Source: an optimization exercise on an open RTL-to-GDS flow (aim: small area, a short achievable clock period and few clock cycles). Production flows keep margins and buffers that such runs may drop.
Function was checked by simulation only, so behaviour that the tests miss may differ from the original.
The series may have gaps, and a smaller design here may also do less where the tests do not look.
The clock port is modelled as an ideal driver; clocking choices that lean on that would not hold on a real chip.

==> flow/design.v <==
module IMC(
    clk,
    rst_n,
    IN_VALID,
    IN,
    OUT_VALID,
    OUT
    );
input           clk, rst_n, IN_VALID;
input  [ 3:0]   IN;
output reg      OUT_VALID;
output reg [13:0] OUT;
reg  [3:0] t;                    
reg  [3:0] p3, p2, p1, p0;
wire dt1;
wire dt2;
wire dt3;
wire dt4;
wire dt5;
wire dt6;
wire dt7;
wire dt8;
wire dt9;
wire dt10;
wire dt11;
wire dt12;
wire dt13;
wire dt14;
wire dt15;
wire dt16;
wire dt17;
wire dt18;
wire dt19;
wire dt20;
wire dt21;
wire dt22;
wire dt23;
wire dt24;
wire dt25;
wire dt26;
wire dt27;
wire dt28;
wire dt29;
wire dt30;
wire dt31;
wire dt32;
wire dt33;
wire dt34;
wire dt35;
wire dt36;
wire dt37;
wire dt38;
wire dt39;
wire dt40;
wire dt41;
wire dt42;
wire dt43;
wire dt44;
wire dt45;
wire dt46;
wire dt47;
wire dt48;
wire dt49;
wire dt50;
wire dt51;
wire dt52;
wire dt53;
wire dt54;
wire dt55;
wire dt56;
wire dt57;
wire dt58;
wire dt59;
wire dt60;
wire dt61;
wire dt62;
wire dt63;
wire dt64;
wire dt65;
wire dt66;
wire dt67;
wire dt68;
wire dt69;
wire dt70;
wire dt71;
wire dt72;
wire dt73;
wire dt74;
wire dt75;
wire dt76;
wire dt77;
wire dt78;
wire dt79;
wire dt80;
wire dt81;
wire dt82;
assign dt1 = ((p3[0] & p0[2])) ^ ((p3[1] & p0[1])) ^ ((p3[2] & p0[0]));
assign dt2 = (((p3[0] & p0[2])) & ((p3[1] & p0[1]))) | (((p3[0] & p0[2])) & ((p3[2] & p0[0]))) | (((p3[1] & p0[1])) & ((p3[2] & p0[0])));
assign dt3 = (~(p3[0] & p0[3])) ^ ((p3[1] & p0[2])) ^ ((p3[2] & p0[1]));
assign dt4 = ((~(p3[0] & p0[3])) & ((p3[1] & p0[2]))) | ((~(p3[0] & p0[3])) & ((p3[2] & p0[1]))) | (((p3[1] & p0[2])) & ((p3[2] & p0[1])));
assign dt5 = (~(p3[3] & p0[0])) ^ ((p2[0] & p1[3])) ^ (~(p2[1] & p1[2]));
assign dt6 = ((~(p3[3] & p0[0])) & ((p2[0] & p1[3]))) | ((~(p3[3] & p0[0])) & (~(p2[1] & p1[2]))) | (((p2[0] & p1[3])) & (~(p2[1] & p1[2])));
assign dt7 = (~(p3[1] & p0[3])) ^ ((p3[2] & p0[2])) ^ (~(p3[3] & p0[1]));
assign dt8 = ((~(p3[1] & p0[3])) & ((p3[2] & p0[2]))) | ((~(p3[1] & p0[3])) & (~(p3[3] & p0[1]))) | (((p3[2] & p0[2])) & (~(p3[3] & p0[1])));
assign dt9 = ((p2[1] & p1[3])) ^ (~(p2[2] & p1[2])) ^ ((p2[3] & p1[1]));
assign dt10 = (((p2[1] & p1[3])) & (~(p2[2] & p1[2]))) | (((p2[1] & p1[3])) & ((p2[3] & p1[1]))) | ((~(p2[2] & p1[2])) & ((p2[3] & p1[1])));
assign dt11 = ((p3[0] & p0[1])) ^ ((p3[1] & p0[0])) ^ (~(p2[0] & p1[1]));
assign dt12 = (((p3[0] & p0[1])) & ((p3[1] & p0[0]))) | (((p3[0] & p0[1])) & (~(p2[0] & p1[1]))) | (((p3[1] & p0[0])) & (~(p2[0] & p1[1])));
assign dt13 = (~(p2[0] & p1[2])) ^ (~(p2[1] & p1[1])) ^ (~(p2[2] & p1[0]));
assign dt14 = ((~(p2[0] & p1[2])) & (~(p2[1] & p1[1]))) | ((~(p2[0] & p1[2])) & (~(p2[2] & p1[0]))) | ((~(p2[1] & p1[1])) & (~(p2[2] & p1[0])));
assign dt15 = (~(p2[2] & p1[1])) ^ ((p2[3] & p1[0])) ^ (1'b1);
assign dt16 = ((~(p2[2] & p1[1])) & ((p2[3] & p1[0]))) | ((~(p2[2] & p1[1])) & (1'b1)) | (((p2[3] & p1[0])) & (1'b1));
assign dt17 = (dt2) ^ (dt3) ^ (dt5);
assign dt18 = ((dt2) & (dt3)) | ((dt2) & (dt5)) | ((dt3) & (dt5));
assign dt19 = (1'b1) ^ (dt4) ^ (dt6);
assign dt20 = ((1'b1) & (dt4)) | ((1'b1) & (dt6)) | ((dt4) & (dt6));
assign dt21 = (dt7) ^ (dt9) ^ (dt16);
assign dt22 = ((dt7) & (dt9)) | ((dt7) & (dt16)) | ((dt9) & (dt16));
assign dt23 = (~(p3[2] & p0[3])) ^ (~(p3[3] & p0[2])) ^ ((p2[2] & p1[3]));
assign dt24 = ((~(p3[2] & p0[3])) & (~(p3[3] & p0[2]))) | ((~(p3[2] & p0[3])) & ((p2[2] & p1[3]))) | ((~(p3[3] & p0[2])) & ((p2[2] & p1[3])));
assign dt25 = ((p2[3] & p1[2])) ^ (dt8) ^ (dt10);
assign dt26 = (((p2[3] & p1[2])) & (dt8)) | (((p2[3] & p1[2])) & (dt10)) | ((dt8) & (dt10));
assign dt27 = (1'b1) ^ (dt1) ^ (dt12);
assign dt28 = ((1'b1) & (dt1)) | ((1'b1) & (dt12)) | ((dt1) & (dt12));
assign dt29 = (dt14) ^ (dt15) ^ (dt17);
assign dt30 = ((dt14) & (dt15)) | ((dt14) & (dt17)) | ((dt15) & (dt17));
assign dt31 = (dt18) ^ (dt19) ^ (dt21);
assign dt32 = ((dt18) & (dt19)) | ((dt18) & (dt21)) | ((dt19) & (dt21));
assign dt33 = (dt20) ^ (dt22) ^ (dt23);
assign dt34 = ((dt20) & (dt22)) | ((dt20) & (dt23)) | ((dt22) & (dt23));
assign dt35 = ((p3[3] & p0[3])) ^ (~(p2[3] & p1[3])) ^ (dt24);
assign dt36 = (((p3[3] & p0[3])) & (~(p2[3] & p1[3]))) | (((p3[3] & p0[3])) & (dt24)) | ((~(p2[3] & p1[3])) & (dt24));
assign dt37 = ((p3[0] & p0[0])) ^ (~(p2[0] & p1[0])) ^ (1'b1);
assign dt38 = (((p3[0] & p0[0])) & (~(p2[0] & p1[0]))) | (((p3[0] & p0[0])) & (1'b1)) | ((~(p2[0] & p1[0])) & (1'b1));
assign dt39 = (~(p2[1] & p1[0])) ^ (1'b1) ^ (dt11);
assign dt40 = ((~(p2[1] & p1[0])) & (1'b1)) | ((~(p2[1] & p1[0])) & (dt11)) | ((1'b1) & (dt11));
assign dt41 = (dt13) ^ (dt27) ^ (dt40);
assign dt42 = ((dt13) & (dt27)) | ((dt13) & (dt40)) | ((dt27) & (dt40));
assign dt43 = (dt28) ^ (dt29) ^ (dt42);
assign dt44 = ((dt28) & (dt29)) | ((dt28) & (dt42)) | ((dt29) & (dt42));
assign dt45 = (dt30) ^ (dt31) ^ (dt44);
assign dt46 = ((dt30) & (dt31)) | ((dt30) & (dt44)) | ((dt31) & (dt44));
assign dt47 = (dt25) ^ (dt32) ^ (dt33);
assign dt48 = ((dt25) & (dt32)) | ((dt25) & (dt33)) | ((dt32) & (dt33));
assign dt49 = (dt26) ^ (dt34) ^ (dt35);
assign dt50 = ((dt26) & (dt34)) | ((dt26) & (dt35)) | ((dt34) & (dt35));
assign dt51 = (dt37) & (1'b0);
assign dt52 = (dt38) & (dt39);
assign dt53 = (dt41) & (1'b0);
assign dt54 = (dt43) & (1'b0);
assign dt55 = (dt45) & (1'b0);
assign dt56 = (dt46) & (dt47);
assign dt57 = (dt48) & (dt49);
assign dt58 = (dt36) & (dt50);
assign dt59 = (dt37) ^ (1'b0);
assign dt60 = (dt38) ^ (dt39);
assign dt61 = (dt41) ^ (1'b0);
assign dt62 = (dt43) ^ (1'b0);
assign dt63 = (dt45) ^ (1'b0);
assign dt64 = (dt46) ^ (dt47);
assign dt65 = (dt48) ^ (dt49);
assign dt66 = (dt36) ^ (dt50);
assign dt67 = (dt51) | (1'b0 & dt59);
assign dt68 = (dt51 & dt60) | (dt52) | (1'b0 & dt59 & dt60);
assign dt69 = (dt51 & dt60 & dt61) | (dt52 & dt61) | (dt53) | (1'b0 & dt59 & dt60 & dt61);
assign dt70 = (dt51 & dt60 & dt61 & dt62) | (dt52 & dt61 & dt62) | (dt53 & dt62) | (dt54) | (1'b0 & dt59 & dt60 & dt61 & dt62);
assign dt71 = dt59 ^ (1'b0);
assign dt72 = dt60 ^ (dt67);
assign dt73 = dt61 ^ (dt68);
assign dt74 = dt62 ^ (dt69);
assign dt75 = (dt55) | (dt70 & dt63);
assign dt76 = (dt55 & dt64) | (dt56) | (dt70 & dt63 & dt64);
assign dt77 = (dt55 & dt64 & dt65) | (dt56 & dt65) | (dt57) | (dt70 & dt63 & dt64 & dt65);
assign dt78 = (dt55 & dt64 & dt65 & dt66) | (dt56 & dt65 & dt66) | (dt57 & dt66) | (dt58) | (dt70 & dt63 & dt64 & dt65 & dt66);
assign dt79 = dt63 ^ (dt70);
assign dt80 = dt64 ^ (dt75);
assign dt81 = dt65 ^ (dt76);
assign dt82 = dt66 ^ (dt77);
wire [7:0] det = {dt82,dt81,dt80,dt79,dt74,dt73,dt72,dt71};
wire [6:0]  dlow = {|det[5:0], |det[4:0], |det[3:0], |det[2:0], |det[1:0], det[0], 1'b0};
wire [6:0]  dmag = det[6:0] ^ ({7{det[7]}} & dlow);
wire        nonsing = |det;
reg  [6:0]  D;                   
reg         sd;                  
wire [16:0] R;                   
wire rg0;
wire rg1;
wire rg2;
wire rg3;
wire rg4;
wire rg5;
wire rg6;
wire rg7;
wire rg8;
wire rg9;
wire rg10;
wire rg11;
wire rg12;
wire rg13;
wire rg14;
wire rg15;
wire rg16;
wire rg17;
wire rg18;
wire rg19;
wire rg20;
wire rg21;
wire rg22;
wire rg23;
wire rg24;
wire rg25;
wire rg26;
wire rg27;
wire rg28;
wire rg29;
wire rg30;
wire rg31;
wire rg32;
wire rg33;
wire rg34;
wire rg35;
wire rg36;
wire rg37;
wire rg38;
wire rg39;
wire rg40;
wire rg41;
wire rg42;
wire rg43;
wire rg44;
wire rg45;
wire rg46;
wire rg47;
wire rg48;
wire rg49;
wire rg50;
wire rg51;
wire rg52;
wire rg53;
wire rg54;
wire rg55;
wire rg56;
wire rg57;
wire rg58;
wire rg59;
wire rg60;
wire rg61;
wire rg62;
wire rg63;
wire rg64;
wire rg65;
wire rg66;
wire rg67;
wire rg68;
wire rg69;
wire rg70;
wire rg71;
wire rg72;
wire rg73;
wire rg74;
wire rg75;
wire rg76;
wire rg77;
wire rg78;
wire rg79;
wire rg80;
wire rg81;
wire rg82;
wire rg83;
wire rg84;
wire rg85;
wire rg86;
wire rg87;
wire rg88;
wire rg89;
wire rg90;
wire rg91;
wire rg92;
wire rg93;
wire rg94;
wire rg95;
wire rg96;
wire rg97;
wire rg98;
wire rg99;
wire rg100;
wire rg101;
wire rg102;
wire rg103;
wire rg104;
wire rg105;
wire rg106;
wire rg107;
wire rg108;
wire rg109;
wire rg110;
wire rg111;
wire rg112;
wire rg113;
wire rg114;
wire rg115;
wire rg116;
wire rg117;
wire rg118;
wire rg119;
wire rg120;
wire rg121;
wire rg122;
wire rg123;
wire rg124;
wire rg125;
wire rg126;
wire rg127;
wire rg128;
wire rg129;
wire rg130;
wire rg131;
wire rg132;
wire rg133;
wire rg134;
wire rg135;
wire rg136;
wire rg137;
wire rg138;
wire rg139;
wire rg140;
wire rg141;
wire rg142;
wire rg143;
wire rg144;
wire rg145;
wire rg146;
wire rg147;
wire rg148;
wire rg149;
wire rg150;
wire rg151;
wire rg152;
wire rg153;
wire rg154;
wire rg155;
wire rg156;
wire rg157;
wire rg158;
wire rg159;
wire rg160;
wire rg161;
wire rg162;
wire rg163;
wire rg164;
wire rg165;
wire rg166;
wire rg167;
wire rg168;
wire rg169;
wire rg170;
wire rg171;
wire rg172;
wire rg173;
wire rg174;
wire rg175;
wire rg176;
wire rg177;
wire rg178;
wire rg179;
wire rg180;
wire rg181;
wire rg182;
wire rg183;
wire rg184;
wire rg185;
wire rg186;
wire rg187;
wire rg188;
wire rg189;
wire rg190;
wire rg191;
wire rg192;
wire rg193;
wire rg194;
wire rg195;
wire rg196;
wire rg197;
wire rg198;
wire rg199;
wire rg200;
wire rg201;
wire rg202;
wire rg203;
wire rg204;
wire rg205;
wire rg206;
wire rg207;
wire rg208;
wire rg209;
wire rg210;
wire rg211;
wire rg212;
wire rg213;
wire rg214;
wire rg215;
wire rg216;
wire rg217;
wire rg218;
wire rg219;
wire rg220;
wire rg221;
wire rg222;
wire rg223;
wire rg224;
wire rg225;
wire rg226;
wire rg227;
wire rg228;
wire rg229;
wire rg230;
wire rg231;
wire rg232;
wire rg233;
wire rg234;
wire rg235;
wire rg236;
wire rg237;
wire rg238;
wire rg239;
wire rg240;
wire rg241;
wire rg242;
wire rg243;
wire rg244;
wire rg245;
wire rg246;
wire rg247;
wire rg248;
wire rg249;
wire rg250;
wire rg251;
wire rg252;
wire rg253;
wire rg254;
wire rg255;
wire rg256;
wire rg257;
wire rg258;
wire rg259;
wire rg260;
wire rg261;
wire rg262;
wire rg263;
wire rg264;
wire rg265;
wire rg266;
wire rg267;
wire rg268;
wire rg269;
wire rg270;
wire rg271;
wire rg272;
wire rg273;
wire rg274;
wire rg275;
wire rg276;
wire rg277;
wire rg278;
wire rg279;
wire rg280;
wire rg281;
wire rg282;
wire rg283;
wire rg284;
wire rg285;
wire rg286;
wire rg287;
wire rg288;
wire rg289;
wire rg290;
wire rg291;
wire rg292;
wire rg293;
wire rg294;
wire rg295;
wire rg296;
wire rg297;
wire rg298;
wire rg299;
wire rg300;
wire rg301;
wire rg302;
wire rg303;
wire rg304;
wire rg305;
wire rg306;
wire rg307;
wire rg308;
wire rg309;
wire rg310;
wire rg311;
wire rg312;
wire rg313;
wire rg314;
wire rg315;
wire rg316;
wire rg317;
wire rg318;
wire rg319;
wire rg320;
wire rg321;
wire rg322;
wire rg323;
wire rg324;
wire rg325;
wire rg326;
wire rg327;
wire rg328;
wire rg329;
wire rg330;
assign rg306 = ~D[2];
assign rg305 = ~D[1];
assign rg304 = ~(D[4] | D[5]);
assign rg303 = ~(D[5] | D[6]);
assign rg302 = rg304 & ~(D[6]);
assign rg301 = D[0] | ~(D[1]);
assign rg300 = ~(D[3] | D[2]);
assign rg299 = D[1] & ~(D[2]);
assign rg298 = D[3] | D[0];
assign rg297 = rg299 & ~(rg298);
assign rg296 = ~(D[3] | D[4]);
assign R[15] = rg302 & rg297;
assign rg295 = D[0] & D[1];
assign rg294 = D[2] | rg295;
assign rg293 = D[0] | D[1];
assign rg292 = ~(D[2] & rg293);
assign rg291 = D[0] & ~(D[2]);
assign rg290 = ~(D[1] & rg291);
assign rg289 = D[0] | ~(D[2]);
assign rg288 = D[2] & ~(rg293);
assign rg287 = rg290 & ~(rg288);
assign rg286 = D[3] | rg287;
assign R[14] = rg302 & ~(rg286);
assign rg285 = D[2] | ~(D[3]);
assign rg284 = D[2] | D[1];
assign rg283 = D[3] & ~(D[0]);
assign rg282 = rg293 | rg285;
assign rg281 = D[2] & D[1];
assign rg280 = ~(D[2] & D[1]);
assign rg279 = D[3] | rg280;
assign rg278 = D[0] & ~(D[3]);
assign rg277 = D[2] & D[0];
assign rg276 = ~(D[2] & rg278);
assign rg275 = D[3] | rg292;
assign rg274 = ~(rg282 & rg275);
assign R[13] = rg302 & rg274;
assign rg273 = ~(D[3] | D[1]);
assign rg272 = ~(D[3] | rg281);
assign rg271 = rg280 & rg278;
assign rg270 = D[3] | ~(rg295);
assign rg269 = ~(rg284 & rg278);
assign rg268 = rg281 | rg269;
assign rg267 = D[0] | rg284;
assign rg266 = D[3] & rg267;
assign rg265 = ~(D[4] | rg266);
assign rg264 = ~(rg268 & rg265);
assign rg263 = rg300 & ~(rg293);
assign rg262 = rg263 | ~(D[4]);
assign rg261 = rg303 & rg262;
assign R[12] = rg264 & rg261;
assign rg260 = D[4] | ~(rg263);
assign rg259 = D[5] & rg260;
assign rg258 = ~(D[6] | rg259);
assign rg257 = D[1] | ~(D[0]);
assign rg256 = rg301 & rg257;
assign rg255 = rg285 | rg256;
assign rg254 = rg298 | rg280;
assign rg253 = rg304 & rg254;
assign rg252 = ~(rg255 & rg253);
assign rg251 = D[4] & ~(D[5]);
assign rg250 = ~(rg263 & rg251);
assign rg249 = rg252 & rg250;
assign R[11] = rg258 & rg249;
assign rg248 = ~(rg304 & rg263);
assign rg247 = ~(D[6] & rg248);
assign rg246 = rg291 | ~(rg289);
assign rg245 = D[3] & rg280;
assign rg244 = ~(rg246 & rg245);
assign rg243 = ~(rg270 & rg244);
assign rg242 = ~(rg304 & rg243);
assign rg241 = rg272 & rg267;
assign rg240 = ~(rg251 & rg241);
assign rg239 = rg242 & rg240;
assign rg238 = ~(rg258 & rg239);
assign R[10] = rg247 & rg238;
assign rg237 = ~(D[4] | rg263);
assign rg236 = ~(D[3] & rg294);
assign rg235 = rg237 & rg236;
assign rg234 = ~(D[5] & rg235);
assign rg233 = D[2] & ~(rg295);
assign rg232 = D[2] & ~(rg256);
assign rg231 = rg295 ? rg285 : rg292;
assign rg230 = rg231 | ~(rg304);
assign rg229 = ~(D[3] | rg291);
assign rg228 = D[1] | rg291;
assign rg227 = rg284 | ~(rg298);
assign rg226 = ~(D[1] & rg229);
assign rg225 = ~(rg227 & rg226);
assign rg224 = ~(rg251 & rg225);
assign rg223 = rg230 & rg224;
assign rg222 = ~(rg234 & rg223);
assign R[9] = D[6] ? rg248 : rg222;
assign rg221 = ~(rg284 & rg280);
assign rg220 = D[0] | ~(rg284);
assign rg219 = D[0] ? D[2] : rg221;
assign rg218 = ~(D[3] | rg219);
assign rg217 = ~(D[4] | rg218);
assign rg216 = ~(rg236 & rg217);
assign rg215 = rg300 | ~(D[4]);
assign rg214 = D[5] & rg215;
assign rg213 = ~(rg216 & rg214);
assign rg212 = D[3] & rg284;
assign rg211 = D[0] | rg280;
assign rg210 = ~(rg212 & rg211);
assign rg209 = ~(rg268 & rg210);
assign rg208 = ~(rg304 & rg209);
assign rg207 = ~(D[3] & rg221);
assign rg206 = D[2] ? D[1] : D[0];
assign rg205 = rg283 | rg206;
assign rg204 = rg251 & rg205;
assign rg203 = ~(rg207 & rg204);
assign rg202 = rg208 & rg203;
assign rg201 = ~(rg213 & rg202);
assign rg200 = D[4] & ~(rg272);
assign rg199 = ~(D[5] | rg200);
assign rg198 = rg260 & rg199;
assign R[8] = D[6] ? rg198 : rg201;
assign rg197 = rg266 | rg215;
assign rg196 = ~(D[0] & rg281);
assign rg195 = rg236 | ~(rg196);
assign rg194 = D[3] | rg256;
assign rg193 = rg276 & rg194;
assign rg192 = rg195 & rg193;
assign rg191 = D[4] | rg192;
assign rg190 = ~(rg197 & rg191);
assign rg189 = ~(D[5] & rg190);
assign rg188 = D[3] | rg289;
assign rg187 = D[3] & ~(rg291);
assign rg186 = D[2] & rg301;
assign rg185 = ~(D[2] & rg256);
assign rg184 = ~(rg187 & rg185);
assign rg183 = ~(rg188 & rg184);
assign rg182 = ~(rg251 & rg183);
assign rg181 = ~(rg304 & rg293);
assign rg180 = D[3] ? rg206 : rg280;
assign rg179 = rg181 | rg180;
assign rg178 = rg182 & rg179;
assign rg177 = rg189 & rg178;
assign rg176 = D[6] | rg177;
assign rg175 = rg212 | ~(rg237);
assign rg174 = ~(rg199 & rg175);
assign rg173 = ~(rg296 & rg196);
assign rg172 = ~(D[5] & rg173);
assign rg171 = D[6] & rg172;
assign rg170 = ~(rg174 & rg171);
assign R[7] = ~(rg176 & rg170);
assign rg169 = ~(rg212 & rg196);
assign rg168 = ~(rg217 & rg169);
assign rg167 = D[4] & rg279;
assign rg166 = rg167 & ~(rg245);
assign rg165 = ~(D[5] | rg166);
assign rg164 = ~(rg168 & rg165);
assign rg163 = D[3] | rg284;
assign rg162 = ~(D[4] & rg163);
assign rg161 = rg172 | ~(rg162);
assign rg160 = D[6] & rg161;
assign rg159 = ~(rg164 & rg160);
assign rg158 = D[3] ? rg219 : rg228;
assign rg157 = ~(D[4] & rg158);
assign rg156 = ~(D[3] & rg257);
assign rg155 = ~(D[3] & rg256);
assign rg154 = ~(D[4] | rg271);
assign rg153 = ~(rg155 & rg154);
assign rg152 = D[5] & rg157;
assign rg151 = ~(rg153 & rg152);
assign rg150 = ~(rg289 & rg212);
assign rg149 = ~(rg286 & rg150);
assign rg148 = ~(rg251 & rg149);
assign rg147 = D[3] | rg299;
assign rg146 = rg304 & rg246;
assign rg145 = rg147 & rg146;
assign rg144 = ~(D[6] | rg145);
assign rg143 = rg148 & rg144;
assign rg142 = ~(rg151 & rg143);
assign R[6] = rg159 & rg142;
assign rg141 = rg306 ? rg257 : D[0];
assign rg140 = ~(rg272 & rg141);
assign rg139 = D[4] & rg140;
assign rg138 = ~(rg155 & rg139);
assign rg137 = D[3] | rg232;
assign rg136 = rg284 & rg283;
assign rg135 = ~(D[4] | rg136);
assign rg134 = ~(rg137 & rg135);
assign rg133 = ~(rg138 & rg134);
assign rg132 = ~(D[5] & rg133);
assign rg131 = rg304 & rg156;
assign rg130 = ~(rg137 & rg131);
assign rg129 = ~(rg293 & rg187);
assign rg128 = rg277 | ~(rg273);
assign rg127 = rg251 & rg128;
assign rg126 = ~(rg129 & rg127);
assign rg125 = rg130 & rg126;
assign rg124 = rg132 & rg125;
assign rg123 = D[6] | rg124;
assign rg122 = rg233 | rg147;
assign rg121 = rg285 & rg122;
assign rg120 = D[4] | rg121;
assign rg119 = D[5] & rg162;
assign rg118 = ~(rg120 & rg119);
assign rg117 = D[1] & rg289;
assign rg116 = ~(D[3] & rg117);
assign rg115 = rg194 & rg116;
assign rg114 = ~(rg304 & rg115);
assign rg113 = rg251 & ~(rg221);
assign rg112 = D[6] & ~(rg113);
assign rg111 = rg114 & rg112;
assign rg110 = ~(rg118 & rg111);
assign R[5] = ~(rg123 & rg110);
assign rg109 = rg270 & rg188;
assign rg108 = ~(rg265 & rg109);
assign rg107 = ~(D[3] & rg220);
assign rg106 = D[0] | ~(rg300);
assign rg105 = D[4] & rg106;
assign rg104 = rg194 & rg105;
assign rg103 = ~(rg107 & rg104);
assign rg102 = D[5] & rg103;
assign rg101 = ~(rg108 & rg102);
assign rg100 = ~(rg293 & rg280);
assign rg99 = D[5] | rg100;
assign rg98 = ~(rg162 | rg99);
assign rg97 = ~(D[6] | rg98);
assign rg96 = ~(D[3] & rg186);
assign rg95 = rg269 & rg96;
assign rg94 = ~(rg255 & rg95);
assign rg93 = ~(rg304 & rg94);
assign rg92 = rg97 & rg93;
assign rg91 = ~(rg101 & rg92);
assign rg90 = D[3] | rg221;
assign rg89 = ~(D[4] & rg90);
assign rg88 = rg117 | ~(rg296);
assign rg87 = D[5] & rg88;
assign rg86 = rg89 & rg87;
assign rg85 = ~(rg116 & rg86);
assign rg307 = ~(D[2] ^ rg301);
assign rg308 = ~(D[3] & rg307);
assign rg309 = D[3] ? rg307 : D[0];
assign rg310 = ~(rg304 & rg298);
assign rg311 = ~(rg304 & rg309);
assign rg312 = ~(rg305 & rg106);
assign rg313 = ~(rg251 & rg312);
assign rg314 = D[6] & rg313;
assign rg315 = rg311 & rg314;
assign rg316 = ~(rg85 & rg315);
assign R[4] = rg91 & rg316;
assign rg317 = ~(rg229 & rg211);
assign rg318 = rg308 & rg317;
assign rg319 = D[4] | rg318;
assign rg320 = D[4] & ~(D[3]);
assign rg321 = ~(rg257 & rg320);
assign rg322 = rg186 | rg321;
assign rg323 = ~(rg319 & rg322);
assign rg324 = ~(D[5] & rg323);
assign rg325 = ~(rg280 & rg155);
assign rg326 = ~(rg304 & rg325);
assign rg327 = D[6] & rg326;
assign rg328 = rg306 ? rg194 : rg298;
assign rg329 = rg283 | ~(rg328);
assign rg330 = ~(rg251 & rg329);
assign rg0 = rg327 & rg330;
assign rg1 = ~(rg324 & rg0);
assign rg2 = rg328 | ~(D[4]);
assign rg3 = ~(rg296 & rg233);
assign rg4 = rg255 & rg3;
assign rg5 = ~(rg2 & rg4);
assign rg6 = ~(D[5] & rg5);
assign rg7 = D[3] ? rg186 : rg219;
assign rg8 = rg7 | ~(rg251);
assign rg9 = ~(rg301 | rg300);
assign rg10 = rg304 & rg9;
assign rg11 = ~(D[6] | rg10);
assign rg12 = rg8 & rg11;
assign rg13 = ~(rg6 & rg12);
assign R[3] = rg1 & rg13;
assign rg14 = rg320 & ~(rg291);
assign rg15 = ~(rg211 & rg14);
assign rg16 = ~(D[1] | D[4]);
assign rg17 = ~(rg296 & rg288);
assign rg18 = rg306 & ~(rg155);
assign rg19 = ~(rg15 & rg17);
assign rg20 = rg18 | rg19;
assign rg21 = ~(D[5] & rg20);
assign rg22 = ~(rg300 & rg295);
assign rg23 = ~(D[3] & rg288);
assign rg24 = rg275 & rg23;
assign rg25 = ~(rg22 & rg24);
assign rg26 = ~(rg304 & rg25);
assign rg27 = ~(rg273 & rg246);
assign rg28 = ~(rg305 & rg187);
assign rg29 = ~(rg27 & rg28);
assign rg30 = rg251 & rg29;
assign rg31 = ~(D[6] | rg30);
assign rg32 = rg26 & rg31;
assign rg33 = ~(rg21 & rg32);
assign rg34 = rg272 & rg257;
assign rg35 = D[3] & rg100;
assign rg36 = ~(rg34 | rg35);
assign rg37 = D[4] | rg36;
assign rg38 = rg306 | rg321;
assign rg39 = ~(rg37 & rg38);
assign rg40 = ~(D[5] & rg39);
assign rg41 = ~(rg251 & rg34);
assign rg42 = rg206 | rg310;
assign rg43 = D[6] & rg42;
assign rg44 = rg41 & rg43;
assign rg45 = ~(rg40 & rg44);
assign R[2] = rg33 & rg45;
assign rg46 = D[0] ? rg280 : rg284;
assign rg47 = D[3] ? rg46 : rg287;
assign rg48 = D[4] | ~(rg47);
assign rg49 = D[5] & rg262;
assign rg50 = ~(rg48 & rg49);
assign rg51 = D[2] ? rg278 : rg283;
assign rg52 = ~(rg304 & rg51);
assign rg53 = rg251 & ~(rg22);
assign rg54 = rg277 & rg320;
assign rg55 = ~(D[5] & rg54);
assign rg56 = D[6] & rg55;
assign rg57 = rg52 & ~(rg53);
assign rg58 = rg56 & rg57;
assign rg59 = ~(rg50 & rg58);
assign rg60 = ~(rg16 & rg51);
assign rg61 = D[3] ? rg290 : rg46;
assign rg62 = rg61 | ~(D[4]);
assign rg63 = ~(rg60 & rg62);
assign rg64 = ~(D[5] & rg63);
assign rg65 = rg287 | ~(D[3]);
assign rg66 = ~(rg27 & rg65);
assign rg67 = ~(rg251 & rg66);
assign rg68 = rg136 | ~(rg22);
assign rg69 = rg304 & rg68;
assign rg70 = ~(D[6] | rg69);
assign rg71 = rg67 & rg70;
assign rg72 = ~(rg64 & rg71);
assign R[1] = rg59 & rg72;
assign rg73 = ~(rg254 & rg23);
assign rg74 = ~(rg304 & rg73);
assign rg75 = ~(rg56 & rg74);
assign rg76 = D[3] | rg257;
assign rg77 = rg282 & rg76;
assign rg78 = D[4] | rg77;
assign rg79 = ~(rg117 & rg14);
assign rg80 = ~(rg78 & rg79);
assign rg81 = D[5] & rg80;
assign rg82 = rg282 | ~(rg251);
assign rg83 = D[6] | ~(rg82);
assign rg84 = rg81 | rg83;
assign R[0] = rg75 & rg84;
assign R[16] = rg302 & ~(rg163);
wire        res = (t != 4'd4);   
wire [3:0]  xlow = {|p3[2:0], |p3[1:0], p3[0], 1'b0};
wire [3:0]  m = (p3 ^ ({4{p3[3]}} & xlow)) & {4{res}};
wire        neg = res & (p3[3] ^ sd ^ (t == 4'd6 || t == 4'd7));
wire        s8 = m[3] | (m[2] & m[1] & m[0]);
wire        s4 = m[2] ^ (m[1] & m[0]);
wire        s1 = m[0];
wire        s2 = m[1] & ~m[0];
wire        n0 = m[1] & m[0];
wire mu1;
wire mu2;
wire mu3;
wire mu4;
wire mu5;
wire mu6;
wire mu7;
wire mu8;
wire mu9;
wire mu10;
wire mu11;
wire mu12;
wire mu13;
wire mu14;
wire mu15;
wire mu16;
wire mu17;
wire mu18;
wire mu19;
wire mu20;
wire mu21;
wire mu22;
wire mu23;
wire mu24;
wire mu25;
wire mu26;
wire mu27;
wire mu28;
wire mu29;
wire mu30;
wire mu31;
wire mu32;
wire mu33;
wire mu34;
wire mu35;
wire mu36;
wire mu37;
wire mu38;
wire mu39;
wire mu40;
wire mu41;
wire mu42;
wire mu43;
wire mu44;
wire mu45;
wire mu46;
wire mu47;
wire mu48;
wire mu49;
wire mu50;
wire mu51;
wire mu52;
wire mu53;
wire mu54;
wire mu55;
wire mu56;
wire mu57;
wire mu58;
wire mu59;
wire mu60;
wire mu61;
wire mu62;
wire mu63;
wire mu64;
wire mu65;
wire mu66;
wire mu67;
wire mu68;
wire mu69;
wire mu70;
wire mu71;
wire mu72;
wire mu73;
wire mu74;
wire mu75;
wire mu76;
wire mu77;
wire mu78;
wire mu79;
wire mu80;
wire mu81;
wire mu82;
wire mu83;
wire mu84;
wire mu85;
wire mu86;
wire mu87;
wire mu88;
wire mu89;
wire mu90;
wire mu91;
wire mu92;
wire mu93;
wire mu94;
wire mu95;
wire mu96;
wire mu97;
wire mu98;
wire mu99;
wire mu100;
wire mu101;
wire mu102;
wire mu103;
wire mu104;
wire mu105;
wire mu106;
wire mu107;
wire mu108;
assign mu1 = ((((s1 & R[6]) | (s2 & R[5])) ^ n0)) ^ ((s4 & R[4]) | (s8 & R[3])) ^ (neg);
assign mu2 = (((((s1 & R[6]) | (s2 & R[5])) ^ n0)) & ((s4 & R[4]) | (s8 & R[3]))) | (((((s1 & R[6]) | (s2 & R[5])) ^ n0)) & (neg)) | (((s4 & R[4]) | (s8 & R[3])) & (neg));
assign mu3 = ((((s1 & R[7]) | (s2 & R[6])) ^ n0)) ^ ((s4 & R[5]) | (s8 & R[4])) ^ (neg);
assign mu4 = (((((s1 & R[7]) | (s2 & R[6])) ^ n0)) & ((s4 & R[5]) | (s8 & R[4]))) | (((((s1 & R[7]) | (s2 & R[6])) ^ n0)) & (neg)) | (((s4 & R[5]) | (s8 & R[4])) & (neg));
assign mu5 = ((((s1 & R[8]) | (s2 & R[7])) ^ n0)) ^ ((s4 & R[6]) | (s8 & R[5])) ^ (neg);
assign mu6 = (((((s1 & R[8]) | (s2 & R[7])) ^ n0)) & ((s4 & R[6]) | (s8 & R[5]))) | (((((s1 & R[8]) | (s2 & R[7])) ^ n0)) & (neg)) | (((s4 & R[6]) | (s8 & R[5])) & (neg));
assign mu7 = ((((s1 & R[9]) | (s2 & R[8])) ^ n0)) ^ ((s4 & R[7]) | (s8 & R[6])) ^ (neg);
assign mu8 = (((((s1 & R[9]) | (s2 & R[8])) ^ n0)) & ((s4 & R[7]) | (s8 & R[6]))) | (((((s1 & R[9]) | (s2 & R[8])) ^ n0)) & (neg)) | (((s4 & R[7]) | (s8 & R[6])) & (neg));
assign mu9 = ((((s1 & R[10]) | (s2 & R[9])) ^ n0)) ^ ((s4 & R[8]) | (s8 & R[7])) ^ (neg);
assign mu10 = (((((s1 & R[10]) | (s2 & R[9])) ^ n0)) & ((s4 & R[8]) | (s8 & R[7]))) | (((((s1 & R[10]) | (s2 & R[9])) ^ n0)) & (neg)) | (((s4 & R[8]) | (s8 & R[7])) & (neg));
assign mu11 = ((((s1 & R[11]) | (s2 & R[10])) ^ n0)) ^ ((s4 & R[9]) | (s8 & R[8])) ^ (neg);
assign mu12 = (((((s1 & R[11]) | (s2 & R[10])) ^ n0)) & ((s4 & R[9]) | (s8 & R[8]))) | (((((s1 & R[11]) | (s2 & R[10])) ^ n0)) & (neg)) | (((s4 & R[9]) | (s8 & R[8])) & (neg));
assign mu13 = ((((s1 & R[12]) | (s2 & R[11])) ^ n0)) ^ ((s4 & R[10]) | (s8 & R[9])) ^ (neg);
assign mu14 = (((((s1 & R[12]) | (s2 & R[11])) ^ n0)) & ((s4 & R[10]) | (s8 & R[9]))) | (((((s1 & R[12]) | (s2 & R[11])) ^ n0)) & (neg)) | (((s4 & R[10]) | (s8 & R[9])) & (neg));
assign mu15 = ((((s1 & R[13]) | (s2 & R[12])) ^ n0)) ^ ((s4 & R[11]) | (s8 & R[10])) ^ (neg);
assign mu16 = (((((s1 & R[13]) | (s2 & R[12])) ^ n0)) & ((s4 & R[11]) | (s8 & R[10]))) | (((((s1 & R[13]) | (s2 & R[12])) ^ n0)) & (neg)) | (((s4 & R[11]) | (s8 & R[10])) & (neg));
assign mu17 = ((((s1 & R[14]) | (s2 & R[13])) ^ n0)) ^ ((s4 & R[12]) | (s8 & R[11])) ^ (neg);
assign mu18 = (((((s1 & R[14]) | (s2 & R[13])) ^ n0)) & ((s4 & R[12]) | (s8 & R[11]))) | (((((s1 & R[14]) | (s2 & R[13])) ^ n0)) & (neg)) | (((s4 & R[12]) | (s8 & R[11])) & (neg));
assign mu19 = ((((s1 & R[15]) | (s2 & R[14])) ^ n0)) ^ ((s4 & R[13]) | (s8 & R[12])) ^ (neg);
assign mu20 = (((((s1 & R[15]) | (s2 & R[14])) ^ n0)) & ((s4 & R[13]) | (s8 & R[12]))) | (((((s1 & R[15]) | (s2 & R[14])) ^ n0)) & (neg)) | (((s4 & R[13]) | (s8 & R[12])) & (neg));
assign mu21 = ((((s1 & R[16]) | (s2 & R[15])) ^ n0)) ^ ((s4 & R[14]) | (s8 & R[13])) ^ (neg);
assign mu22 = (((((s1 & R[16]) | (s2 & R[15])) ^ n0)) & ((s4 & R[14]) | (s8 & R[13]))) | (((((s1 & R[16]) | (s2 & R[15])) ^ n0)) & (neg)) | (((s4 & R[14]) | (s8 & R[13])) & (neg));
assign mu23 = ((((s2 & R[16])) ^ n0)) ^ ((s4 & R[15]) | (s8 & R[14])) ^ (neg);
assign mu24 = (((((s2 & R[16])) ^ n0)) & ((s4 & R[15]) | (s8 & R[14]))) | (((((s2 & R[16])) ^ n0)) & (neg)) | (((s4 & R[15]) | (s8 & R[14])) & (neg));
assign mu25 = (n0) ^ ((s4 & R[16]) | (s8 & R[15])) ^ (neg);
assign mu26 = ((n0) & ((s4 & R[16]) | (s8 & R[15]))) | ((n0) & (neg)) | (((s4 & R[16]) | (s8 & R[15])) & (neg));
assign mu27 = (n0) ^ ((s8 & R[16])) ^ (neg);
assign mu28 = ((n0) & ((s8 & R[16]))) | ((n0) & (neg)) | (((s8 & R[16])) & (neg));
assign mu29 = ((((s1 & R[0])) ^ n0)) & (1'b0);
assign mu30 = ((((s1 & R[1]) | (s2 & R[0])) ^ n0)) & (1'b0);
assign mu31 = ((((s1 & R[2]) | (s2 & R[1])) ^ n0)) & ((s4 & R[0]));
assign mu32 = ((((s1 & R[3]) | (s2 & R[2])) ^ n0)) & ((s4 & R[1]) | (s8 & R[0]));
assign mu33 = ((((s1 & R[4]) | (s2 & R[3])) ^ n0)) & ((s4 & R[2]) | (s8 & R[1]));
assign mu34 = ((((s1 & R[5]) | (s2 & R[4])) ^ n0)) & ((s4 & R[3]) | (s8 & R[2]));
assign mu35 = (mu1) & (1'b0);
assign mu36 = (mu2) & (mu3);
assign mu37 = (mu4) & (mu5);
assign mu38 = (mu6) & (mu7);
assign mu39 = (mu8) & (mu9);
assign mu40 = (mu10) & (mu11);
assign mu41 = (mu12) & (mu13);
assign mu42 = (mu14) & (mu15);
assign mu43 = (mu16) & (mu17);
assign mu44 = (mu18) & (mu19);
assign mu45 = (mu20) & (mu21);
assign mu46 = (mu22) & (mu23);
assign mu47 = (mu24) & (mu25);
assign mu48 = (mu26) & (mu27);
assign mu49 = ((((s1 & R[0])) ^ n0)) ^ (1'b0);
assign mu50 = ((((s1 & R[1]) | (s2 & R[0])) ^ n0)) ^ (1'b0);
assign mu51 = ((((s1 & R[2]) | (s2 & R[1])) ^ n0)) ^ ((s4 & R[0]));
assign mu52 = ((((s1 & R[3]) | (s2 & R[2])) ^ n0)) ^ ((s4 & R[1]) | (s8 & R[0]));
assign mu53 = ((((s1 & R[4]) | (s2 & R[3])) ^ n0)) ^ ((s4 & R[2]) | (s8 & R[1]));
assign mu54 = ((((s1 & R[5]) | (s2 & R[4])) ^ n0)) ^ ((s4 & R[3]) | (s8 & R[2]));
assign mu55 = (mu1) ^ (1'b0);
assign mu56 = (mu2) ^ (mu3);
assign mu57 = (mu4) ^ (mu5);
assign mu58 = (mu6) ^ (mu7);
assign mu59 = (mu8) ^ (mu9);
assign mu60 = (mu10) ^ (mu11);
assign mu61 = (mu12) ^ (mu13);
assign mu62 = (mu14) ^ (mu15);
assign mu63 = (mu16) ^ (mu17);
assign mu64 = (mu18) ^ (mu19);
assign mu65 = (mu20) ^ (mu21);
assign mu66 = (mu22) ^ (mu23);
assign mu67 = (mu24) ^ (mu25);
assign mu68 = (mu26) ^ (mu27);
assign mu69 = (mu29) | (n0 & mu49);
assign mu70 = (mu29 & mu50) | (mu30) | (n0 & mu49 & mu50);
assign mu71 = (mu29 & mu50 & mu51) | (mu30 & mu51) | (mu31) | (n0 & mu49 & mu50 & mu51);
assign mu72 = (mu29 & mu50 & mu51 & mu52) | (mu30 & mu51 & mu52) | (mu31 & mu52) | (mu32) | (n0 & mu49 & mu50 & mu51 & mu52);
assign mu73 = mu49 ^ (n0);
assign mu74 = mu50 ^ (mu69);
assign mu75 = mu51 ^ (mu70);
assign mu76 = mu52 ^ (mu71);
assign mu77 = (mu33) | (mu72 & mu53);
assign mu78 = (mu33 & mu54) | (mu34) | (mu72 & mu53 & mu54);
assign mu79 = (mu33 & mu54 & mu55) | (mu34 & mu55) | (mu35) | (mu72 & mu53 & mu54 & mu55);
assign mu80 = (mu33 & mu54 & mu55 & mu56) | (mu34 & mu55 & mu56) | (mu35 & mu56) | (mu36) | (mu72 & mu53 & mu54 & mu55 & mu56);
assign mu81 = mu53 ^ (mu72);
assign mu82 = mu54 ^ (mu77);
assign mu83 = mu55 ^ (mu78);
assign mu84 = mu56 ^ (mu79);
assign mu85 = (mu37) | (mu80 & mu57);
assign mu86 = (mu37 & mu58) | (mu38) | (mu80 & mu57 & mu58);
assign mu87 = (mu37 & mu58 & mu59) | (mu38 & mu59) | (mu39) | (mu80 & mu57 & mu58 & mu59);
assign mu88 = (mu37 & mu58 & mu59 & mu60) | (mu38 & mu59 & mu60) | (mu39 & mu60) | (mu40) | (mu80 & mu57 & mu58 & mu59 & mu60);
assign mu89 = mu57 ^ (mu80);
assign mu90 = mu58 ^ (mu85);
assign mu91 = mu59 ^ (mu86);
assign mu92 = mu60 ^ (mu87);
assign mu93 = (mu41) | (mu88 & mu61);
assign mu94 = (mu41 & mu62) | (mu42) | (mu88 & mu61 & mu62);
assign mu95 = (mu41 & mu62 & mu63) | (mu42 & mu63) | (mu43) | (mu88 & mu61 & mu62 & mu63);
assign mu96 = (mu41 & mu62 & mu63 & mu64) | (mu42 & mu63 & mu64) | (mu43 & mu64) | (mu44) | (mu88 & mu61 & mu62 & mu63 & mu64);
assign mu97 = mu61 ^ (mu88);
assign mu98 = mu62 ^ (mu93);
assign mu99 = mu63 ^ (mu94);
assign mu100 = mu64 ^ (mu95);
assign mu101 = (mu45) | (mu96 & mu65);
assign mu102 = (mu45 & mu66) | (mu46) | (mu96 & mu65 & mu66);
assign mu103 = (mu45 & mu66 & mu67) | (mu46 & mu67) | (mu47) | (mu96 & mu65 & mu66 & mu67);
assign mu104 = (mu45 & mu66 & mu67 & mu68) | (mu46 & mu67 & mu68) | (mu47 & mu68) | (mu48) | (mu96 & mu65 & mu66 & mu67 & mu68);
assign mu105 = mu65 ^ (mu96);
assign mu106 = mu66 ^ (mu101);
assign mu107 = mu67 ^ (mu102);
assign mu108 = mu68 ^ (mu103);
wire [19:0] prod = {mu108,mu107,mu106,mu105,mu100,mu99,mu98,mu97,mu92,mu91,mu90,mu89,mu84,mu83,mu82,mu81,mu76,mu75,mu74,mu73};
wire [13:0] qout = prod[19:6] ^ {14{neg}};
wire        shift = ~t[2] & ~t[3];  
always @(posedge clk) begin
    if (shift) begin
        p3 <= p2; p2 <= p1; p1 <= p0; p0 <= IN;
    end else begin
        p3 <= p0; p2 <= p1; p1 <= p3; p0 <= p2;
    end
    if (t == 4'd4) begin
        D  <= dmag;
        sd <= det[7];
    end
    OUT <= qout;
end
always @(posedge clk) begin
    if (!rst_n) begin
        t <= 4'd0;
        OUT_VALID <= 1'b0;
    end else begin
        OUT_VALID <= 1'b0;
        case (t)
            4'd0: t <= IN_VALID ? 4'd1 : 4'd0;
            4'd4: begin
                t <= nonsing ? 4'd5 : 4'd0;
                OUT_VALID <= ~nonsing;
            end
            4'd5, 4'd6, 4'd7, 4'd8: begin
                t <= (t == 4'd8) ? 4'd0 : t + 4'd1;
                OUT_VALID <= 1'b1;
            end
            default: t <= t + 4'd1;
        endcase
    end
end
endmodule
==> flow/flow/run.sh <==
#!/bin/bash
# Layout flow: the standard synthesis, then the combinational logic between
# the (unchanged) flip-flops is mapped again by ABC for area; the rest is the
# standard ORFS layout, with the port buffers made of buf_2 cells.
set -euo pipefail
HERE=$(pwd)
F=$HERE/flow
LIB=$FLOW_HOME/platforms/sky130hd/lib/sky130_fd_sc_hd__tt_025C_1v80.lib
RES=$HERE/orfs/results/sky130hd/IMC/base
YOSYS=$FLOW_HOME/../tools/install/yosys/bin/yosys
[[ -x $YOSYS ]] || YOSYS=yosys

# 1. standard synthesis
bash standard.sh synth > synth.log 2>&1

# 2. re-map the combinational logic
cp $RES/1_2_yosys.v $HERE/standard_netlist.v
{
  echo "read_liberty -ignore_miss_func $LIB"
  echo "blackbox $(tr '\n' ' ' < $F/seq_cells.txt)"
  echo "read_verilog $HERE/standard_netlist.v"
  echo "hierarchy -top $FLOW_TOP"
  echo "flatten"
  echo "hierarchy -top $FLOW_TOP"
  echo "opt -purge"
  echo "abc -liberty $LIB -script $F/area.abc $(sed 's/^/-dont_use /' $F/dont_use.txt | tr '\n' ' ')"
  echo "opt_clean -purge"
  echo "hilomap -singleton -hicell sky130_fd_sc_hd__conb_1 HI -locell sky130_fd_sc_hd__conb_1 LO"
  echo "splitnets"
  echo "opt_clean -purge"
  echo "stat -liberty $LIB"
  echo "write_verilog -noattr -noexpr -nohex -nodec $HERE/resynth.v"
} > $HERE/resynth.ys
$YOSYS -s $HERE/resynth.ys > resynth.log 2>&1
cp $HERE/resynth.v $RES/1_2_yosys.v
rm -f $RES/1_synth.odb $RES/1_synth.sdc
touch $RES/1_2_yosys.v

# 3. the standard layout from the new netlist
bash standard.sh BUFFER_PORTS_ARGS="-buffer_cell sky130_fd_sc_hd__buf_2" finish > layout.log 2>&1
==> flow/flow/area.abc <==
strash
dc2
dch -f
amap
==> flow/flow/dont_use.txt <==
sky130_fd_sc_hd__lpflow_bleeder_1
sky130_fd_sc_hd__lpflow_clkbufkapwr_1
sky130_fd_sc_hd__lpflow_clkbufkapwr_16
sky130_fd_sc_hd__lpflow_clkbufkapwr_2
sky130_fd_sc_hd__lpflow_clkbufkapwr_4
sky130_fd_sc_hd__lpflow_clkbufkapwr_8
sky130_fd_sc_hd__lpflow_clkinvkapwr_1
sky130_fd_sc_hd__lpflow_clkinvkapwr_16
sky130_fd_sc_hd__lpflow_clkinvkapwr_2
sky130_fd_sc_hd__lpflow_clkinvkapwr_4
sky130_fd_sc_hd__lpflow_clkinvkapwr_8
sky130_fd_sc_hd__lpflow_decapkapwr_12
sky130_fd_sc_hd__lpflow_decapkapwr_3
sky130_fd_sc_hd__lpflow_decapkapwr_4
sky130_fd_sc_hd__lpflow_decapkapwr_6
sky130_fd_sc_hd__lpflow_decapkapwr_8
sky130_fd_sc_hd__lpflow_inputiso0n_1
sky130_fd_sc_hd__lpflow_inputiso0p_1
sky130_fd_sc_hd__lpflow_inputiso1n_1
sky130_fd_sc_hd__lpflow_inputiso1p_1
sky130_fd_sc_hd__lpflow_inputisolatch_1
sky130_fd_sc_hd__lpflow_isobufsrc_1
sky130_fd_sc_hd__lpflow_isobufsrc_16
sky130_fd_sc_hd__lpflow_isobufsrc_2
sky130_fd_sc_hd__lpflow_isobufsrc_4
sky130_fd_sc_hd__lpflow_isobufsrc_8
sky130_fd_sc_hd__lpflow_isobufsrckapwr_16
sky130_fd_sc_hd__lpflow_lsbuf_lh_hl_isowell_tap_1
sky130_fd_sc_hd__lpflow_lsbuf_lh_hl_isowell_tap_2
sky130_fd_sc_hd__lpflow_lsbuf_lh_hl_isowell_tap_4
sky130_fd_sc_hd__lpflow_lsbuf_lh_isowell_4
sky130_fd_sc_hd__lpflow_lsbuf_lh_isowell_tap_1
sky130_fd_sc_hd__lpflow_lsbuf_lh_isowell_tap_2
sky130_fd_sc_hd__lpflow_lsbuf_lh_isowell_tap_4
sky130_fd_sc_hd__probe_p_8
sky130_fd_sc_hd__probec_p_8
==> flow/flow/seq_cells.txt <==
sky130_fd_sc_hd__dfbbn_1
sky130_fd_sc_hd__dfbbn_2
sky130_fd_sc_hd__dfbbp_1
sky130_fd_sc_hd__dfrbp_1
sky130_fd_sc_hd__dfrbp_2
sky130_fd_sc_hd__dfrtn_1
sky130_fd_sc_hd__dfrtp_1
sky130_fd_sc_hd__dfrtp_2
sky130_fd_sc_hd__dfrtp_4
sky130_fd_sc_hd__dfsbp_1
sky130_fd_sc_hd__dfsbp_2
sky130_fd_sc_hd__dfstp_1
sky130_fd_sc_hd__dfstp_2
sky130_fd_sc_hd__dfstp_4
sky130_fd_sc_hd__dfxbp_1
sky130_fd_sc_hd__dfxbp_2
sky130_fd_sc_hd__dfxtp_1
sky130_fd_sc_hd__dfxtp_2
sky130_fd_sc_hd__dfxtp_4
sky130_fd_sc_hd__dlclkp_1
sky130_fd_sc_hd__dlclkp_2
sky130_fd_sc_hd__dlclkp_4
sky130_fd_sc_hd__dlrbn_1
sky130_fd_sc_hd__dlrbn_2
sky130_fd_sc_hd__dlrbp_1
sky130_fd_sc_hd__dlrbp_2
sky130_fd_sc_hd__dlrtn_1
sky130_fd_sc_hd__dlrtn_2
sky130_fd_sc_hd__dlrtn_4
sky130_fd_sc_hd__dlrtp_1
sky130_fd_sc_hd__dlrtp_2
sky130_fd_sc_hd__dlrtp_4
sky130_fd_sc_hd__dlxbn_1
sky130_fd_sc_hd__dlxbn_2
sky130_fd_sc_hd__dlxbp_1
sky130_fd_sc_hd__dlxtn_1
sky130_fd_sc_hd__dlxtn_2
sky130_fd_sc_hd__dlxtn_4
sky130_fd_sc_hd__dlxtp_1
sky130_fd_sc_hd__edfxbp_1
sky130_fd_sc_hd__edfxtp_1
sky130_fd_sc_hd__lpflow_inputisolatch_1
sky130_fd_sc_hd__sdfbbn_1
sky130_fd_sc_hd__sdfbbn_2
sky130_fd_sc_hd__sdfbbp_1
sky130_fd_sc_hd__sdfrbp_1
sky130_fd_sc_hd__sdfrbp_2
sky130_fd_sc_hd__sdfrtn_1
sky130_fd_sc_hd__sdfrtp_1
sky130_fd_sc_hd__sdfrtp_2
sky130_fd_sc_hd__sdfrtp_4
sky130_fd_sc_hd__sdfsbp_1
sky130_fd_sc_hd__sdfsbp_2
sky130_fd_sc_hd__sdfstp_1
sky130_fd_sc_hd__sdfstp_2
sky130_fd_sc_hd__sdfstp_4
sky130_fd_sc_hd__sdfxbp_1
sky130_fd_sc_hd__sdfxbp_2
sky130_fd_sc_hd__sdfxtp_1
sky130_fd_sc_hd__sdfxtp_2
sky130_fd_sc_hd__sdfxtp_4
sky130_fd_sc_hd__sdlclkp_1
sky130_fd_sc_hd__sdlclkp_2
sky130_fd_sc_hd__sdlclkp_4
sky130_fd_sc_hd__sedfxbp_1
sky130_fd_sc_hd__sedfxbp_2
sky130_fd_sc_hd__sedfxtp_1
sky130_fd_sc_hd__sedfxtp_2
sky130_fd_sc_hd__sedfxtp_4
==> flow/standard.sh <==
#!/bin/bash
# synth_recipe.tcl (not shown) runs the flow's synth.tcl, then flattens the netlist and writes it again
# the make line also repeats each setting of config.mk as NAME=value (left out here)
make -C /OpenROAD-flow-scripts/flow DESIGN_CONFIG=/design/flow/config.mk WORK_HOME=/design/flow/orfs CLKGATE_MAP_FILE= SYNTH_SCRIPT=/design/flow/synth_recipe.tcl "${@:-finish}"
==> flow/config.mk <==
export PLATFORM = sky130hd
export DESIGN_NAME = IMC
export DESIGN_NICKNAME = IMC
export VERILOG_FILES = /design/flow/design.v
export SDC_FILE = /design/flow/constraint.sdc
export NUM_CORES = 4
export LEC_CHECK = 0
export CAP_MARGIN = 20
export CORE_MARGIN = 2
export CORE_UTILIZATION = 40
export SLEW_MARGIN = 20
==> flow/constraint.sdc <==
create_clock -name core_clock -period 33.0 [get_ports {clk}]
set_input_delay 6.6000 -clock core_clock [delete_from_list [all_inputs] [get_ports {clk}]]
set_output_delay 6.6000 -clock core_clock [all_outputs]
set_load 0.01 [all_outputs]
**Run 1: power grid**

The bar under the picture is 20 um long. Pins as bars on the die edge.
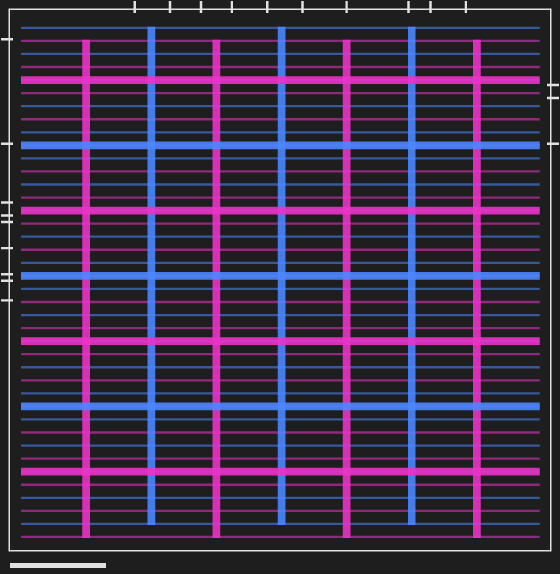
| net | color |
|---|---|
| VDD | blue |
| VSS | magenta |
met4 straps: 7
met1 rails: 40
signal pins: 22
met5 straps: 7
rows: 39

**Run 1: cell classes on the final placement**

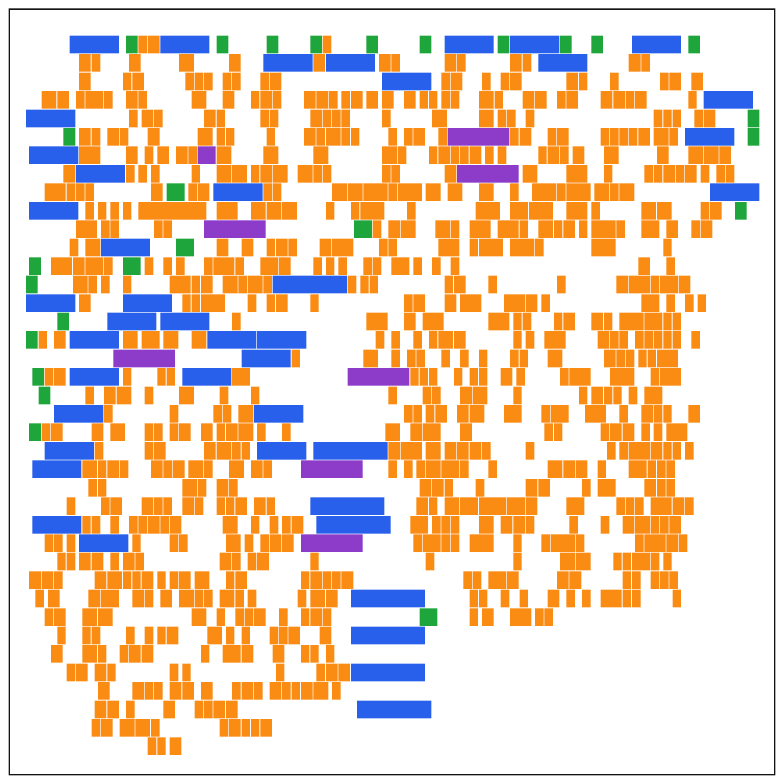
| class | color | cells | share of their area |
|---|---|---|---|
| clock drivers and dummy loads | purple | 8 | 3.6% |
| flip-flops | blue | 43 | 19% |
| other buffers and delay cells | green | 26 | 2.8% |
| all other logic | orange | 785 | 75% |

==> implementation parameters, run 1 <==
Parameter                              Value

Die
  Starting utilization of the core area    0.411
  Row Count    39
  Die height    113 um

STA
  Hold Worst Slack    0.356 ns
  Slew margin rel.    0.393
  Max-slew violation count    0
  Fin Setup TNS    0 ns
  Transition time of the tightest slew-check pin    0.900 ns
  Final hold violations    0
  Max frequency    0.136 GHz
  # setup viols final    0

Clocking
  # H-tree levels    2
  Hold Buf Count CTS    0
  TritonCTS clock tree    done

Critical path
  Flop2flop setup slack    25.93 ns
  Number of cells on the critical path    1
  Data arrival time at the worst-slack endpoint    0.74 ns
  Reg2Reg Capture Point    OUT[12]$_DFF_P_
  Slowest cell delay on critical path    0.32 ns
  Slowest stage cell on the critical path    sky130_fd_sc_hd__dfxtp_1
  Worst path bufs/invs    1
  Critical path destination    OUT[10]
  Crit path launch    OUT[10]$_DFF_P_
  Endpoint class of the critical path    output port
  Critical Path, Cell by Cell    buf_2

Route
  Total number of vias    5827
  Vias/cell    5.80
  First drt pass iteration count    8
  Post-DR wirelength/cell    14.8 um

Final layout
  Highest-count cells in the layout ignoring fill and taps    248 x sky130_fd_sc_hd__nor2_1, 100 x sky130_fd_sc_hd__o21ai_0, 91 x sky130_fd_sc_hd__clkinv_1, 89 x sky130_fd_sc_hd__nand2_1, 72 x sky130_fd_sc_hd__a21oi_1
  Number of non-filler instances in the completed layout    1005
  Proportion of layout cells with a drive suffix above 1    0.0406
  Sequential Area    941 sq um
  Diodes inserted    0
  Area of combinational cells with multiple inputs    3450 sq um

Global routing
  Via count of the first global-routing pass    5145
  First-pass GRT wire length    24.6 mm

Outcome
  Status    complete, no violations

Placed design
  Weighted congestion at the end of routability-driven global placement    0.984
  Detailed-placement wirelength estimate    11.2 mm

Logic synthesis
  Number of warnings issued by yosys    1
Testbench counts for the RTL of run 1, summed over its fixed seeds: cycles 118,728.
**Run 1: clock distribution**

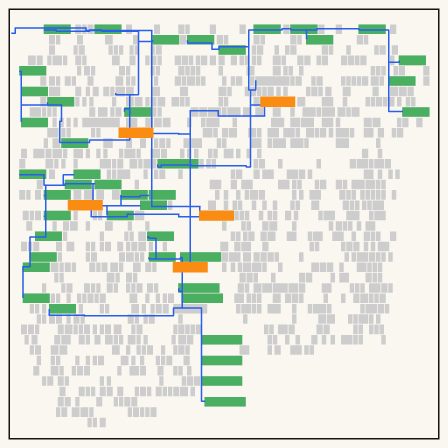
[cells driving clock nets] orange | count: 5
[flip-flops] green | count: 43
[clock wires] blue | length: 724 um
flops lie: spread over the die

==> run 1: cell type report <==
type	instances	share of cell area
multi-input cells	694	0.659
flip-flops and latches	43	0.180
inverters	91	0.0653
well taps	143	0.0342
clock buffers	7	0.0335
repair buffers	26	0.0273
clock inverters	1	0.00143
==> run 1: how the worst min path moves through the flow <==
| stage | depth (start not counted) | endpoint | slack, ns | from |
|---|---|---|---|---|
| floorplan | 0 | p2[1]$_DFF_P_ | 0.34 | p1[1]$_DFF_P_ |
| global placement | 0 | p2[2]$_DFF_P_ | 0.35 | p1[2]$_DFF_P_ |
| detailed placement | 0 | p2[2]$_DFF_P_ | 0.35 | p1[2]$_DFF_P_ |
| CTS | 0 | p2[2]$_DFF_P_ | 0.36 | p1[2]$_DFF_P_ |
| global route | 0 | p2[1]$_DFF_P_ | 0.37 | p1[1]$_DFF_P_ |
| finish | 0 | p2[2]$_DFF_P_ | 0.36 | p1[2]$_DFF_P_ |
==> run 1: metal layers <==
metal	vias up	share of wire	wire (um)	global-route usage
li1	3020	-	-	-
met1	2489	0.44	6550	0.323
met2	273	0.43	6440	0.375
met3	45	0.090	1340	0.0405
met4	0	0.034	509	0.0935
met5	-	0	0	0
==> run 1: through the flow <==
step	util	worst slack [ns]
after detailed placement	0.440	25.42
after CTS	0.456	25.64
after global routing	0.456	25.26
final	0.456	25.66
after global placement	0.440	25.47
after floorplan	-	25.66
==> run 1: sequential cells by signal (all words and copies together), names as in the netlist <==
| signal | count |
|---|---|
| D | 7 |
| OUT | 14 |
| OUT_VALID | 1 |
| p0 | 4 |
| p1 | 4 |
| p2 | 4 |
| p3 | 4 |
| sd | 1 |
| t | 4 |
==> inputs of run 2 (changes only) <==
--- a/flow/design.v
+++ b/flow/design.v
@@ -64,34 +64,2 @@
 wire dt50;
-wire dt51;
-wire dt52;
-wire dt53;
-wire dt54;
-wire dt55;
-wire dt56;
-wire dt57;
-wire dt58;
-wire dt59;
-wire dt60;
-wire dt61;
-wire dt62;
-wire dt63;
-wire dt64;
-wire dt65;
-wire dt66;
-wire dt67;
-wire dt68;
-wire dt69;
-wire dt70;
-wire dt71;
-wire dt72;
-wire dt73;
-wire dt74;
-wire dt75;
-wire dt76;
-wire dt77;
-wire dt78;
-wire dt79;
-wire dt80;
-wire dt81;
-wire dt82;
 assign dt1 = ((p3[0] & p0[2])) ^ ((p3[1] & p0[1])) ^ ((p3[2] & p0[0]));
@@ -146,35 +114,3 @@
 assign dt50 = ((dt26) & (dt34)) | ((dt26) & (dt35)) | ((dt34) & (dt35));
-assign dt51 = (dt37) & (1'b0);
-assign dt52 = (dt38) & (dt39);
-assign dt53 = (dt41) & (1'b0);
-assign dt54 = (dt43) & (1'b0);
-assign dt55 = (dt45) & (1'b0);
-assign dt56 = (dt46) & (dt47);
-assign dt57 = (dt48) & (dt49);
-assign dt58 = (dt36) & (dt50);
-assign dt59 = (dt37) ^ (1'b0);
-assign dt60 = (dt38) ^ (dt39);
-assign dt61 = (dt41) ^ (1'b0);
-assign dt62 = (dt43) ^ (1'b0);
-assign dt63 = (dt45) ^ (1'b0);
-assign dt64 = (dt46) ^ (dt47);
-assign dt65 = (dt48) ^ (dt49);
-assign dt66 = (dt36) ^ (dt50);
-assign dt67 = (dt51) | (1'b0 & dt59);
-assign dt68 = (dt51 & dt60) | (dt52) | (1'b0 & dt59 & dt60);
-assign dt69 = (dt51 & dt60 & dt61) | (dt52 & dt61) | (dt53) | (1'b0 & dt59 & dt60 & dt61);
-assign dt70 = (dt51 & dt60 & dt61 & dt62) | (dt52 & dt61 & dt62) | (dt53 & dt62) | (dt54) | (1'b0 & dt59 & dt60 & dt61 & dt62);
-assign dt71 = dt59 ^ (1'b0);
-assign dt72 = dt60 ^ (dt67);
-assign dt73 = dt61 ^ (dt68);
-assign dt74 = dt62 ^ (dt69);
-assign dt75 = (dt55) | (dt70 & dt63);
-assign dt76 = (dt55 & dt64) | (dt56) | (dt70 & dt63 & dt64);
-assign dt77 = (dt55 & dt64 & dt65) | (dt56 & dt65) | (dt57) | (dt70 & dt63 & dt64 & dt65);
-assign dt78 = (dt55 & dt64 & dt65 & dt66) | (dt56 & dt65 & dt66) | (dt57 & dt66) | (dt58) | (dt70 & dt63 & dt64 & dt65 & dt66);
-assign dt79 = dt63 ^ (dt70);
-assign dt80 = dt64 ^ (dt75);
-assign dt81 = dt65 ^ (dt76);
-assign dt82 = dt66 ^ (dt77);
-wire [7:0] det = {dt82,dt81,dt80,dt79,dt74,dt73,dt72,dt71};
+wire [7:0] det = {dt36,dt48,dt46,dt45,dt43,dt41,dt38,dt37} + {dt50,dt49,dt47,1'b0,1'b0,1'b0,dt39,1'b0};
 wire [6:0]  dlow = {|det[5:0], |det[4:0], |det[3:0], |det[2:0], |det[1:0], det[0], 1'b0};
@@ -953,140 +889,84 @@
 wire mu80;
-wire mu81;
-wire mu82;
-wire mu83;
-wire mu84;
-wire mu85;
-wire mu86;
-wire mu87;
-wire mu88;
-wire mu89;
-wire mu90;
-wire mu91;
-wire mu92;
-wire mu93;
-wire mu94;
-wire mu95;
-wire mu96;
-wire mu97;
-wire mu98;
-wire mu99;
-wire mu100;
-wire mu101;
-wire mu102;
-wire mu103;
-wire mu104;
-wire mu105;
-wire mu106;
-wire mu107;
-wire mu108;
-assign mu1 = ((((s1 & R[6]) | (s2 & R[5])) ^ n0)) ^ ((s4 & R[4]) | (s8 & R[3])) ^ (neg);
-assign mu2 = (((((s1 & R[6]) | (s2 & R[5])) ^ n0)) & ((s4 & R[4]) | (s8 & R[3]))) | (((((s1 & R[6]) | (s2 & R[5])) ^ n0)) & (neg)) | (((s4 & R[4]) | (s8 & R[3])) & (neg));
-assign mu3 = ((((s1 & R[7]) | (s2 & R[6])) ^ n0)) ^ ((s4 & R[5]) | (s8 & R[4])) ^ (neg);
-assign mu4 = (((((s1 & R[7]) | (s2 & R[6])) ^ n0)) & ((s4 & R[5]) | (s8 & R[4]))) | (((((s1 & R[7]) | (s2 & R[6])) ^ n0)) & (neg)) | (((s4 & R[5]) | (s8 & R[4])) & (neg));
-assign mu5 = ((((s1 & R[8]) | (s2 & R[7])) ^ n0)) ^ ((s4 & R[6]) | (s8 & R[5])) ^ (neg);
-assign mu6 = (((((s1 & R[8]) | (s2 & R[7])) ^ n0)) & ((s4 & R[6]) | (s8 & R[5]))) | (((((s1 & R[8]) | (s2 & R[7])) ^ n0)) & (neg)) | (((s4 & R[6]) | (s8 & R[5])) & (neg));
-assign mu7 = ((((s1 & R[9]) | (s2 & R[8])) ^ n0)) ^ ((s4 & R[7]) | (s8 & R[6])) ^ (neg);
-assign mu8 = (((((s1 & R[9]) | (s2 & R[8])) ^ n0)) & ((s4 & R[7]) | (s8 & R[6]))) | (((((s1 & R[9]) | (s2 & R[8])) ^ n0)) & (neg)) | (((s4 & R[7]) | (s8 & R[6])) & (neg));
-assign mu9 = ((((s1 & R[10]) | (s2 & R[9])) ^ n0)) ^ ((s4 & R[8]) | (s8 & R[7])) ^ (neg);
-assign mu10 = (((((s1 & R[10]) | (s2 & R[9])) ^ n0)) & ((s4 & R[8]) | (s8 & R[7]))) | (((((s1 & R[10]) | (s2 & R[9])) ^ n0)) & (neg)) | (((s4 & R[8]) | (s8 & R[7])) & (neg));
-assign mu11 = ((((s1 & R[11]) | (s2 & R[10])) ^ n0)) ^ ((s4 & R[9]) | (s8 & R[8])) ^ (neg);
-assign mu12 = (((((s1 & R[11]) | (s2 & R[10])) ^ n0)) & ((s4 & R[9]) | (s8 & R[8]))) | (((((s1 & R[11]) | (s2 & R[10])) ^ n0)) & (neg)) | (((s4 & R[9]) | (s8 & R[8])) & (neg));
-assign mu13 = ((((s1 & R[12]) | (s2 & R[11])) ^ n0)) ^ ((s4 & R[10]) | (s8 & R[9])) ^ (neg);
-assign mu14 = (((((s1 & R[12]) | (s2 & R[11])) ^ n0)) & ((s4 & R[10]) | (s8 & R[9]))) | (((((s1 & R[12]) | (s2 & R[11])) ^ n0)) & (neg)) | (((s4 & R[10]) | (s8 & R[9])) & (neg));
-assign mu15 = ((((s1 & R[13]) | (s2 & R[12])) ^ n0)) ^ ((s4 & R[11]) | (s8 & R[10])) ^ (neg);
-assign mu16 = (((((s1 & R[13]) | (s2 & R[12])) ^ n0)) & ((s4 & R[11]) | (s8 & R[10]))) | (((((s1 & R[13]) | (s2 & R[12])) ^ n0)) & (neg)) | (((s4 & R[11]) | (s8 & R[10])) & (neg));
-assign mu17 = ((((s1 & R[14]) | (s2 & R[13])) ^ n0)) ^ ((s4 & R[12]) | (s8 & R[11])) ^ (neg);
-assign mu18 = (((((s1 & R[14]) | (s2 & R[13])) ^ n0)) & ((s4 & R[12]) | (s8 & R[11]))) | (((((s1 & R[14]) | (s2 & R[13])) ^ n0)) & (neg)) | (((s4 & R[12]) | (s8 & R[11])) & (neg));
-assign mu19 = ((((s1 & R[15]) | (s2 & R[14])) ^ n0)) ^ ((s4 & R[13]) | (s8 & R[12])) ^ (neg);
-assign mu20 = (((((s1 & R[15]) | (s2 & R[14])) ^ n0)) & ((s4 & R[13]) | (s8 & R[12]))) | (((((s1 & R[15]) | (s2 & R[14])) ^ n0)) & (neg)) | (((s4 & R[13]) | (s8 & R[12])) & (neg));
-assign mu21 = ((((s1 & R[16]) | (s2 & R[15])) ^ n0)) ^ ((s4 & R[14]) | (s8 & R[13])) ^ (neg);
-assign mu22 = (((((s1 & R[16]) | (s2 & R[15])) ^ n0)) & ((s4 & R[14]) | (s8 & R[13]))) | (((((s1 & R[16]) | (s2 & R[15])) ^ n0)) & (neg)) | (((s4 & R[14]) | (s8 & R[13])) & (neg));
-assign mu23 = ((((s2 & R[16])) ^ n0)) ^ ((s4 & R[15]) | (s8 & R[14])) ^ (neg);
-assign mu24 = (((((s2 & R[16])) ^ n0)) & ((s4 & R[15]) | (s8 & R[14]))) | (((((s2 & R[16])) ^ n0)) & (neg)) | (((s4 & R[15]) | (s8 & R[14])) & (neg));
-assign mu25 = (n0) ^ ((s4 & R[16]) | (s8 & R[15])) ^ (neg);
-assign mu26 = ((n0) & ((s4 & R[16]) | (s8 & R[15]))) | ((n0) & (neg)) | (((s4 & R[16]) | (s8 & R[15])) & (neg));
-assign mu27 = (n0) ^ ((s8 & R[16])) ^ (neg);
-assign mu28 = ((n0) & ((s8 & R[16]))) | ((n0) & (neg)) | (((s8 & R[16])) & (neg));
-assign mu29 = ((((s1 & R[0])) ^ n0)) & (1'b0);
-assign mu30 = ((((s1 & R[1]) | (s2 & R[0])) ^ n0)) & (1'b0);
-assign mu31 = ((((s1 & R[2]) | (s2 & R[1])) ^ n0)) & ((s4 & R[0]));
-assign mu32 = ((((s1 & R[3]) | (s2 & R[2])) ^ n0)) & ((s4 & R[1]) | (s8 & R[0]));
-assign mu33 = ((((s1 & R[4]) | (s2 & R[3])) ^ n0)) & ((s4 & R[2]) | (s8 & R[1]));
-assign mu34 = ((((s1 & R[5]) | (s2 & R[4])) ^ n0)) & ((s4 & R[3]) | (s8 & R[2]));
-assign mu35 = (mu1) & (1'b0);
-assign mu36 = (mu2) & (mu3);
-assign mu37 = (mu4) & (mu5);
-assign mu38 = (mu6) & (mu7);
-assign mu39 = (mu8) & (mu9);
-assign mu40 = (mu10) & (mu11);
-assign mu41 = (mu12) & (mu13);
-assign mu42 = (mu14) & (mu15);
-assign mu43 = (mu16) & (mu17);
-assign mu44 = (mu18) & (mu19);
-assign mu45 = (mu20) & (mu21);
-assign mu46 = (mu22) & (mu23);
-assign mu47 = (mu24) & (mu25);
-assign mu48 = (mu26) & (mu27);
-assign mu49 = ((((s1 & R[0])) ^ n0)) ^ (1'b0);
-assign mu50 = ((((s1 & R[1]) | (s2 & R[0])) ^ n0)) ^ (1'b0);
-assign mu51 = ((((s1 & R[2]) | (s2 & R[1])) ^ n0)) ^ ((s4 & R[0]));
-assign mu52 = ((((s1 & R[3]) | (s2 & R[2])) ^ n0)) ^ ((s4 & R[1]) | (s8 & R[0]));
-assign mu53 = ((((s1 & R[4]) | (s2 & R[3])) ^ n0)) ^ ((s4 & R[2]) | (s8 & R[1]));
-assign mu54 = ((((s1 & R[5]) | (s2 & R[4])) ^ n0)) ^ ((s4 & R[3]) | (s8 & R[2]));
-assign mu55 = (mu1) ^ (1'b0);
-assign mu56 = (mu2) ^ (mu3);
-assign mu57 = (mu4) ^ (mu5);
-assign mu58 = (mu6) ^ (mu7);
-assign mu59 = (mu8) ^ (mu9);
-assign mu60 = (mu10) ^ (mu11);
-assign mu61 = (mu12) ^ (mu13);
-assign mu62 = (mu14) ^ (mu15);
-assign mu63 = (mu16) ^ (mu17);
-assign mu64 = (mu18) ^ (mu19);
-assign mu65 = (mu20) ^ (mu21);
-assign mu66 = (mu22) ^ (mu23);
-assign mu67 = (mu24) ^ (mu25);
-assign mu68 = (mu26) ^ (mu27);
-assign mu69 = (mu29) | (n0 & mu49);
-assign mu70 = (mu29 & mu50) | (mu30) | (n0 & mu49 & mu50);
-assign mu71 = (mu29 & mu50 & mu51) | (mu30 & mu51) | (mu31) | (n0 & mu49 & mu50 & mu51);
-assign mu72 = (mu29 & mu50 & mu51 & mu52) | (mu30 & mu51 & mu52) | (mu31 & mu52) | (mu32) | (n0 & mu49 & mu50 & mu51 & mu52);
-assign mu73 = mu49 ^ (n0);
-assign mu74 = mu50 ^ (mu69);
-assign mu75 = mu51 ^ (mu70);
-assign mu76 = mu52 ^ (mu71);
-assign mu77 = (mu33) | (mu72 & mu53);
-assign mu78 = (mu33 & mu54) | (mu34) | (mu72 & mu53 & mu54);
-assign mu79 = (mu33 & mu54 & mu55) | (mu34 & mu55) | (mu35) | (mu72 & mu53 & mu54 & mu55);
-assign mu80 = (mu33 & mu54 & mu55 & mu56) | (mu34 & mu55 & mu56) | (mu35 & mu56) | (mu36) | (mu72 & mu53 & mu54 & mu55 & mu56);
-assign mu81 = mu53 ^ (mu72);
-assign mu82 = mu54 ^ (mu77);
-assign mu83 = mu55 ^ (mu78);
-assign mu84 = mu56 ^ (mu79);
-assign mu85 = (mu37) | (mu80 & mu57);
-assign mu86 = (mu37 & mu58) | (mu38) | (mu80 & mu57 & mu58);
-assign mu87 = (mu37 & mu58 & mu59) | (mu38 & mu59) | (mu39) | (mu80 & mu57 & mu58 & mu59);
-assign mu88 = (mu37 & mu58 & mu59 & mu60) | (mu38 & mu59 & mu60) | (mu39 & mu60) | (mu40) | (mu80 & mu57 & mu58 & mu59 & mu60);
-assign mu89 = mu57 ^ (mu80);
-assign mu90 = mu58 ^ (mu85);
-assign mu91 = mu59 ^ (mu86);
-assign mu92 = mu60 ^ (mu87);
-assign mu93 = (mu41) | (mu88 & mu61);
-assign mu94 = (mu41 & mu62) | (mu42) | (mu88 & mu61 & mu62);
-assign mu95 = (mu41 & mu62 & mu63) | (mu42 & mu63) | (mu43) | (mu88 & mu61 & mu62 & mu63);
-assign mu96 = (mu41 & mu62 & mu63 & mu64) | (mu42 & mu63 & mu64) | (mu43 & mu64) | (mu44) | (mu88 & mu61 & mu62 & mu63 & mu64);
-assign mu97 = mu61 ^ (mu88);
-assign mu98 = mu62 ^ (mu93);
-assign mu99 = mu63 ^ (mu94);
-assign mu100 = mu64 ^ (mu95);
-assign mu101 = (mu45) | (mu96 & mu65);
-assign mu102 = (mu45 & mu66) | (mu46) | (mu96 & mu65 & mu66);
-assign mu103 = (mu45 & mu66 & mu67) | (mu46 & mu67) | (mu47) | (mu96 & mu65 & mu66 & mu67);
-assign mu104 = (mu45 & mu66 & mu67 & mu68) | (mu46 & mu67 & mu68) | (mu47 & mu68) | (mu48) | (mu96 & mu65 & mu66 & mu67 & mu68);
-assign mu105 = mu65 ^ (mu96);
-assign mu106 = mu66 ^ (mu101);
-assign mu107 = mu67 ^ (mu102);
-assign mu108 = mu68 ^ (mu103);
-wire [19:0] prod = {mu108,mu107,mu106,mu105,mu100,mu99,mu98,mu97,mu92,mu91,mu90,mu89,mu84,mu83,mu82,mu81,mu76,mu75,mu74,mu73};
-wire [13:0] qout = prod[19:6] ^ {14{neg}};
+assign mu1 = ((((s1 & R[0])) ^ n0)) & (1'b0);
+assign mu2 = ((((s1 & R[1]) | (s2 & R[0])) ^ n0)) & (1'b0);
+assign mu3 = ((((s1 & R[2]) | (s2 & R[1])) ^ n0)) & ((s4 & R[0]));
+assign mu4 = ((((s1 & R[3]) | (s2 & R[2])) ^ n0)) & ((s4 & R[1]) | (s8 & R[0]));
+assign mu5 = ((((s1 & R[4]) | (s2 & R[3])) ^ n0)) & ((s4 & R[2]) | (s8 & R[1]));
+assign mu6 = ((((s1 & R[5]) | (s2 & R[4])) ^ n0)) & ((s4 & R[3]) | (s8 & R[2]));
+assign mu7 = ((((s1 & R[6]) | (s2 & R[5])) ^ n0)) & ((s4 & R[4]) | (s8 & R[3]));
+assign mu8 = ((((s1 & R[7]) | (s2 & R[6])) ^ n0)) & ((s4 & R[5]) | (s8 & R[4]));
+assign mu9 = ((((s1 & R[8]) | (s2 & R[7])) ^ n0)) & ((s4 & R[6]) | (s8 & R[5]));
+assign mu10 = ((((s1 & R[9]) | (s2 & R[8])) ^ n0)) & ((s4 & R[7]) | (s8 & R[6]));
+assign mu11 = ((((s1 & R[10]) | (s2 & R[9])) ^ n0)) & ((s4 & R[8]) | (s8 & R[7]));
+assign mu12 = ((((s1 & R[11]) | (s2 & R[10])) ^ n0)) & ((s4 & R[9]) | (s8 & R[8]));
+assign mu13 = ((((s1 & R[12]) | (s2 & R[11])) ^ n0)) & ((s4 & R[10]) | (s8 & R[9]));
+assign mu14 = ((((s1 & R[13]) | (s2 & R[12])) ^ n0)) & ((s4 & R[11]) | (s8 & R[10]));
+assign mu15 = ((((s1 & R[14]) | (s2 & R[13])) ^ n0)) & ((s4 & R[12]) | (s8 & R[11]));
+assign mu16 = ((((s1 & R[15]) | (s2 & R[14])) ^ n0)) & ((s4 & R[13]) | (s8 & R[12]));
+assign mu17 = ((((s1 & R[16]) | (s2 & R[15])) ^ n0)) & ((s4 & R[14]) | (s8 & R[13]));
+assign mu18 = ((((s2 & R[16])) ^ n0)) & ((s4 & R[15]) | (s8 & R[14]));
+assign mu19 = (n0) & ((s4 & R[16]) | (s8 & R[15]));
+assign mu20 = (n0) & ((s8 & R[16]));
+assign mu21 = ((((s1 & R[0])) ^ n0)) ^ (1'b0);
+assign mu22 = ((((s1 & R[1]) | (s2 & R[0])) ^ n0)) ^ (1'b0);
+assign mu23 = ((((s1 & R[2]) | (s2 & R[1])) ^ n0)) ^ ((s4 & R[0]));
+assign mu24 = ((((s1 & R[3]) | (s2 & R[2])) ^ n0)) ^ ((s4 & R[1]) | (s8 & R[0]));
+assign mu25 = ((((s1 & R[4]) | (s2 & R[3])) ^ n0)) ^ ((s4 & R[2]) | (s8 & R[1]));
+assign mu26 = ((((s1 & R[5]) | (s2 & R[4])) ^ n0)) ^ ((s4 & R[3]) | (s8 & R[2]));
+assign mu27 = ((((s1 & R[6]) | (s2 & R[5])) ^ n0)) ^ ((s4 & R[4]) | (s8 & R[3]));
+assign mu28 = ((((s1 & R[7]) | (s2 & R[6])) ^ n0)) ^ ((s4 & R[5]) | (s8 & R[4]));
+assign mu29 = ((((s1 & R[8]) | (s2 & R[7])) ^ n0)) ^ ((s4 & R[6]) | (s8 & R[5]));
+assign mu30 = ((((s1 & R[9]) | (s2 & R[8])) ^ n0)) ^ ((s4 & R[7]) | (s8 & R[6]));
+assign mu31 = ((((s1 & R[10]) | (s2 & R[9])) ^ n0)) ^ ((s4 & R[8]) | (s8 & R[7]));
+assign mu32 = ((((s1 & R[11]) | (s2 & R[10])) ^ n0)) ^ ((s4 & R[9]) | (s8 & R[8]));
+assign mu33 = ((((s1 & R[12]) | (s2 & R[11])) ^ n0)) ^ ((s4 & R[10]) | (s8 & R[9]));
+assign mu34 = ((((s1 & R[13]) | (s2 & R[12])) ^ n0)) ^ ((s4 & R[11]) | (s8 & R[10]));
+assign mu35 = ((((s1 & R[14]) | (s2 & R[13])) ^ n0)) ^ ((s4 & R[12]) | (s8 & R[11]));
+assign mu36 = ((((s1 & R[15]) | (s2 & R[14])) ^ n0)) ^ ((s4 & R[13]) | (s8 & R[12]));
+assign mu37 = ((((s1 & R[16]) | (s2 & R[15])) ^ n0)) ^ ((s4 & R[14]) | (s8 & R[13]));
+assign mu38 = ((((s2 & R[16])) ^ n0)) ^ ((s4 & R[15]) | (s8 & R[14]));
+assign mu39 = (n0) ^ ((s4 & R[16]) | (s8 & R[15]));
+assign mu40 = (n0) ^ ((s8 & R[16]));
+assign mu41 = (mu1) | (n0 & mu21);
+assign mu42 = (mu1 & mu22) | (mu2) | (n0 & mu21 & mu22);
+assign mu43 = (mu1 & mu22 & mu23) | (mu2 & mu23) | (mu3) | (n0 & mu21 & mu22 & mu23);
+assign mu44 = mu21 ^ (n0);
+assign mu45 = mu22 ^ (mu41);
+assign mu46 = mu23 ^ (mu42);
+assign mu47 = (mu4) | (mu43 & mu24);
+assign mu48 = (mu4 & mu25) | (mu5) | (mu43 & mu24 & mu25);
+assign mu49 = (mu4 & mu25 & mu26) | (mu5 & mu26) | (mu6) | (mu43 & mu24 & mu25 & mu26);
+assign mu50 = mu24 ^ (mu43);
+assign mu51 = mu25 ^ (mu47);
+assign mu52 = mu26 ^ (mu48);
+assign mu53 = (mu7) | (mu49 & mu27);
+assign mu54 = (mu7 & mu28) | (mu8) | (mu49 & mu27 & mu28);
+assign mu55 = (mu7 & mu28 & mu29) | (mu8 & mu29) | (mu9) | (mu49 & mu27 & mu28 & mu29);
+assign mu56 = mu27 ^ (mu49);
+assign mu57 = mu28 ^ (mu53);
+assign mu58 = mu29 ^ (mu54);
+assign mu59 = (mu10) | (mu55 & mu30);
+assign mu60 = (mu10 & mu31) | (mu11) | (mu55 & mu30 & mu31);
+assign mu61 = (mu10 & mu31 & mu32) | (mu11 & mu32) | (mu12) | (mu55 & mu30 & mu31 & mu32);
+assign mu62 = mu30 ^ (mu55);
+assign mu63 = mu31 ^ (mu59);
+assign mu64 = mu32 ^ (mu60);
+assign mu65 = (mu13) | (mu61 & mu33);
+assign mu66 = (mu13 & mu34) | (mu14) | (mu61 & mu33 & mu34);
+assign mu67 = (mu13 & mu34 & mu35) | (mu14 & mu35) | (mu15) | (mu61 & mu33 & mu34 & mu35);
+assign mu68 = mu33 ^ (mu61);
+assign mu69 = mu34 ^ (mu65);
+assign mu70 = mu35 ^ (mu66);
+assign mu71 = (mu16) | (mu67 & mu36);
+assign mu72 = (mu16 & mu37) | (mu17) | (mu67 & mu36 & mu37);
+assign mu73 = (mu16 & mu37 & mu38) | (mu17 & mu38) | (mu18) | (mu67 & mu36 & mu37 & mu38);
+assign mu74 = mu36 ^ (mu67);
+assign mu75 = mu37 ^ (mu71);
+assign mu76 = mu38 ^ (mu72);
+assign mu77 = (mu19) | (mu73 & mu39);
+assign mu78 = (mu19 & mu40) | (mu20) | (mu73 & mu39 & mu40);
+assign mu79 = mu39 ^ (mu73);
+assign mu80 = mu40 ^ (mu77);
+wire [19:0] prod = {mu80,mu79,mu76,mu75,mu74,mu70,mu69,mu68,mu64,mu63,mu62,mu58,mu57,mu56,mu52,mu51,mu50,mu46,mu45,mu44};
+wire [13:0] qout = (prod[19:6] ^ {14{neg}}) + {13'd0, neg};
 wire        shift = ~t[2] & ~t[3];  
--- a/flow/flow/run.sh
+++ b/flow/flow/run.sh
@@ -25,3 +25,3 @@
   echo "opt -purge"
-  echo "abc -liberty $LIB -script $F/area.abc $(sed 's/^/-dont_use /' $F/dont_use.txt | tr '\n' ' ')"
+  echo "abc -liberty $LIB -D 6000 -script $F/area.abc $(sed 's/^/-dont_use /' $F/dont_use.txt | tr '\n' ' ')"
   echo "opt_clean -purge"
==> flow/flow/area.abc (replaced) <==
strash
dc2
dch -f
amap
topo
buffer -c
upsize -c
dnsize -c
**Run 2: cell classes on the final placement**

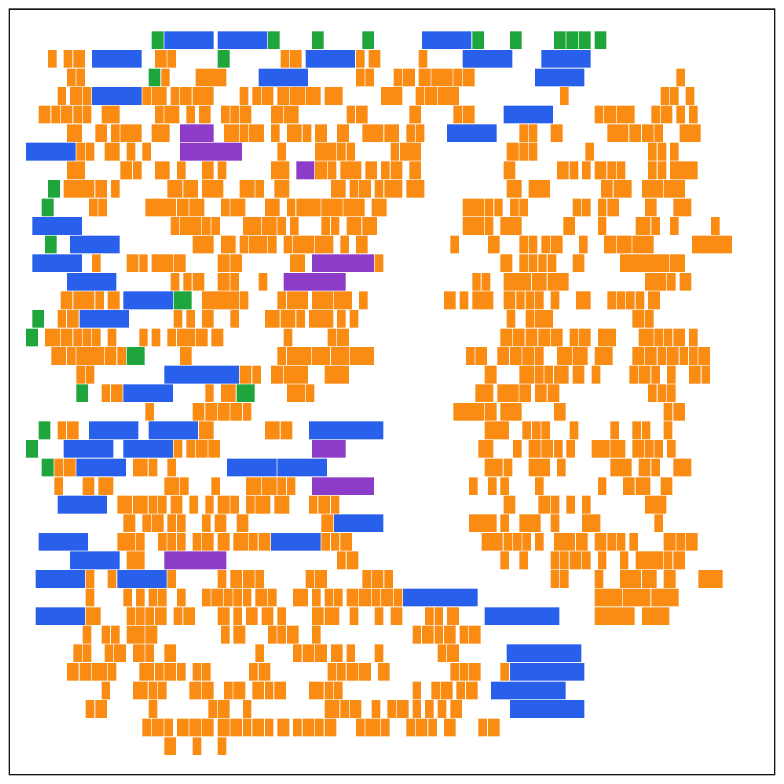
| class | color | cells | share of their area |
|---|---|---|---|
| flip-flops | blue | 43 | 19% |
| clock drivers and dummy loads | purple | 8 | 3.3% |
| all other logic | orange | 724 | 75% |
| other buffers and delay cells | green | 24 | 2.6% |

**Run 2: wiring by layer**

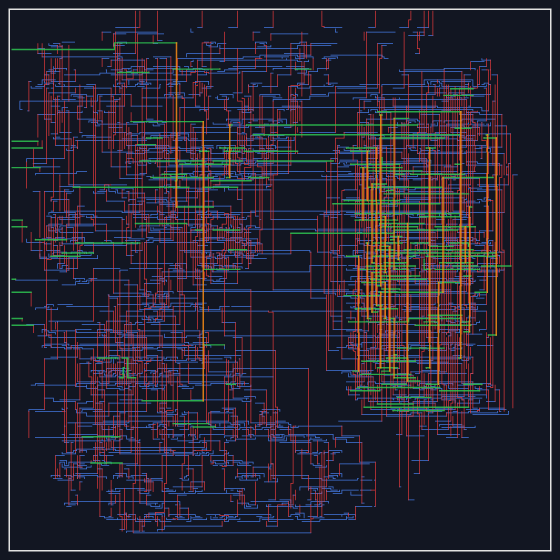
| layer | color | wire length |
|---|---|---|
| met3 | green | 1140 um |
| met1 | blue | 6760 um |
| met4 | orange | 645 um |
| met2 | red | 6890 um |

==> run 2 against run 1 <==
  * Synthesized cell count decreased by 6.0%
  * Still clean on timing, DRC and antenna
  * Via count decreased by 3.3%
==> implementation parameters, run 2 <==
Parameter                              Value

Placed design
  Weighted congestion at the end of routability-driven global placement    1.01

STA
  Max frequency    0.136 GHz
  Hold Worst Slack    0.371 ns
  Worst setup margin    25.67 ns
  Final hold violations    0
  Transition time of the tightest slew-check pin    1.05 ns
  Max-slew violation count    0

Die
  Die Area    12500 sq um
  Die height    112 um
  Starting utilization of the core area    0.409

Critical path
  Worst path bufs/invs    1
  Critical Path, Cell by Cell    buf_2
  Slowest cell delay on critical path    0.32 ns
  Endpoint class of the critical path    output port
  Slowest stage cell on the critical path    sky130_fd_sc_hd__dfxtp_1

Final layout
  Diodes inserted    0
  Largest regs    OUT: 14 flops, D: 7 flops
  Highest-count cells in the layout ignoring fill and taps    190 x sky130_fd_sc_hd__nor2_1, 106 x sky130_fd_sc_hd__o21ai_0, 97 x sky130_fd_sc_hd__nand2_1, 68 x sky130_fd_sc_hd__inv_1, 58 x sky130_fd_sc_hd__a21oi_1
  Register with the most flip-flops    OUT
  Number of flip-flops under the largest register name    14

Route
  First drt pass iteration count    7
  Total number of vias    5633

Outcome
  Status    complete, no violations

Logic synthesis
  Number of warnings issued by yosys    1

Clocking
  TritonCTS clock tree    done
  Hold Buf Count CTS    0
  # H-tree levels    2
Testbench counts for the RTL of run 2, summed over its fixed seeds: cycles 118,728.
**Run 2: clock distribution**

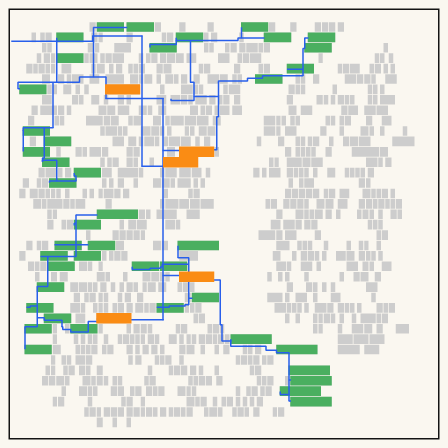
[clock wires] blue | length: 639 um
[cells driving clock nets] orange | count: 5
[flip-flops] green | count: 43
flops lie: spread over the die

-- run 2: final timing paths --
kind                            depth (start not counted)         endpoint  slack [ns]       startpoint
worst max register to register                         23  OUT[12]$_DFF_P_       26.57   D[3]$_DFFE_PP_
worst min-delay path                                    0    p2[2]$_DFF_P_        0.37    p1[2]$_DFF_P_
worst min register to register                          0    p2[2]$_DFF_P_        0.37    p1[2]$_DFF_P_
worst max-delay path                                    1          OUT[10]       25.67  OUT[10]$_DFF_P_
-- run 2: per-layer routing --
layer	vias up	track usage	wire length, um
met3	64	0.0316	1140
met5	-	0	0
met1	2483	0.312	6760
li1	2808	-	-
met4	0	0.132	645
met2	278	0.396	6890
-- run 2: area by class of cell --
cell class	instances	area, sq um
Inverter	79	332
Timing Repair Buffer	24	128
Multi-Input combinational cell	645	3320
Tap cell	143	179
Clock inverter	1	7.51
Sequential cell	43	941
Fill cell	1211	6310
Clock buffer	7	153
-- run 2: metrics by stage --
stage | std cells | utilization
4_1_cts | 942 | 0.445
6_report | 942 | 0.445
3_5_place_dp | 934 | 0.431
5_1_grt | 942 | 0.445
2_1_floorplan | 778 | -
3_3_place_gp | 934 | 0.431
==> inputs of run 3 (changes only) <==
--- a/flow/flow/run.sh
+++ b/flow/flow/run.sh
@@ -25,3 +25,3 @@
   echo "opt -purge"
-  echo "abc -liberty $LIB -D 6000 -script $F/area.abc $(sed 's/^/-dont_use /' $F/dont_use.txt | tr '\n' ' ')"
+  echo "abc -liberty $LIB -script $F/area.abc $(sed 's/^/-dont_use /' $F/dont_use.txt | tr '\n' ' ')"
   echo "opt_clean -purge"
==> flow/flow/area.abc (replaced) <==
strash
dc2
dch -f
amap
**Run 3: power grid**

The bar under the picture is 20 um long. Pins as bars on the die edge.
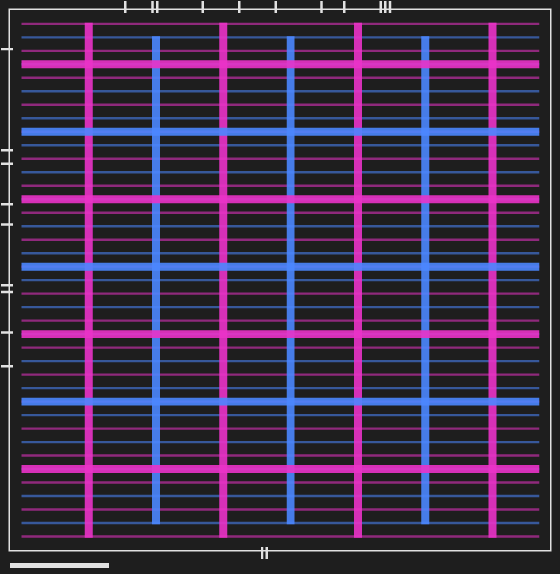
| net | color |
|---|---|
| VDD | blue |
| VSS | magenta |
met1 rails: 39
met4 straps: 7
met5 straps: 7

**Run 3: wiring by layer**

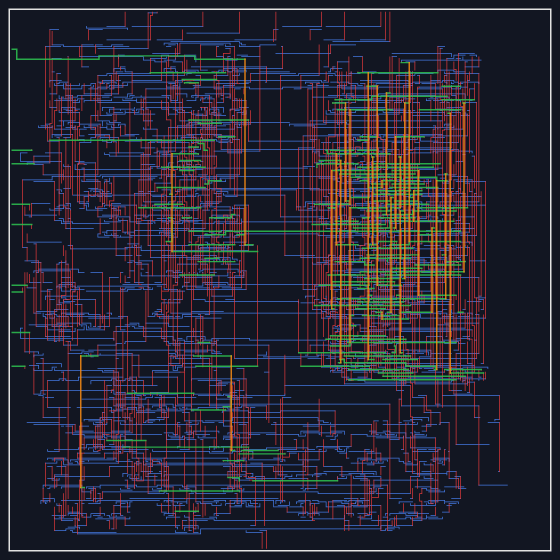
| layer | color | wire length |
|---|---|---|
| met2 | red | 6720 um |
| met1 | blue | 6890 um |
| met4 | orange | 748 um |
| met3 | green | 1310 um |

==> run 3 against run 2 <==
  * Still clean
  * Fmax down 2.9%
  * Worst hold slack better by 0.015 ns
  * Utilization up 0.060 points
  * Synthesized cell count down 1.4%
  * Largest cell class unchanged
  * Highest routed layer unchanged
==> implementation parameters, run 3 <==
Parameter                              Value

Critical path
  Data arrival time at the worst-slack endpoint    7.74 ns
  Slowest stage cell on the critical path    sky130_fd_sc_hd__edfxtp_1
  Endpoint class of the critical path    flip-flop
  Worst path bufs/invs    2
  Critical setup path kind    reg -> reg
  Reg-to-reg startpoint    D[3]$_DFFE_PP_
  Worst setup SP type    flip-flop
  CP delay by family, top    compound AO/OA/AOI/OAI gates
  Crit path launch    D[3]$_DFFE_PP_
  Slowest cell delay on critical path    0.90 ns
  Critical path required time    33.19 ns

Clocking
  CTS max path bufs    2
  Clock latency of the later-clocked register in the worst-skew pair    0.31 ns
  TritonCTS clock tree    done
  TritonCTS buffer count    5
  Hold Buf Count CTS    0
  Post-CTS repair timing setup buffer count    0
  # H-tree levels    2

Placed design
  Detailed-placement wirelength estimate    12.2 mm
  Weighted congestion at the end of routability-driven global placement    1.05

STA
  Fin Setup TNS    0 ns
  Final hold violations    0
  # setup viols final    0
  Max frequency    0.133 GHz
  Transition time of the tightest slew-check pin    0.936 ns
  Slew margin rel.    0.374
  Max-slew violation count    0

Die
  Die Area    11900 sq um
  Die height    109 um
  Row Count    38
  Floorplan die width    109 um
  Starting utilization of the core area    0.408
  Core area    10800 sq um

Global routing
  Busiest metal layer after global routing    met2
  Pin count of the biggest net entering global routing    23
  First-pass GRT wire length    24.9 mm
  GR Util met3    0.0359
  Overall routing resource usage    0.268
  Via count of the first global-routing pass    5095

Final layout
  Proportion of layout cells with a drive suffix above 1    0.0424
  Register with the most flip-flops    OUT
  Most common cell after layout, fill and taps aside    sky130_fd_sc_hd__nor2_1
  NumNets Final    807
  Diodes inserted    0
  Largest regs    OUT: 14 flops, D: 7 flops
  Highest-count cells in the layout ignoring fill and taps    209 x sky130_fd_sc_hd__nor2_1, 111 x sky130_fd_sc_hd__o21ai_0, 97 x sky130_fd_sc_hd__nand2_1, 79 x sky130_fd_sc_hd__clkinv_1, 62 x sky130_fd_sc_hd__a21oi_1
  Number of flip-flops under the largest register name    14

Route
  Vias/cell    6.07
  Final ANT Viol Nets    0
  First drt pass iteration count    9
  Total number of vias    5713
  Post-DR wirelength/cell    16.6 um
  DRT iter0 DRCs    511

Logic synthesis
  Number of warnings issued by yosys    1

Min path
  Startpoint of the tightest hold check path    p1[0]$_DFF_P_

Outcome
  Status    complete, no violations
**Run 3: routing congestion map**

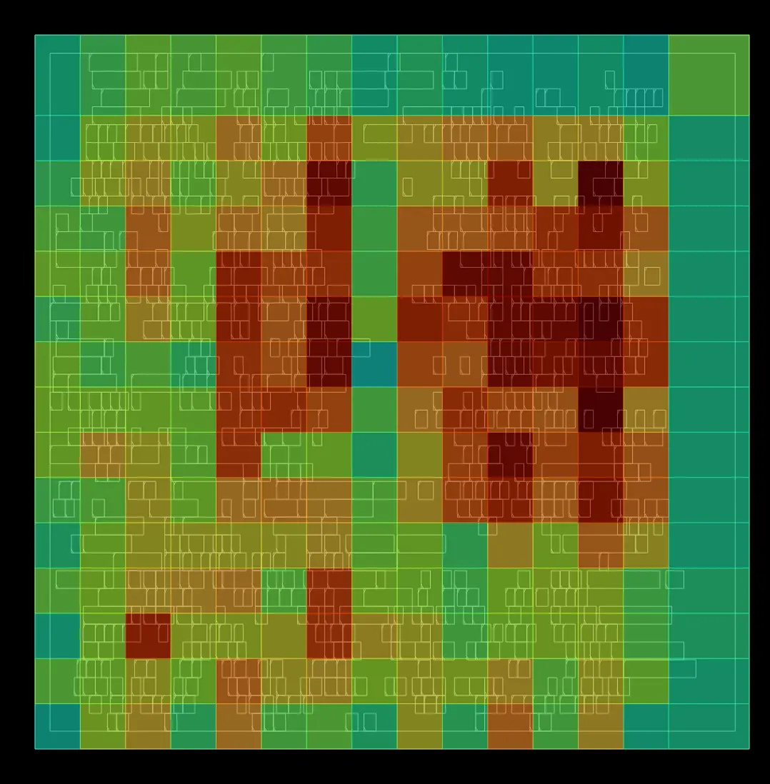
routing usage on met2: 0.425
GRT met1 Usage: 0.354

run 3: worst paths after layout:
| check | to | slack (ns) | cells after the start |
|---|---|---|---|
| max | OUT[12]$_DFF_P_ | 25.45 | 29 |
| min | p2[0]$_DFF_P_ | 0.39 | 0 |
| max reg2reg | OUT[12]$_DFF_P_ | 25.45 | 29 |
| min reg2reg | p2[0]$_DFF_P_ | 0.39 | 0 |
run 3: final cells by class:
cell class | count | area [sq um]
fill | 1151 | 5980
multi-input combinational | 645 | 3160
sequential | 43 | 941
inverter | 79 | 297
tap | 140 | 175
timing repair buffer | 26 | 143
clock buffer | 5 | 68.8
clock inverter | 3 | 23.8
run 3: per-stage QoR:
step,util,hold slack (ns),instances,worst slack [ns],area [sq um]
finish,0.446,0.385,941,25.45,4810
global route,0.446,0.395,941,24.82,4810
CTS,0.446,0.386,941,25.62,4810
detailed placement,0.437,0.371,933,25.58,4720
global placement,0.437,0.366,933,25.71,4720
floorplan,-,0.351,767,25.86,4400
run 3: routing by layer:
metal	vias up	wire length, um
met5	-	0
met4	0	748
met3	66	1310
met2	303	6720
met1	2513	6890
li1	2831	-
==> inputs of run 4 (changes only) <==
--- a/flow/config.mk
+++ b/flow/config.mk
@@ -10,2 +10,4 @@
 export CORE_UTILIZATION = 40
+export CTS_CLUSTER_DIAMETER = 200
+export CTS_CLUSTER_SIZE = 50
 export SLEW_MARGIN = 20
**Run 4: cell classes on the final placement**

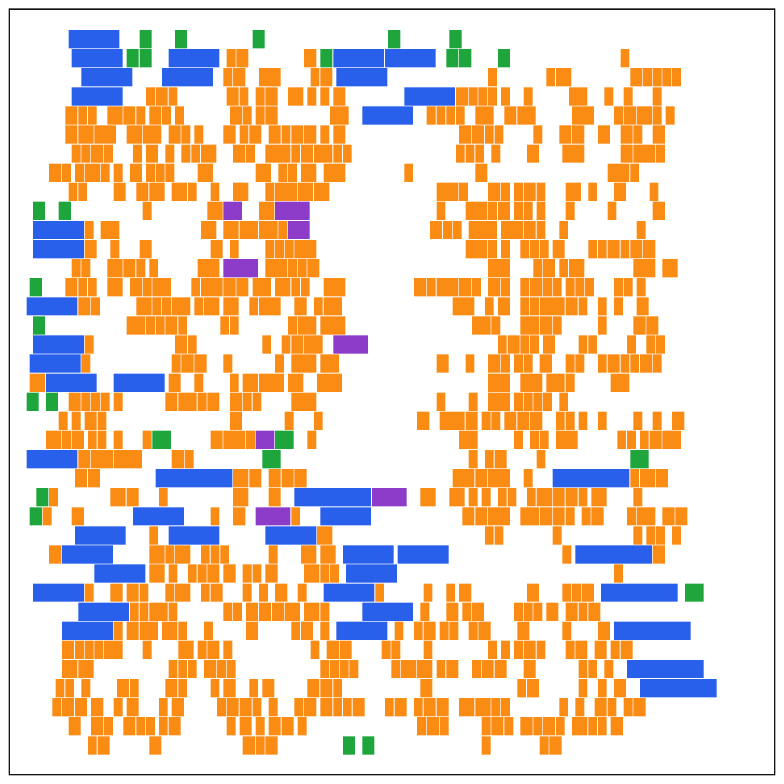
| class | color | cells | share of their area |
|---|---|---|---|
| clock drivers and dummy loads | purple | 8 | 2.0% |
| other buffers and delay cells | green | 26 | 3.1% |
| flip-flops | blue | 43 | 20% |
| all other logic | orange | 724 | 75% |

**Run 4: final layout**

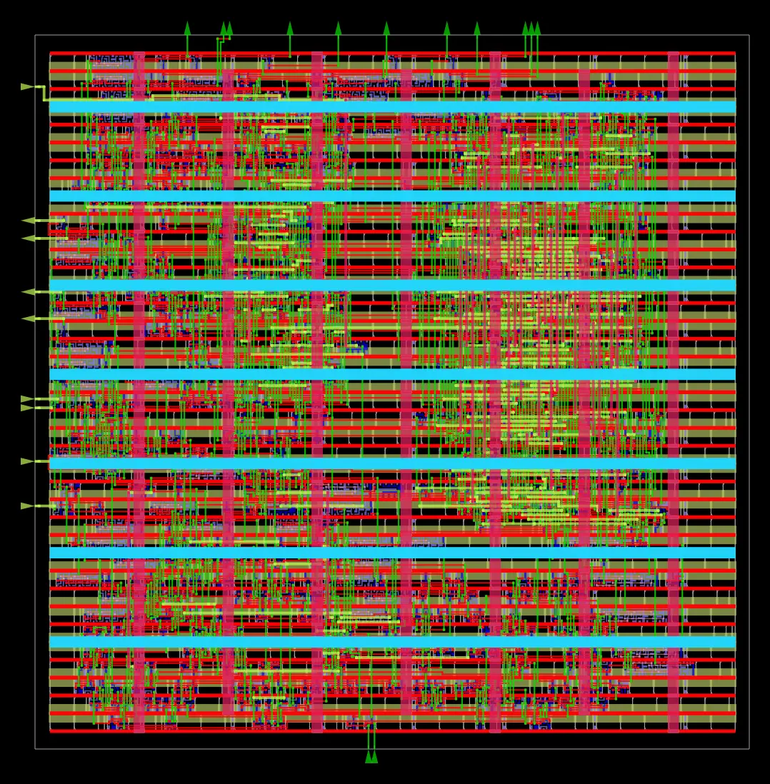
Layout Utilization: 0.446
post-route design area: 4810 sq um

==> run 4 against run 3 <==
  * Sequential share of layout area is the same
  * Wire length is the same
  * Die area stayed put
  * Critical path type unchanged
  * Clock skew unchanged
==> implementation parameters, run 4 <==
Parameter                              Value

Final layout
  Number of flip-flops under the largest register name    14
  Diodes inserted    0

Clocking
  TritonCTS buffer count    5
  TritonCTS clock tree    done
  CTS max path bufs    2
  # H-tree levels    2

Outcome
  Status    complete, no violations

Critical path
  Critical path required time    33.19 ns
  Worst setup SP type    flip-flop
  Critical setup path kind    reg -> reg
  Data arrival time at the worst-slack endpoint    7.74 ns

STA
  Transition time of the tightest slew-check pin    0.936 ns
  Max-slew violation count    0
  # setup viols final    0
  Final hold violations    0
  Fin Setup TNS    0 ns

Placed design
  Detailed-placement wirelength estimate    12.2 mm
  Weighted congestion at the end of routability-driven global placement    1.05

Route
  Post-DR wirelength/cell    16.6 um
  First drt pass iteration count    9
  Final ANT Viol Nets    0

Die
  Core area    10800 sq um
  Die Area    11900 sq um

Global routing
  Via count of the first global-routing pass    5095
**Run 4: clock distribution**

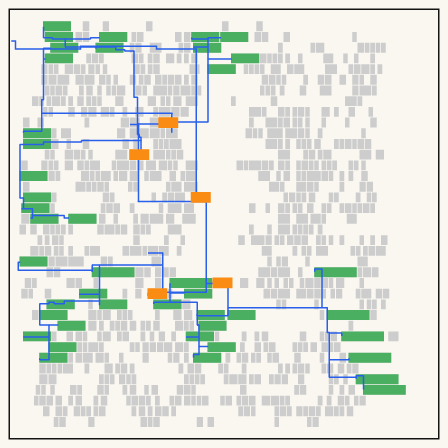
[clock wires] blue | length: 680 um
[cells driving clock nets] orange | count: 5
[flip-flops] green | count: 43
routed clock nets: 6
flops lie: spread over the die

## run 4: critical path: cells and delay by family, from the launching register on
family / cells / cell delay, ns
compound gates: 15 / 3.01
simple gates: 12 / 2.44
buf+inv: 2 / 1.07
flops: 1 / 0.90
## run 4: final cells by class
class	instances	area [sq um]	area share
Multi-Input combinational cell	645	3160	0.657
Timing Repair Buffer	26	143	0.0297
Clock buffer	5	68.8	0.0143
Tap cell	140	175	0.0364
Inverter	79	297	0.0617
Sequential cell	43	941	0.196
Clock inverter	3	23.8	0.00494
## run 4: per-stage QoR
stage               worst slack, ns  cell area [sq um]  utilization  instances
finish                        25.45               4810        0.446        941
global route                  24.82               4810        0.446        941
CTS                           25.62               4810        0.446        941
detailed placement            25.58               4720        0.437        933
global placement              25.71               4720        0.437        933
floorplan                     25.86               4400            -        767
## run 4: final timing paths
path	startpoint	endpoint	slack (ns)	cells after the start
min reg2reg	p1[0]$_DFF_P_	p2[0]$_DFF_P_	0.39	0
max reg2reg	D[3]$_DFFE_PP_	OUT[12]$_DFF_P_	25.45	29
max	D[3]$_DFFE_PP_	OUT[12]$_DFF_P_	25.45	29
min	p1[0]$_DFF_P_	p2[0]$_DFF_P_	0.39	0
## run 4: metal layers
metal  share of wire  vias up  global-route usage
met4           0.048        0               0.142
met2            0.43      303               0.425
met1            0.44     2513               0.354
li1                -     2831                   -
met5               0        -                   0
met3           0.084       66              0.0359
==> inputs of run 5 (changes only) <==
==> flow/flow/area.abc (replaced) <==
strash
dc2
dch -f
amap
topo
buffer -c
upsize -D 4500
dnsize -D 4500
--- a/flow/config.mk
+++ b/flow/config.mk
@@ -10,4 +10,2 @@
 export CORE_UTILIZATION = 40
-export CTS_CLUSTER_DIAMETER = 200
-export CTS_CLUSTER_SIZE = 50
 export SLEW_MARGIN = 20
**Run 5: clock distribution**

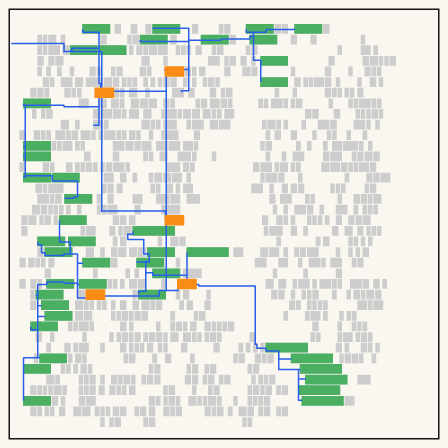
[cells driving clock nets] orange | count: 5
[clock wires] blue | length: 589 um
[flip-flops] green | count: 43
routed clock nets: 6

**Run 5: wiring by layer**

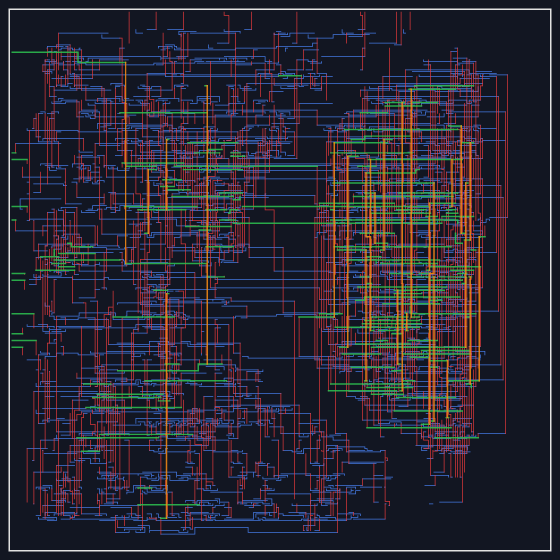
| layer | color | wire length |
|---|---|---|
| met4 | orange | 714 um |
| met1 | blue | 6670 um |
| met3 | green | 1310 um |
| met2 | red | 6820 um |

==> run 5 against run 4 <==
  * Clock-buffer cell count grew 1
  * Utilization grew 0.070 points
  * Critical path type is now reg -> out
  * Critical path depth shrank 28
==> implementation parameters, run 5 <==
Parameter                              Value

Min path
  Endpoint of the worst hold-timing path    p2[2]$_DFF_P_
  Number of stages on the worst hold path    0

Final layout
  Most common cell after layout, fill and taps aside    sky130_fd_sc_hd__nor2_1
  NumNets Final    808
  Proportion of layout cells with a drive suffix above 1    0.0536
  Diodes inserted    0
  Register with the most flip-flops    OUT
  Number of filler instances in the final layout    1181
  Largest regs    OUT: 14 flops, D: 7 flops
  Highest-count cells in the layout ignoring fill and taps    207 x sky130_fd_sc_hd__nor2_1, 111 x sky130_fd_sc_hd__o21ai_0, 97 x sky130_fd_sc_hd__nand2_1, 76 x sky130_fd_sc_hd__inv_1, 62 x sky130_fd_sc_hd__a21oi_1

Critical path
  Slowest cell delay on critical path    0.32 ns
  Reg-to-reg startpoint    D[0]$_DFFE_PP_
  Flop2flop setup slack    26.03 ns
  Critical Path, Cell by Cell    buf_2
  Worst path bufs/invs    1
  Reg2Reg Capture Point    OUT[12]$_DFF_P_
  Data arrival time at the worst-slack endpoint    0.74 ns
  Critical path required time    26.40 ns
  Endpoint class of the critical path    output port
  CP delay by family, top    flip-flops
  Number of cells on the worst reg-to-reg path    32

STA
  Fin Setup TNS    0 ns
  Max frequency    0.136 GHz
  # setup viols final    0
  Final hold violations    0
  Max-slew violation count    0
  Slew margin rel.    0.319
  Transition time of the tightest slew-check pin    1.01 ns

Clocking
  Clock latency of the later-clocked register in the worst-skew pair    0.30 ns
  Hold Buf Count CTS    0
  Post-CTS repair timing setup buffer count    0
  TritonCTS clock tree    done
  CTS max path bufs    2
  TritonCTS buffer count    5

Die
  Starting utilization of the core area    0.411
  Die Area    12000 sq um
  Die height    110 um
  Floorplan die width    110 um

Global routing
  First-pass GRT wire length    25.6 mm
  Overall routing resource usage    0.270
  Pin count of the biggest net entering global routing    23

Route
  Final ANT Viol Nets    0
  Total number of vias    5582
  First drt pass iteration count    10
  Post-DR wirelength/cell    16.5 um
  Vias/cell    5.93

Placed design
  Detailed-placement wirelength estimate    11.9 mm
  Weighted congestion at the end of routability-driven global placement    1.02

Logic synthesis
  Number of warnings issued by yosys    1

Outcome
  Status    complete, no violations
**Run 5: final layout**

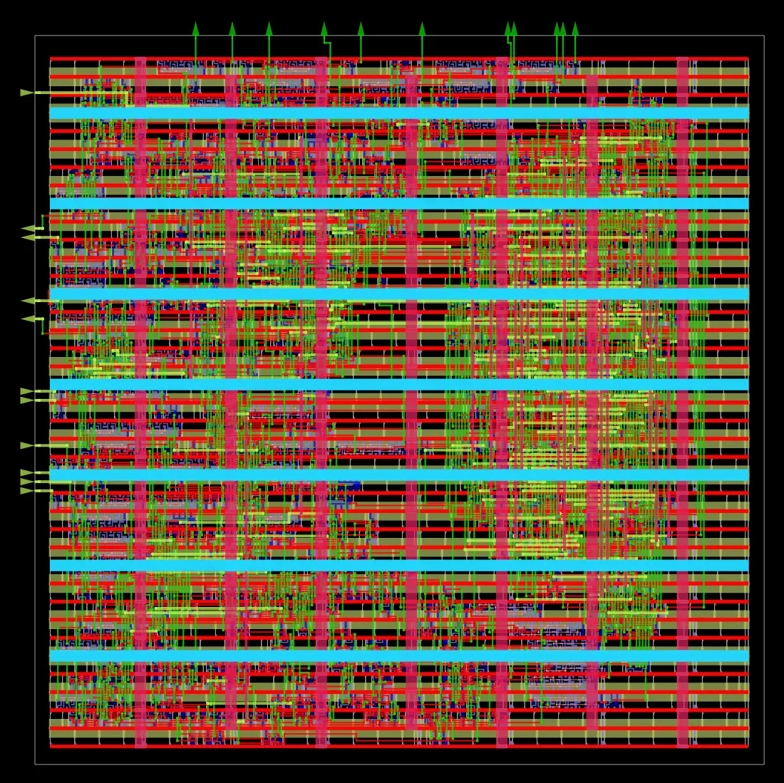
Layout Utilization: 0.446
Row Count: 38

[run 5: final cells by class]
type                    count  area (sq um)  area share
flip-flops and latches     43           941       0.194
repair buffers             27           150      0.0310
well taps                 140           175      0.0362
inverters                  79           297      0.0613
clock buffers               6          82.6      0.0171
multi-input cells         645          3180       0.657
clock inverters             2          16.3     0.00336
[run 5: worst reg2reg max path: cells and delay by family (launching register included)]
kind                   cells  cell delay [ns]
and+or+nand+nor           11             1.84
AOI/OAI and AO/OA         18             3.74
buffers and inverters      3             0.67
DFF                        1             0.59
[run 5: metrics by stage]
stage	setup slack, ns	cell area (sq um)	cells	util
floorplan	25.85	4460	778	-
global placement	25.70	4740	934	0.437
detailed placement	25.65	4740	934	0.437
CTS	25.64	4840	942	0.446
global route	25.33	4840	942	0.446
finish	25.66	4840	942	0.446
[run 5: worst max path at each step]
stage | start | end | slack, ns | depth (start not counted)
3_3_place_gp | rst_n | t[3]$_SDFF_PN0_ | 25.70 | 4
2_1_floorplan | rst_n | t[3]$_SDFF_PN0_ | 25.85 | 3
5_1_grt | D[0]$_DFFE_PP_ | OUT[12]$_DFF_P_ | 25.33 | 30
3_5_place_dp | rst_n | t[3]$_SDFF_PN0_ | 25.65 | 4
4_1_cts | OUT[13]$_DFF_P_ | OUT[13] | 25.64 | 1
6_report | OUT[1]$_DFF_P_ | OUT[1] | 25.66 | 1
[run 5: layer usage]
metal	share of wire	track usage
met3	0.084	0.0403
met5	0	0
met1	0.43	0.355
met2	0.44	0.428
met4	0.046	0.136
==> inputs of run 6 (changes only) <==
==> flow/flow/area.abc (replaced) <==
strash
&get -n
&deepsyn -J 50
&put
dch -f
amap
topo
buffer -c
upsize -D 4500
dnsize -D 4500
**Run 6: final layout**

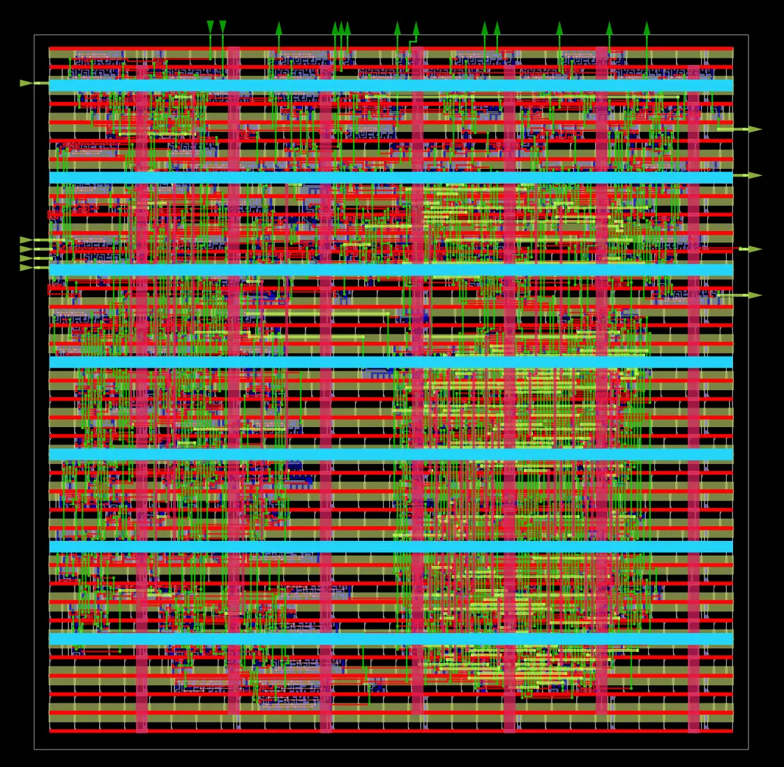
post-route design area: 4490 sq um
top-level port count: 22
Layout Utilization: 0.443

**Run 6: clock distribution**

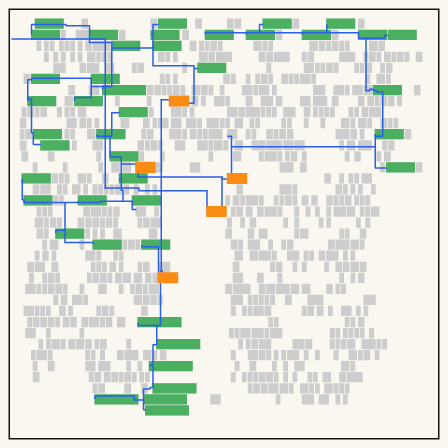
[flip-flops] green | count: 43
[cells driving clock nets] orange | count: 5
[clock wires] blue | length: 618 um
flops lie: spread over the die
routed clock nets: 6

==> run 6 against run 5 <==
  * Still clean on timing, DRC and antenna
  * Via count is 10% lower
  * Sequential share of layout area rose by 1.5 points
  * Clock-buffer cell count decreased by 1
  * Highest routed layer unchanged
==> implementation parameters, run 6 <==
Parameter                              Value

Outcome
  Status    complete, no violations

STA
  Final hold violations    0
  Fin Setup TNS    0 ns
  Max-slew violation count    0
  Transition time of the tightest slew-check pin    0.813 ns
  # setup viols final    0

Critical path
  Number of cells on the worst reg-to-reg path    35
  Critical path required time    26.40 ns
  Reg2Reg Capture Point    OUT[13]$_DFF_P_
  Flop2flop setup slack    26.11 ns
  Crit path launch    OUT[9]$_DFF_P_
  Endpoint class of the critical path    output port
  Worst path bufs/invs    1
  Worst setup SP type    flip-flop
  Critical setup path kind    reg -> out
  Slowest stage cell on the critical path    sky130_fd_sc_hd__dfxtp_1
  Critical Path, Cell by Cell    buf_2
  Data arrival time at the worst-slack endpoint    0.74 ns
  Reg-to-reg startpoint    D[4]$_DFFE_PP_

Final layout
  Proportion of layout cells with a drive suffix above 1    0.0697
  Register with the most flip-flops    OUT
  Largest regs    OUT: 14 flops, D: 7 flops
  Diodes inserted    0
  Number of flip-flops under the largest register name    14

Clocking
  Post-CTS repair timing setup buffer count    0
  CTS max path bufs    2
  TritonCTS buffer count    5
  # H-tree levels    2
  Hold Buf Count CTS    0

Die
  Die Area    11100 sq um
  Die height    105 um
  Floorplan die width    105 um
  Starting utilization of the core area    0.406

Route
  Total number of vias    5023
  DRT iter0 DRCs    387
  Vias/cell    5.89

Placed design
  Detailed-placement wirelength estimate    10.5 mm
  Instance area at placement    4400 sq um

Global routing
  Overall routing resource usage    0.241
  Via count of the first global-routing pass    4531

Min path
  Startpoint of the tightest hold check path    p1[2]$_DFF_P_

Logic synthesis
  Number of warnings issued by yosys    1
**Run 6: routing congestion map**

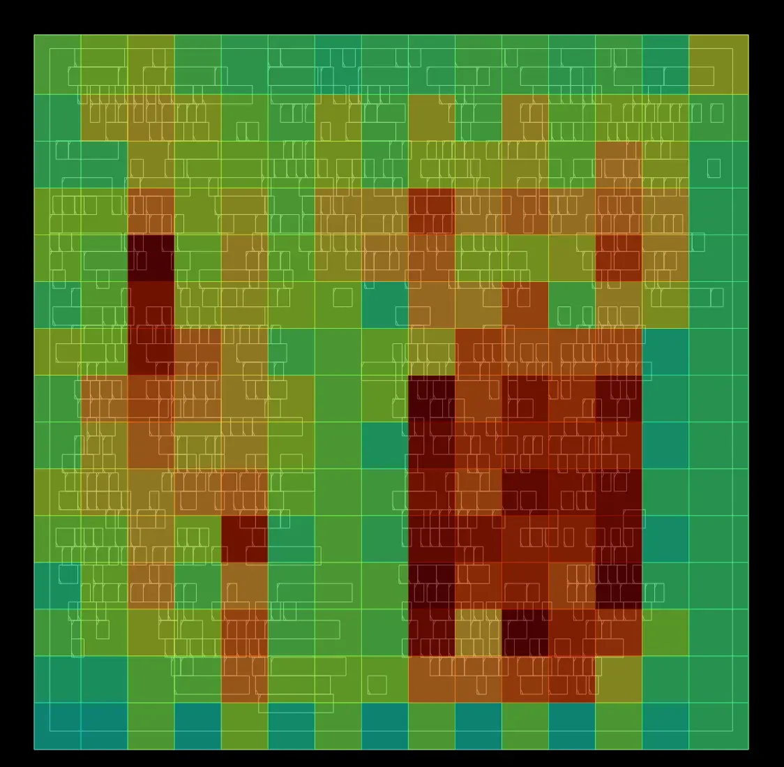
GRT met1 Usage: 0.298
post-DR wirelength/cell: 15.7 um

-- run 6: worst max path at each step --
stage	depth (start not counted)	slack, ns	end
6_report	1	25.66	OUT[9]
5_1_grt	35	25.49	OUT[13]$_DFF_P_
4_1_cts	1	25.64	OUT[9]
3_5_place_dp	5	25.76	t[0]$_SDFF_PN0_
3_3_place_gp	5	25.73	t[0]$_SDFF_PN0_
2_1_floorplan	4	25.90	t[0]$_SDFF_PN0_
-- run 6: layout make-up --
class | count | area [sq um]
multi-input combinational | 563 | 2850
tap | 136 | 170
sequential | 43 | 941
inverter | 77 | 289
clock inverter | 3 | 23.8
clock buffer | 5 | 68.8
timing repair buffer | 26 | 143
fill | 1052 | 5650
-- run 6: layer usage --
layer | vias to the layer above | track usage | part of all wire
met1 | 2183 | 0.298 | 0.41
met3 | 74 | 0.0451 | 0.083
met4 | 0 | 0.179 | 0.071
li1 | 2508 | - | -
met5 | - | 0 | 0
met2 | 258 | 0.369 | 0.44
-- run 6: stage by stage --
stage	hold WS [ns]	cells	worst slack, ns	util
floorplan	0.331	690	25.90	-
global placement	0.352	845	25.73	0.434
detailed placement	0.347	845	25.76	0.434
CTS	0.363	853	25.64	0.443
global route	0.375	853	25.49	0.443
finish	0.365	853	25.66	0.443
==> inputs of run 7 (changes only) <==
==> flow/flow/area.abc (replaced) <==
strash
dc2
dch -f
amap
--- a/flow/config.mk
+++ b/flow/config.mk
@@ -7,5 +7,5 @@
 export LEC_CHECK = 0
-export CAP_MARGIN = 20
+export CAP_MARGIN = 70
 export CORE_MARGIN = 2
 export CORE_UTILIZATION = 40
-export SLEW_MARGIN = 20
+export SLEW_MARGIN = 70
**Run 7: final layout**

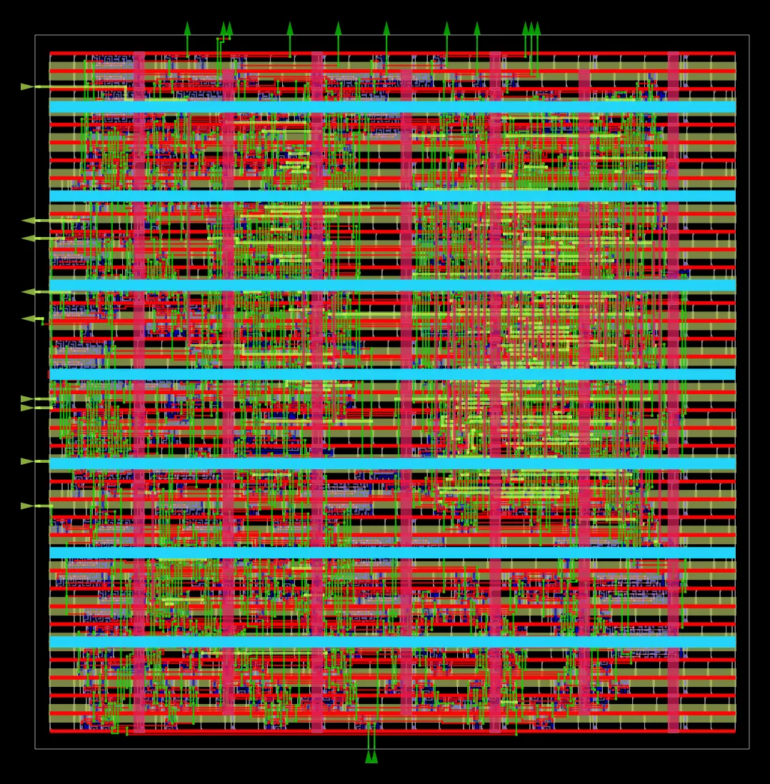
Die Area: 11900 sq um
floorplan die width: 109 um
post-route design area: 5180 sq um
die height: 109 um
Layout Utilization: 0.480

**Run 7: routing congestion map**

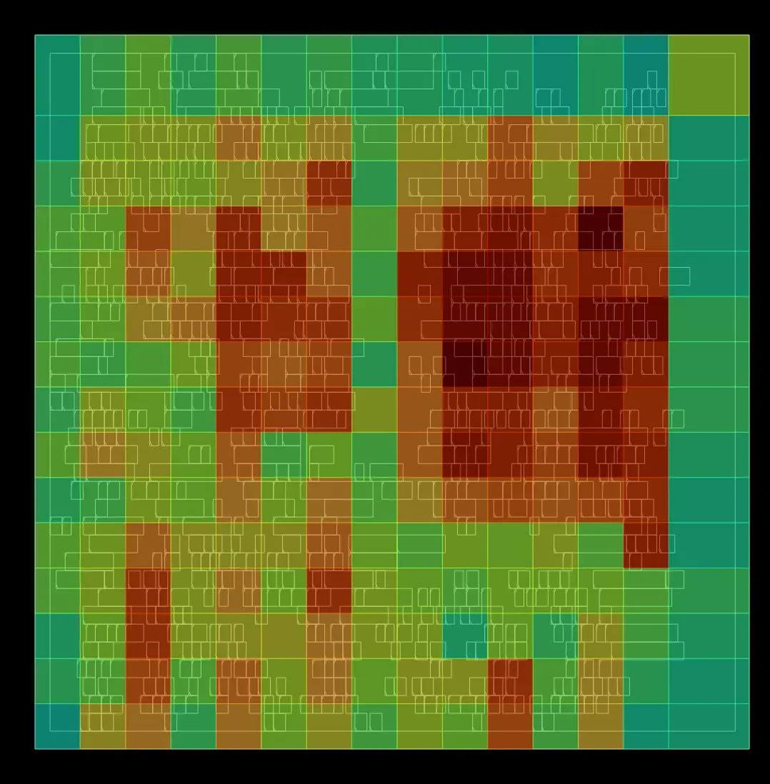
busiest metal layer after global routing: met2
overall routing resource usage: 0.278

==> run 7 against run 6 <==
  * Wire length grew 19%
  * Largest cell class unchanged
  * Register-to-register slack gained 0.32 ns
  * Die area grew 6.7%
  * Synthesized cell count grew 11%
  * Still clean on timing, DRC and antenna
  * Fmax shrank 0.34%
  * Worst hold slack gained 0.018 ns
  * Clock-buffer cell count is the same
  * Via count grew 15%
  * Setup slack lost 0.025 ns
  * Critical endpoint is now OUT[8]
==> implementation parameters, run 7 <==
Parameter                              Value

Clocking
  TritonCTS clock tree    done
  # H-tree levels    2
  TritonCTS buffer count    5
  Post-CTS repair timing setup buffer count    0
  Number of cells upsized or downsized after cts    0
  CTS max path bufs    2
  Hold Buf Count CTS    0

Critical path
  Worst path bufs/invs    1
  Data arrival time at the worst-slack endpoint    0.77 ns
  Slowest stage cell on the critical path    sky130_fd_sc_hd__dfxtp_1
  Worst setup SP type    flip-flop
  Slowest cell delay on critical path    0.34 ns
  CP delay by family, top    flip-flops
  Critical path required time    26.40 ns
  Endpoint class of the critical path    output port
  Critical Path, Cell by Cell    buf_2
  Critical setup path kind    reg -> out

Final layout
  Proportion of layout cells with a drive suffix above 1    0.114
  Number of flip-flops under the largest register name    14
  Most common cell after layout, fill and taps aside    sky130_fd_sc_hd__nor2_1
  Largest regs    OUT: 14 flops, D: 7 flops
  Highest-count cells in the layout ignoring fill and taps    196 x sky130_fd_sc_hd__nor2_1, 103 x sky130_fd_sc_hd__o21ai_0, 97 x sky130_fd_sc_hd__nand2_1, 74 x sky130_fd_sc_hd__clkinv_1, 62 x sky130_fd_sc_hd__a21oi_1
  NumNets Final    822
  Register with the most flip-flops    OUT

STA
  Max frequency    0.136 GHz
  # setup viols final    0
  Transition time of the tightest slew-check pin    0.447 ns
  Max-slew violation count    0
  Final hold violations    0
  Slew margin rel.    0.702
  Fin Setup TNS    0 ns

Global routing
  Pin count of the biggest net entering global routing    23
  Via count of the first global-routing pass    5197
  GRT met1 Usage    0.368
  First-pass GRT wire length    26.0 mm
  GR Util met3    0.0347
  Routing usage on met2    0.453

Logic synthesis
  Summed instance area of the synthesized netlist    4400 sq um
  Number of warnings issued by yosys    1

Outcome
  Status    complete, no violations

Die
  Row Count    38
  Starting utilization of the core area    0.408
  Top-level port count    22

Route
  DRT iter0 DRCs    434
  Total number of vias    5776
  Final ANT Viol Nets    0
  First drt pass iteration count    6
  Vias/cell    6.04

Placed design
  Detailed-placement wirelength estimate    12.6 mm
  Weighted congestion at the end of routability-driven global placement    1.05
**Run 7: cell classes on the final placement**

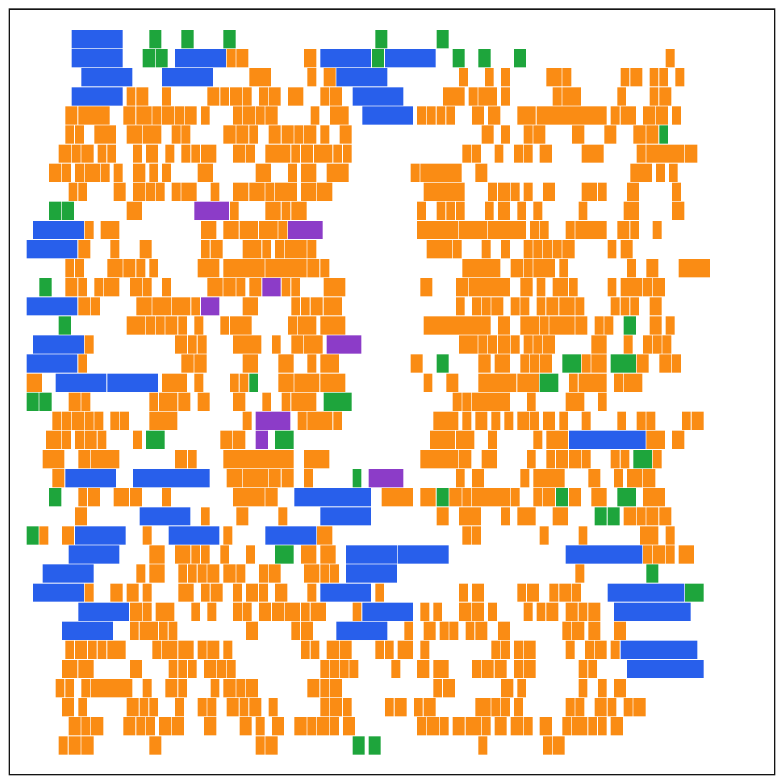
| class | color | cells | share of their area |
|---|---|---|---|
| other buffers and delay cells | green | 41 | 4.7% |
| flip-flops | blue | 43 | 19% |
| clock drivers and dummy loads | purple | 8 | 1.8% |
| all other logic | orange | 724 | 75% |

run 7: worst paths after layout:
| path | start | to | slack [ns] | cells after the start |
|---|---|---|---|---|
| setup / recovery | OUT[8]$_DFF_P_ | OUT[8] | 25.63 | 1 |
| hold / removal | p1[0]$_DFF_P_ | p2[0]$_DFF_P_ | 0.38 | 0 |
| hold reg to reg | p1[0]$_DFF_P_ | p2[0]$_DFF_P_ | 0.38 | 0 |
| setup reg to reg | D[0]$_DFFE_PP_ | OUT[12]$_DFF_P_ | 26.43 | 33 |
run 7: metrics by stage:
step           area (sq um)  hold slack (ns)  utilization  setup WS (ns)  std cells
2_1_floorplan          4400            0.351            -          25.86        767
3_3_place_gp           4720            0.366        0.437          25.71        933
3_5_place_dp           4980            0.371        0.461          25.60        946
4_1_cts                5060            0.385        0.469          25.62        954
5_1_grt                5180            0.393        0.480          25.61        956
6_report               5180            0.383        0.480          25.63        956
run 7: metal layers:
metal  routed length [um]  share of wire
met1                 7070           0.44
met2                 6980           0.44
met3                 1050          0.066
met4                  868          0.054
met5                    0              0
run 7: layout make-up:
type,count,area [sq um]
Inverter,79,305
Timing Repair Buffer,41,233
Multi-Input combinational cell,645,3430
Fill cell,1135,5620
Clock buffer,5,68.8
Clock inverter,3,20.0
Tap cell,140,175
Sequential cell,43,941
--- run 8 (changed files replaced; the others as in run 7) ---
==> flow/design.v <==
module IMC(
    clk,
    rst_n,
    IN_VALID,
    IN,
    OUT_VALID,
    OUT
    );
input           clk, rst_n, IN_VALID;
input  [ 3:0]   IN;
output reg      OUT_VALID;
output reg [13:0] OUT;
reg  [3:0] t;                    
reg  [3:0] p3, p2, p1, p0;
wire dt1;
wire dt2;
wire dt3;
wire dt4;
wire dt5;
wire dt6;
wire dt7;
wire dt8;
wire dt9;
wire dt10;
wire dt11;
wire dt12;
wire dt13;
wire dt14;
wire dt15;
wire dt16;
wire dt17;
wire dt18;
wire dt19;
wire dt20;
wire dt21;
wire dt22;
wire dt23;
wire dt24;
wire dt25;
wire dt26;
wire dt27;
wire dt28;
wire dt29;
wire dt30;
wire dt31;
wire dt32;
wire dt33;
wire dt34;
wire dt35;
wire dt36;
wire dt37;
wire dt38;
wire dt39;
wire dt40;
wire dt41;
wire dt42;
wire dt43;
wire dt44;
wire dt45;
wire dt46;
wire dt47;
wire dt48;
wire dt49;
wire dt50;
assign dt1 = ((p3[0] & p0[2])) ^ ((p3[1] & p0[1])) ^ ((p3[2] & p0[0]));
assign dt2 = (((p3[0] & p0[2])) & ((p3[1] & p0[1]))) | (((p3[0] & p0[2])) & ((p3[2] & p0[0]))) | (((p3[1] & p0[1])) & ((p3[2] & p0[0])));
assign dt3 = (~(p3[0] & p0[3])) ^ ((p3[1] & p0[2])) ^ ((p3[2] & p0[1]));
assign dt4 = ((~(p3[0] & p0[3])) & ((p3[1] & p0[2]))) | ((~(p3[0] & p0[3])) & ((p3[2] & p0[1]))) | (((p3[1] & p0[2])) & ((p3[2] & p0[1])));
assign dt5 = (~(p3[3] & p0[0])) ^ ((p2[0] & p1[3])) ^ (~(p2[1] & p1[2]));
assign dt6 = ((~(p3[3] & p0[0])) & ((p2[0] & p1[3]))) | ((~(p3[3] & p0[0])) & (~(p2[1] & p1[2]))) | (((p2[0] & p1[3])) & (~(p2[1] & p1[2])));
assign dt7 = (~(p3[1] & p0[3])) ^ ((p3[2] & p0[2])) ^ (~(p3[3] & p0[1]));
assign dt8 = ((~(p3[1] & p0[3])) & ((p3[2] & p0[2]))) | ((~(p3[1] & p0[3])) & (~(p3[3] & p0[1]))) | (((p3[2] & p0[2])) & (~(p3[3] & p0[1])));
assign dt9 = ((p2[1] & p1[3])) ^ (~(p2[2] & p1[2])) ^ ((p2[3] & p1[1]));
assign dt10 = (((p2[1] & p1[3])) & (~(p2[2] & p1[2]))) | (((p2[1] & p1[3])) & ((p2[3] & p1[1]))) | ((~(p2[2] & p1[2])) & ((p2[3] & p1[1])));
assign dt11 = ((p3[0] & p0[1])) ^ ((p3[1] & p0[0])) ^ (~(p2[0] & p1[1]));
assign dt12 = (((p3[0] & p0[1])) & ((p3[1] & p0[0]))) | (((p3[0] & p0[1])) & (~(p2[0] & p1[1]))) | (((p3[1] & p0[0])) & (~(p2[0] & p1[1])));
assign dt13 = (~(p2[0] & p1[2])) ^ (~(p2[1] & p1[1])) ^ (~(p2[2] & p1[0]));
assign dt14 = ((~(p2[0] & p1[2])) & (~(p2[1] & p1[1]))) | ((~(p2[0] & p1[2])) & (~(p2[2] & p1[0]))) | ((~(p2[1] & p1[1])) & (~(p2[2] & p1[0])));
assign dt15 = (~(p2[2] & p1[1])) ^ ((p2[3] & p1[0])) ^ (1'b1);
assign dt16 = ((~(p2[2] & p1[1])) & ((p2[3] & p1[0]))) | ((~(p2[2] & p1[1])) & (1'b1)) | (((p2[3] & p1[0])) & (1'b1));
assign dt17 = (dt2) ^ (dt3) ^ (dt5);
assign dt18 = ((dt2) & (dt3)) | ((dt2) & (dt5)) | ((dt3) & (dt5));
assign dt19 = (1'b1) ^ (dt4) ^ (dt6);
assign dt20 = ((1'b1) & (dt4)) | ((1'b1) & (dt6)) | ((dt4) & (dt6));
assign dt21 = (dt7) ^ (dt9) ^ (dt16);
assign dt22 = ((dt7) & (dt9)) | ((dt7) & (dt16)) | ((dt9) & (dt16));
assign dt23 = (~(p3[2] & p0[3])) ^ (~(p3[3] & p0[2])) ^ ((p2[2] & p1[3]));
assign dt24 = ((~(p3[2] & p0[3])) & (~(p3[3] & p0[2]))) | ((~(p3[2] & p0[3])) & ((p2[2] & p1[3]))) | ((~(p3[3] & p0[2])) & ((p2[2] & p1[3])));
assign dt25 = ((p2[3] & p1[2])) ^ (dt8) ^ (dt10);
assign dt26 = (((p2[3] & p1[2])) & (dt8)) | (((p2[3] & p1[2])) & (dt10)) | ((dt8) & (dt10));
assign dt27 = (1'b1) ^ (dt1) ^ (dt12);
assign dt28 = ((1'b1) & (dt1)) | ((1'b1) & (dt12)) | ((dt1) & (dt12));
assign dt29 = (dt14) ^ (dt15) ^ (dt17);
assign dt30 = ((dt14) & (dt15)) | ((dt14) & (dt17)) | ((dt15) & (dt17));
assign dt31 = (dt18) ^ (dt19) ^ (dt21);
assign dt32 = ((dt18) & (dt19)) | ((dt18) & (dt21)) | ((dt19) & (dt21));
assign dt33 = (dt20) ^ (dt22) ^ (dt23);
assign dt34 = ((dt20) & (dt22)) | ((dt20) & (dt23)) | ((dt22) & (dt23));
assign dt35 = ((p3[3] & p0[3])) ^ (~(p2[3] & p1[3])) ^ (dt24);
assign dt36 = (((p3[3] & p0[3])) & (~(p2[3] & p1[3]))) | (((p3[3] & p0[3])) & (dt24)) | ((~(p2[3] & p1[3])) & (dt24));
assign dt37 = ((p3[0] & p0[0])) ^ (~(p2[0] & p1[0])) ^ (1'b1);
assign dt38 = (((p3[0] & p0[0])) & (~(p2[0] & p1[0]))) | (((p3[0] & p0[0])) & (1'b1)) | ((~(p2[0] & p1[0])) & (1'b1));
assign dt39 = (~(p2[1] & p1[0])) ^ (1'b1) ^ (dt11);
assign dt40 = ((~(p2[1] & p1[0])) & (1'b1)) | ((~(p2[1] & p1[0])) & (dt11)) | ((1'b1) & (dt11));
assign dt41 = (dt13) ^ (dt27) ^ (dt40);
assign dt42 = ((dt13) & (dt27)) | ((dt13) & (dt40)) | ((dt27) & (dt40));
assign dt43 = (dt28) ^ (dt29) ^ (dt42);
assign dt44 = ((dt28) & (dt29)) | ((dt28) & (dt42)) | ((dt29) & (dt42));
assign dt45 = (dt30) ^ (dt31) ^ (dt44);
assign dt46 = ((dt30) & (dt31)) | ((dt30) & (dt44)) | ((dt31) & (dt44));
assign dt47 = (dt25) ^ (dt32) ^ (dt33);
assign dt48 = ((dt25) & (dt32)) | ((dt25) & (dt33)) | ((dt32) & (dt33));
assign dt49 = (dt26) ^ (dt34) ^ (dt35);
assign dt50 = ((dt26) & (dt34)) | ((dt26) & (dt35)) | ((dt34) & (dt35));
wire [7:0] det = {dt36,dt48,dt46,dt45,dt43,dt41,dt38,dt37} + {dt50,dt49,dt47,1'b0,1'b0,1'b0,dt39,1'b0};
wire [6:0]  dlow = {|det[5:0], |det[4:0], |det[3:0], |det[2:0], |det[1:0], det[0], 1'b0};
wire [6:0]  dmag = det[6:0] ^ ({7{det[7]}} & dlow);
wire        nonsing = |det;
reg  [6:0]  D;                   
reg         sd;                  
wire [16:0] R;                   
wire rg0;
wire rg1;
wire rg2;
wire rg3;
wire rg4;
wire rg5;
wire rg6;
wire rg7;
wire rg8;
wire rg9;
wire rg10;
wire rg11;
wire rg12;
wire rg13;
wire rg14;
wire rg15;
wire rg16;
wire rg17;
wire rg18;
wire rg19;
wire rg20;
wire rg21;
wire rg22;
wire rg23;
wire rg24;
wire rg25;
wire rg26;
wire rg27;
wire rg28;
wire rg29;
wire rg30;
wire rg31;
wire rg32;
wire rg33;
wire rg34;
wire rg35;
wire rg36;
wire rg37;
wire rg38;
wire rg39;
wire rg40;
wire rg41;
wire rg42;
wire rg43;
wire rg44;
wire rg45;
wire rg46;
wire rg47;
wire rg48;
wire rg49;
wire rg50;
wire rg51;
wire rg52;
wire rg53;
wire rg54;
wire rg55;
wire rg56;
wire rg57;
wire rg58;
wire rg59;
wire rg60;
wire rg61;
wire rg62;
wire rg63;
wire rg64;
wire rg65;
wire rg66;
wire rg67;
wire rg68;
wire rg69;
wire rg70;
wire rg71;
wire rg72;
wire rg73;
wire rg74;
wire rg75;
wire rg76;
wire rg77;
wire rg78;
wire rg79;
wire rg80;
wire rg81;
wire rg82;
wire rg83;
wire rg84;
wire rg85;
wire rg86;
wire rg87;
wire rg88;
wire rg89;
wire rg90;
wire rg91;
wire rg92;
wire rg93;
wire rg94;
wire rg95;
wire rg96;
wire rg97;
wire rg98;
wire rg99;
wire rg100;
wire rg101;
wire rg102;
wire rg103;
wire rg104;
wire rg105;
wire rg106;
wire rg107;
wire rg108;
wire rg109;
wire rg110;
wire rg111;
wire rg112;
wire rg113;
wire rg114;
wire rg115;
wire rg116;
wire rg117;
wire rg118;
wire rg119;
wire rg120;
wire rg121;
wire rg122;
wire rg123;
wire rg124;
wire rg125;
wire rg126;
wire rg127;
wire rg128;
wire rg129;
wire rg130;
wire rg131;
wire rg132;
wire rg133;
wire rg134;
wire rg135;
wire rg136;
wire rg137;
wire rg138;
wire rg139;
wire rg140;
wire rg141;
wire rg142;
wire rg143;
wire rg144;
wire rg145;
wire rg146;
wire rg147;
wire rg148;
wire rg149;
wire rg150;
wire rg151;
wire rg152;
wire rg153;
wire rg154;
wire rg155;
wire rg156;
wire rg157;
wire rg158;
wire rg159;
wire rg160;
wire rg161;
wire rg162;
wire rg163;
wire rg164;
wire rg165;
wire rg166;
wire rg167;
wire rg168;
wire rg169;
wire rg170;
wire rg171;
wire rg172;
wire rg173;
wire rg174;
wire rg175;
wire rg176;
wire rg177;
wire rg178;
wire rg179;
wire rg180;
wire rg181;
wire rg182;
wire rg183;
wire rg184;
wire rg185;
wire rg186;
wire rg187;
wire rg188;
wire rg189;
wire rg190;
wire rg191;
wire rg192;
wire rg193;
wire rg194;
wire rg195;
wire rg196;
wire rg197;
wire rg198;
wire rg199;
wire rg200;
wire rg201;
wire rg202;
wire rg203;
wire rg204;
wire rg205;
wire rg206;
wire rg207;
wire rg208;
wire rg209;
wire rg210;
wire rg211;
wire rg212;
wire rg213;
wire rg214;
wire rg215;
wire rg216;
wire rg217;
wire rg218;
wire rg219;
wire rg220;
wire rg221;
wire rg222;
wire rg223;
wire rg224;
wire rg225;
wire rg226;
wire rg227;
wire rg228;
wire rg229;
wire rg230;
wire rg231;
wire rg232;
wire rg233;
wire rg234;
wire rg235;
wire rg236;
wire rg237;
wire rg238;
wire rg239;
wire rg240;
wire rg241;
wire rg242;
wire rg243;
wire rg244;
wire rg245;
wire rg246;
wire rg247;
wire rg248;
wire rg249;
wire rg250;
wire rg251;
wire rg252;
wire rg253;
wire rg254;
wire rg255;
wire rg256;
wire rg257;
wire rg258;
wire rg259;
wire rg260;
wire rg261;
wire rg262;
wire rg263;
wire rg264;
wire rg265;
wire rg266;
wire rg267;
wire rg268;
wire rg269;
wire rg270;
wire rg271;
wire rg272;
wire rg273;
wire rg274;
wire rg275;
wire rg276;
wire rg277;
wire rg278;
wire rg279;
wire rg280;
wire rg281;
wire rg282;
wire rg283;
wire rg284;
wire rg285;
wire rg286;
wire rg287;
wire rg288;
wire rg289;
wire rg290;
wire rg291;
wire rg292;
wire rg293;
wire rg294;
wire rg295;
wire rg296;
wire rg297;
wire rg298;
wire rg299;
wire rg300;
wire rg301;
wire rg302;
wire rg303;
wire rg304;
wire rg305;
wire rg306;
wire rg307;
wire rg308;
wire rg309;
wire rg310;
wire rg311;
wire rg312;
wire rg313;
wire rg314;
wire rg315;
wire rg316;
wire rg317;
wire rg318;
wire rg319;
wire rg320;
wire rg321;
wire rg322;
wire rg323;
wire rg324;
wire rg325;
wire rg326;
wire rg327;
wire rg328;
wire rg329;
wire rg330;
wire rg331;
wire rg332;
wire rg333;
wire rg334;
wire rg335;
wire rg336;
assign rg312 = ~D[5];
assign rg311 = ~D[3];
assign rg310 = D[0] | ~(D[1]);
assign rg309 = ~(D[4] | D[5]);
assign rg308 = ~(D[5] | D[6]);
assign rg307 = rg308 & ~(D[4]);
assign rg306 = D[2] | D[3];
assign rg305 = D[1] & ~(D[2]);
assign rg304 = ~(D[0] | D[3]);
assign rg303 = rg305 & rg304;
assign rg302 = D[0] | ~(rg305);
assign rg301 = ~(D[4] | D[3]);
assign R[15] = rg307 & rg303;
assign rg300 = D[0] | ~(D[2]);
assign rg299 = D[0] & ~(D[2]);
assign rg298 = D[2] | ~(D[0]);
assign rg297 = ~(rg300 & rg298);
assign rg296 = D[1] & D[2];
assign rg295 = D[1] | D[2];
assign rg294 = rg296 | ~(rg295);
assign rg293 = rg311 & ~(rg294);
assign rg292 = D[0] & D[1];
assign rg291 = rg311 & ~(rg296);
assign rg290 = D[0] & D[2];
assign rg289 = ~(rg297 & rg293);
assign R[14] = rg307 & ~(rg289);
assign rg288 = D[0] | D[1];
assign rg287 = D[3] & ~(D[2]);
assign rg286 = D[0] | ~(D[3]);
assign rg285 = rg288 | ~(rg287);
assign rg284 = D[2] & ~(D[3]);
assign rg283 = ~rg284;
assign rg282 = ~(rg311 & rg296);
assign rg281 = D[0] & ~(D[3]);
assign rg280 = ~(rg311 & rg290);
assign rg279 = rg288 & rg284;
assign rg278 = rg288 ? rg284 : rg287;
assign R[13] = rg307 & rg278;
assign rg277 = rg304 & ~(rg295);
assign rg276 = D[0] | D[2];
assign rg275 = D[0] | rg295;
assign rg274 = D[4] & ~(D[3]);
assign rg273 = ~(D[4] & rg277);
assign rg272 = D[3] & rg295;
assign rg271 = ~(D[0] & D[3]);
assign rg270 = ~(D[3] & rg275);
assign rg269 = rg294 | ~(rg281);
assign rg268 = ~(rg270 & rg269);
assign rg267 = D[4] ? rg277 : rg268;
assign R[12] = rg308 & rg267;
assign rg266 = ~(rg304 & rg296);
assign rg265 = D[0] & ~(D[1]);
assign rg264 = rg310 & ~(rg265);
assign rg263 = rg264 | ~(rg287);
assign rg262 = D[4] | ~(rg263);
assign rg261 = rg262 | ~(rg266);
assign rg260 = ~(rg273 & rg261);
assign rg259 = ~(rg312 & rg260);
assign rg258 = D[4] | ~(rg277);
assign rg257 = D[5] & rg258;
assign rg256 = ~(D[6] | rg257);
assign R[11] = rg259 & rg256;
assign rg255 = rg309 & rg277;
assign rg254 = D[6] & rg258;
assign rg253 = rg255 | ~(D[6]);
assign rg252 = D[1] | ~(D[3]);
assign rg251 = D[3] & ~(rg296);
assign rg250 = ~(rg297 & rg251);
assign rg249 = ~(D[1] & rg281);
assign rg248 = ~(rg250 & rg249);
assign rg247 = ~(rg309 & rg248);
assign rg246 = D[4] & ~(D[5]);
assign rg245 = rg291 & rg246;
assign rg244 = ~(rg275 & rg245);
assign rg243 = rg256 & rg244;
assign rg242 = ~(rg247 & rg243);
assign R[10] = rg253 & rg242;
assign rg241 = D[1] | ~(rg287);
assign rg240 = D[1] | rg299;
assign rg239 = rg311 & rg240;
assign rg238 = ~(D[0] & rg305);
assign rg237 = rg239 & rg238;
assign rg236 = ~(rg239 & rg238);
assign rg235 = ~(rg241 & rg236);
assign rg234 = D[2] & ~(rg292);
assign rg233 = D[2] & ~(rg264);
assign rg232 = D[1] & D[3];
assign rg231 = ~(rg292 & rg287);
assign rg230 = rg233 | ~(rg231);
assign rg229 = D[4] ? rg235 : rg230;
assign rg228 = ~(rg308 & rg229);
assign rg227 = rg276 & rg272;
assign rg226 = D[5] & ~(D[4]);
assign rg225 = rg227 | ~(rg226);
assign rg224 = rg277 | rg225;
assign rg223 = D[6] ? rg255 : rg224;
assign R[9] = ~(rg228 & rg223);
assign rg222 = D[0] ? D[2] : rg294;
assign rg221 = D[3] | rg222;
assign rg220 = ~(D[4] | rg227);
assign rg219 = ~(rg221 & rg220);
assign rg218 = D[4] & rg306;
assign rg217 = D[5] & ~(rg218);
assign rg216 = ~(rg219 & rg217);
assign rg215 = ~(D[3] & rg294);
assign rg214 = D[2] ? D[1] : D[0];
assign rg213 = rg214 | ~(rg286);
assign rg212 = rg246 & rg213;
assign rg211 = ~(rg215 & rg212);
assign rg210 = ~(rg296 & rg271);
assign rg209 = rg309 & ~(rg304);
assign rg208 = rg295 & rg210;
assign rg207 = ~(rg209 & rg208);
assign rg206 = rg211 & rg207;
assign rg205 = rg216 & rg206;
assign rg204 = D[6] | rg205;
assign rg203 = rg312 & rg291;
assign rg202 = rg309 | rg203;
assign rg201 = ~(rg254 & rg202);
assign R[8] = ~(rg204 & rg201);
assign rg200 = D[5] & ~(D[6]);
assign rg199 = ~(rg270 & rg218);
assign rg198 = ~(D[2] & rg292);
assign rg197 = ~(rg227 & rg198);
assign rg196 = D[3] | rg264;
assign rg195 = rg280 & rg196;
assign rg194 = rg197 & rg195;
assign rg193 = D[4] | rg194;
assign rg192 = ~(rg199 & rg193);
assign rg191 = ~(rg200 & rg192);
assign rg190 = rg300 | ~(rg274);
assign rg189 = D[4] & D[3];
assign rg188 = D[2] ? rg264 : D[0];
assign rg187 = rg188 | ~(rg189);
assign rg186 = ~(rg190 & rg187);
assign rg185 = ~(rg308 & rg186);
assign rg184 = rg295 ? D[3] : rg304;
assign rg183 = D[4] | rg184;
assign rg182 = ~(rg202 & rg183);
assign rg181 = ~(rg301 & rg198);
assign rg180 = ~(D[5] & rg181);
assign rg179 = D[6] & rg180;
assign rg178 = ~(rg182 & rg179);
assign rg177 = D[3] & rg302;
assign rg176 = ~(D[2] & rg265);
assign rg175 = ~(rg177 & rg176);
assign rg174 = rg307 & ~(rg291);
assign rg173 = ~(rg175 & rg174);
assign rg172 = rg178 & rg173;
assign rg171 = rg185 & rg172;
assign R[7] = ~(rg191 & rg171);
assign rg170 = D[3] | rg295;
assign rg169 = D[4] & D[6];
assign rg168 = rg170 & rg169;
assign rg167 = rg179 | rg168;
assign rg166 = ~(rg272 & rg198);
assign rg165 = rg221 & rg166;
assign rg164 = rg282 & ~(rg251);
assign rg163 = D[4] ? rg164 : rg165;
assign rg162 = D[5] | rg163;
assign rg161 = ~(rg167 & rg162);
assign rg160 = ~(rg300 & rg272);
assign rg159 = D[4] & rg160;
assign rg158 = ~(rg289 & rg159);
assign rg157 = D[3] | rg305;
assign rg156 = rg297 & rg157;
assign rg155 = D[4] | rg156;
assign rg154 = rg312 & rg155;
assign rg153 = ~(rg158 & rg154);
assign rg152 = D[4] & D[5];
assign rg151 = D[3] ? rg222 : rg240;
assign rg150 = rg152 & ~(rg151);
assign rg149 = ~(D[3] & rg264);
assign rg148 = rg296 | ~(rg281);
assign rg147 = ~(rg149 & rg148);
assign rg146 = rg226 & rg147;
assign rg145 = ~(rg150 | rg146);
assign rg144 = ~(rg153 & rg145);
assign rg143 = D[6] | rg144;
assign R[6] = rg161 & rg143;
assign rg142 = ~(rg300 & rg232);
assign rg141 = ~(rg196 & rg142);
assign rg140 = rg234 | rg157;
assign rg139 = rg287 | ~(rg140);
assign rg138 = ~(rg226 & rg139);
assign rg137 = ~(rg170 & rg152);
assign rg136 = ~(D[4] & rg294);
assign rg135 = D[4] ? rg294 : rg141;
assign rg134 = ~(rg312 & rg135);
assign rg133 = rg138 & rg137;
assign rg132 = ~(rg134 & rg133);
assign rg131 = ~(D[6] & rg132);
assign rg130 = ~(rg306 & rg265);
assign rg129 = rg266 & rg130;
assign rg128 = D[4] | rg129;
assign rg127 = rg310 & rg189;
assign rg126 = rg290 | ~(rg127);
assign rg125 = D[1] | rg290;
assign rg124 = ~(rg274 & rg125);
assign rg123 = rg126 & rg124;
assign rg122 = ~(rg128 & rg123);
assign rg121 = ~(rg308 & rg122);
assign rg120 = ~(rg311 & rg265);
assign rg119 = ~(rg284 & rg265);
assign rg118 = rg265 ? rg283 : rg306;
assign rg117 = D[4] & rg118;
assign rg116 = ~(rg149 & rg117);
assign rg115 = rg271 & rg241;
assign rg114 = D[4] | rg115;
assign rg113 = ~(rg301 & rg233);
assign rg112 = rg114 & rg113;
assign rg111 = ~(rg116 & rg112);
assign rg110 = ~(rg200 & rg111);
assign rg109 = rg121 & rg110;
assign R[5] = ~(rg131 & rg109);
assign rg108 = ~(D[2] & rg310);
assign rg107 = rg177 & rg108;
assign rg106 = ~(rg304 | rg107);
assign rg105 = D[4] | rg106;
assign rg104 = D[3] | rg276;
assign rg103 = D[4] & rg104;
assign rg102 = D[1] | ~(rg103);
assign rg101 = rg312 & rg102;
assign rg100 = ~(rg105 & rg101);
assign rg99 = ~(D[4] | rg292);
assign rg98 = rg99 & ~(rg305);
assign rg97 = ~(D[3] & rg305);
assign rg96 = ~(D[3] ^ rg98);
assign rg95 = D[5] & rg136;
assign rg94 = ~(rg96 & rg95);
assign rg93 = ~(rg100 & rg94);
assign rg92 = ~(D[6] & rg93);
assign rg91 = ~(rg295 & rg281);
assign rg90 = rg311 | rg108;
assign rg89 = ~(rg91 & rg90);
assign rg88 = rg262 | rg89;
assign rg87 = D[4] & ~(rg305);
assign rg86 = ~(rg130 & rg87);
assign rg85 = rg308 & rg86;
assign rg313 = ~(rg88 & rg85);
assign rg314 = rg196 & rg115;
assign rg315 = ~(rg103 & rg314);
assign rg316 = ~(rg276 & rg120);
assign rg317 = ~(D[4] | rg232);
assign rg318 = ~(rg316 & rg317);
assign rg319 = rg200 & rg318;
assign rg320 = ~(rg315 & rg319);
assign rg321 = rg313 & rg320;
assign R[4] = ~(rg92 & rg321);
assign rg322 = ~(D[4] | rg296);
assign rg323 = ~(rg149 & rg322);
assign rg324 = ~(D[4] & rg286);
assign rg325 = ~(rg323 & rg324);
assign rg326 = D[2] ? D[0] : rg264;
assign rg327 = rg326 | ~(rg274);
assign rg328 = ~(rg325 & rg327);
assign rg329 = ~(rg312 & rg328);
assign rg330 = rg274 & ~(rg265);
assign rg331 = ~(rg108 & rg330);
assign rg332 = rg312 | rg331;
assign rg333 = rg276 | ~(rg252);
assign rg334 = ~(rg108 & rg333);
assign rg335 = ~(rg226 & rg334);
assign rg336 = rg332 & rg335;
assign rg0 = ~(rg329 & rg336);
assign rg1 = ~(D[6] & rg0);
assign rg2 = ~(D[3] & rg108);
assign rg3 = D[4] & rg2;
assign rg4 = ~(rg221 & rg3);
assign rg5 = rg306 & ~(rg310);
assign rg6 = D[4] | rg5;
assign rg7 = rg308 & rg6;
assign rg8 = ~(rg4 & rg7);
assign rg9 = ~(rg284 & rg99);
assign rg10 = rg263 & rg9;
assign rg11 = ~(rg327 & rg10);
assign rg12 = ~(rg200 & rg11);
assign rg13 = rg8 & rg12;
assign R[3] = ~(rg1 & rg13);
assign rg14 = rg214 | ~(rg209);
assign rg15 = D[5] ? rg284 : rg291;
assign rg16 = ~(D[4] & rg15);
assign rg17 = rg226 & rg97;
assign rg18 = ~(rg282 & rg17);
assign rg19 = rg16 & rg18;
assign rg20 = rg265 | rg19;
assign rg21 = ~(rg14 & rg20);
assign rg22 = ~(D[6] & rg21);
assign rg23 = D[2] | rg149;
assign rg24 = ~(D[1] & rg297);
assign rg25 = D[4] | ~(rg300);
assign rg26 = rg311 & rg25;
assign rg27 = ~(rg24 & rg26);
assign rg28 = ~(rg23 & rg27);
assign rg29 = ~(rg200 & rg28);
assign rg30 = D[1] | rg300;
assign rg31 = rg300 | rg252;
assign rg32 = ~(rg305 & rg281);
assign rg33 = ~(D[4] | rg279);
assign rg34 = rg31 & rg32;
assign rg35 = ~(rg33 & rg34);
assign rg36 = rg297 | ~(rg274);
assign rg37 = ~(rg240 & rg189);
assign rg38 = rg308 & rg37;
assign rg39 = rg35 & rg38;
assign rg40 = ~(rg36 & rg39);
assign rg41 = rg29 & rg40;
assign R[2] = ~(rg22 & rg41);
assign rg42 = ~(rg299 & rg252);
assign rg43 = D[4] & rg30;
assign rg44 = rg298 & rg295;
assign rg45 = ~(rg301 & rg44);
assign rg46 = ~(rg42 & rg43);
assign rg47 = rg45 & rg46;
assign rg48 = rg312 & rg114;
assign rg49 = ~(rg47 & rg48);
assign rg50 = ~(rg290 & rg232);
assign rg51 = rg285 & rg50;
assign rg52 = ~(rg119 & rg51);
assign rg53 = rg226 & rg52;
assign rg54 = ~(rg231 & rg140);
assign rg55 = ~(rg152 & rg54);
assign rg56 = ~(D[6] | rg53);
assign rg57 = rg49 & rg56;
assign rg58 = ~(rg55 & rg57);
assign rg59 = D[0] | ~(rg287);
assign rg60 = rg280 & rg59;
assign rg61 = D[4] ? rg32 : rg60;
assign rg62 = ~(rg290 & rg274);
assign rg63 = D[4] | rg50;
assign rg64 = rg273 & rg63;
assign rg65 = rg62 & rg64;
assign rg66 = D[5] ? rg65 : rg61;
assign rg67 = ~(rg289 & rg59);
assign rg68 = ~(rg226 & rg67);
assign rg69 = D[6] & rg66;
assign rg70 = ~(rg68 & rg69);
assign R[1] = rg58 & rg70;
assign rg71 = rg237 & rg152;
assign rg72 = ~(D[6] | rg71);
assign rg73 = ~(rg120 & rg51);
assign rg74 = ~(rg226 & rg73);
assign rg75 = ~(rg294 & rg127);
assign rg76 = ~(rg63 & rg75);
assign rg77 = ~(rg312 & rg76);
assign rg78 = rg74 & rg77;
assign rg79 = ~(rg72 & rg78);
assign rg80 = ~(rg282 & rg31);
assign rg81 = ~(rg309 & rg80);
assign rg82 = rg312 | rg62;
assign rg83 = D[6] & rg82;
assign rg84 = ~(rg81 & rg83);
assign R[0] = rg79 & rg84;
assign R[16] = rg307 & ~(rg170);
wire        res = (t != 4'd4);   
wire [3:0]  xlow = {|p3[2:0], |p3[1:0], p3[0], 1'b0};
wire [3:0]  m = (p3 ^ ({4{p3[3]}} & xlow)) & {4{res}};
wire        neg = res & (p3[3] ^ sd ^ (t == 4'd6 || t == 4'd7));
wire        s8 = m[3] | (m[2] & m[1] & m[0]);
wire        s4 = m[2] ^ (m[1] & m[0]);
wire        s1 = m[0];
wire        s2 = m[1] & ~m[0];
wire        n0 = m[1] & m[0];
wire mu1;
wire mu2;
wire mu3;
wire mu4;
wire mu5;
wire mu6;
wire mu7;
wire mu8;
wire mu9;
wire mu10;
wire mu11;
wire mu12;
wire mu13;
wire mu14;
wire mu15;
wire mu16;
wire mu17;
wire mu18;
wire mu19;
wire mu20;
wire mu21;
wire mu22;
wire mu23;
wire mu24;
wire mu25;
wire mu26;
wire mu27;
wire mu28;
wire mu29;
wire mu30;
wire mu31;
wire mu32;
wire mu33;
wire mu34;
wire mu35;
wire mu36;
wire mu37;
wire mu38;
wire mu39;
wire mu40;
wire mu41;
wire mu42;
wire mu43;
wire mu44;
wire mu45;
wire mu46;
wire mu47;
wire mu48;
wire mu49;
wire mu50;
wire mu51;
wire mu52;
wire mu53;
wire mu54;
wire mu55;
wire mu56;
wire mu57;
wire mu58;
wire mu59;
wire mu60;
wire mu61;
wire mu62;
wire mu63;
wire mu64;
wire mu65;
wire mu66;
wire mu67;
wire mu68;
wire mu69;
wire mu70;
wire mu71;
wire mu72;
wire mu73;
wire mu74;
wire mu75;
wire mu76;
wire mu77;
wire mu78;
wire mu79;
wire mu80;
assign mu1 = ((((s1 & R[0])) ^ n0)) & (1'b0);
assign mu2 = ((((s1 & R[1]) | (s2 & R[0])) ^ n0)) & (1'b0);
assign mu3 = ((((s1 & R[2]) | (s2 & R[1])) ^ n0)) & ((s4 & R[0]));
assign mu4 = ((((s1 & R[3]) | (s2 & R[2])) ^ n0)) & ((s4 & R[1]) | (s8 & R[0]));
assign mu5 = ((((s1 & R[4]) | (s2 & R[3])) ^ n0)) & ((s4 & R[2]) | (s8 & R[1]));
assign mu6 = ((((s1 & R[5]) | (s2 & R[4])) ^ n0)) & ((s4 & R[3]) | (s8 & R[2]));
assign mu7 = ((((s1 & R[6]) | (s2 & R[5])) ^ n0)) & ((s4 & R[4]) | (s8 & R[3]));
assign mu8 = ((((s1 & R[7]) | (s2 & R[6])) ^ n0)) & ((s4 & R[5]) | (s8 & R[4]));
assign mu9 = ((((s1 & R[8]) | (s2 & R[7])) ^ n0)) & ((s4 & R[6]) | (s8 & R[5]));
assign mu10 = ((((s1 & R[9]) | (s2 & R[8])) ^ n0)) & ((s4 & R[7]) | (s8 & R[6]));
assign mu11 = ((((s1 & R[10]) | (s2 & R[9])) ^ n0)) & ((s4 & R[8]) | (s8 & R[7]));
assign mu12 = ((((s1 & R[11]) | (s2 & R[10])) ^ n0)) & ((s4 & R[9]) | (s8 & R[8]));
assign mu13 = ((((s1 & R[12]) | (s2 & R[11])) ^ n0)) & ((s4 & R[10]) | (s8 & R[9]));
assign mu14 = ((((s1 & R[13]) | (s2 & R[12])) ^ n0)) & ((s4 & R[11]) | (s8 & R[10]));
assign mu15 = ((((s1 & R[14]) | (s2 & R[13])) ^ n0)) & ((s4 & R[12]) | (s8 & R[11]));
assign mu16 = ((((s1 & R[15]) | (s2 & R[14])) ^ n0)) & ((s4 & R[13]) | (s8 & R[12]));
assign mu17 = ((((s1 & R[16]) | (s2 & R[15])) ^ n0)) & ((s4 & R[14]) | (s8 & R[13]));
assign mu18 = ((((s2 & R[16])) ^ n0)) & ((s4 & R[15]) | (s8 & R[14]));
assign mu19 = (n0) & ((s4 & R[16]) | (s8 & R[15]));
assign mu20 = (n0) & ((s8 & R[16]));
assign mu21 = ((((s1 & R[0])) ^ n0)) ^ (1'b0);
assign mu22 = ((((s1 & R[1]) | (s2 & R[0])) ^ n0)) ^ (1'b0);
assign mu23 = ((((s1 & R[2]) | (s2 & R[1])) ^ n0)) ^ ((s4 & R[0]));
assign mu24 = ((((s1 & R[3]) | (s2 & R[2])) ^ n0)) ^ ((s4 & R[1]) | (s8 & R[0]));
assign mu25 = ((((s1 & R[4]) | (s2 & R[3])) ^ n0)) ^ ((s4 & R[2]) | (s8 & R[1]));
assign mu26 = ((((s1 & R[5]) | (s2 & R[4])) ^ n0)) ^ ((s4 & R[3]) | (s8 & R[2]));
assign mu27 = ((((s1 & R[6]) | (s2 & R[5])) ^ n0)) ^ ((s4 & R[4]) | (s8 & R[3]));
assign mu28 = ((((s1 & R[7]) | (s2 & R[6])) ^ n0)) ^ ((s4 & R[5]) | (s8 & R[4]));
assign mu29 = ((((s1 & R[8]) | (s2 & R[7])) ^ n0)) ^ ((s4 & R[6]) | (s8 & R[5]));
assign mu30 = ((((s1 & R[9]) | (s2 & R[8])) ^ n0)) ^ ((s4 & R[7]) | (s8 & R[6]));
assign mu31 = ((((s1 & R[10]) | (s2 & R[9])) ^ n0)) ^ ((s4 & R[8]) | (s8 & R[7]));
assign mu32 = ((((s1 & R[11]) | (s2 & R[10])) ^ n0)) ^ ((s4 & R[9]) | (s8 & R[8]));
assign mu33 = ((((s1 & R[12]) | (s2 & R[11])) ^ n0)) ^ ((s4 & R[10]) | (s8 & R[9]));
assign mu34 = ((((s1 & R[13]) | (s2 & R[12])) ^ n0)) ^ ((s4 & R[11]) | (s8 & R[10]));
assign mu35 = ((((s1 & R[14]) | (s2 & R[13])) ^ n0)) ^ ((s4 & R[12]) | (s8 & R[11]));
assign mu36 = ((((s1 & R[15]) | (s2 & R[14])) ^ n0)) ^ ((s4 & R[13]) | (s8 & R[12]));
assign mu37 = ((((s1 & R[16]) | (s2 & R[15])) ^ n0)) ^ ((s4 & R[14]) | (s8 & R[13]));
assign mu38 = ((((s2 & R[16])) ^ n0)) ^ ((s4 & R[15]) | (s8 & R[14]));
assign mu39 = (n0) ^ ((s4 & R[16]) | (s8 & R[15]));
assign mu40 = (n0) ^ ((s8 & R[16]));
assign mu41 = (mu1) | (n0 & mu21);
assign mu42 = (mu1 & mu22) | (mu2) | (n0 & mu21 & mu22);
assign mu43 = (mu1 & mu22 & mu23) | (mu2 & mu23) | (mu3) | (n0 & mu21 & mu22 & mu23);
assign mu44 = mu21 ^ (n0);
assign mu45 = mu22 ^ (mu41);
assign mu46 = mu23 ^ (mu42);
assign mu47 = (mu4) | (mu43 & mu24);
assign mu48 = (mu4 & mu25) | (mu5) | (mu43 & mu24 & mu25);
assign mu49 = (mu4 & mu25 & mu26) | (mu5 & mu26) | (mu6) | (mu43 & mu24 & mu25 & mu26);
assign mu50 = mu24 ^ (mu43);
assign mu51 = mu25 ^ (mu47);
assign mu52 = mu26 ^ (mu48);
assign mu53 = (mu7) | (mu49 & mu27);
assign mu54 = (mu7 & mu28) | (mu8) | (mu49 & mu27 & mu28);
assign mu55 = (mu7 & mu28 & mu29) | (mu8 & mu29) | (mu9) | (mu49 & mu27 & mu28 & mu29);
assign mu56 = mu27 ^ (mu49);
assign mu57 = mu28 ^ (mu53);
assign mu58 = mu29 ^ (mu54);
assign mu59 = (mu10) | (mu55 & mu30);
assign mu60 = (mu10 & mu31) | (mu11) | (mu55 & mu30 & mu31);
assign mu61 = (mu10 & mu31 & mu32) | (mu11 & mu32) | (mu12) | (mu55 & mu30 & mu31 & mu32);
assign mu62 = mu30 ^ (mu55);
assign mu63 = mu31 ^ (mu59);
assign mu64 = mu32 ^ (mu60);
assign mu65 = (mu13) | (mu61 & mu33);
assign mu66 = (mu13 & mu34) | (mu14) | (mu61 & mu33 & mu34);
assign mu67 = (mu13 & mu34 & mu35) | (mu14 & mu35) | (mu15) | (mu61 & mu33 & mu34 & mu35);
assign mu68 = mu33 ^ (mu61);
assign mu69 = mu34 ^ (mu65);
assign mu70 = mu35 ^ (mu66);
assign mu71 = (mu16) | (mu67 & mu36);
assign mu72 = (mu16 & mu37) | (mu17) | (mu67 & mu36 & mu37);
assign mu73 = (mu16 & mu37 & mu38) | (mu17 & mu38) | (mu18) | (mu67 & mu36 & mu37 & mu38);
assign mu74 = mu36 ^ (mu67);
assign mu75 = mu37 ^ (mu71);
assign mu76 = mu38 ^ (mu72);
assign mu77 = (mu19) | (mu73 & mu39);
assign mu78 = (mu19 & mu40) | (mu20) | (mu73 & mu39 & mu40);
assign mu79 = mu39 ^ (mu73);
assign mu80 = mu40 ^ (mu77);
wire [19:0] prod = {mu80,mu79,mu76,mu75,mu74,mu70,mu69,mu68,mu64,mu63,mu62,mu58,mu57,mu56,mu52,mu51,mu50,mu46,mu45,mu44};
wire [13:0] qout = (prod[19:6] ^ {14{neg}}) + {13'd0, neg};
wire        shift = ~t[2] & ~t[3];  
always @(posedge clk) begin
    if (shift) begin
        p3 <= p2; p2 <= p1; p1 <= p0; p0 <= IN;
    end else begin
        p3 <= p0; p2 <= p1; p1 <= p3; p0 <= p2;
    end
    if (t == 4'd4) begin
        D  <= dmag;
        sd <= det[7];
    end
    OUT <= qout;
end
always @(posedge clk) begin
    if (!rst_n) begin
        t <= 4'd0;
        OUT_VALID <= 1'b0;
    end else begin
        OUT_VALID <= 1'b0;
        case (t)
            4'd0: t <= IN_VALID ? 4'd1 : 4'd0;
            4'd4: begin
                t <= nonsing ? 4'd5 : 4'd0;
                OUT_VALID <= ~nonsing;
            end
            4'd5, 4'd6, 4'd7, 4'd8: begin
                t <= (t == 4'd8) ? 4'd0 : t + 4'd1;
                OUT_VALID <= 1'b1;
            end
            default: t <= t + 4'd1;
        endcase
    end
end
endmodule
==> flow/flow/run.sh <==
#!/bin/bash
# Layout flow: the standard synthesis, then the combinational logic between
# the (unchanged) flip-flops is mapped again by ABC for area; the rest is the
# standard ORFS layout, with the port buffers made of buf_2 cells.
set -euo pipefail
HERE=$(pwd)
F=$HERE/flow
LIB=$FLOW_HOME/platforms/sky130hd/lib/sky130_fd_sc_hd__tt_025C_1v80.lib
RES=$HERE/orfs/results/sky130hd/IMC/base
YOSYS=$FLOW_HOME/../tools/install/yosys/bin/yosys
[[ -x $YOSYS ]] || YOSYS=yosys

# 1. standard synthesis
bash standard.sh synth > synth.log 2>&1

# 2. re-map the combinational logic
cp $RES/1_2_yosys.v $HERE/standard_netlist.v
{
  echo "read_liberty -ignore_miss_func $LIB"
  echo "blackbox $(tr '\n' ' ' < $F/seq_cells.txt)"
  echo "read_verilog $HERE/standard_netlist.v"
  echo "hierarchy -top $FLOW_TOP"
  echo "flatten"
  echo "hierarchy -top $FLOW_TOP"
  echo "opt -purge"
  echo "abc -liberty $LIB -D 7000 -script $F/area.abc $(sed 's/^/-dont_use /' $F/dont_use.txt | tr '\n' ' ')"
  echo "opt_clean -purge"
  echo "hilomap -singleton -hicell sky130_fd_sc_hd__conb_1 HI -locell sky130_fd_sc_hd__conb_1 LO"
  echo "splitnets"
  echo "opt_clean -purge"
  echo "stat -liberty $LIB"
  echo "write_verilog -noattr -noexpr -nohex -nodec $HERE/resynth.v"
} > $HERE/resynth.ys
$YOSYS -s $HERE/resynth.ys > resynth.log 2>&1
cp $HERE/resynth.v $RES/1_2_yosys.v
rm -f $RES/1_synth.odb $RES/1_synth.sdc
touch $RES/1_2_yosys.v

# 3. the standard layout from the new netlist
bash standard.sh BUFFER_PORTS_ARGS="-buffer_cell sky130_fd_sc_hd__buf_2" finish > layout.log 2>&1
==> flow/flow/area.abc <==
strash
dc2
dch -f
amap
topo
buffer -c
upsize -c
dnsize -c
==> flow/config.mk <==
export PLATFORM = sky130hd
export DESIGN_NAME = IMC
export DESIGN_NICKNAME = IMC
export VERILOG_FILES = /design/flow/design.v
export SDC_FILE = /design/flow/constraint.sdc
export NUM_CORES = 4
export LEC_CHECK = 0
export CAP_MARGIN = 20
export CORE_MARGIN = 2
export CORE_UTILIZATION = 40
export SLEW_MARGIN = 20
**Run 8: routing congestion map**

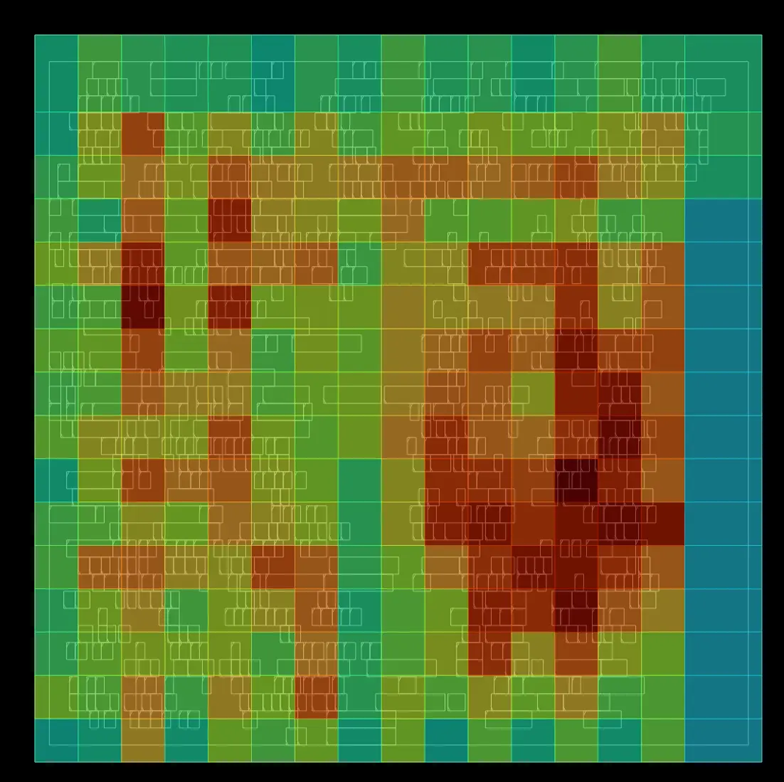
GRT met1 Usage: 0.332
routing usage on met2: 0.387
post-DR wirelength/cell: 16.1 um

**Run 8: final layout**

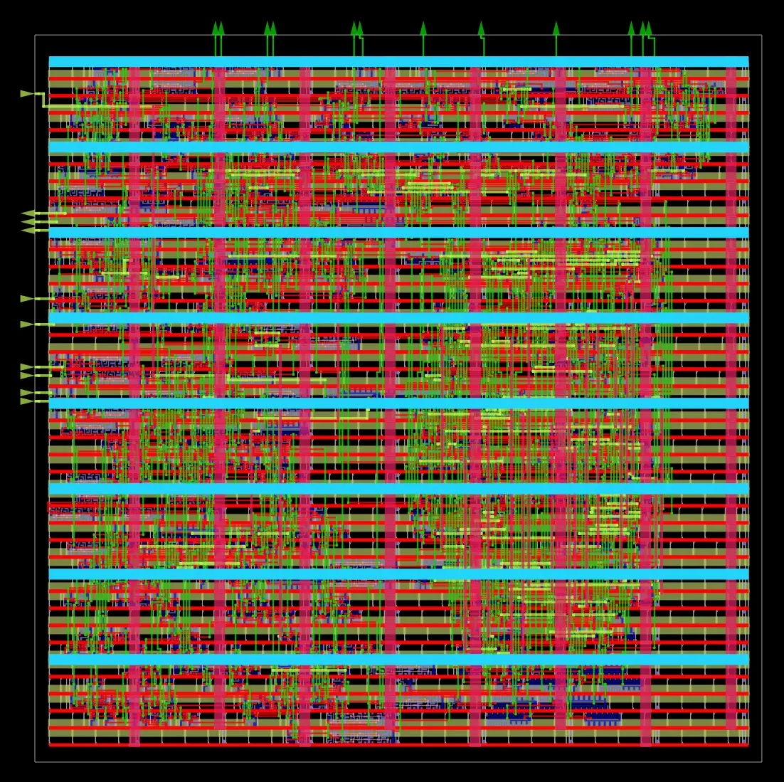
die height: 116 um
post-route design area: 5450 sq um

==> run 8 against run 7 <==
  * Die area increased by 13%
  * Highest routed layer unchanged
  * Still clean on timing, DRC and antenna
  * Critical endpoint is now OUT[11]
  * Non-clock buffer count shrank 17
  * Setup slack gained 0.029 ns
  * Synthesized area grew 14%
  * First-iteration DRC count increased by 8.5%
  * Cell count grew 3.1%
  * Critical path depth stayed put
  * Synthesized cell count up 4.6%
  * Worst hold slack got worse by 0.022 ns
==> implementation parameters, run 8 <==
Parameter                              Value

Outcome
  Status    complete, no violations

Route
  Vias/cell    5.72
  DRT iter0 DRCs    471
  Post-detailed-route DRC marker count    0
  Final ANT Viol Nets    0
  Sum of routed wire length over all layers    15.9 mm
  First drt pass iteration count    5
  Total number of vias    5640

Critical path
  Endpoint class of the critical path    output port
  Data arrival time at the worst-slack endpoint    0.74 ns
  CP delay by family, top    flip-flops
  Critical Path, Cell by Cell    buf_2
  Slowest cell delay on critical path    0.32 ns
  Critical path required time    26.40 ns
  Critical setup path kind    reg -> out
  Worst setup SP type    flip-flop
  Slowest stage cell on the critical path    sky130_fd_sc_hd__dfxtp_1

Final layout
  Register with the most flip-flops    OUT
  Number of non-filler instances in the completed layout    986
  Most common cell after layout, fill and taps aside    sky130_fd_sc_hd__nor2_1
  Largest regs    OUT: 14 flops, D: 7 flops
  Diodes inserted    0
  NumNets Final    824
  Highest-count cells in the layout ignoring fill and taps    189 x sky130_fd_sc_hd__nor2_1, 84 x sky130_fd_sc_hd__nand2_1, 81 x sky130_fd_sc_hd__o21ai_0, 64 x sky130_fd_sc_hd__a21oi_1, 59 x sky130_fd_sc_hd__inv_1
  Area Growth Syn to Fin    9.09%
  Proportion of layout cells with a drive suffix above 1    0.138
  Number of flip-flops under the largest register name    14

Clocking
  Sink count of the clock tree    43
  Number of cells upsized or downsized after cts    0
  TritonCTS buffer count    5
  Hold Buf Count CTS    0
  # H-tree levels    2
  Post-CTS repair timing setup buffer count    0
  Clock latency of the later-clocked register in the worst-skew pair    0.29 ns
  CTS max path bufs    2
  TritonCTS clock tree    done

Die
  Top-level port count    22
  Core area    12100 sq um
  Die Area    13400 sq um
  Row Count    40
  Starting utilization of the core area    0.413

STA
  Slew margin rel.    0.253
  Fin Setup TNS    0 ns
  Max frequency    0.136 GHz
  Worst setup margin    25.66 ns
  Max-slew violation count    0
  Final hold violations    0
  Transition time of the tightest slew-check pin    1.12 ns

Placed design
  Detailed-placement wirelength estimate    12.5 mm
  Weighted congestion at the end of routability-driven global placement    0.982
  Instance area at placement    5260 sq um
  Pre-CTS setup slack    25.62 ns
  Instance count after placement with tap cells included    978

Global routing
  Via count of the first global-routing pass    4984
  Overall routing resource usage    0.246
  First-pass GRT wire length    26.0 mm
  Pin count of the biggest net entering global routing    33

Logic synthesis
  Summed instance area of the synthesized netlist    5000 sq um
  Number of warnings issued by yosys    1
Testbench counts for the RTL of run 8, summed over its fixed seeds: cycles 118,728.
**Run 8: clock distribution**

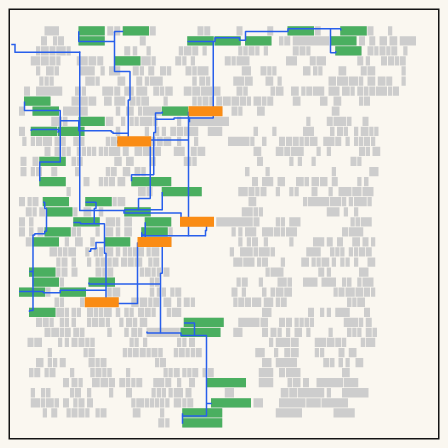
[clock wires] blue | length: 697 um
[flip-flops] green | count: 43
[cells driving clock nets] orange | count: 5
routed clock nets: 6

-- run 8: per-layer routing --
metal | track usage | routed length [um]
met5 | 0 | 0
met4 | 0.118 | 705
met3 | 0.0350 | 838
met2 | 0.387 | 7120
met1 | 0.332 | 7200
-- run 8: worst reg2reg max path: cells and delay by family (launching register included) --
| family | cells | cell delay, ns |
|---|---|---|
| AND/OR/NAND/NOR | 19 | 2.62 |
| AO/OA/AOI/OAI | 14 | 2.24 |
| flip-flops | 1 | 1.09 |
| buffers and inverters | 2 | 0.17 |
-- run 8: layout make-up --
type	instances	area (sq um)
fill	1285	6660
multi-input combinational	659	3630
sequential	43	941
inverter	84	362
tap	168	210
clock buffer	7	154
timing repair buffer	24	128
clock inverter	1	30.0
-- run 8: final timing paths --
| check | to | startpoint | depth (start not counted) | slack (ns) |
|---|---|---|---|---|
| max | OUT[11] | OUT[11]$_DFF_P_ | 1 | 25.66 |
| min | p2[1]$_DFF_P_ | p1[1]$_DFF_P_ | 0 | 0.36 |
| max reg2reg | OUT[13]$_DFF_P_ | D[2]$_DFFE_PP_ | 35 | 26.76 |
| min reg2reg | p2[1]$_DFF_P_ | p1[1]$_DFF_P_ | 0 | 0.36 |
-- run 8: per-stage QoR --
step           hold WS (ns)   util
6_report              0.362  0.450
5_1_grt               0.372  0.450
4_1_cts               0.363  0.450
3_5_place_dp          0.345  0.435
3_3_place_gp          0.357  0.435
2_1_floorplan         0.331      -
==> inputs of run 9 (changes only) <==
--- a/flow/flow/run.sh
+++ b/flow/flow/run.sh
@@ -25,3 +25,3 @@
   echo "opt -purge"
-  echo "abc -liberty $LIB -D 7000 -script $F/area.abc $(sed 's/^/-dont_use /' $F/dont_use.txt | tr '\n' ' ')"
+  echo "abc -liberty $LIB -script $F/area.abc $(sed 's/^/-dont_use /' $F/dont_use.txt | tr '\n' ' ')"
   echo "opt_clean -purge"
==> flow/flow/area.abc (replaced) <==
strash
&get -n
&deepsyn -J 50
&put
dch -f
amap
topo
buffer -c
upsize -D 4500
dnsize -D 4500
--- a/flow/config.mk
+++ b/flow/config.mk
@@ -9,3 +9,3 @@
 export CORE_MARGIN = 2
-export CORE_UTILIZATION = 40
+export CORE_UTILIZATION = 55
 export SLEW_MARGIN = 20
**Run 9: routing congestion map**

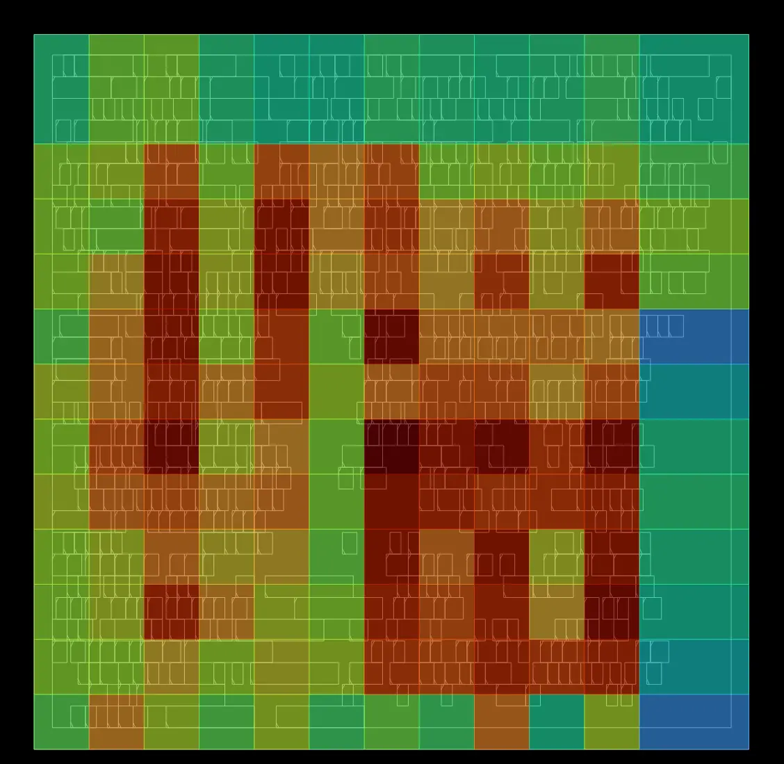
overall routing resource usage: 0.330
GRT met1 Usage: 0.415
GR Util met3: 0.0512

**Run 9: wiring by layer**

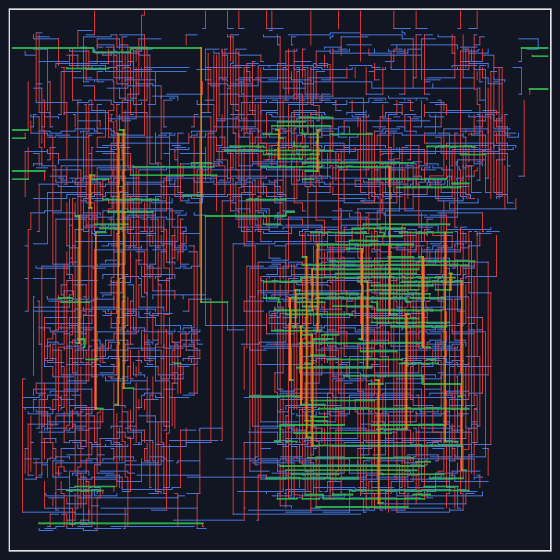
| layer | color | wire length |
|---|---|---|
| met4 | orange | 476 um |
| met1 | blue | 5300 um |
| met2 | red | 6370 um |
| met3 | green | 1130 um |

==> run 9 against run 8 <==
  * Still clean
  * Non-clock buffer count down 2
  * First-iteration DRC count grew 33%
  * Die area shrank 40%
  * Flip-flop and latch count did not move
  * Cell area fell by 21%
  * Critical endpoint is now OUT[1]
  * Largest cell class unchanged
==> implementation parameters, run 9 <==
Parameter                              Value

Route
  Sum of routed wire length over all layers    13.3 mm
  Post-DR wirelength/cell    16.5 um
  Total number of vias    5111
  Vias/cell    6.34
  Final ANT Viol Nets    0
  DRT iter0 DRCs    626

Clocking
  Number of cells upsized or downsized after cts    0
  Post-CTS repair timing setup buffer count    0
  Sink count of the clock tree    43
  TritonCTS buffer count    5

Final layout
  Most common cell after layout, fill and taps aside    sky130_fd_sc_hd__nor2_1
  NumNets Final    713
  Area Growth Syn to Fin    7.36%
  Largest regs    OUT: 14 flops, D: 7 flops
  Highest-count cells in the layout ignoring fill and taps    203 x sky130_fd_sc_hd__nor2_1, 74 x sky130_fd_sc_hd__inv_1, 72 x sky130_fd_sc_hd__a21oi_1, 68 x sky130_fd_sc_hd__o21ai_0, 59 x sky130_fd_sc_hd__nand2_1

Global routing
  First-pass GRT wire length    20.8 mm
  Via count of the first global-routing pass    4419

STA
  Max-slew violation count    0
  Slew margin rel.    0.388
  Final hold violations    0

Placed design
  Instance area at placement    4240 sq um

Critical path
  Slowest stage cell on the critical path    sky130_fd_sc_hd__dfxtp_1
  Data arrival time at the worst-slack endpoint    0.75 ns

Die
  Die height    89.6 um
  Core area    7180 sq um

Outcome
  Status    complete, no violations
**Run 9: clock distribution**

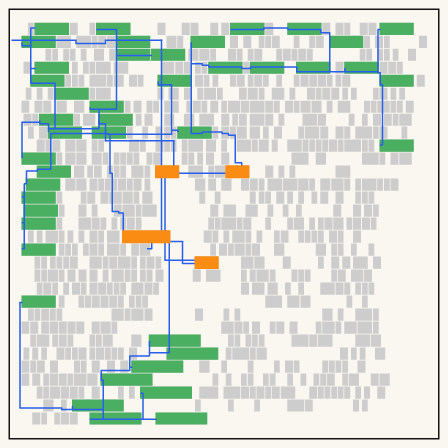
[cells driving clock nets] orange | count: 5
[flip-flops] green | count: 43
[clock wires] blue | length: 626 um
flops lie: spread over the die

[run 9: cell count changes in the layout (fill, tap and decap cells not counted), sizes merged, moves of 9 or more]
| cell | before | now |
|---|---|---|
| nand2 | 85 | 59 |
| nor2 | 224 | 204 |
| nor3 | 30 | 12 |
| o21ai | 93 | 71 |
| o22ai | 42 | 31 |
| nor2b | 10 | 1 |
| o21a | 4 | 13 |
[run 9: worst reg2reg max path: cells and delay by family, from the launching register on]
kind / cells / cell delay, ns
AO/OA/AOI/OAI: 13 / 2.57
buffers and inverters: 2 / 0.64
flip-flops: 1 / 0.82
AND/OR/NAND/NOR: 28 / 3.10
[run 9: cell type report]
class                   count  area (sq um)
flip-flops and latches     43           941
clock buffers               5          68.8
multi-input cells         554          2760
clock inverters             3          18.8
fillers                   702          2850
inverters                  80           300
repair buffers             22           113
well taps                  99           124
[run 9: metrics by stage]
stage	util	cells	setup slack, ns	hold WS, ns
finish	0.603	806	25.65	0.385
global route	0.603	806	24.95	0.386
CTS	0.603	806	25.64	0.382
detailed placement	0.591	798	25.74	0.375
global placement	0.591	798	25.76	0.362
floorplan	-	684	25.90	0.351
[run 9: worst max-delay path by stage]
stage / from / end / depth (start not counted)
detailed placement: IN_VALID / t[0]$_SDFF_PN0_ / 5
CTS: OUT[1]$_DFF_P_ / OUT[1] / 1
global placement: IN_VALID / t[0]$_SDFF_PN0_ / 5
floorplan: IN_VALID / t[0]$_SDFF_PN0_ / 4
global route: D[4]$_DFFE_PP_ / OUT[12]$_DFF_P_ / 43
finish: OUT[1]$_DFF_P_ / OUT[1] / 1
[run 9: per-layer routing]
metal,vias to the layer above,part of all wire
li1,2478,-
met1,2297,0.40
met2,284,0.48
met3,52,0.085
met4,0,0.036
met5,-,0
==> inputs of run 10 (changes only) <==
--- a/flow/config.mk
+++ b/flow/config.mk
@@ -9,3 +9,3 @@
 export CORE_MARGIN = 2
-export CORE_UTILIZATION = 55
+export CORE_UTILIZATION = 40
 export SLEW_MARGIN = 20
**Run 10: final layout**

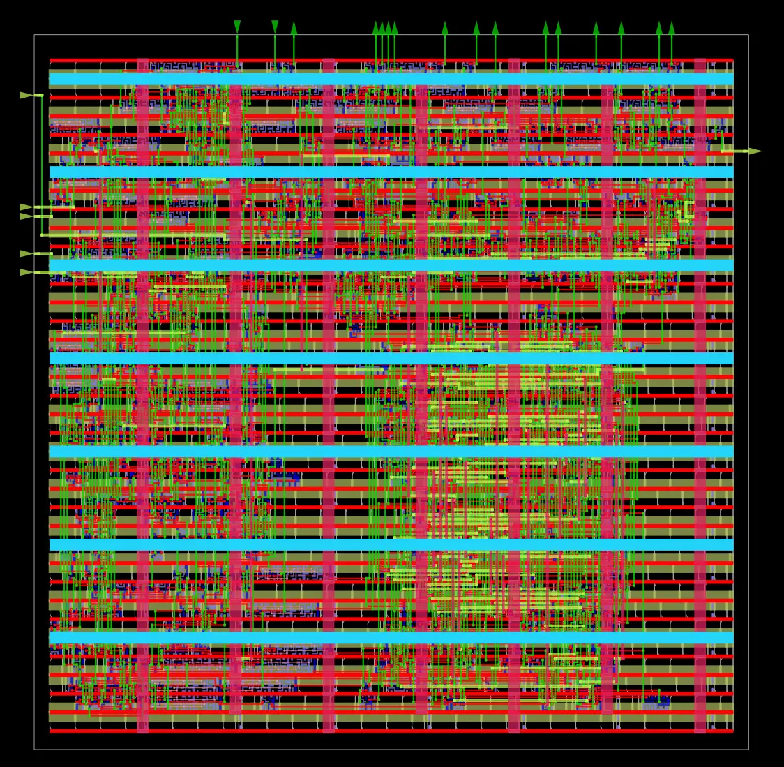
floorplan die width: 104 um
die height: 104 um
Layout Utilization: 0.448
sum of routed wire length over all layers: 13.5 mm
Die Area: 10900 sq um

**Run 10: cell classes on the final placement**

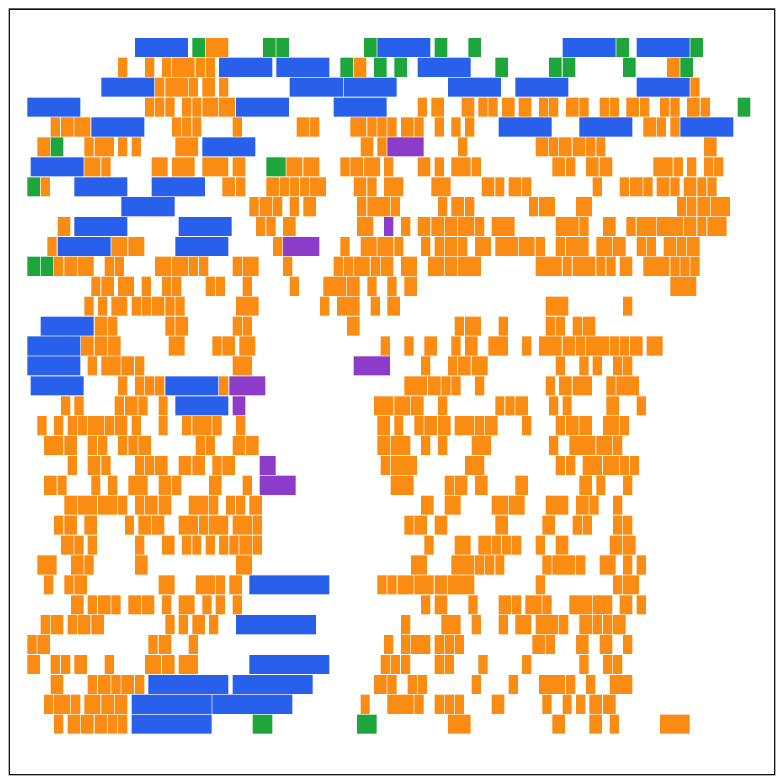
| class | color | cells | share of their area |
|---|---|---|---|
| flip-flops | blue | 43 | 22% |
| clock drivers and dummy loads | purple | 8 | 2.0% |
| all other logic | orange | 634 | 73% |
| other buffers and delay cells | green | 24 | 3.0% |

==> run 10 against run 9 <==
  * Cell area grew 1.2%
  * Flip-flop and latch count unchanged
  * Cell count up 4.5%
  * Critical path depth unchanged
  * Wire length increased by 1.4%
  * Sequential share of layout area fell by 0.26 points
==> implementation parameters, run 10 <==
Parameter                              Value

Outcome
  Status    complete, no violations

Clocking
  Sink count of the clock tree    43
  Clock latency of the later-clocked register in the worst-skew pair    0.30 ns
  # H-tree levels    2
  Hold Buf Count CTS    0
  Number of cells upsized or downsized after cts    0
  TritonCTS buffer count    5

Route
  Total number of vias    4942
  Final ANT Viol Nets    0
  Vias/cell    5.87
  Post-DR wirelength/cell    16.0 um
  First drt pass iteration count    5
  DRT iter0 DRCs    380

Final layout
  Area Growth Syn to Fin    8.66%
  Largest regs    OUT: 14 flops, D: 7 flops
  Diodes inserted    0
  NumNets Final    715
  Number of filler instances in the final layout    1060
  Highest-count cells in the layout ignoring fill and taps    203 x sky130_fd_sc_hd__nor2_1, 74 x sky130_fd_sc_hd__inv_1, 72 x sky130_fd_sc_hd__a21oi_1, 68 x sky130_fd_sc_hd__o21ai_0, 59 x sky130_fd_sc_hd__nand2_1
  Proportion of layout cells with a drive suffix above 1    0.0522
  Most common cell after layout, fill and taps aside    sky130_fd_sc_hd__nor2_1
  Number of flip-flops under the largest register name    14

STA
  Final hold violations    0
  Max frequency    0.136 GHz
  Transition time of the tightest slew-check pin    0.904 ns
  Hold Worst Slack    0.382 ns
  Slew margin rel.    0.389
  Fin Setup TNS    0 ns
  Worst setup margin    25.67 ns

Critical path
  Critical Path, Cell by Cell    buf_2
  Slowest cell delay on critical path    0.32 ns
  Endpoint class of the critical path    output port
  Critical setup path kind    reg -> out
  Worst path bufs/invs    1
  Slowest stage cell on the critical path    sky130_fd_sc_hd__dfxtp_1
  CP delay by family, top    flip-flops
  Critical path required time    26.40 ns
  Data arrival time at the worst-slack endpoint    0.73 ns
  Worst setup SP type    flip-flop

Global routing
  Via count of the first global-routing pass    4429
  Overall routing resource usage    0.243
  First-pass GRT wire length    21.5 mm

Placed design
  Pre-CTS setup slack    25.74 ns
  Weighted congestion at the end of routability-driven global placement    0.964
  Detailed-placement wirelength estimate    10.4 mm

Die
  Starting utilization of the core area    0.412
  Row Count    36
  Core area    9770 sq um
  Top-level port count    22

Logic synthesis
  Summed instance area of the synthesized netlist    4030 sq um
**Run 10: wiring by layer**

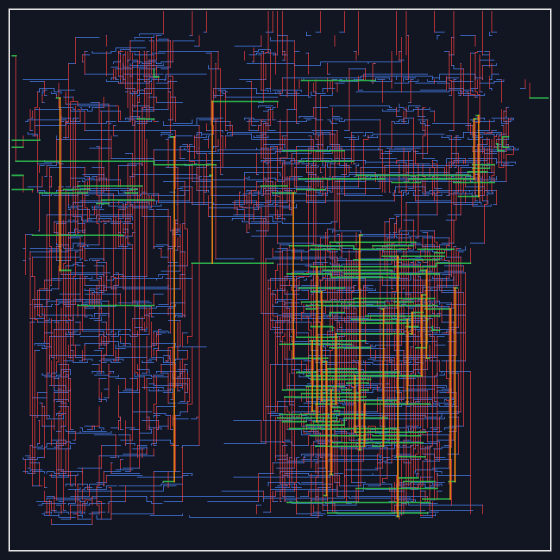
| layer | color | wire length |
|---|---|---|
| met1 | blue | 5540 um |
| met4 | orange | 575 um |
| met3 | green | 1060 um |
| met2 | red | 6280 um |

-- run 10: changes by cell type in the layout (fill, tap and decap cells not counted) --
cell,change
sky130_fd_sc_hd__a2111oi_1,-1
sky130_fd_sc_hd__a2111oi_0,+1
sky130_fd_sc_hd__clkinvlp_4,-1
sky130_fd_sc_hd__clkbuf_1,+1
sky130_fd_sc_hd__buf_4,+2
-- run 10: cell type report --
cell class | count | area [sq um] | area share
clock buffer | 6 | 72.6 | 0.0166
timing repair buffer | 24 | 128 | 0.0291
multi-input combinational | 554 | 2760 | 0.630
clock inverter | 2 | 11.3 | 0.00257
tap | 133 | 166 | 0.0380
sequential | 43 | 941 | 0.215
inverter | 80 | 300 | 0.0686
-- run 10: worst paths after layout --
| path | slack (ns) | startpoint | to | cells past startpoint |
|---|---|---|---|---|
| setup reg to reg | 26.02 | D[4]$_DFFE_PP_ | OUT[12]$_DFF_P_ | 42 |
| hold reg to reg | 0.38 | p1[1]$_DFF_P_ | p2[1]$_DFF_P_ | 0 |
| hold / removal | 0.38 | p1[1]$_DFF_P_ | p2[1]$_DFF_P_ | 0 |
| setup / recovery | 25.67 | OUT[8]$_DFF_P_ | OUT[8] | 1 |
-- run 10: per-layer routing --
metal	track usage	share of wire	wire, um
met4	0.133	0.043	575
met3	0.0426	0.079	1060
met5	0	0	0
met1	0.294	0.41	5540
met2	0.405	0.47	6280
-- run 10: through the flow --
step,utilization,std cells,area (sq um)
6_report,0.448,842,4380
5_1_grt,0.448,842,4380
4_1_cts,0.448,842,4380
3_5_place_dp,0.440,834,4300
3_3_place_gp,0.440,834,4300
2_1_floorplan,-,684,4030
==> inputs of run 11 (changes only) <==
--- a/flow/flow/run.sh
+++ b/flow/flow/run.sh
@@ -3,3 +3,4 @@
 # the (unchanged) flip-flops is mapped again by ABC for area; the rest is the
-# standard ORFS layout, with the port buffers made of buf_2 cells.
+# standard ORFS layout, with the port buffers made of buf_2 cells and the root
+# level of the clock tree dropped (flow/post_cts.tcl).
 set -euo pipefail
@@ -39,2 +40,2 @@
 # 3. the standard layout from the new netlist
-bash standard.sh BUFFER_PORTS_ARGS="-buffer_cell sky130_fd_sc_hd__buf_2" finish > layout.log 2>&1
+bash standard.sh BUFFER_PORTS_ARGS="-buffer_cell sky130_fd_sc_hd__buf_2" POST_CTS_TCL=$F/post_cts.tcl finish > layout.log 2>&1
==> flow/flow/post_cts.tcl (new file) <==
set block [ord::get_db_block]
set clk_net [$block findNet clk]
set roots {}
foreach it [$clk_net getITerms] {
  set inst [$it getInst]
  if {[string match *clkbuf* [[$inst getMaster] getName]]} { lappend roots $inst }
}
if {[llength $roots] == 1} {
  set root [lindex $roots 0]
  set root_out [[$root findITerm X] getNet]
  set leaves {}
  set others 0
  foreach it [$root_out getITerms] {
    set inst [$it getInst]
    if {$inst eq $root} continue
    if {[string match *clkbuf* [[$inst getMaster] getName]]} { lappend leaves $inst } else { incr others }
  }
  if {[llength $leaves] >= 1 && [llength $leaves] <= 4 && $others == 0} {
    foreach inst $leaves {
      set a [$inst findITerm A]
      $a disconnect
      $a connect $clk_net
    }
    [$root findITerm A] disconnect
    odb::dbInst_destroy $root
    odb::dbNet_destroy $root_out
    puts "post_cts: clock port now drives [llength $leaves] leaf buffers directly"
    estimate_parasitics -placement
  } else {
    puts "post_cts: tree left as built ([llength $leaves] leaves, $others other loads)"
  }
}
**Run 11: routing congestion map**

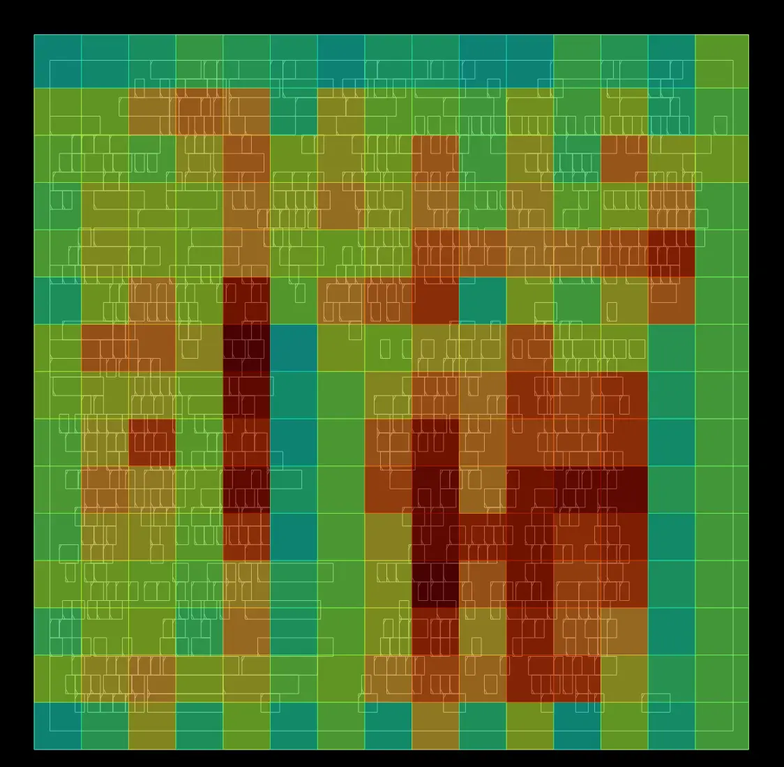
GR Util met3: 0.0370
GRT met1 Usage: 0.294
post-DR wirelength/cell: 16.0 um

**Run 11: cell classes on the final placement**

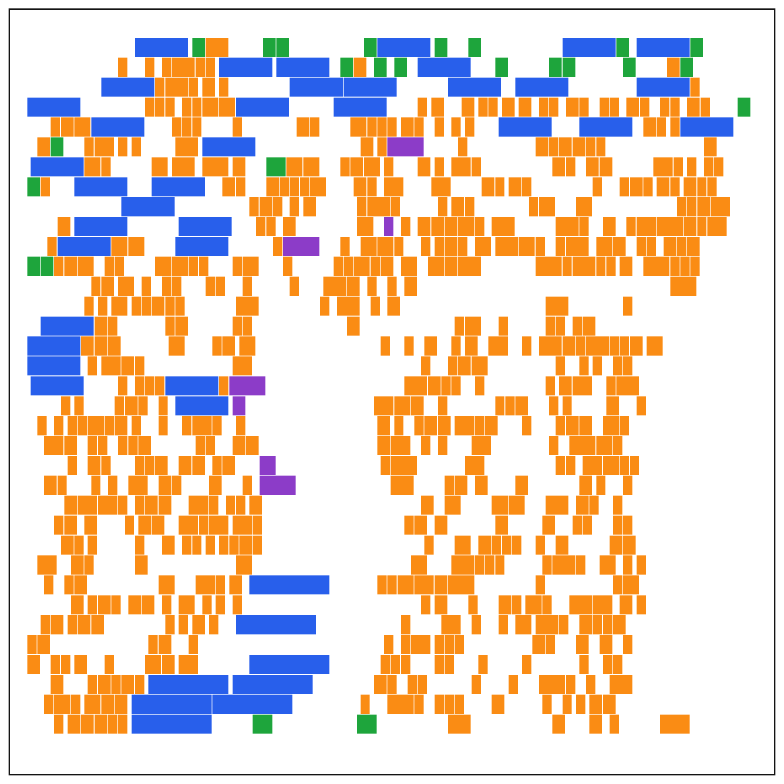
| class | color | cells | share of their area |
|---|---|---|---|
| all other logic | orange | 634 | 73% |
| other buffers and delay cells | green | 24 | 3.0% |
| clock drivers and dummy loads | purple | 7 | 1.7% |
| flip-flops | blue | 43 | 22% |

==> run 11 against run 10 <==
  * Largest cell class unchanged
  * Still clean
  * Synthesized cell count did not move
  * Register-to-register slack gained 0.05 ns
  * Non-clock buffer count unchanged
  * Global-route usage shrank 0.28 points
  * Critical path depth did not move
  * Setup slack improved by 0.15 ns
==> implementation parameters, run 11 <==
Parameter                              Value

Critical path
  Critical Path, Cell by Cell    buf_2
  Endpoint class of the critical path    output port
  Critical path required time    26.40 ns
  Data arrival time at the worst-slack endpoint    0.58 ns
  Worst path bufs/invs    1
  Slowest stage cell on the critical path    sky130_fd_sc_hd__dfxtp_1
  Slowest cell delay on critical path    0.32 ns
  Worst setup SP type    flip-flop
  Critical setup path kind    reg -> out
  CP delay by family, top    flip-flops

Outcome
  Status    complete, no violations

Die
  Starting utilization of the core area    0.412
  Top-level port count    22
  Floorplan die width    104 um
  Die Area    10900 sq um
  Core area    9770 sq um
  Die height    104 um

Route
  DRT iter0 DRCs    374
  Post-detailed-route DRC marker count    0
  Total number of vias    4919
  Final ANT Viol Nets    0
  Vias/cell    5.85

Clocking
  Clock latency of the later-clocked register in the worst-skew pair    0.15 ns
  TritonCTS clock tree    done
  Sink count of the clock tree    43

Final layout
  Diodes inserted    0
  Post-route design area    4370 sq um
  Number of flip-flops under the largest register name    14
  Largest regs    OUT: 14 flops, D: 7 flops
  Highest-count cells in the layout ignoring fill and taps    203 x sky130_fd_sc_hd__nor2_1, 74 x sky130_fd_sc_hd__inv_1, 72 x sky130_fd_sc_hd__a21oi_1, 68 x sky130_fd_sc_hd__o21ai_0, 59 x sky130_fd_sc_hd__nand2_1
  Area Growth Syn to Fin    8.32%
  Proportion of layout cells with a drive suffix above 1    0.0508
  Register with the most flip-flops    OUT
  NumNets Final    714

Placed design
  Detailed-placement wirelength estimate    10.4 mm
  Instance area at placement    4300 sq um
  Pre-CTS setup slack    25.74 ns
  Weighted congestion at the end of routability-driven global placement    0.964

STA
  Max-slew violation count    0
  Max frequency    0.139 GHz
  Fin Setup TNS    0 ns
  Transition time of the tightest slew-check pin    0.912 ns
  Slew margin rel.    0.390
  Worst setup margin    25.82 ns
  Final hold violations    0
  # setup viols final    0

Global routing
  First-pass GRT wire length    21.4 mm
  Overall routing resource usage    0.240
  Via count of the first global-routing pass    4419

Logic synthesis
  Number of warnings issued by yosys    1
  Summed instance area of the synthesized netlist    4030 sq um
**Run 11: final layout**

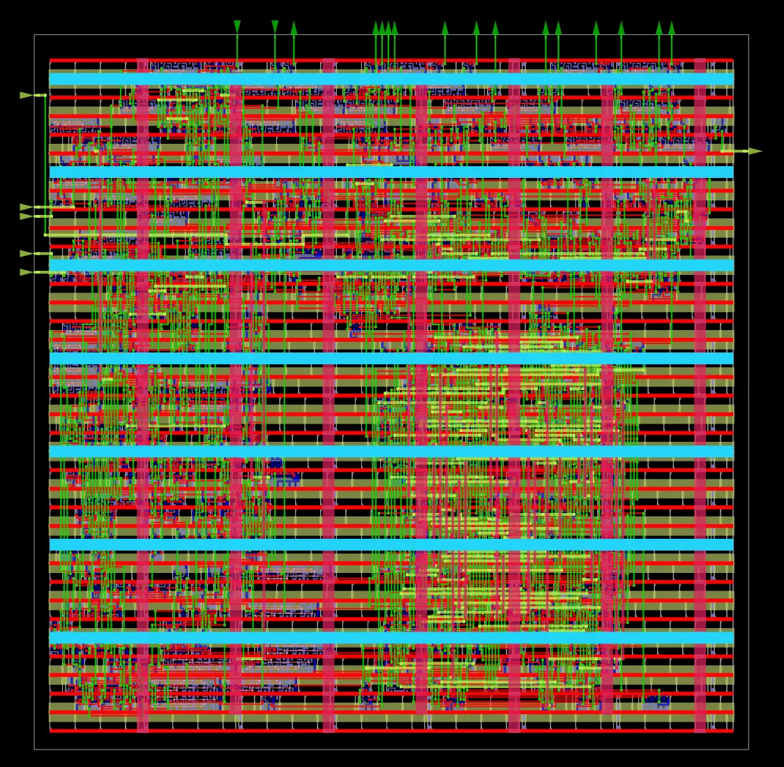
Row Count: 36
sum of routed wire length over all layers: 13.5 mm
number of non-filler instances in the completed layout: 841

## run 11: final cells by class
| class | count | area [sq um] |
|---|---|---|
| Clock buffer | 5 | 58.8 |
| Clock inverter | 2 | 11.3 |
| Timing Repair Buffer | 24 | 128 |
| Sequential cell | 43 | 941 |
| Multi-Input combinational cell | 554 | 2760 |
| Fill cell | 1060 | 5410 |
| Inverter | 80 | 300 |
| Tap cell | 133 | 166 |
## run 11: metrics by stage
step / cells / util
after detailed placement: 834 / 0.440
after global placement: 834 / 0.440
final: 841 / 0.447
after floorplan: 684 / -
after global routing: 841 / 0.447
## run 11: layer usage
layer | wire (um) | GRT usage | part of all wire
met1 | 5550 | 0.294 | 0.41
met2 | 6240 | 0.405 | 0.46
met3 | 1030 | 0.0370 | 0.076
met4 | 630 | 0.122 | 0.047
met5 | 0 | 0 | 0
## run 11: worst paths after layout
path                  startpoint              end  slack [ns]  cells past startpoint
setup reg to reg  D[4]$_DFFE_PP_  OUT[12]$_DFF_P_       26.07                     42
hold / removal     p1[1]$_DFF_P_    p2[1]$_DFF_P_        0.38                      0
hold reg to reg    p1[1]$_DFF_P_    p2[1]$_DFF_P_        0.38                      0
setup / recovery  OUT[8]$_DFF_P_           OUT[8]       25.82                      1

==> gallery <==
Cell classes on the final placement.
shot_01.png
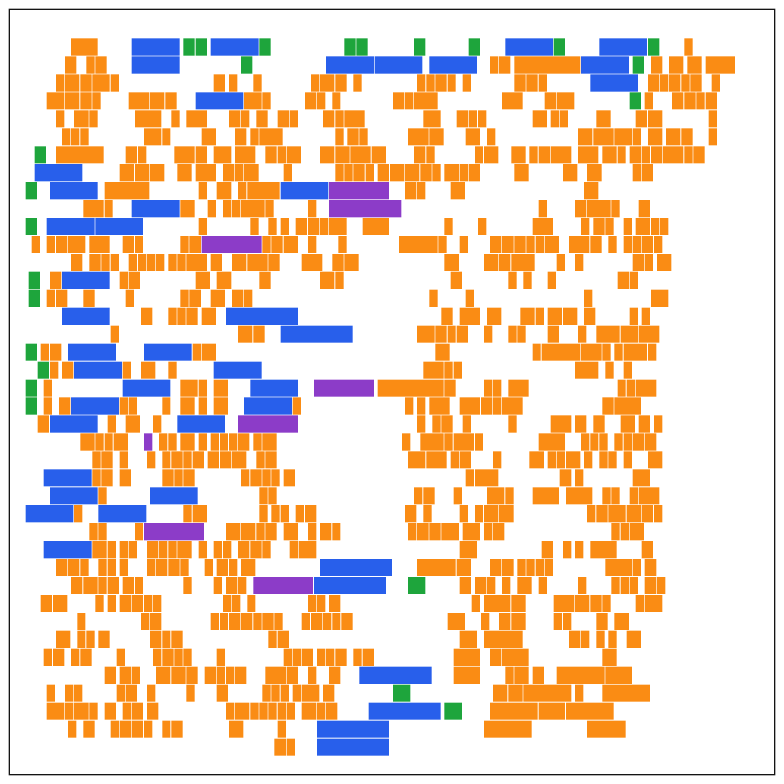
shot_02.png
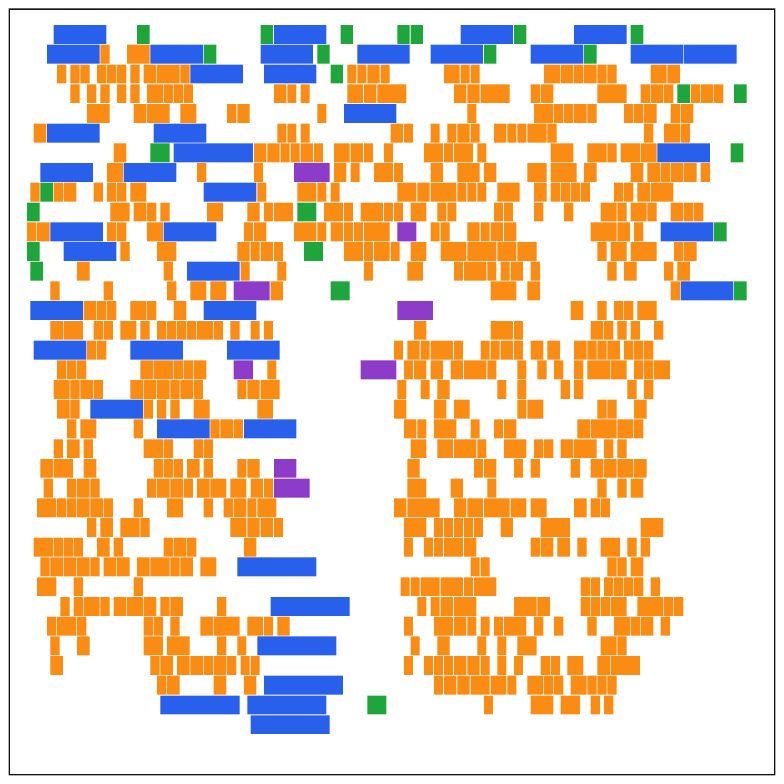
shot_03.png
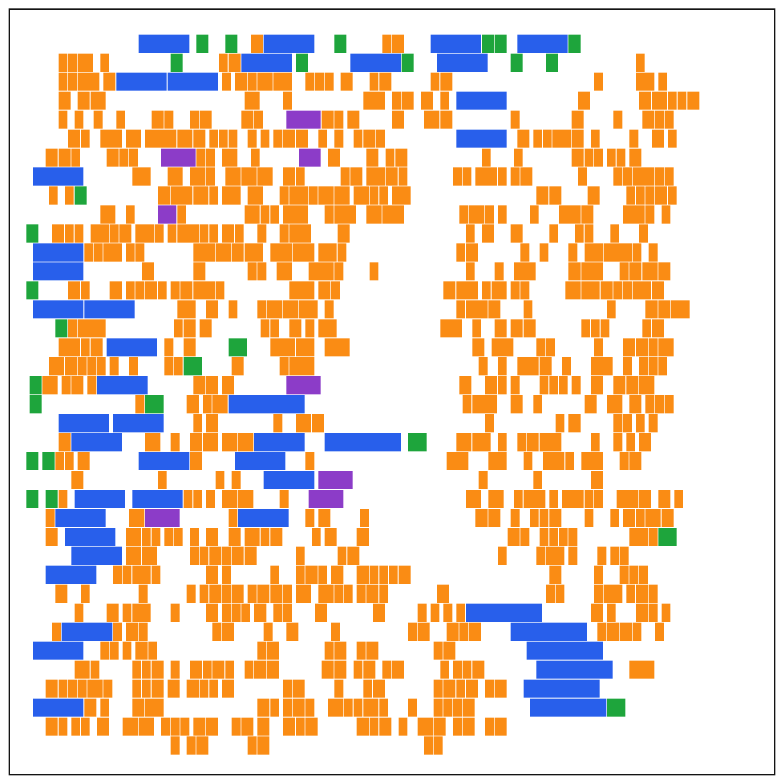
run 6 -> shot_02.png
run 8 -> shot_01.png
run 5 -> shot_03.png

Key to shot_01.png:
| class | color | cells | share of their area |
|---|---|---|---|
| all other logic | orange | 743 | 76% |
| flip-flops | blue | 43 | 18% |
| clock drivers and dummy loads | purple | 8 | 3.5% |
| other buffers and delay cells | green | 24 | 2.4% |


==> notes/layouts.md <==
Pictures saved along the way, in no particular order.

Final layout.
image #1
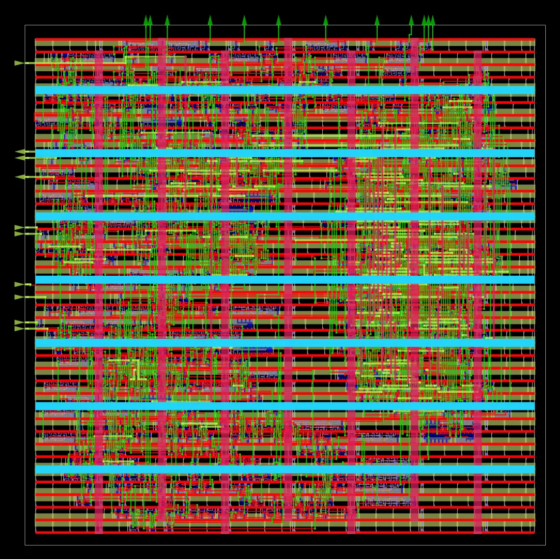
image #2
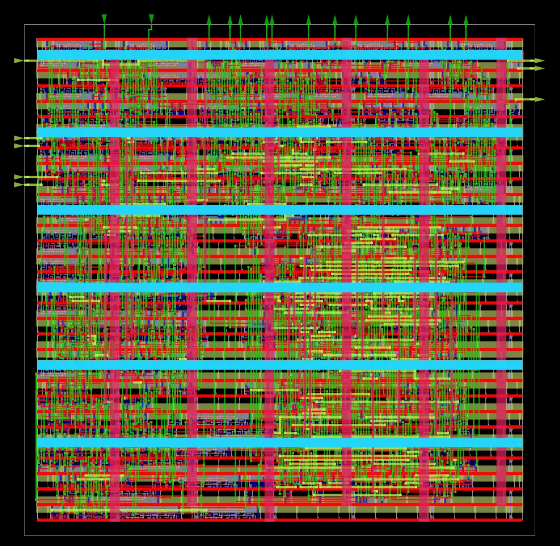
image #3
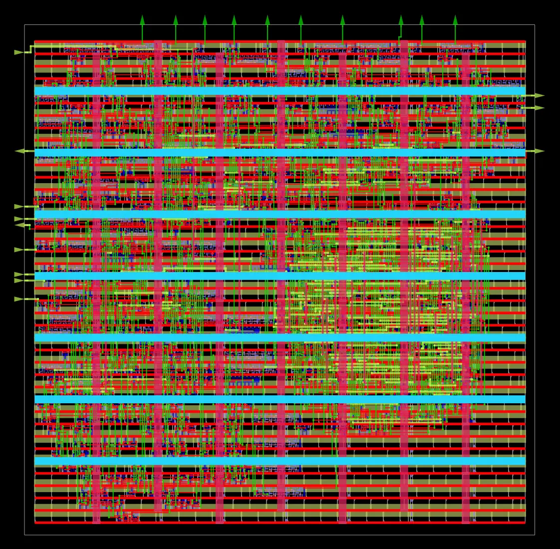
Run 1 is image #3.
Run 9 is image #2.
Run 2 is image #1.
The one with the fewest cells is image #2.
The one with the highest utilization is image #2.

==> separate check: timing with driven ports <==
The results above use ideal ports. As a check the final layouts listed here were re-extracted and re-timed, cells and wires unchanged. Step 1 assumes that a clkbuf_16 drives the clock port and a buf_2 every other input. Step 2 moves the port delays by t, midway between the first and last clock arrival at a register: inputs arrive t later, outputs are due t later. That takes back most of the time a late clock gives input paths. Three values: ideal, step 1, step 2; two values: the first two.
run | t, ns | setup slack, ns | worst hold slack (ns) | worst setup path at the end | pins driven straight from the clock port
run 1 | 0.331 | 25.664 / 25.625 / 25.428 | 0.356 / 0.356 / 0.356 | input to register | 1
run 2 | 0.322 | 25.671 / 25.635 / 25.617 | 0.371 / 0.371 / 0.371 | input to register | 1
run 3 | 0.340 | 25.453 / 25.453 / 25.453 | 0.385 / 0.385 / 0.385 | register to register | 1
run 4 | 0.340 | 25.453 / 25.453 / 25.453 | 0.385 / 0.385 / 0.385 | register to register | 1
run 5 | 0.334 | 25.659 / 25.626 / 25.633 | 0.373 / 0.373 / 0.373 | input to register | 1
run 6 | 0.330 | 25.658 / 25.624 / 25.764 | 0.365 / 0.365 / 0.365 | input to register | 1
run 7 | 0.333 | 25.633 / 25.599 / 25.574 | 0.383 / 0.383 / 0.383 | input to register | 1
run 8 | 0.326 | 25.662 / 25.624 / 25.608 | 0.362 / 0.362 / 0.362 | input to register | 1
run 9 | 0.326 | 25.649 / 25.615 / 25.748 | 0.385 / 0.385 / 0.385 | input to register | 1
run 10 | 0.321 | 25.666 / 25.637 / 25.757 | 0.382 / 0.382 / 0.382 | input to register | 1
run 11 | 0.195 | 25.816 / 25.763 / 25.756 | 0.381 / 0.381 / 0.381 | input to register | 4
After both steps every run listed still meets setup and hold. The setup slack of run 1, which loses most, moves by -0.039 ns with the drivers and by -0.236 ns with both steps.
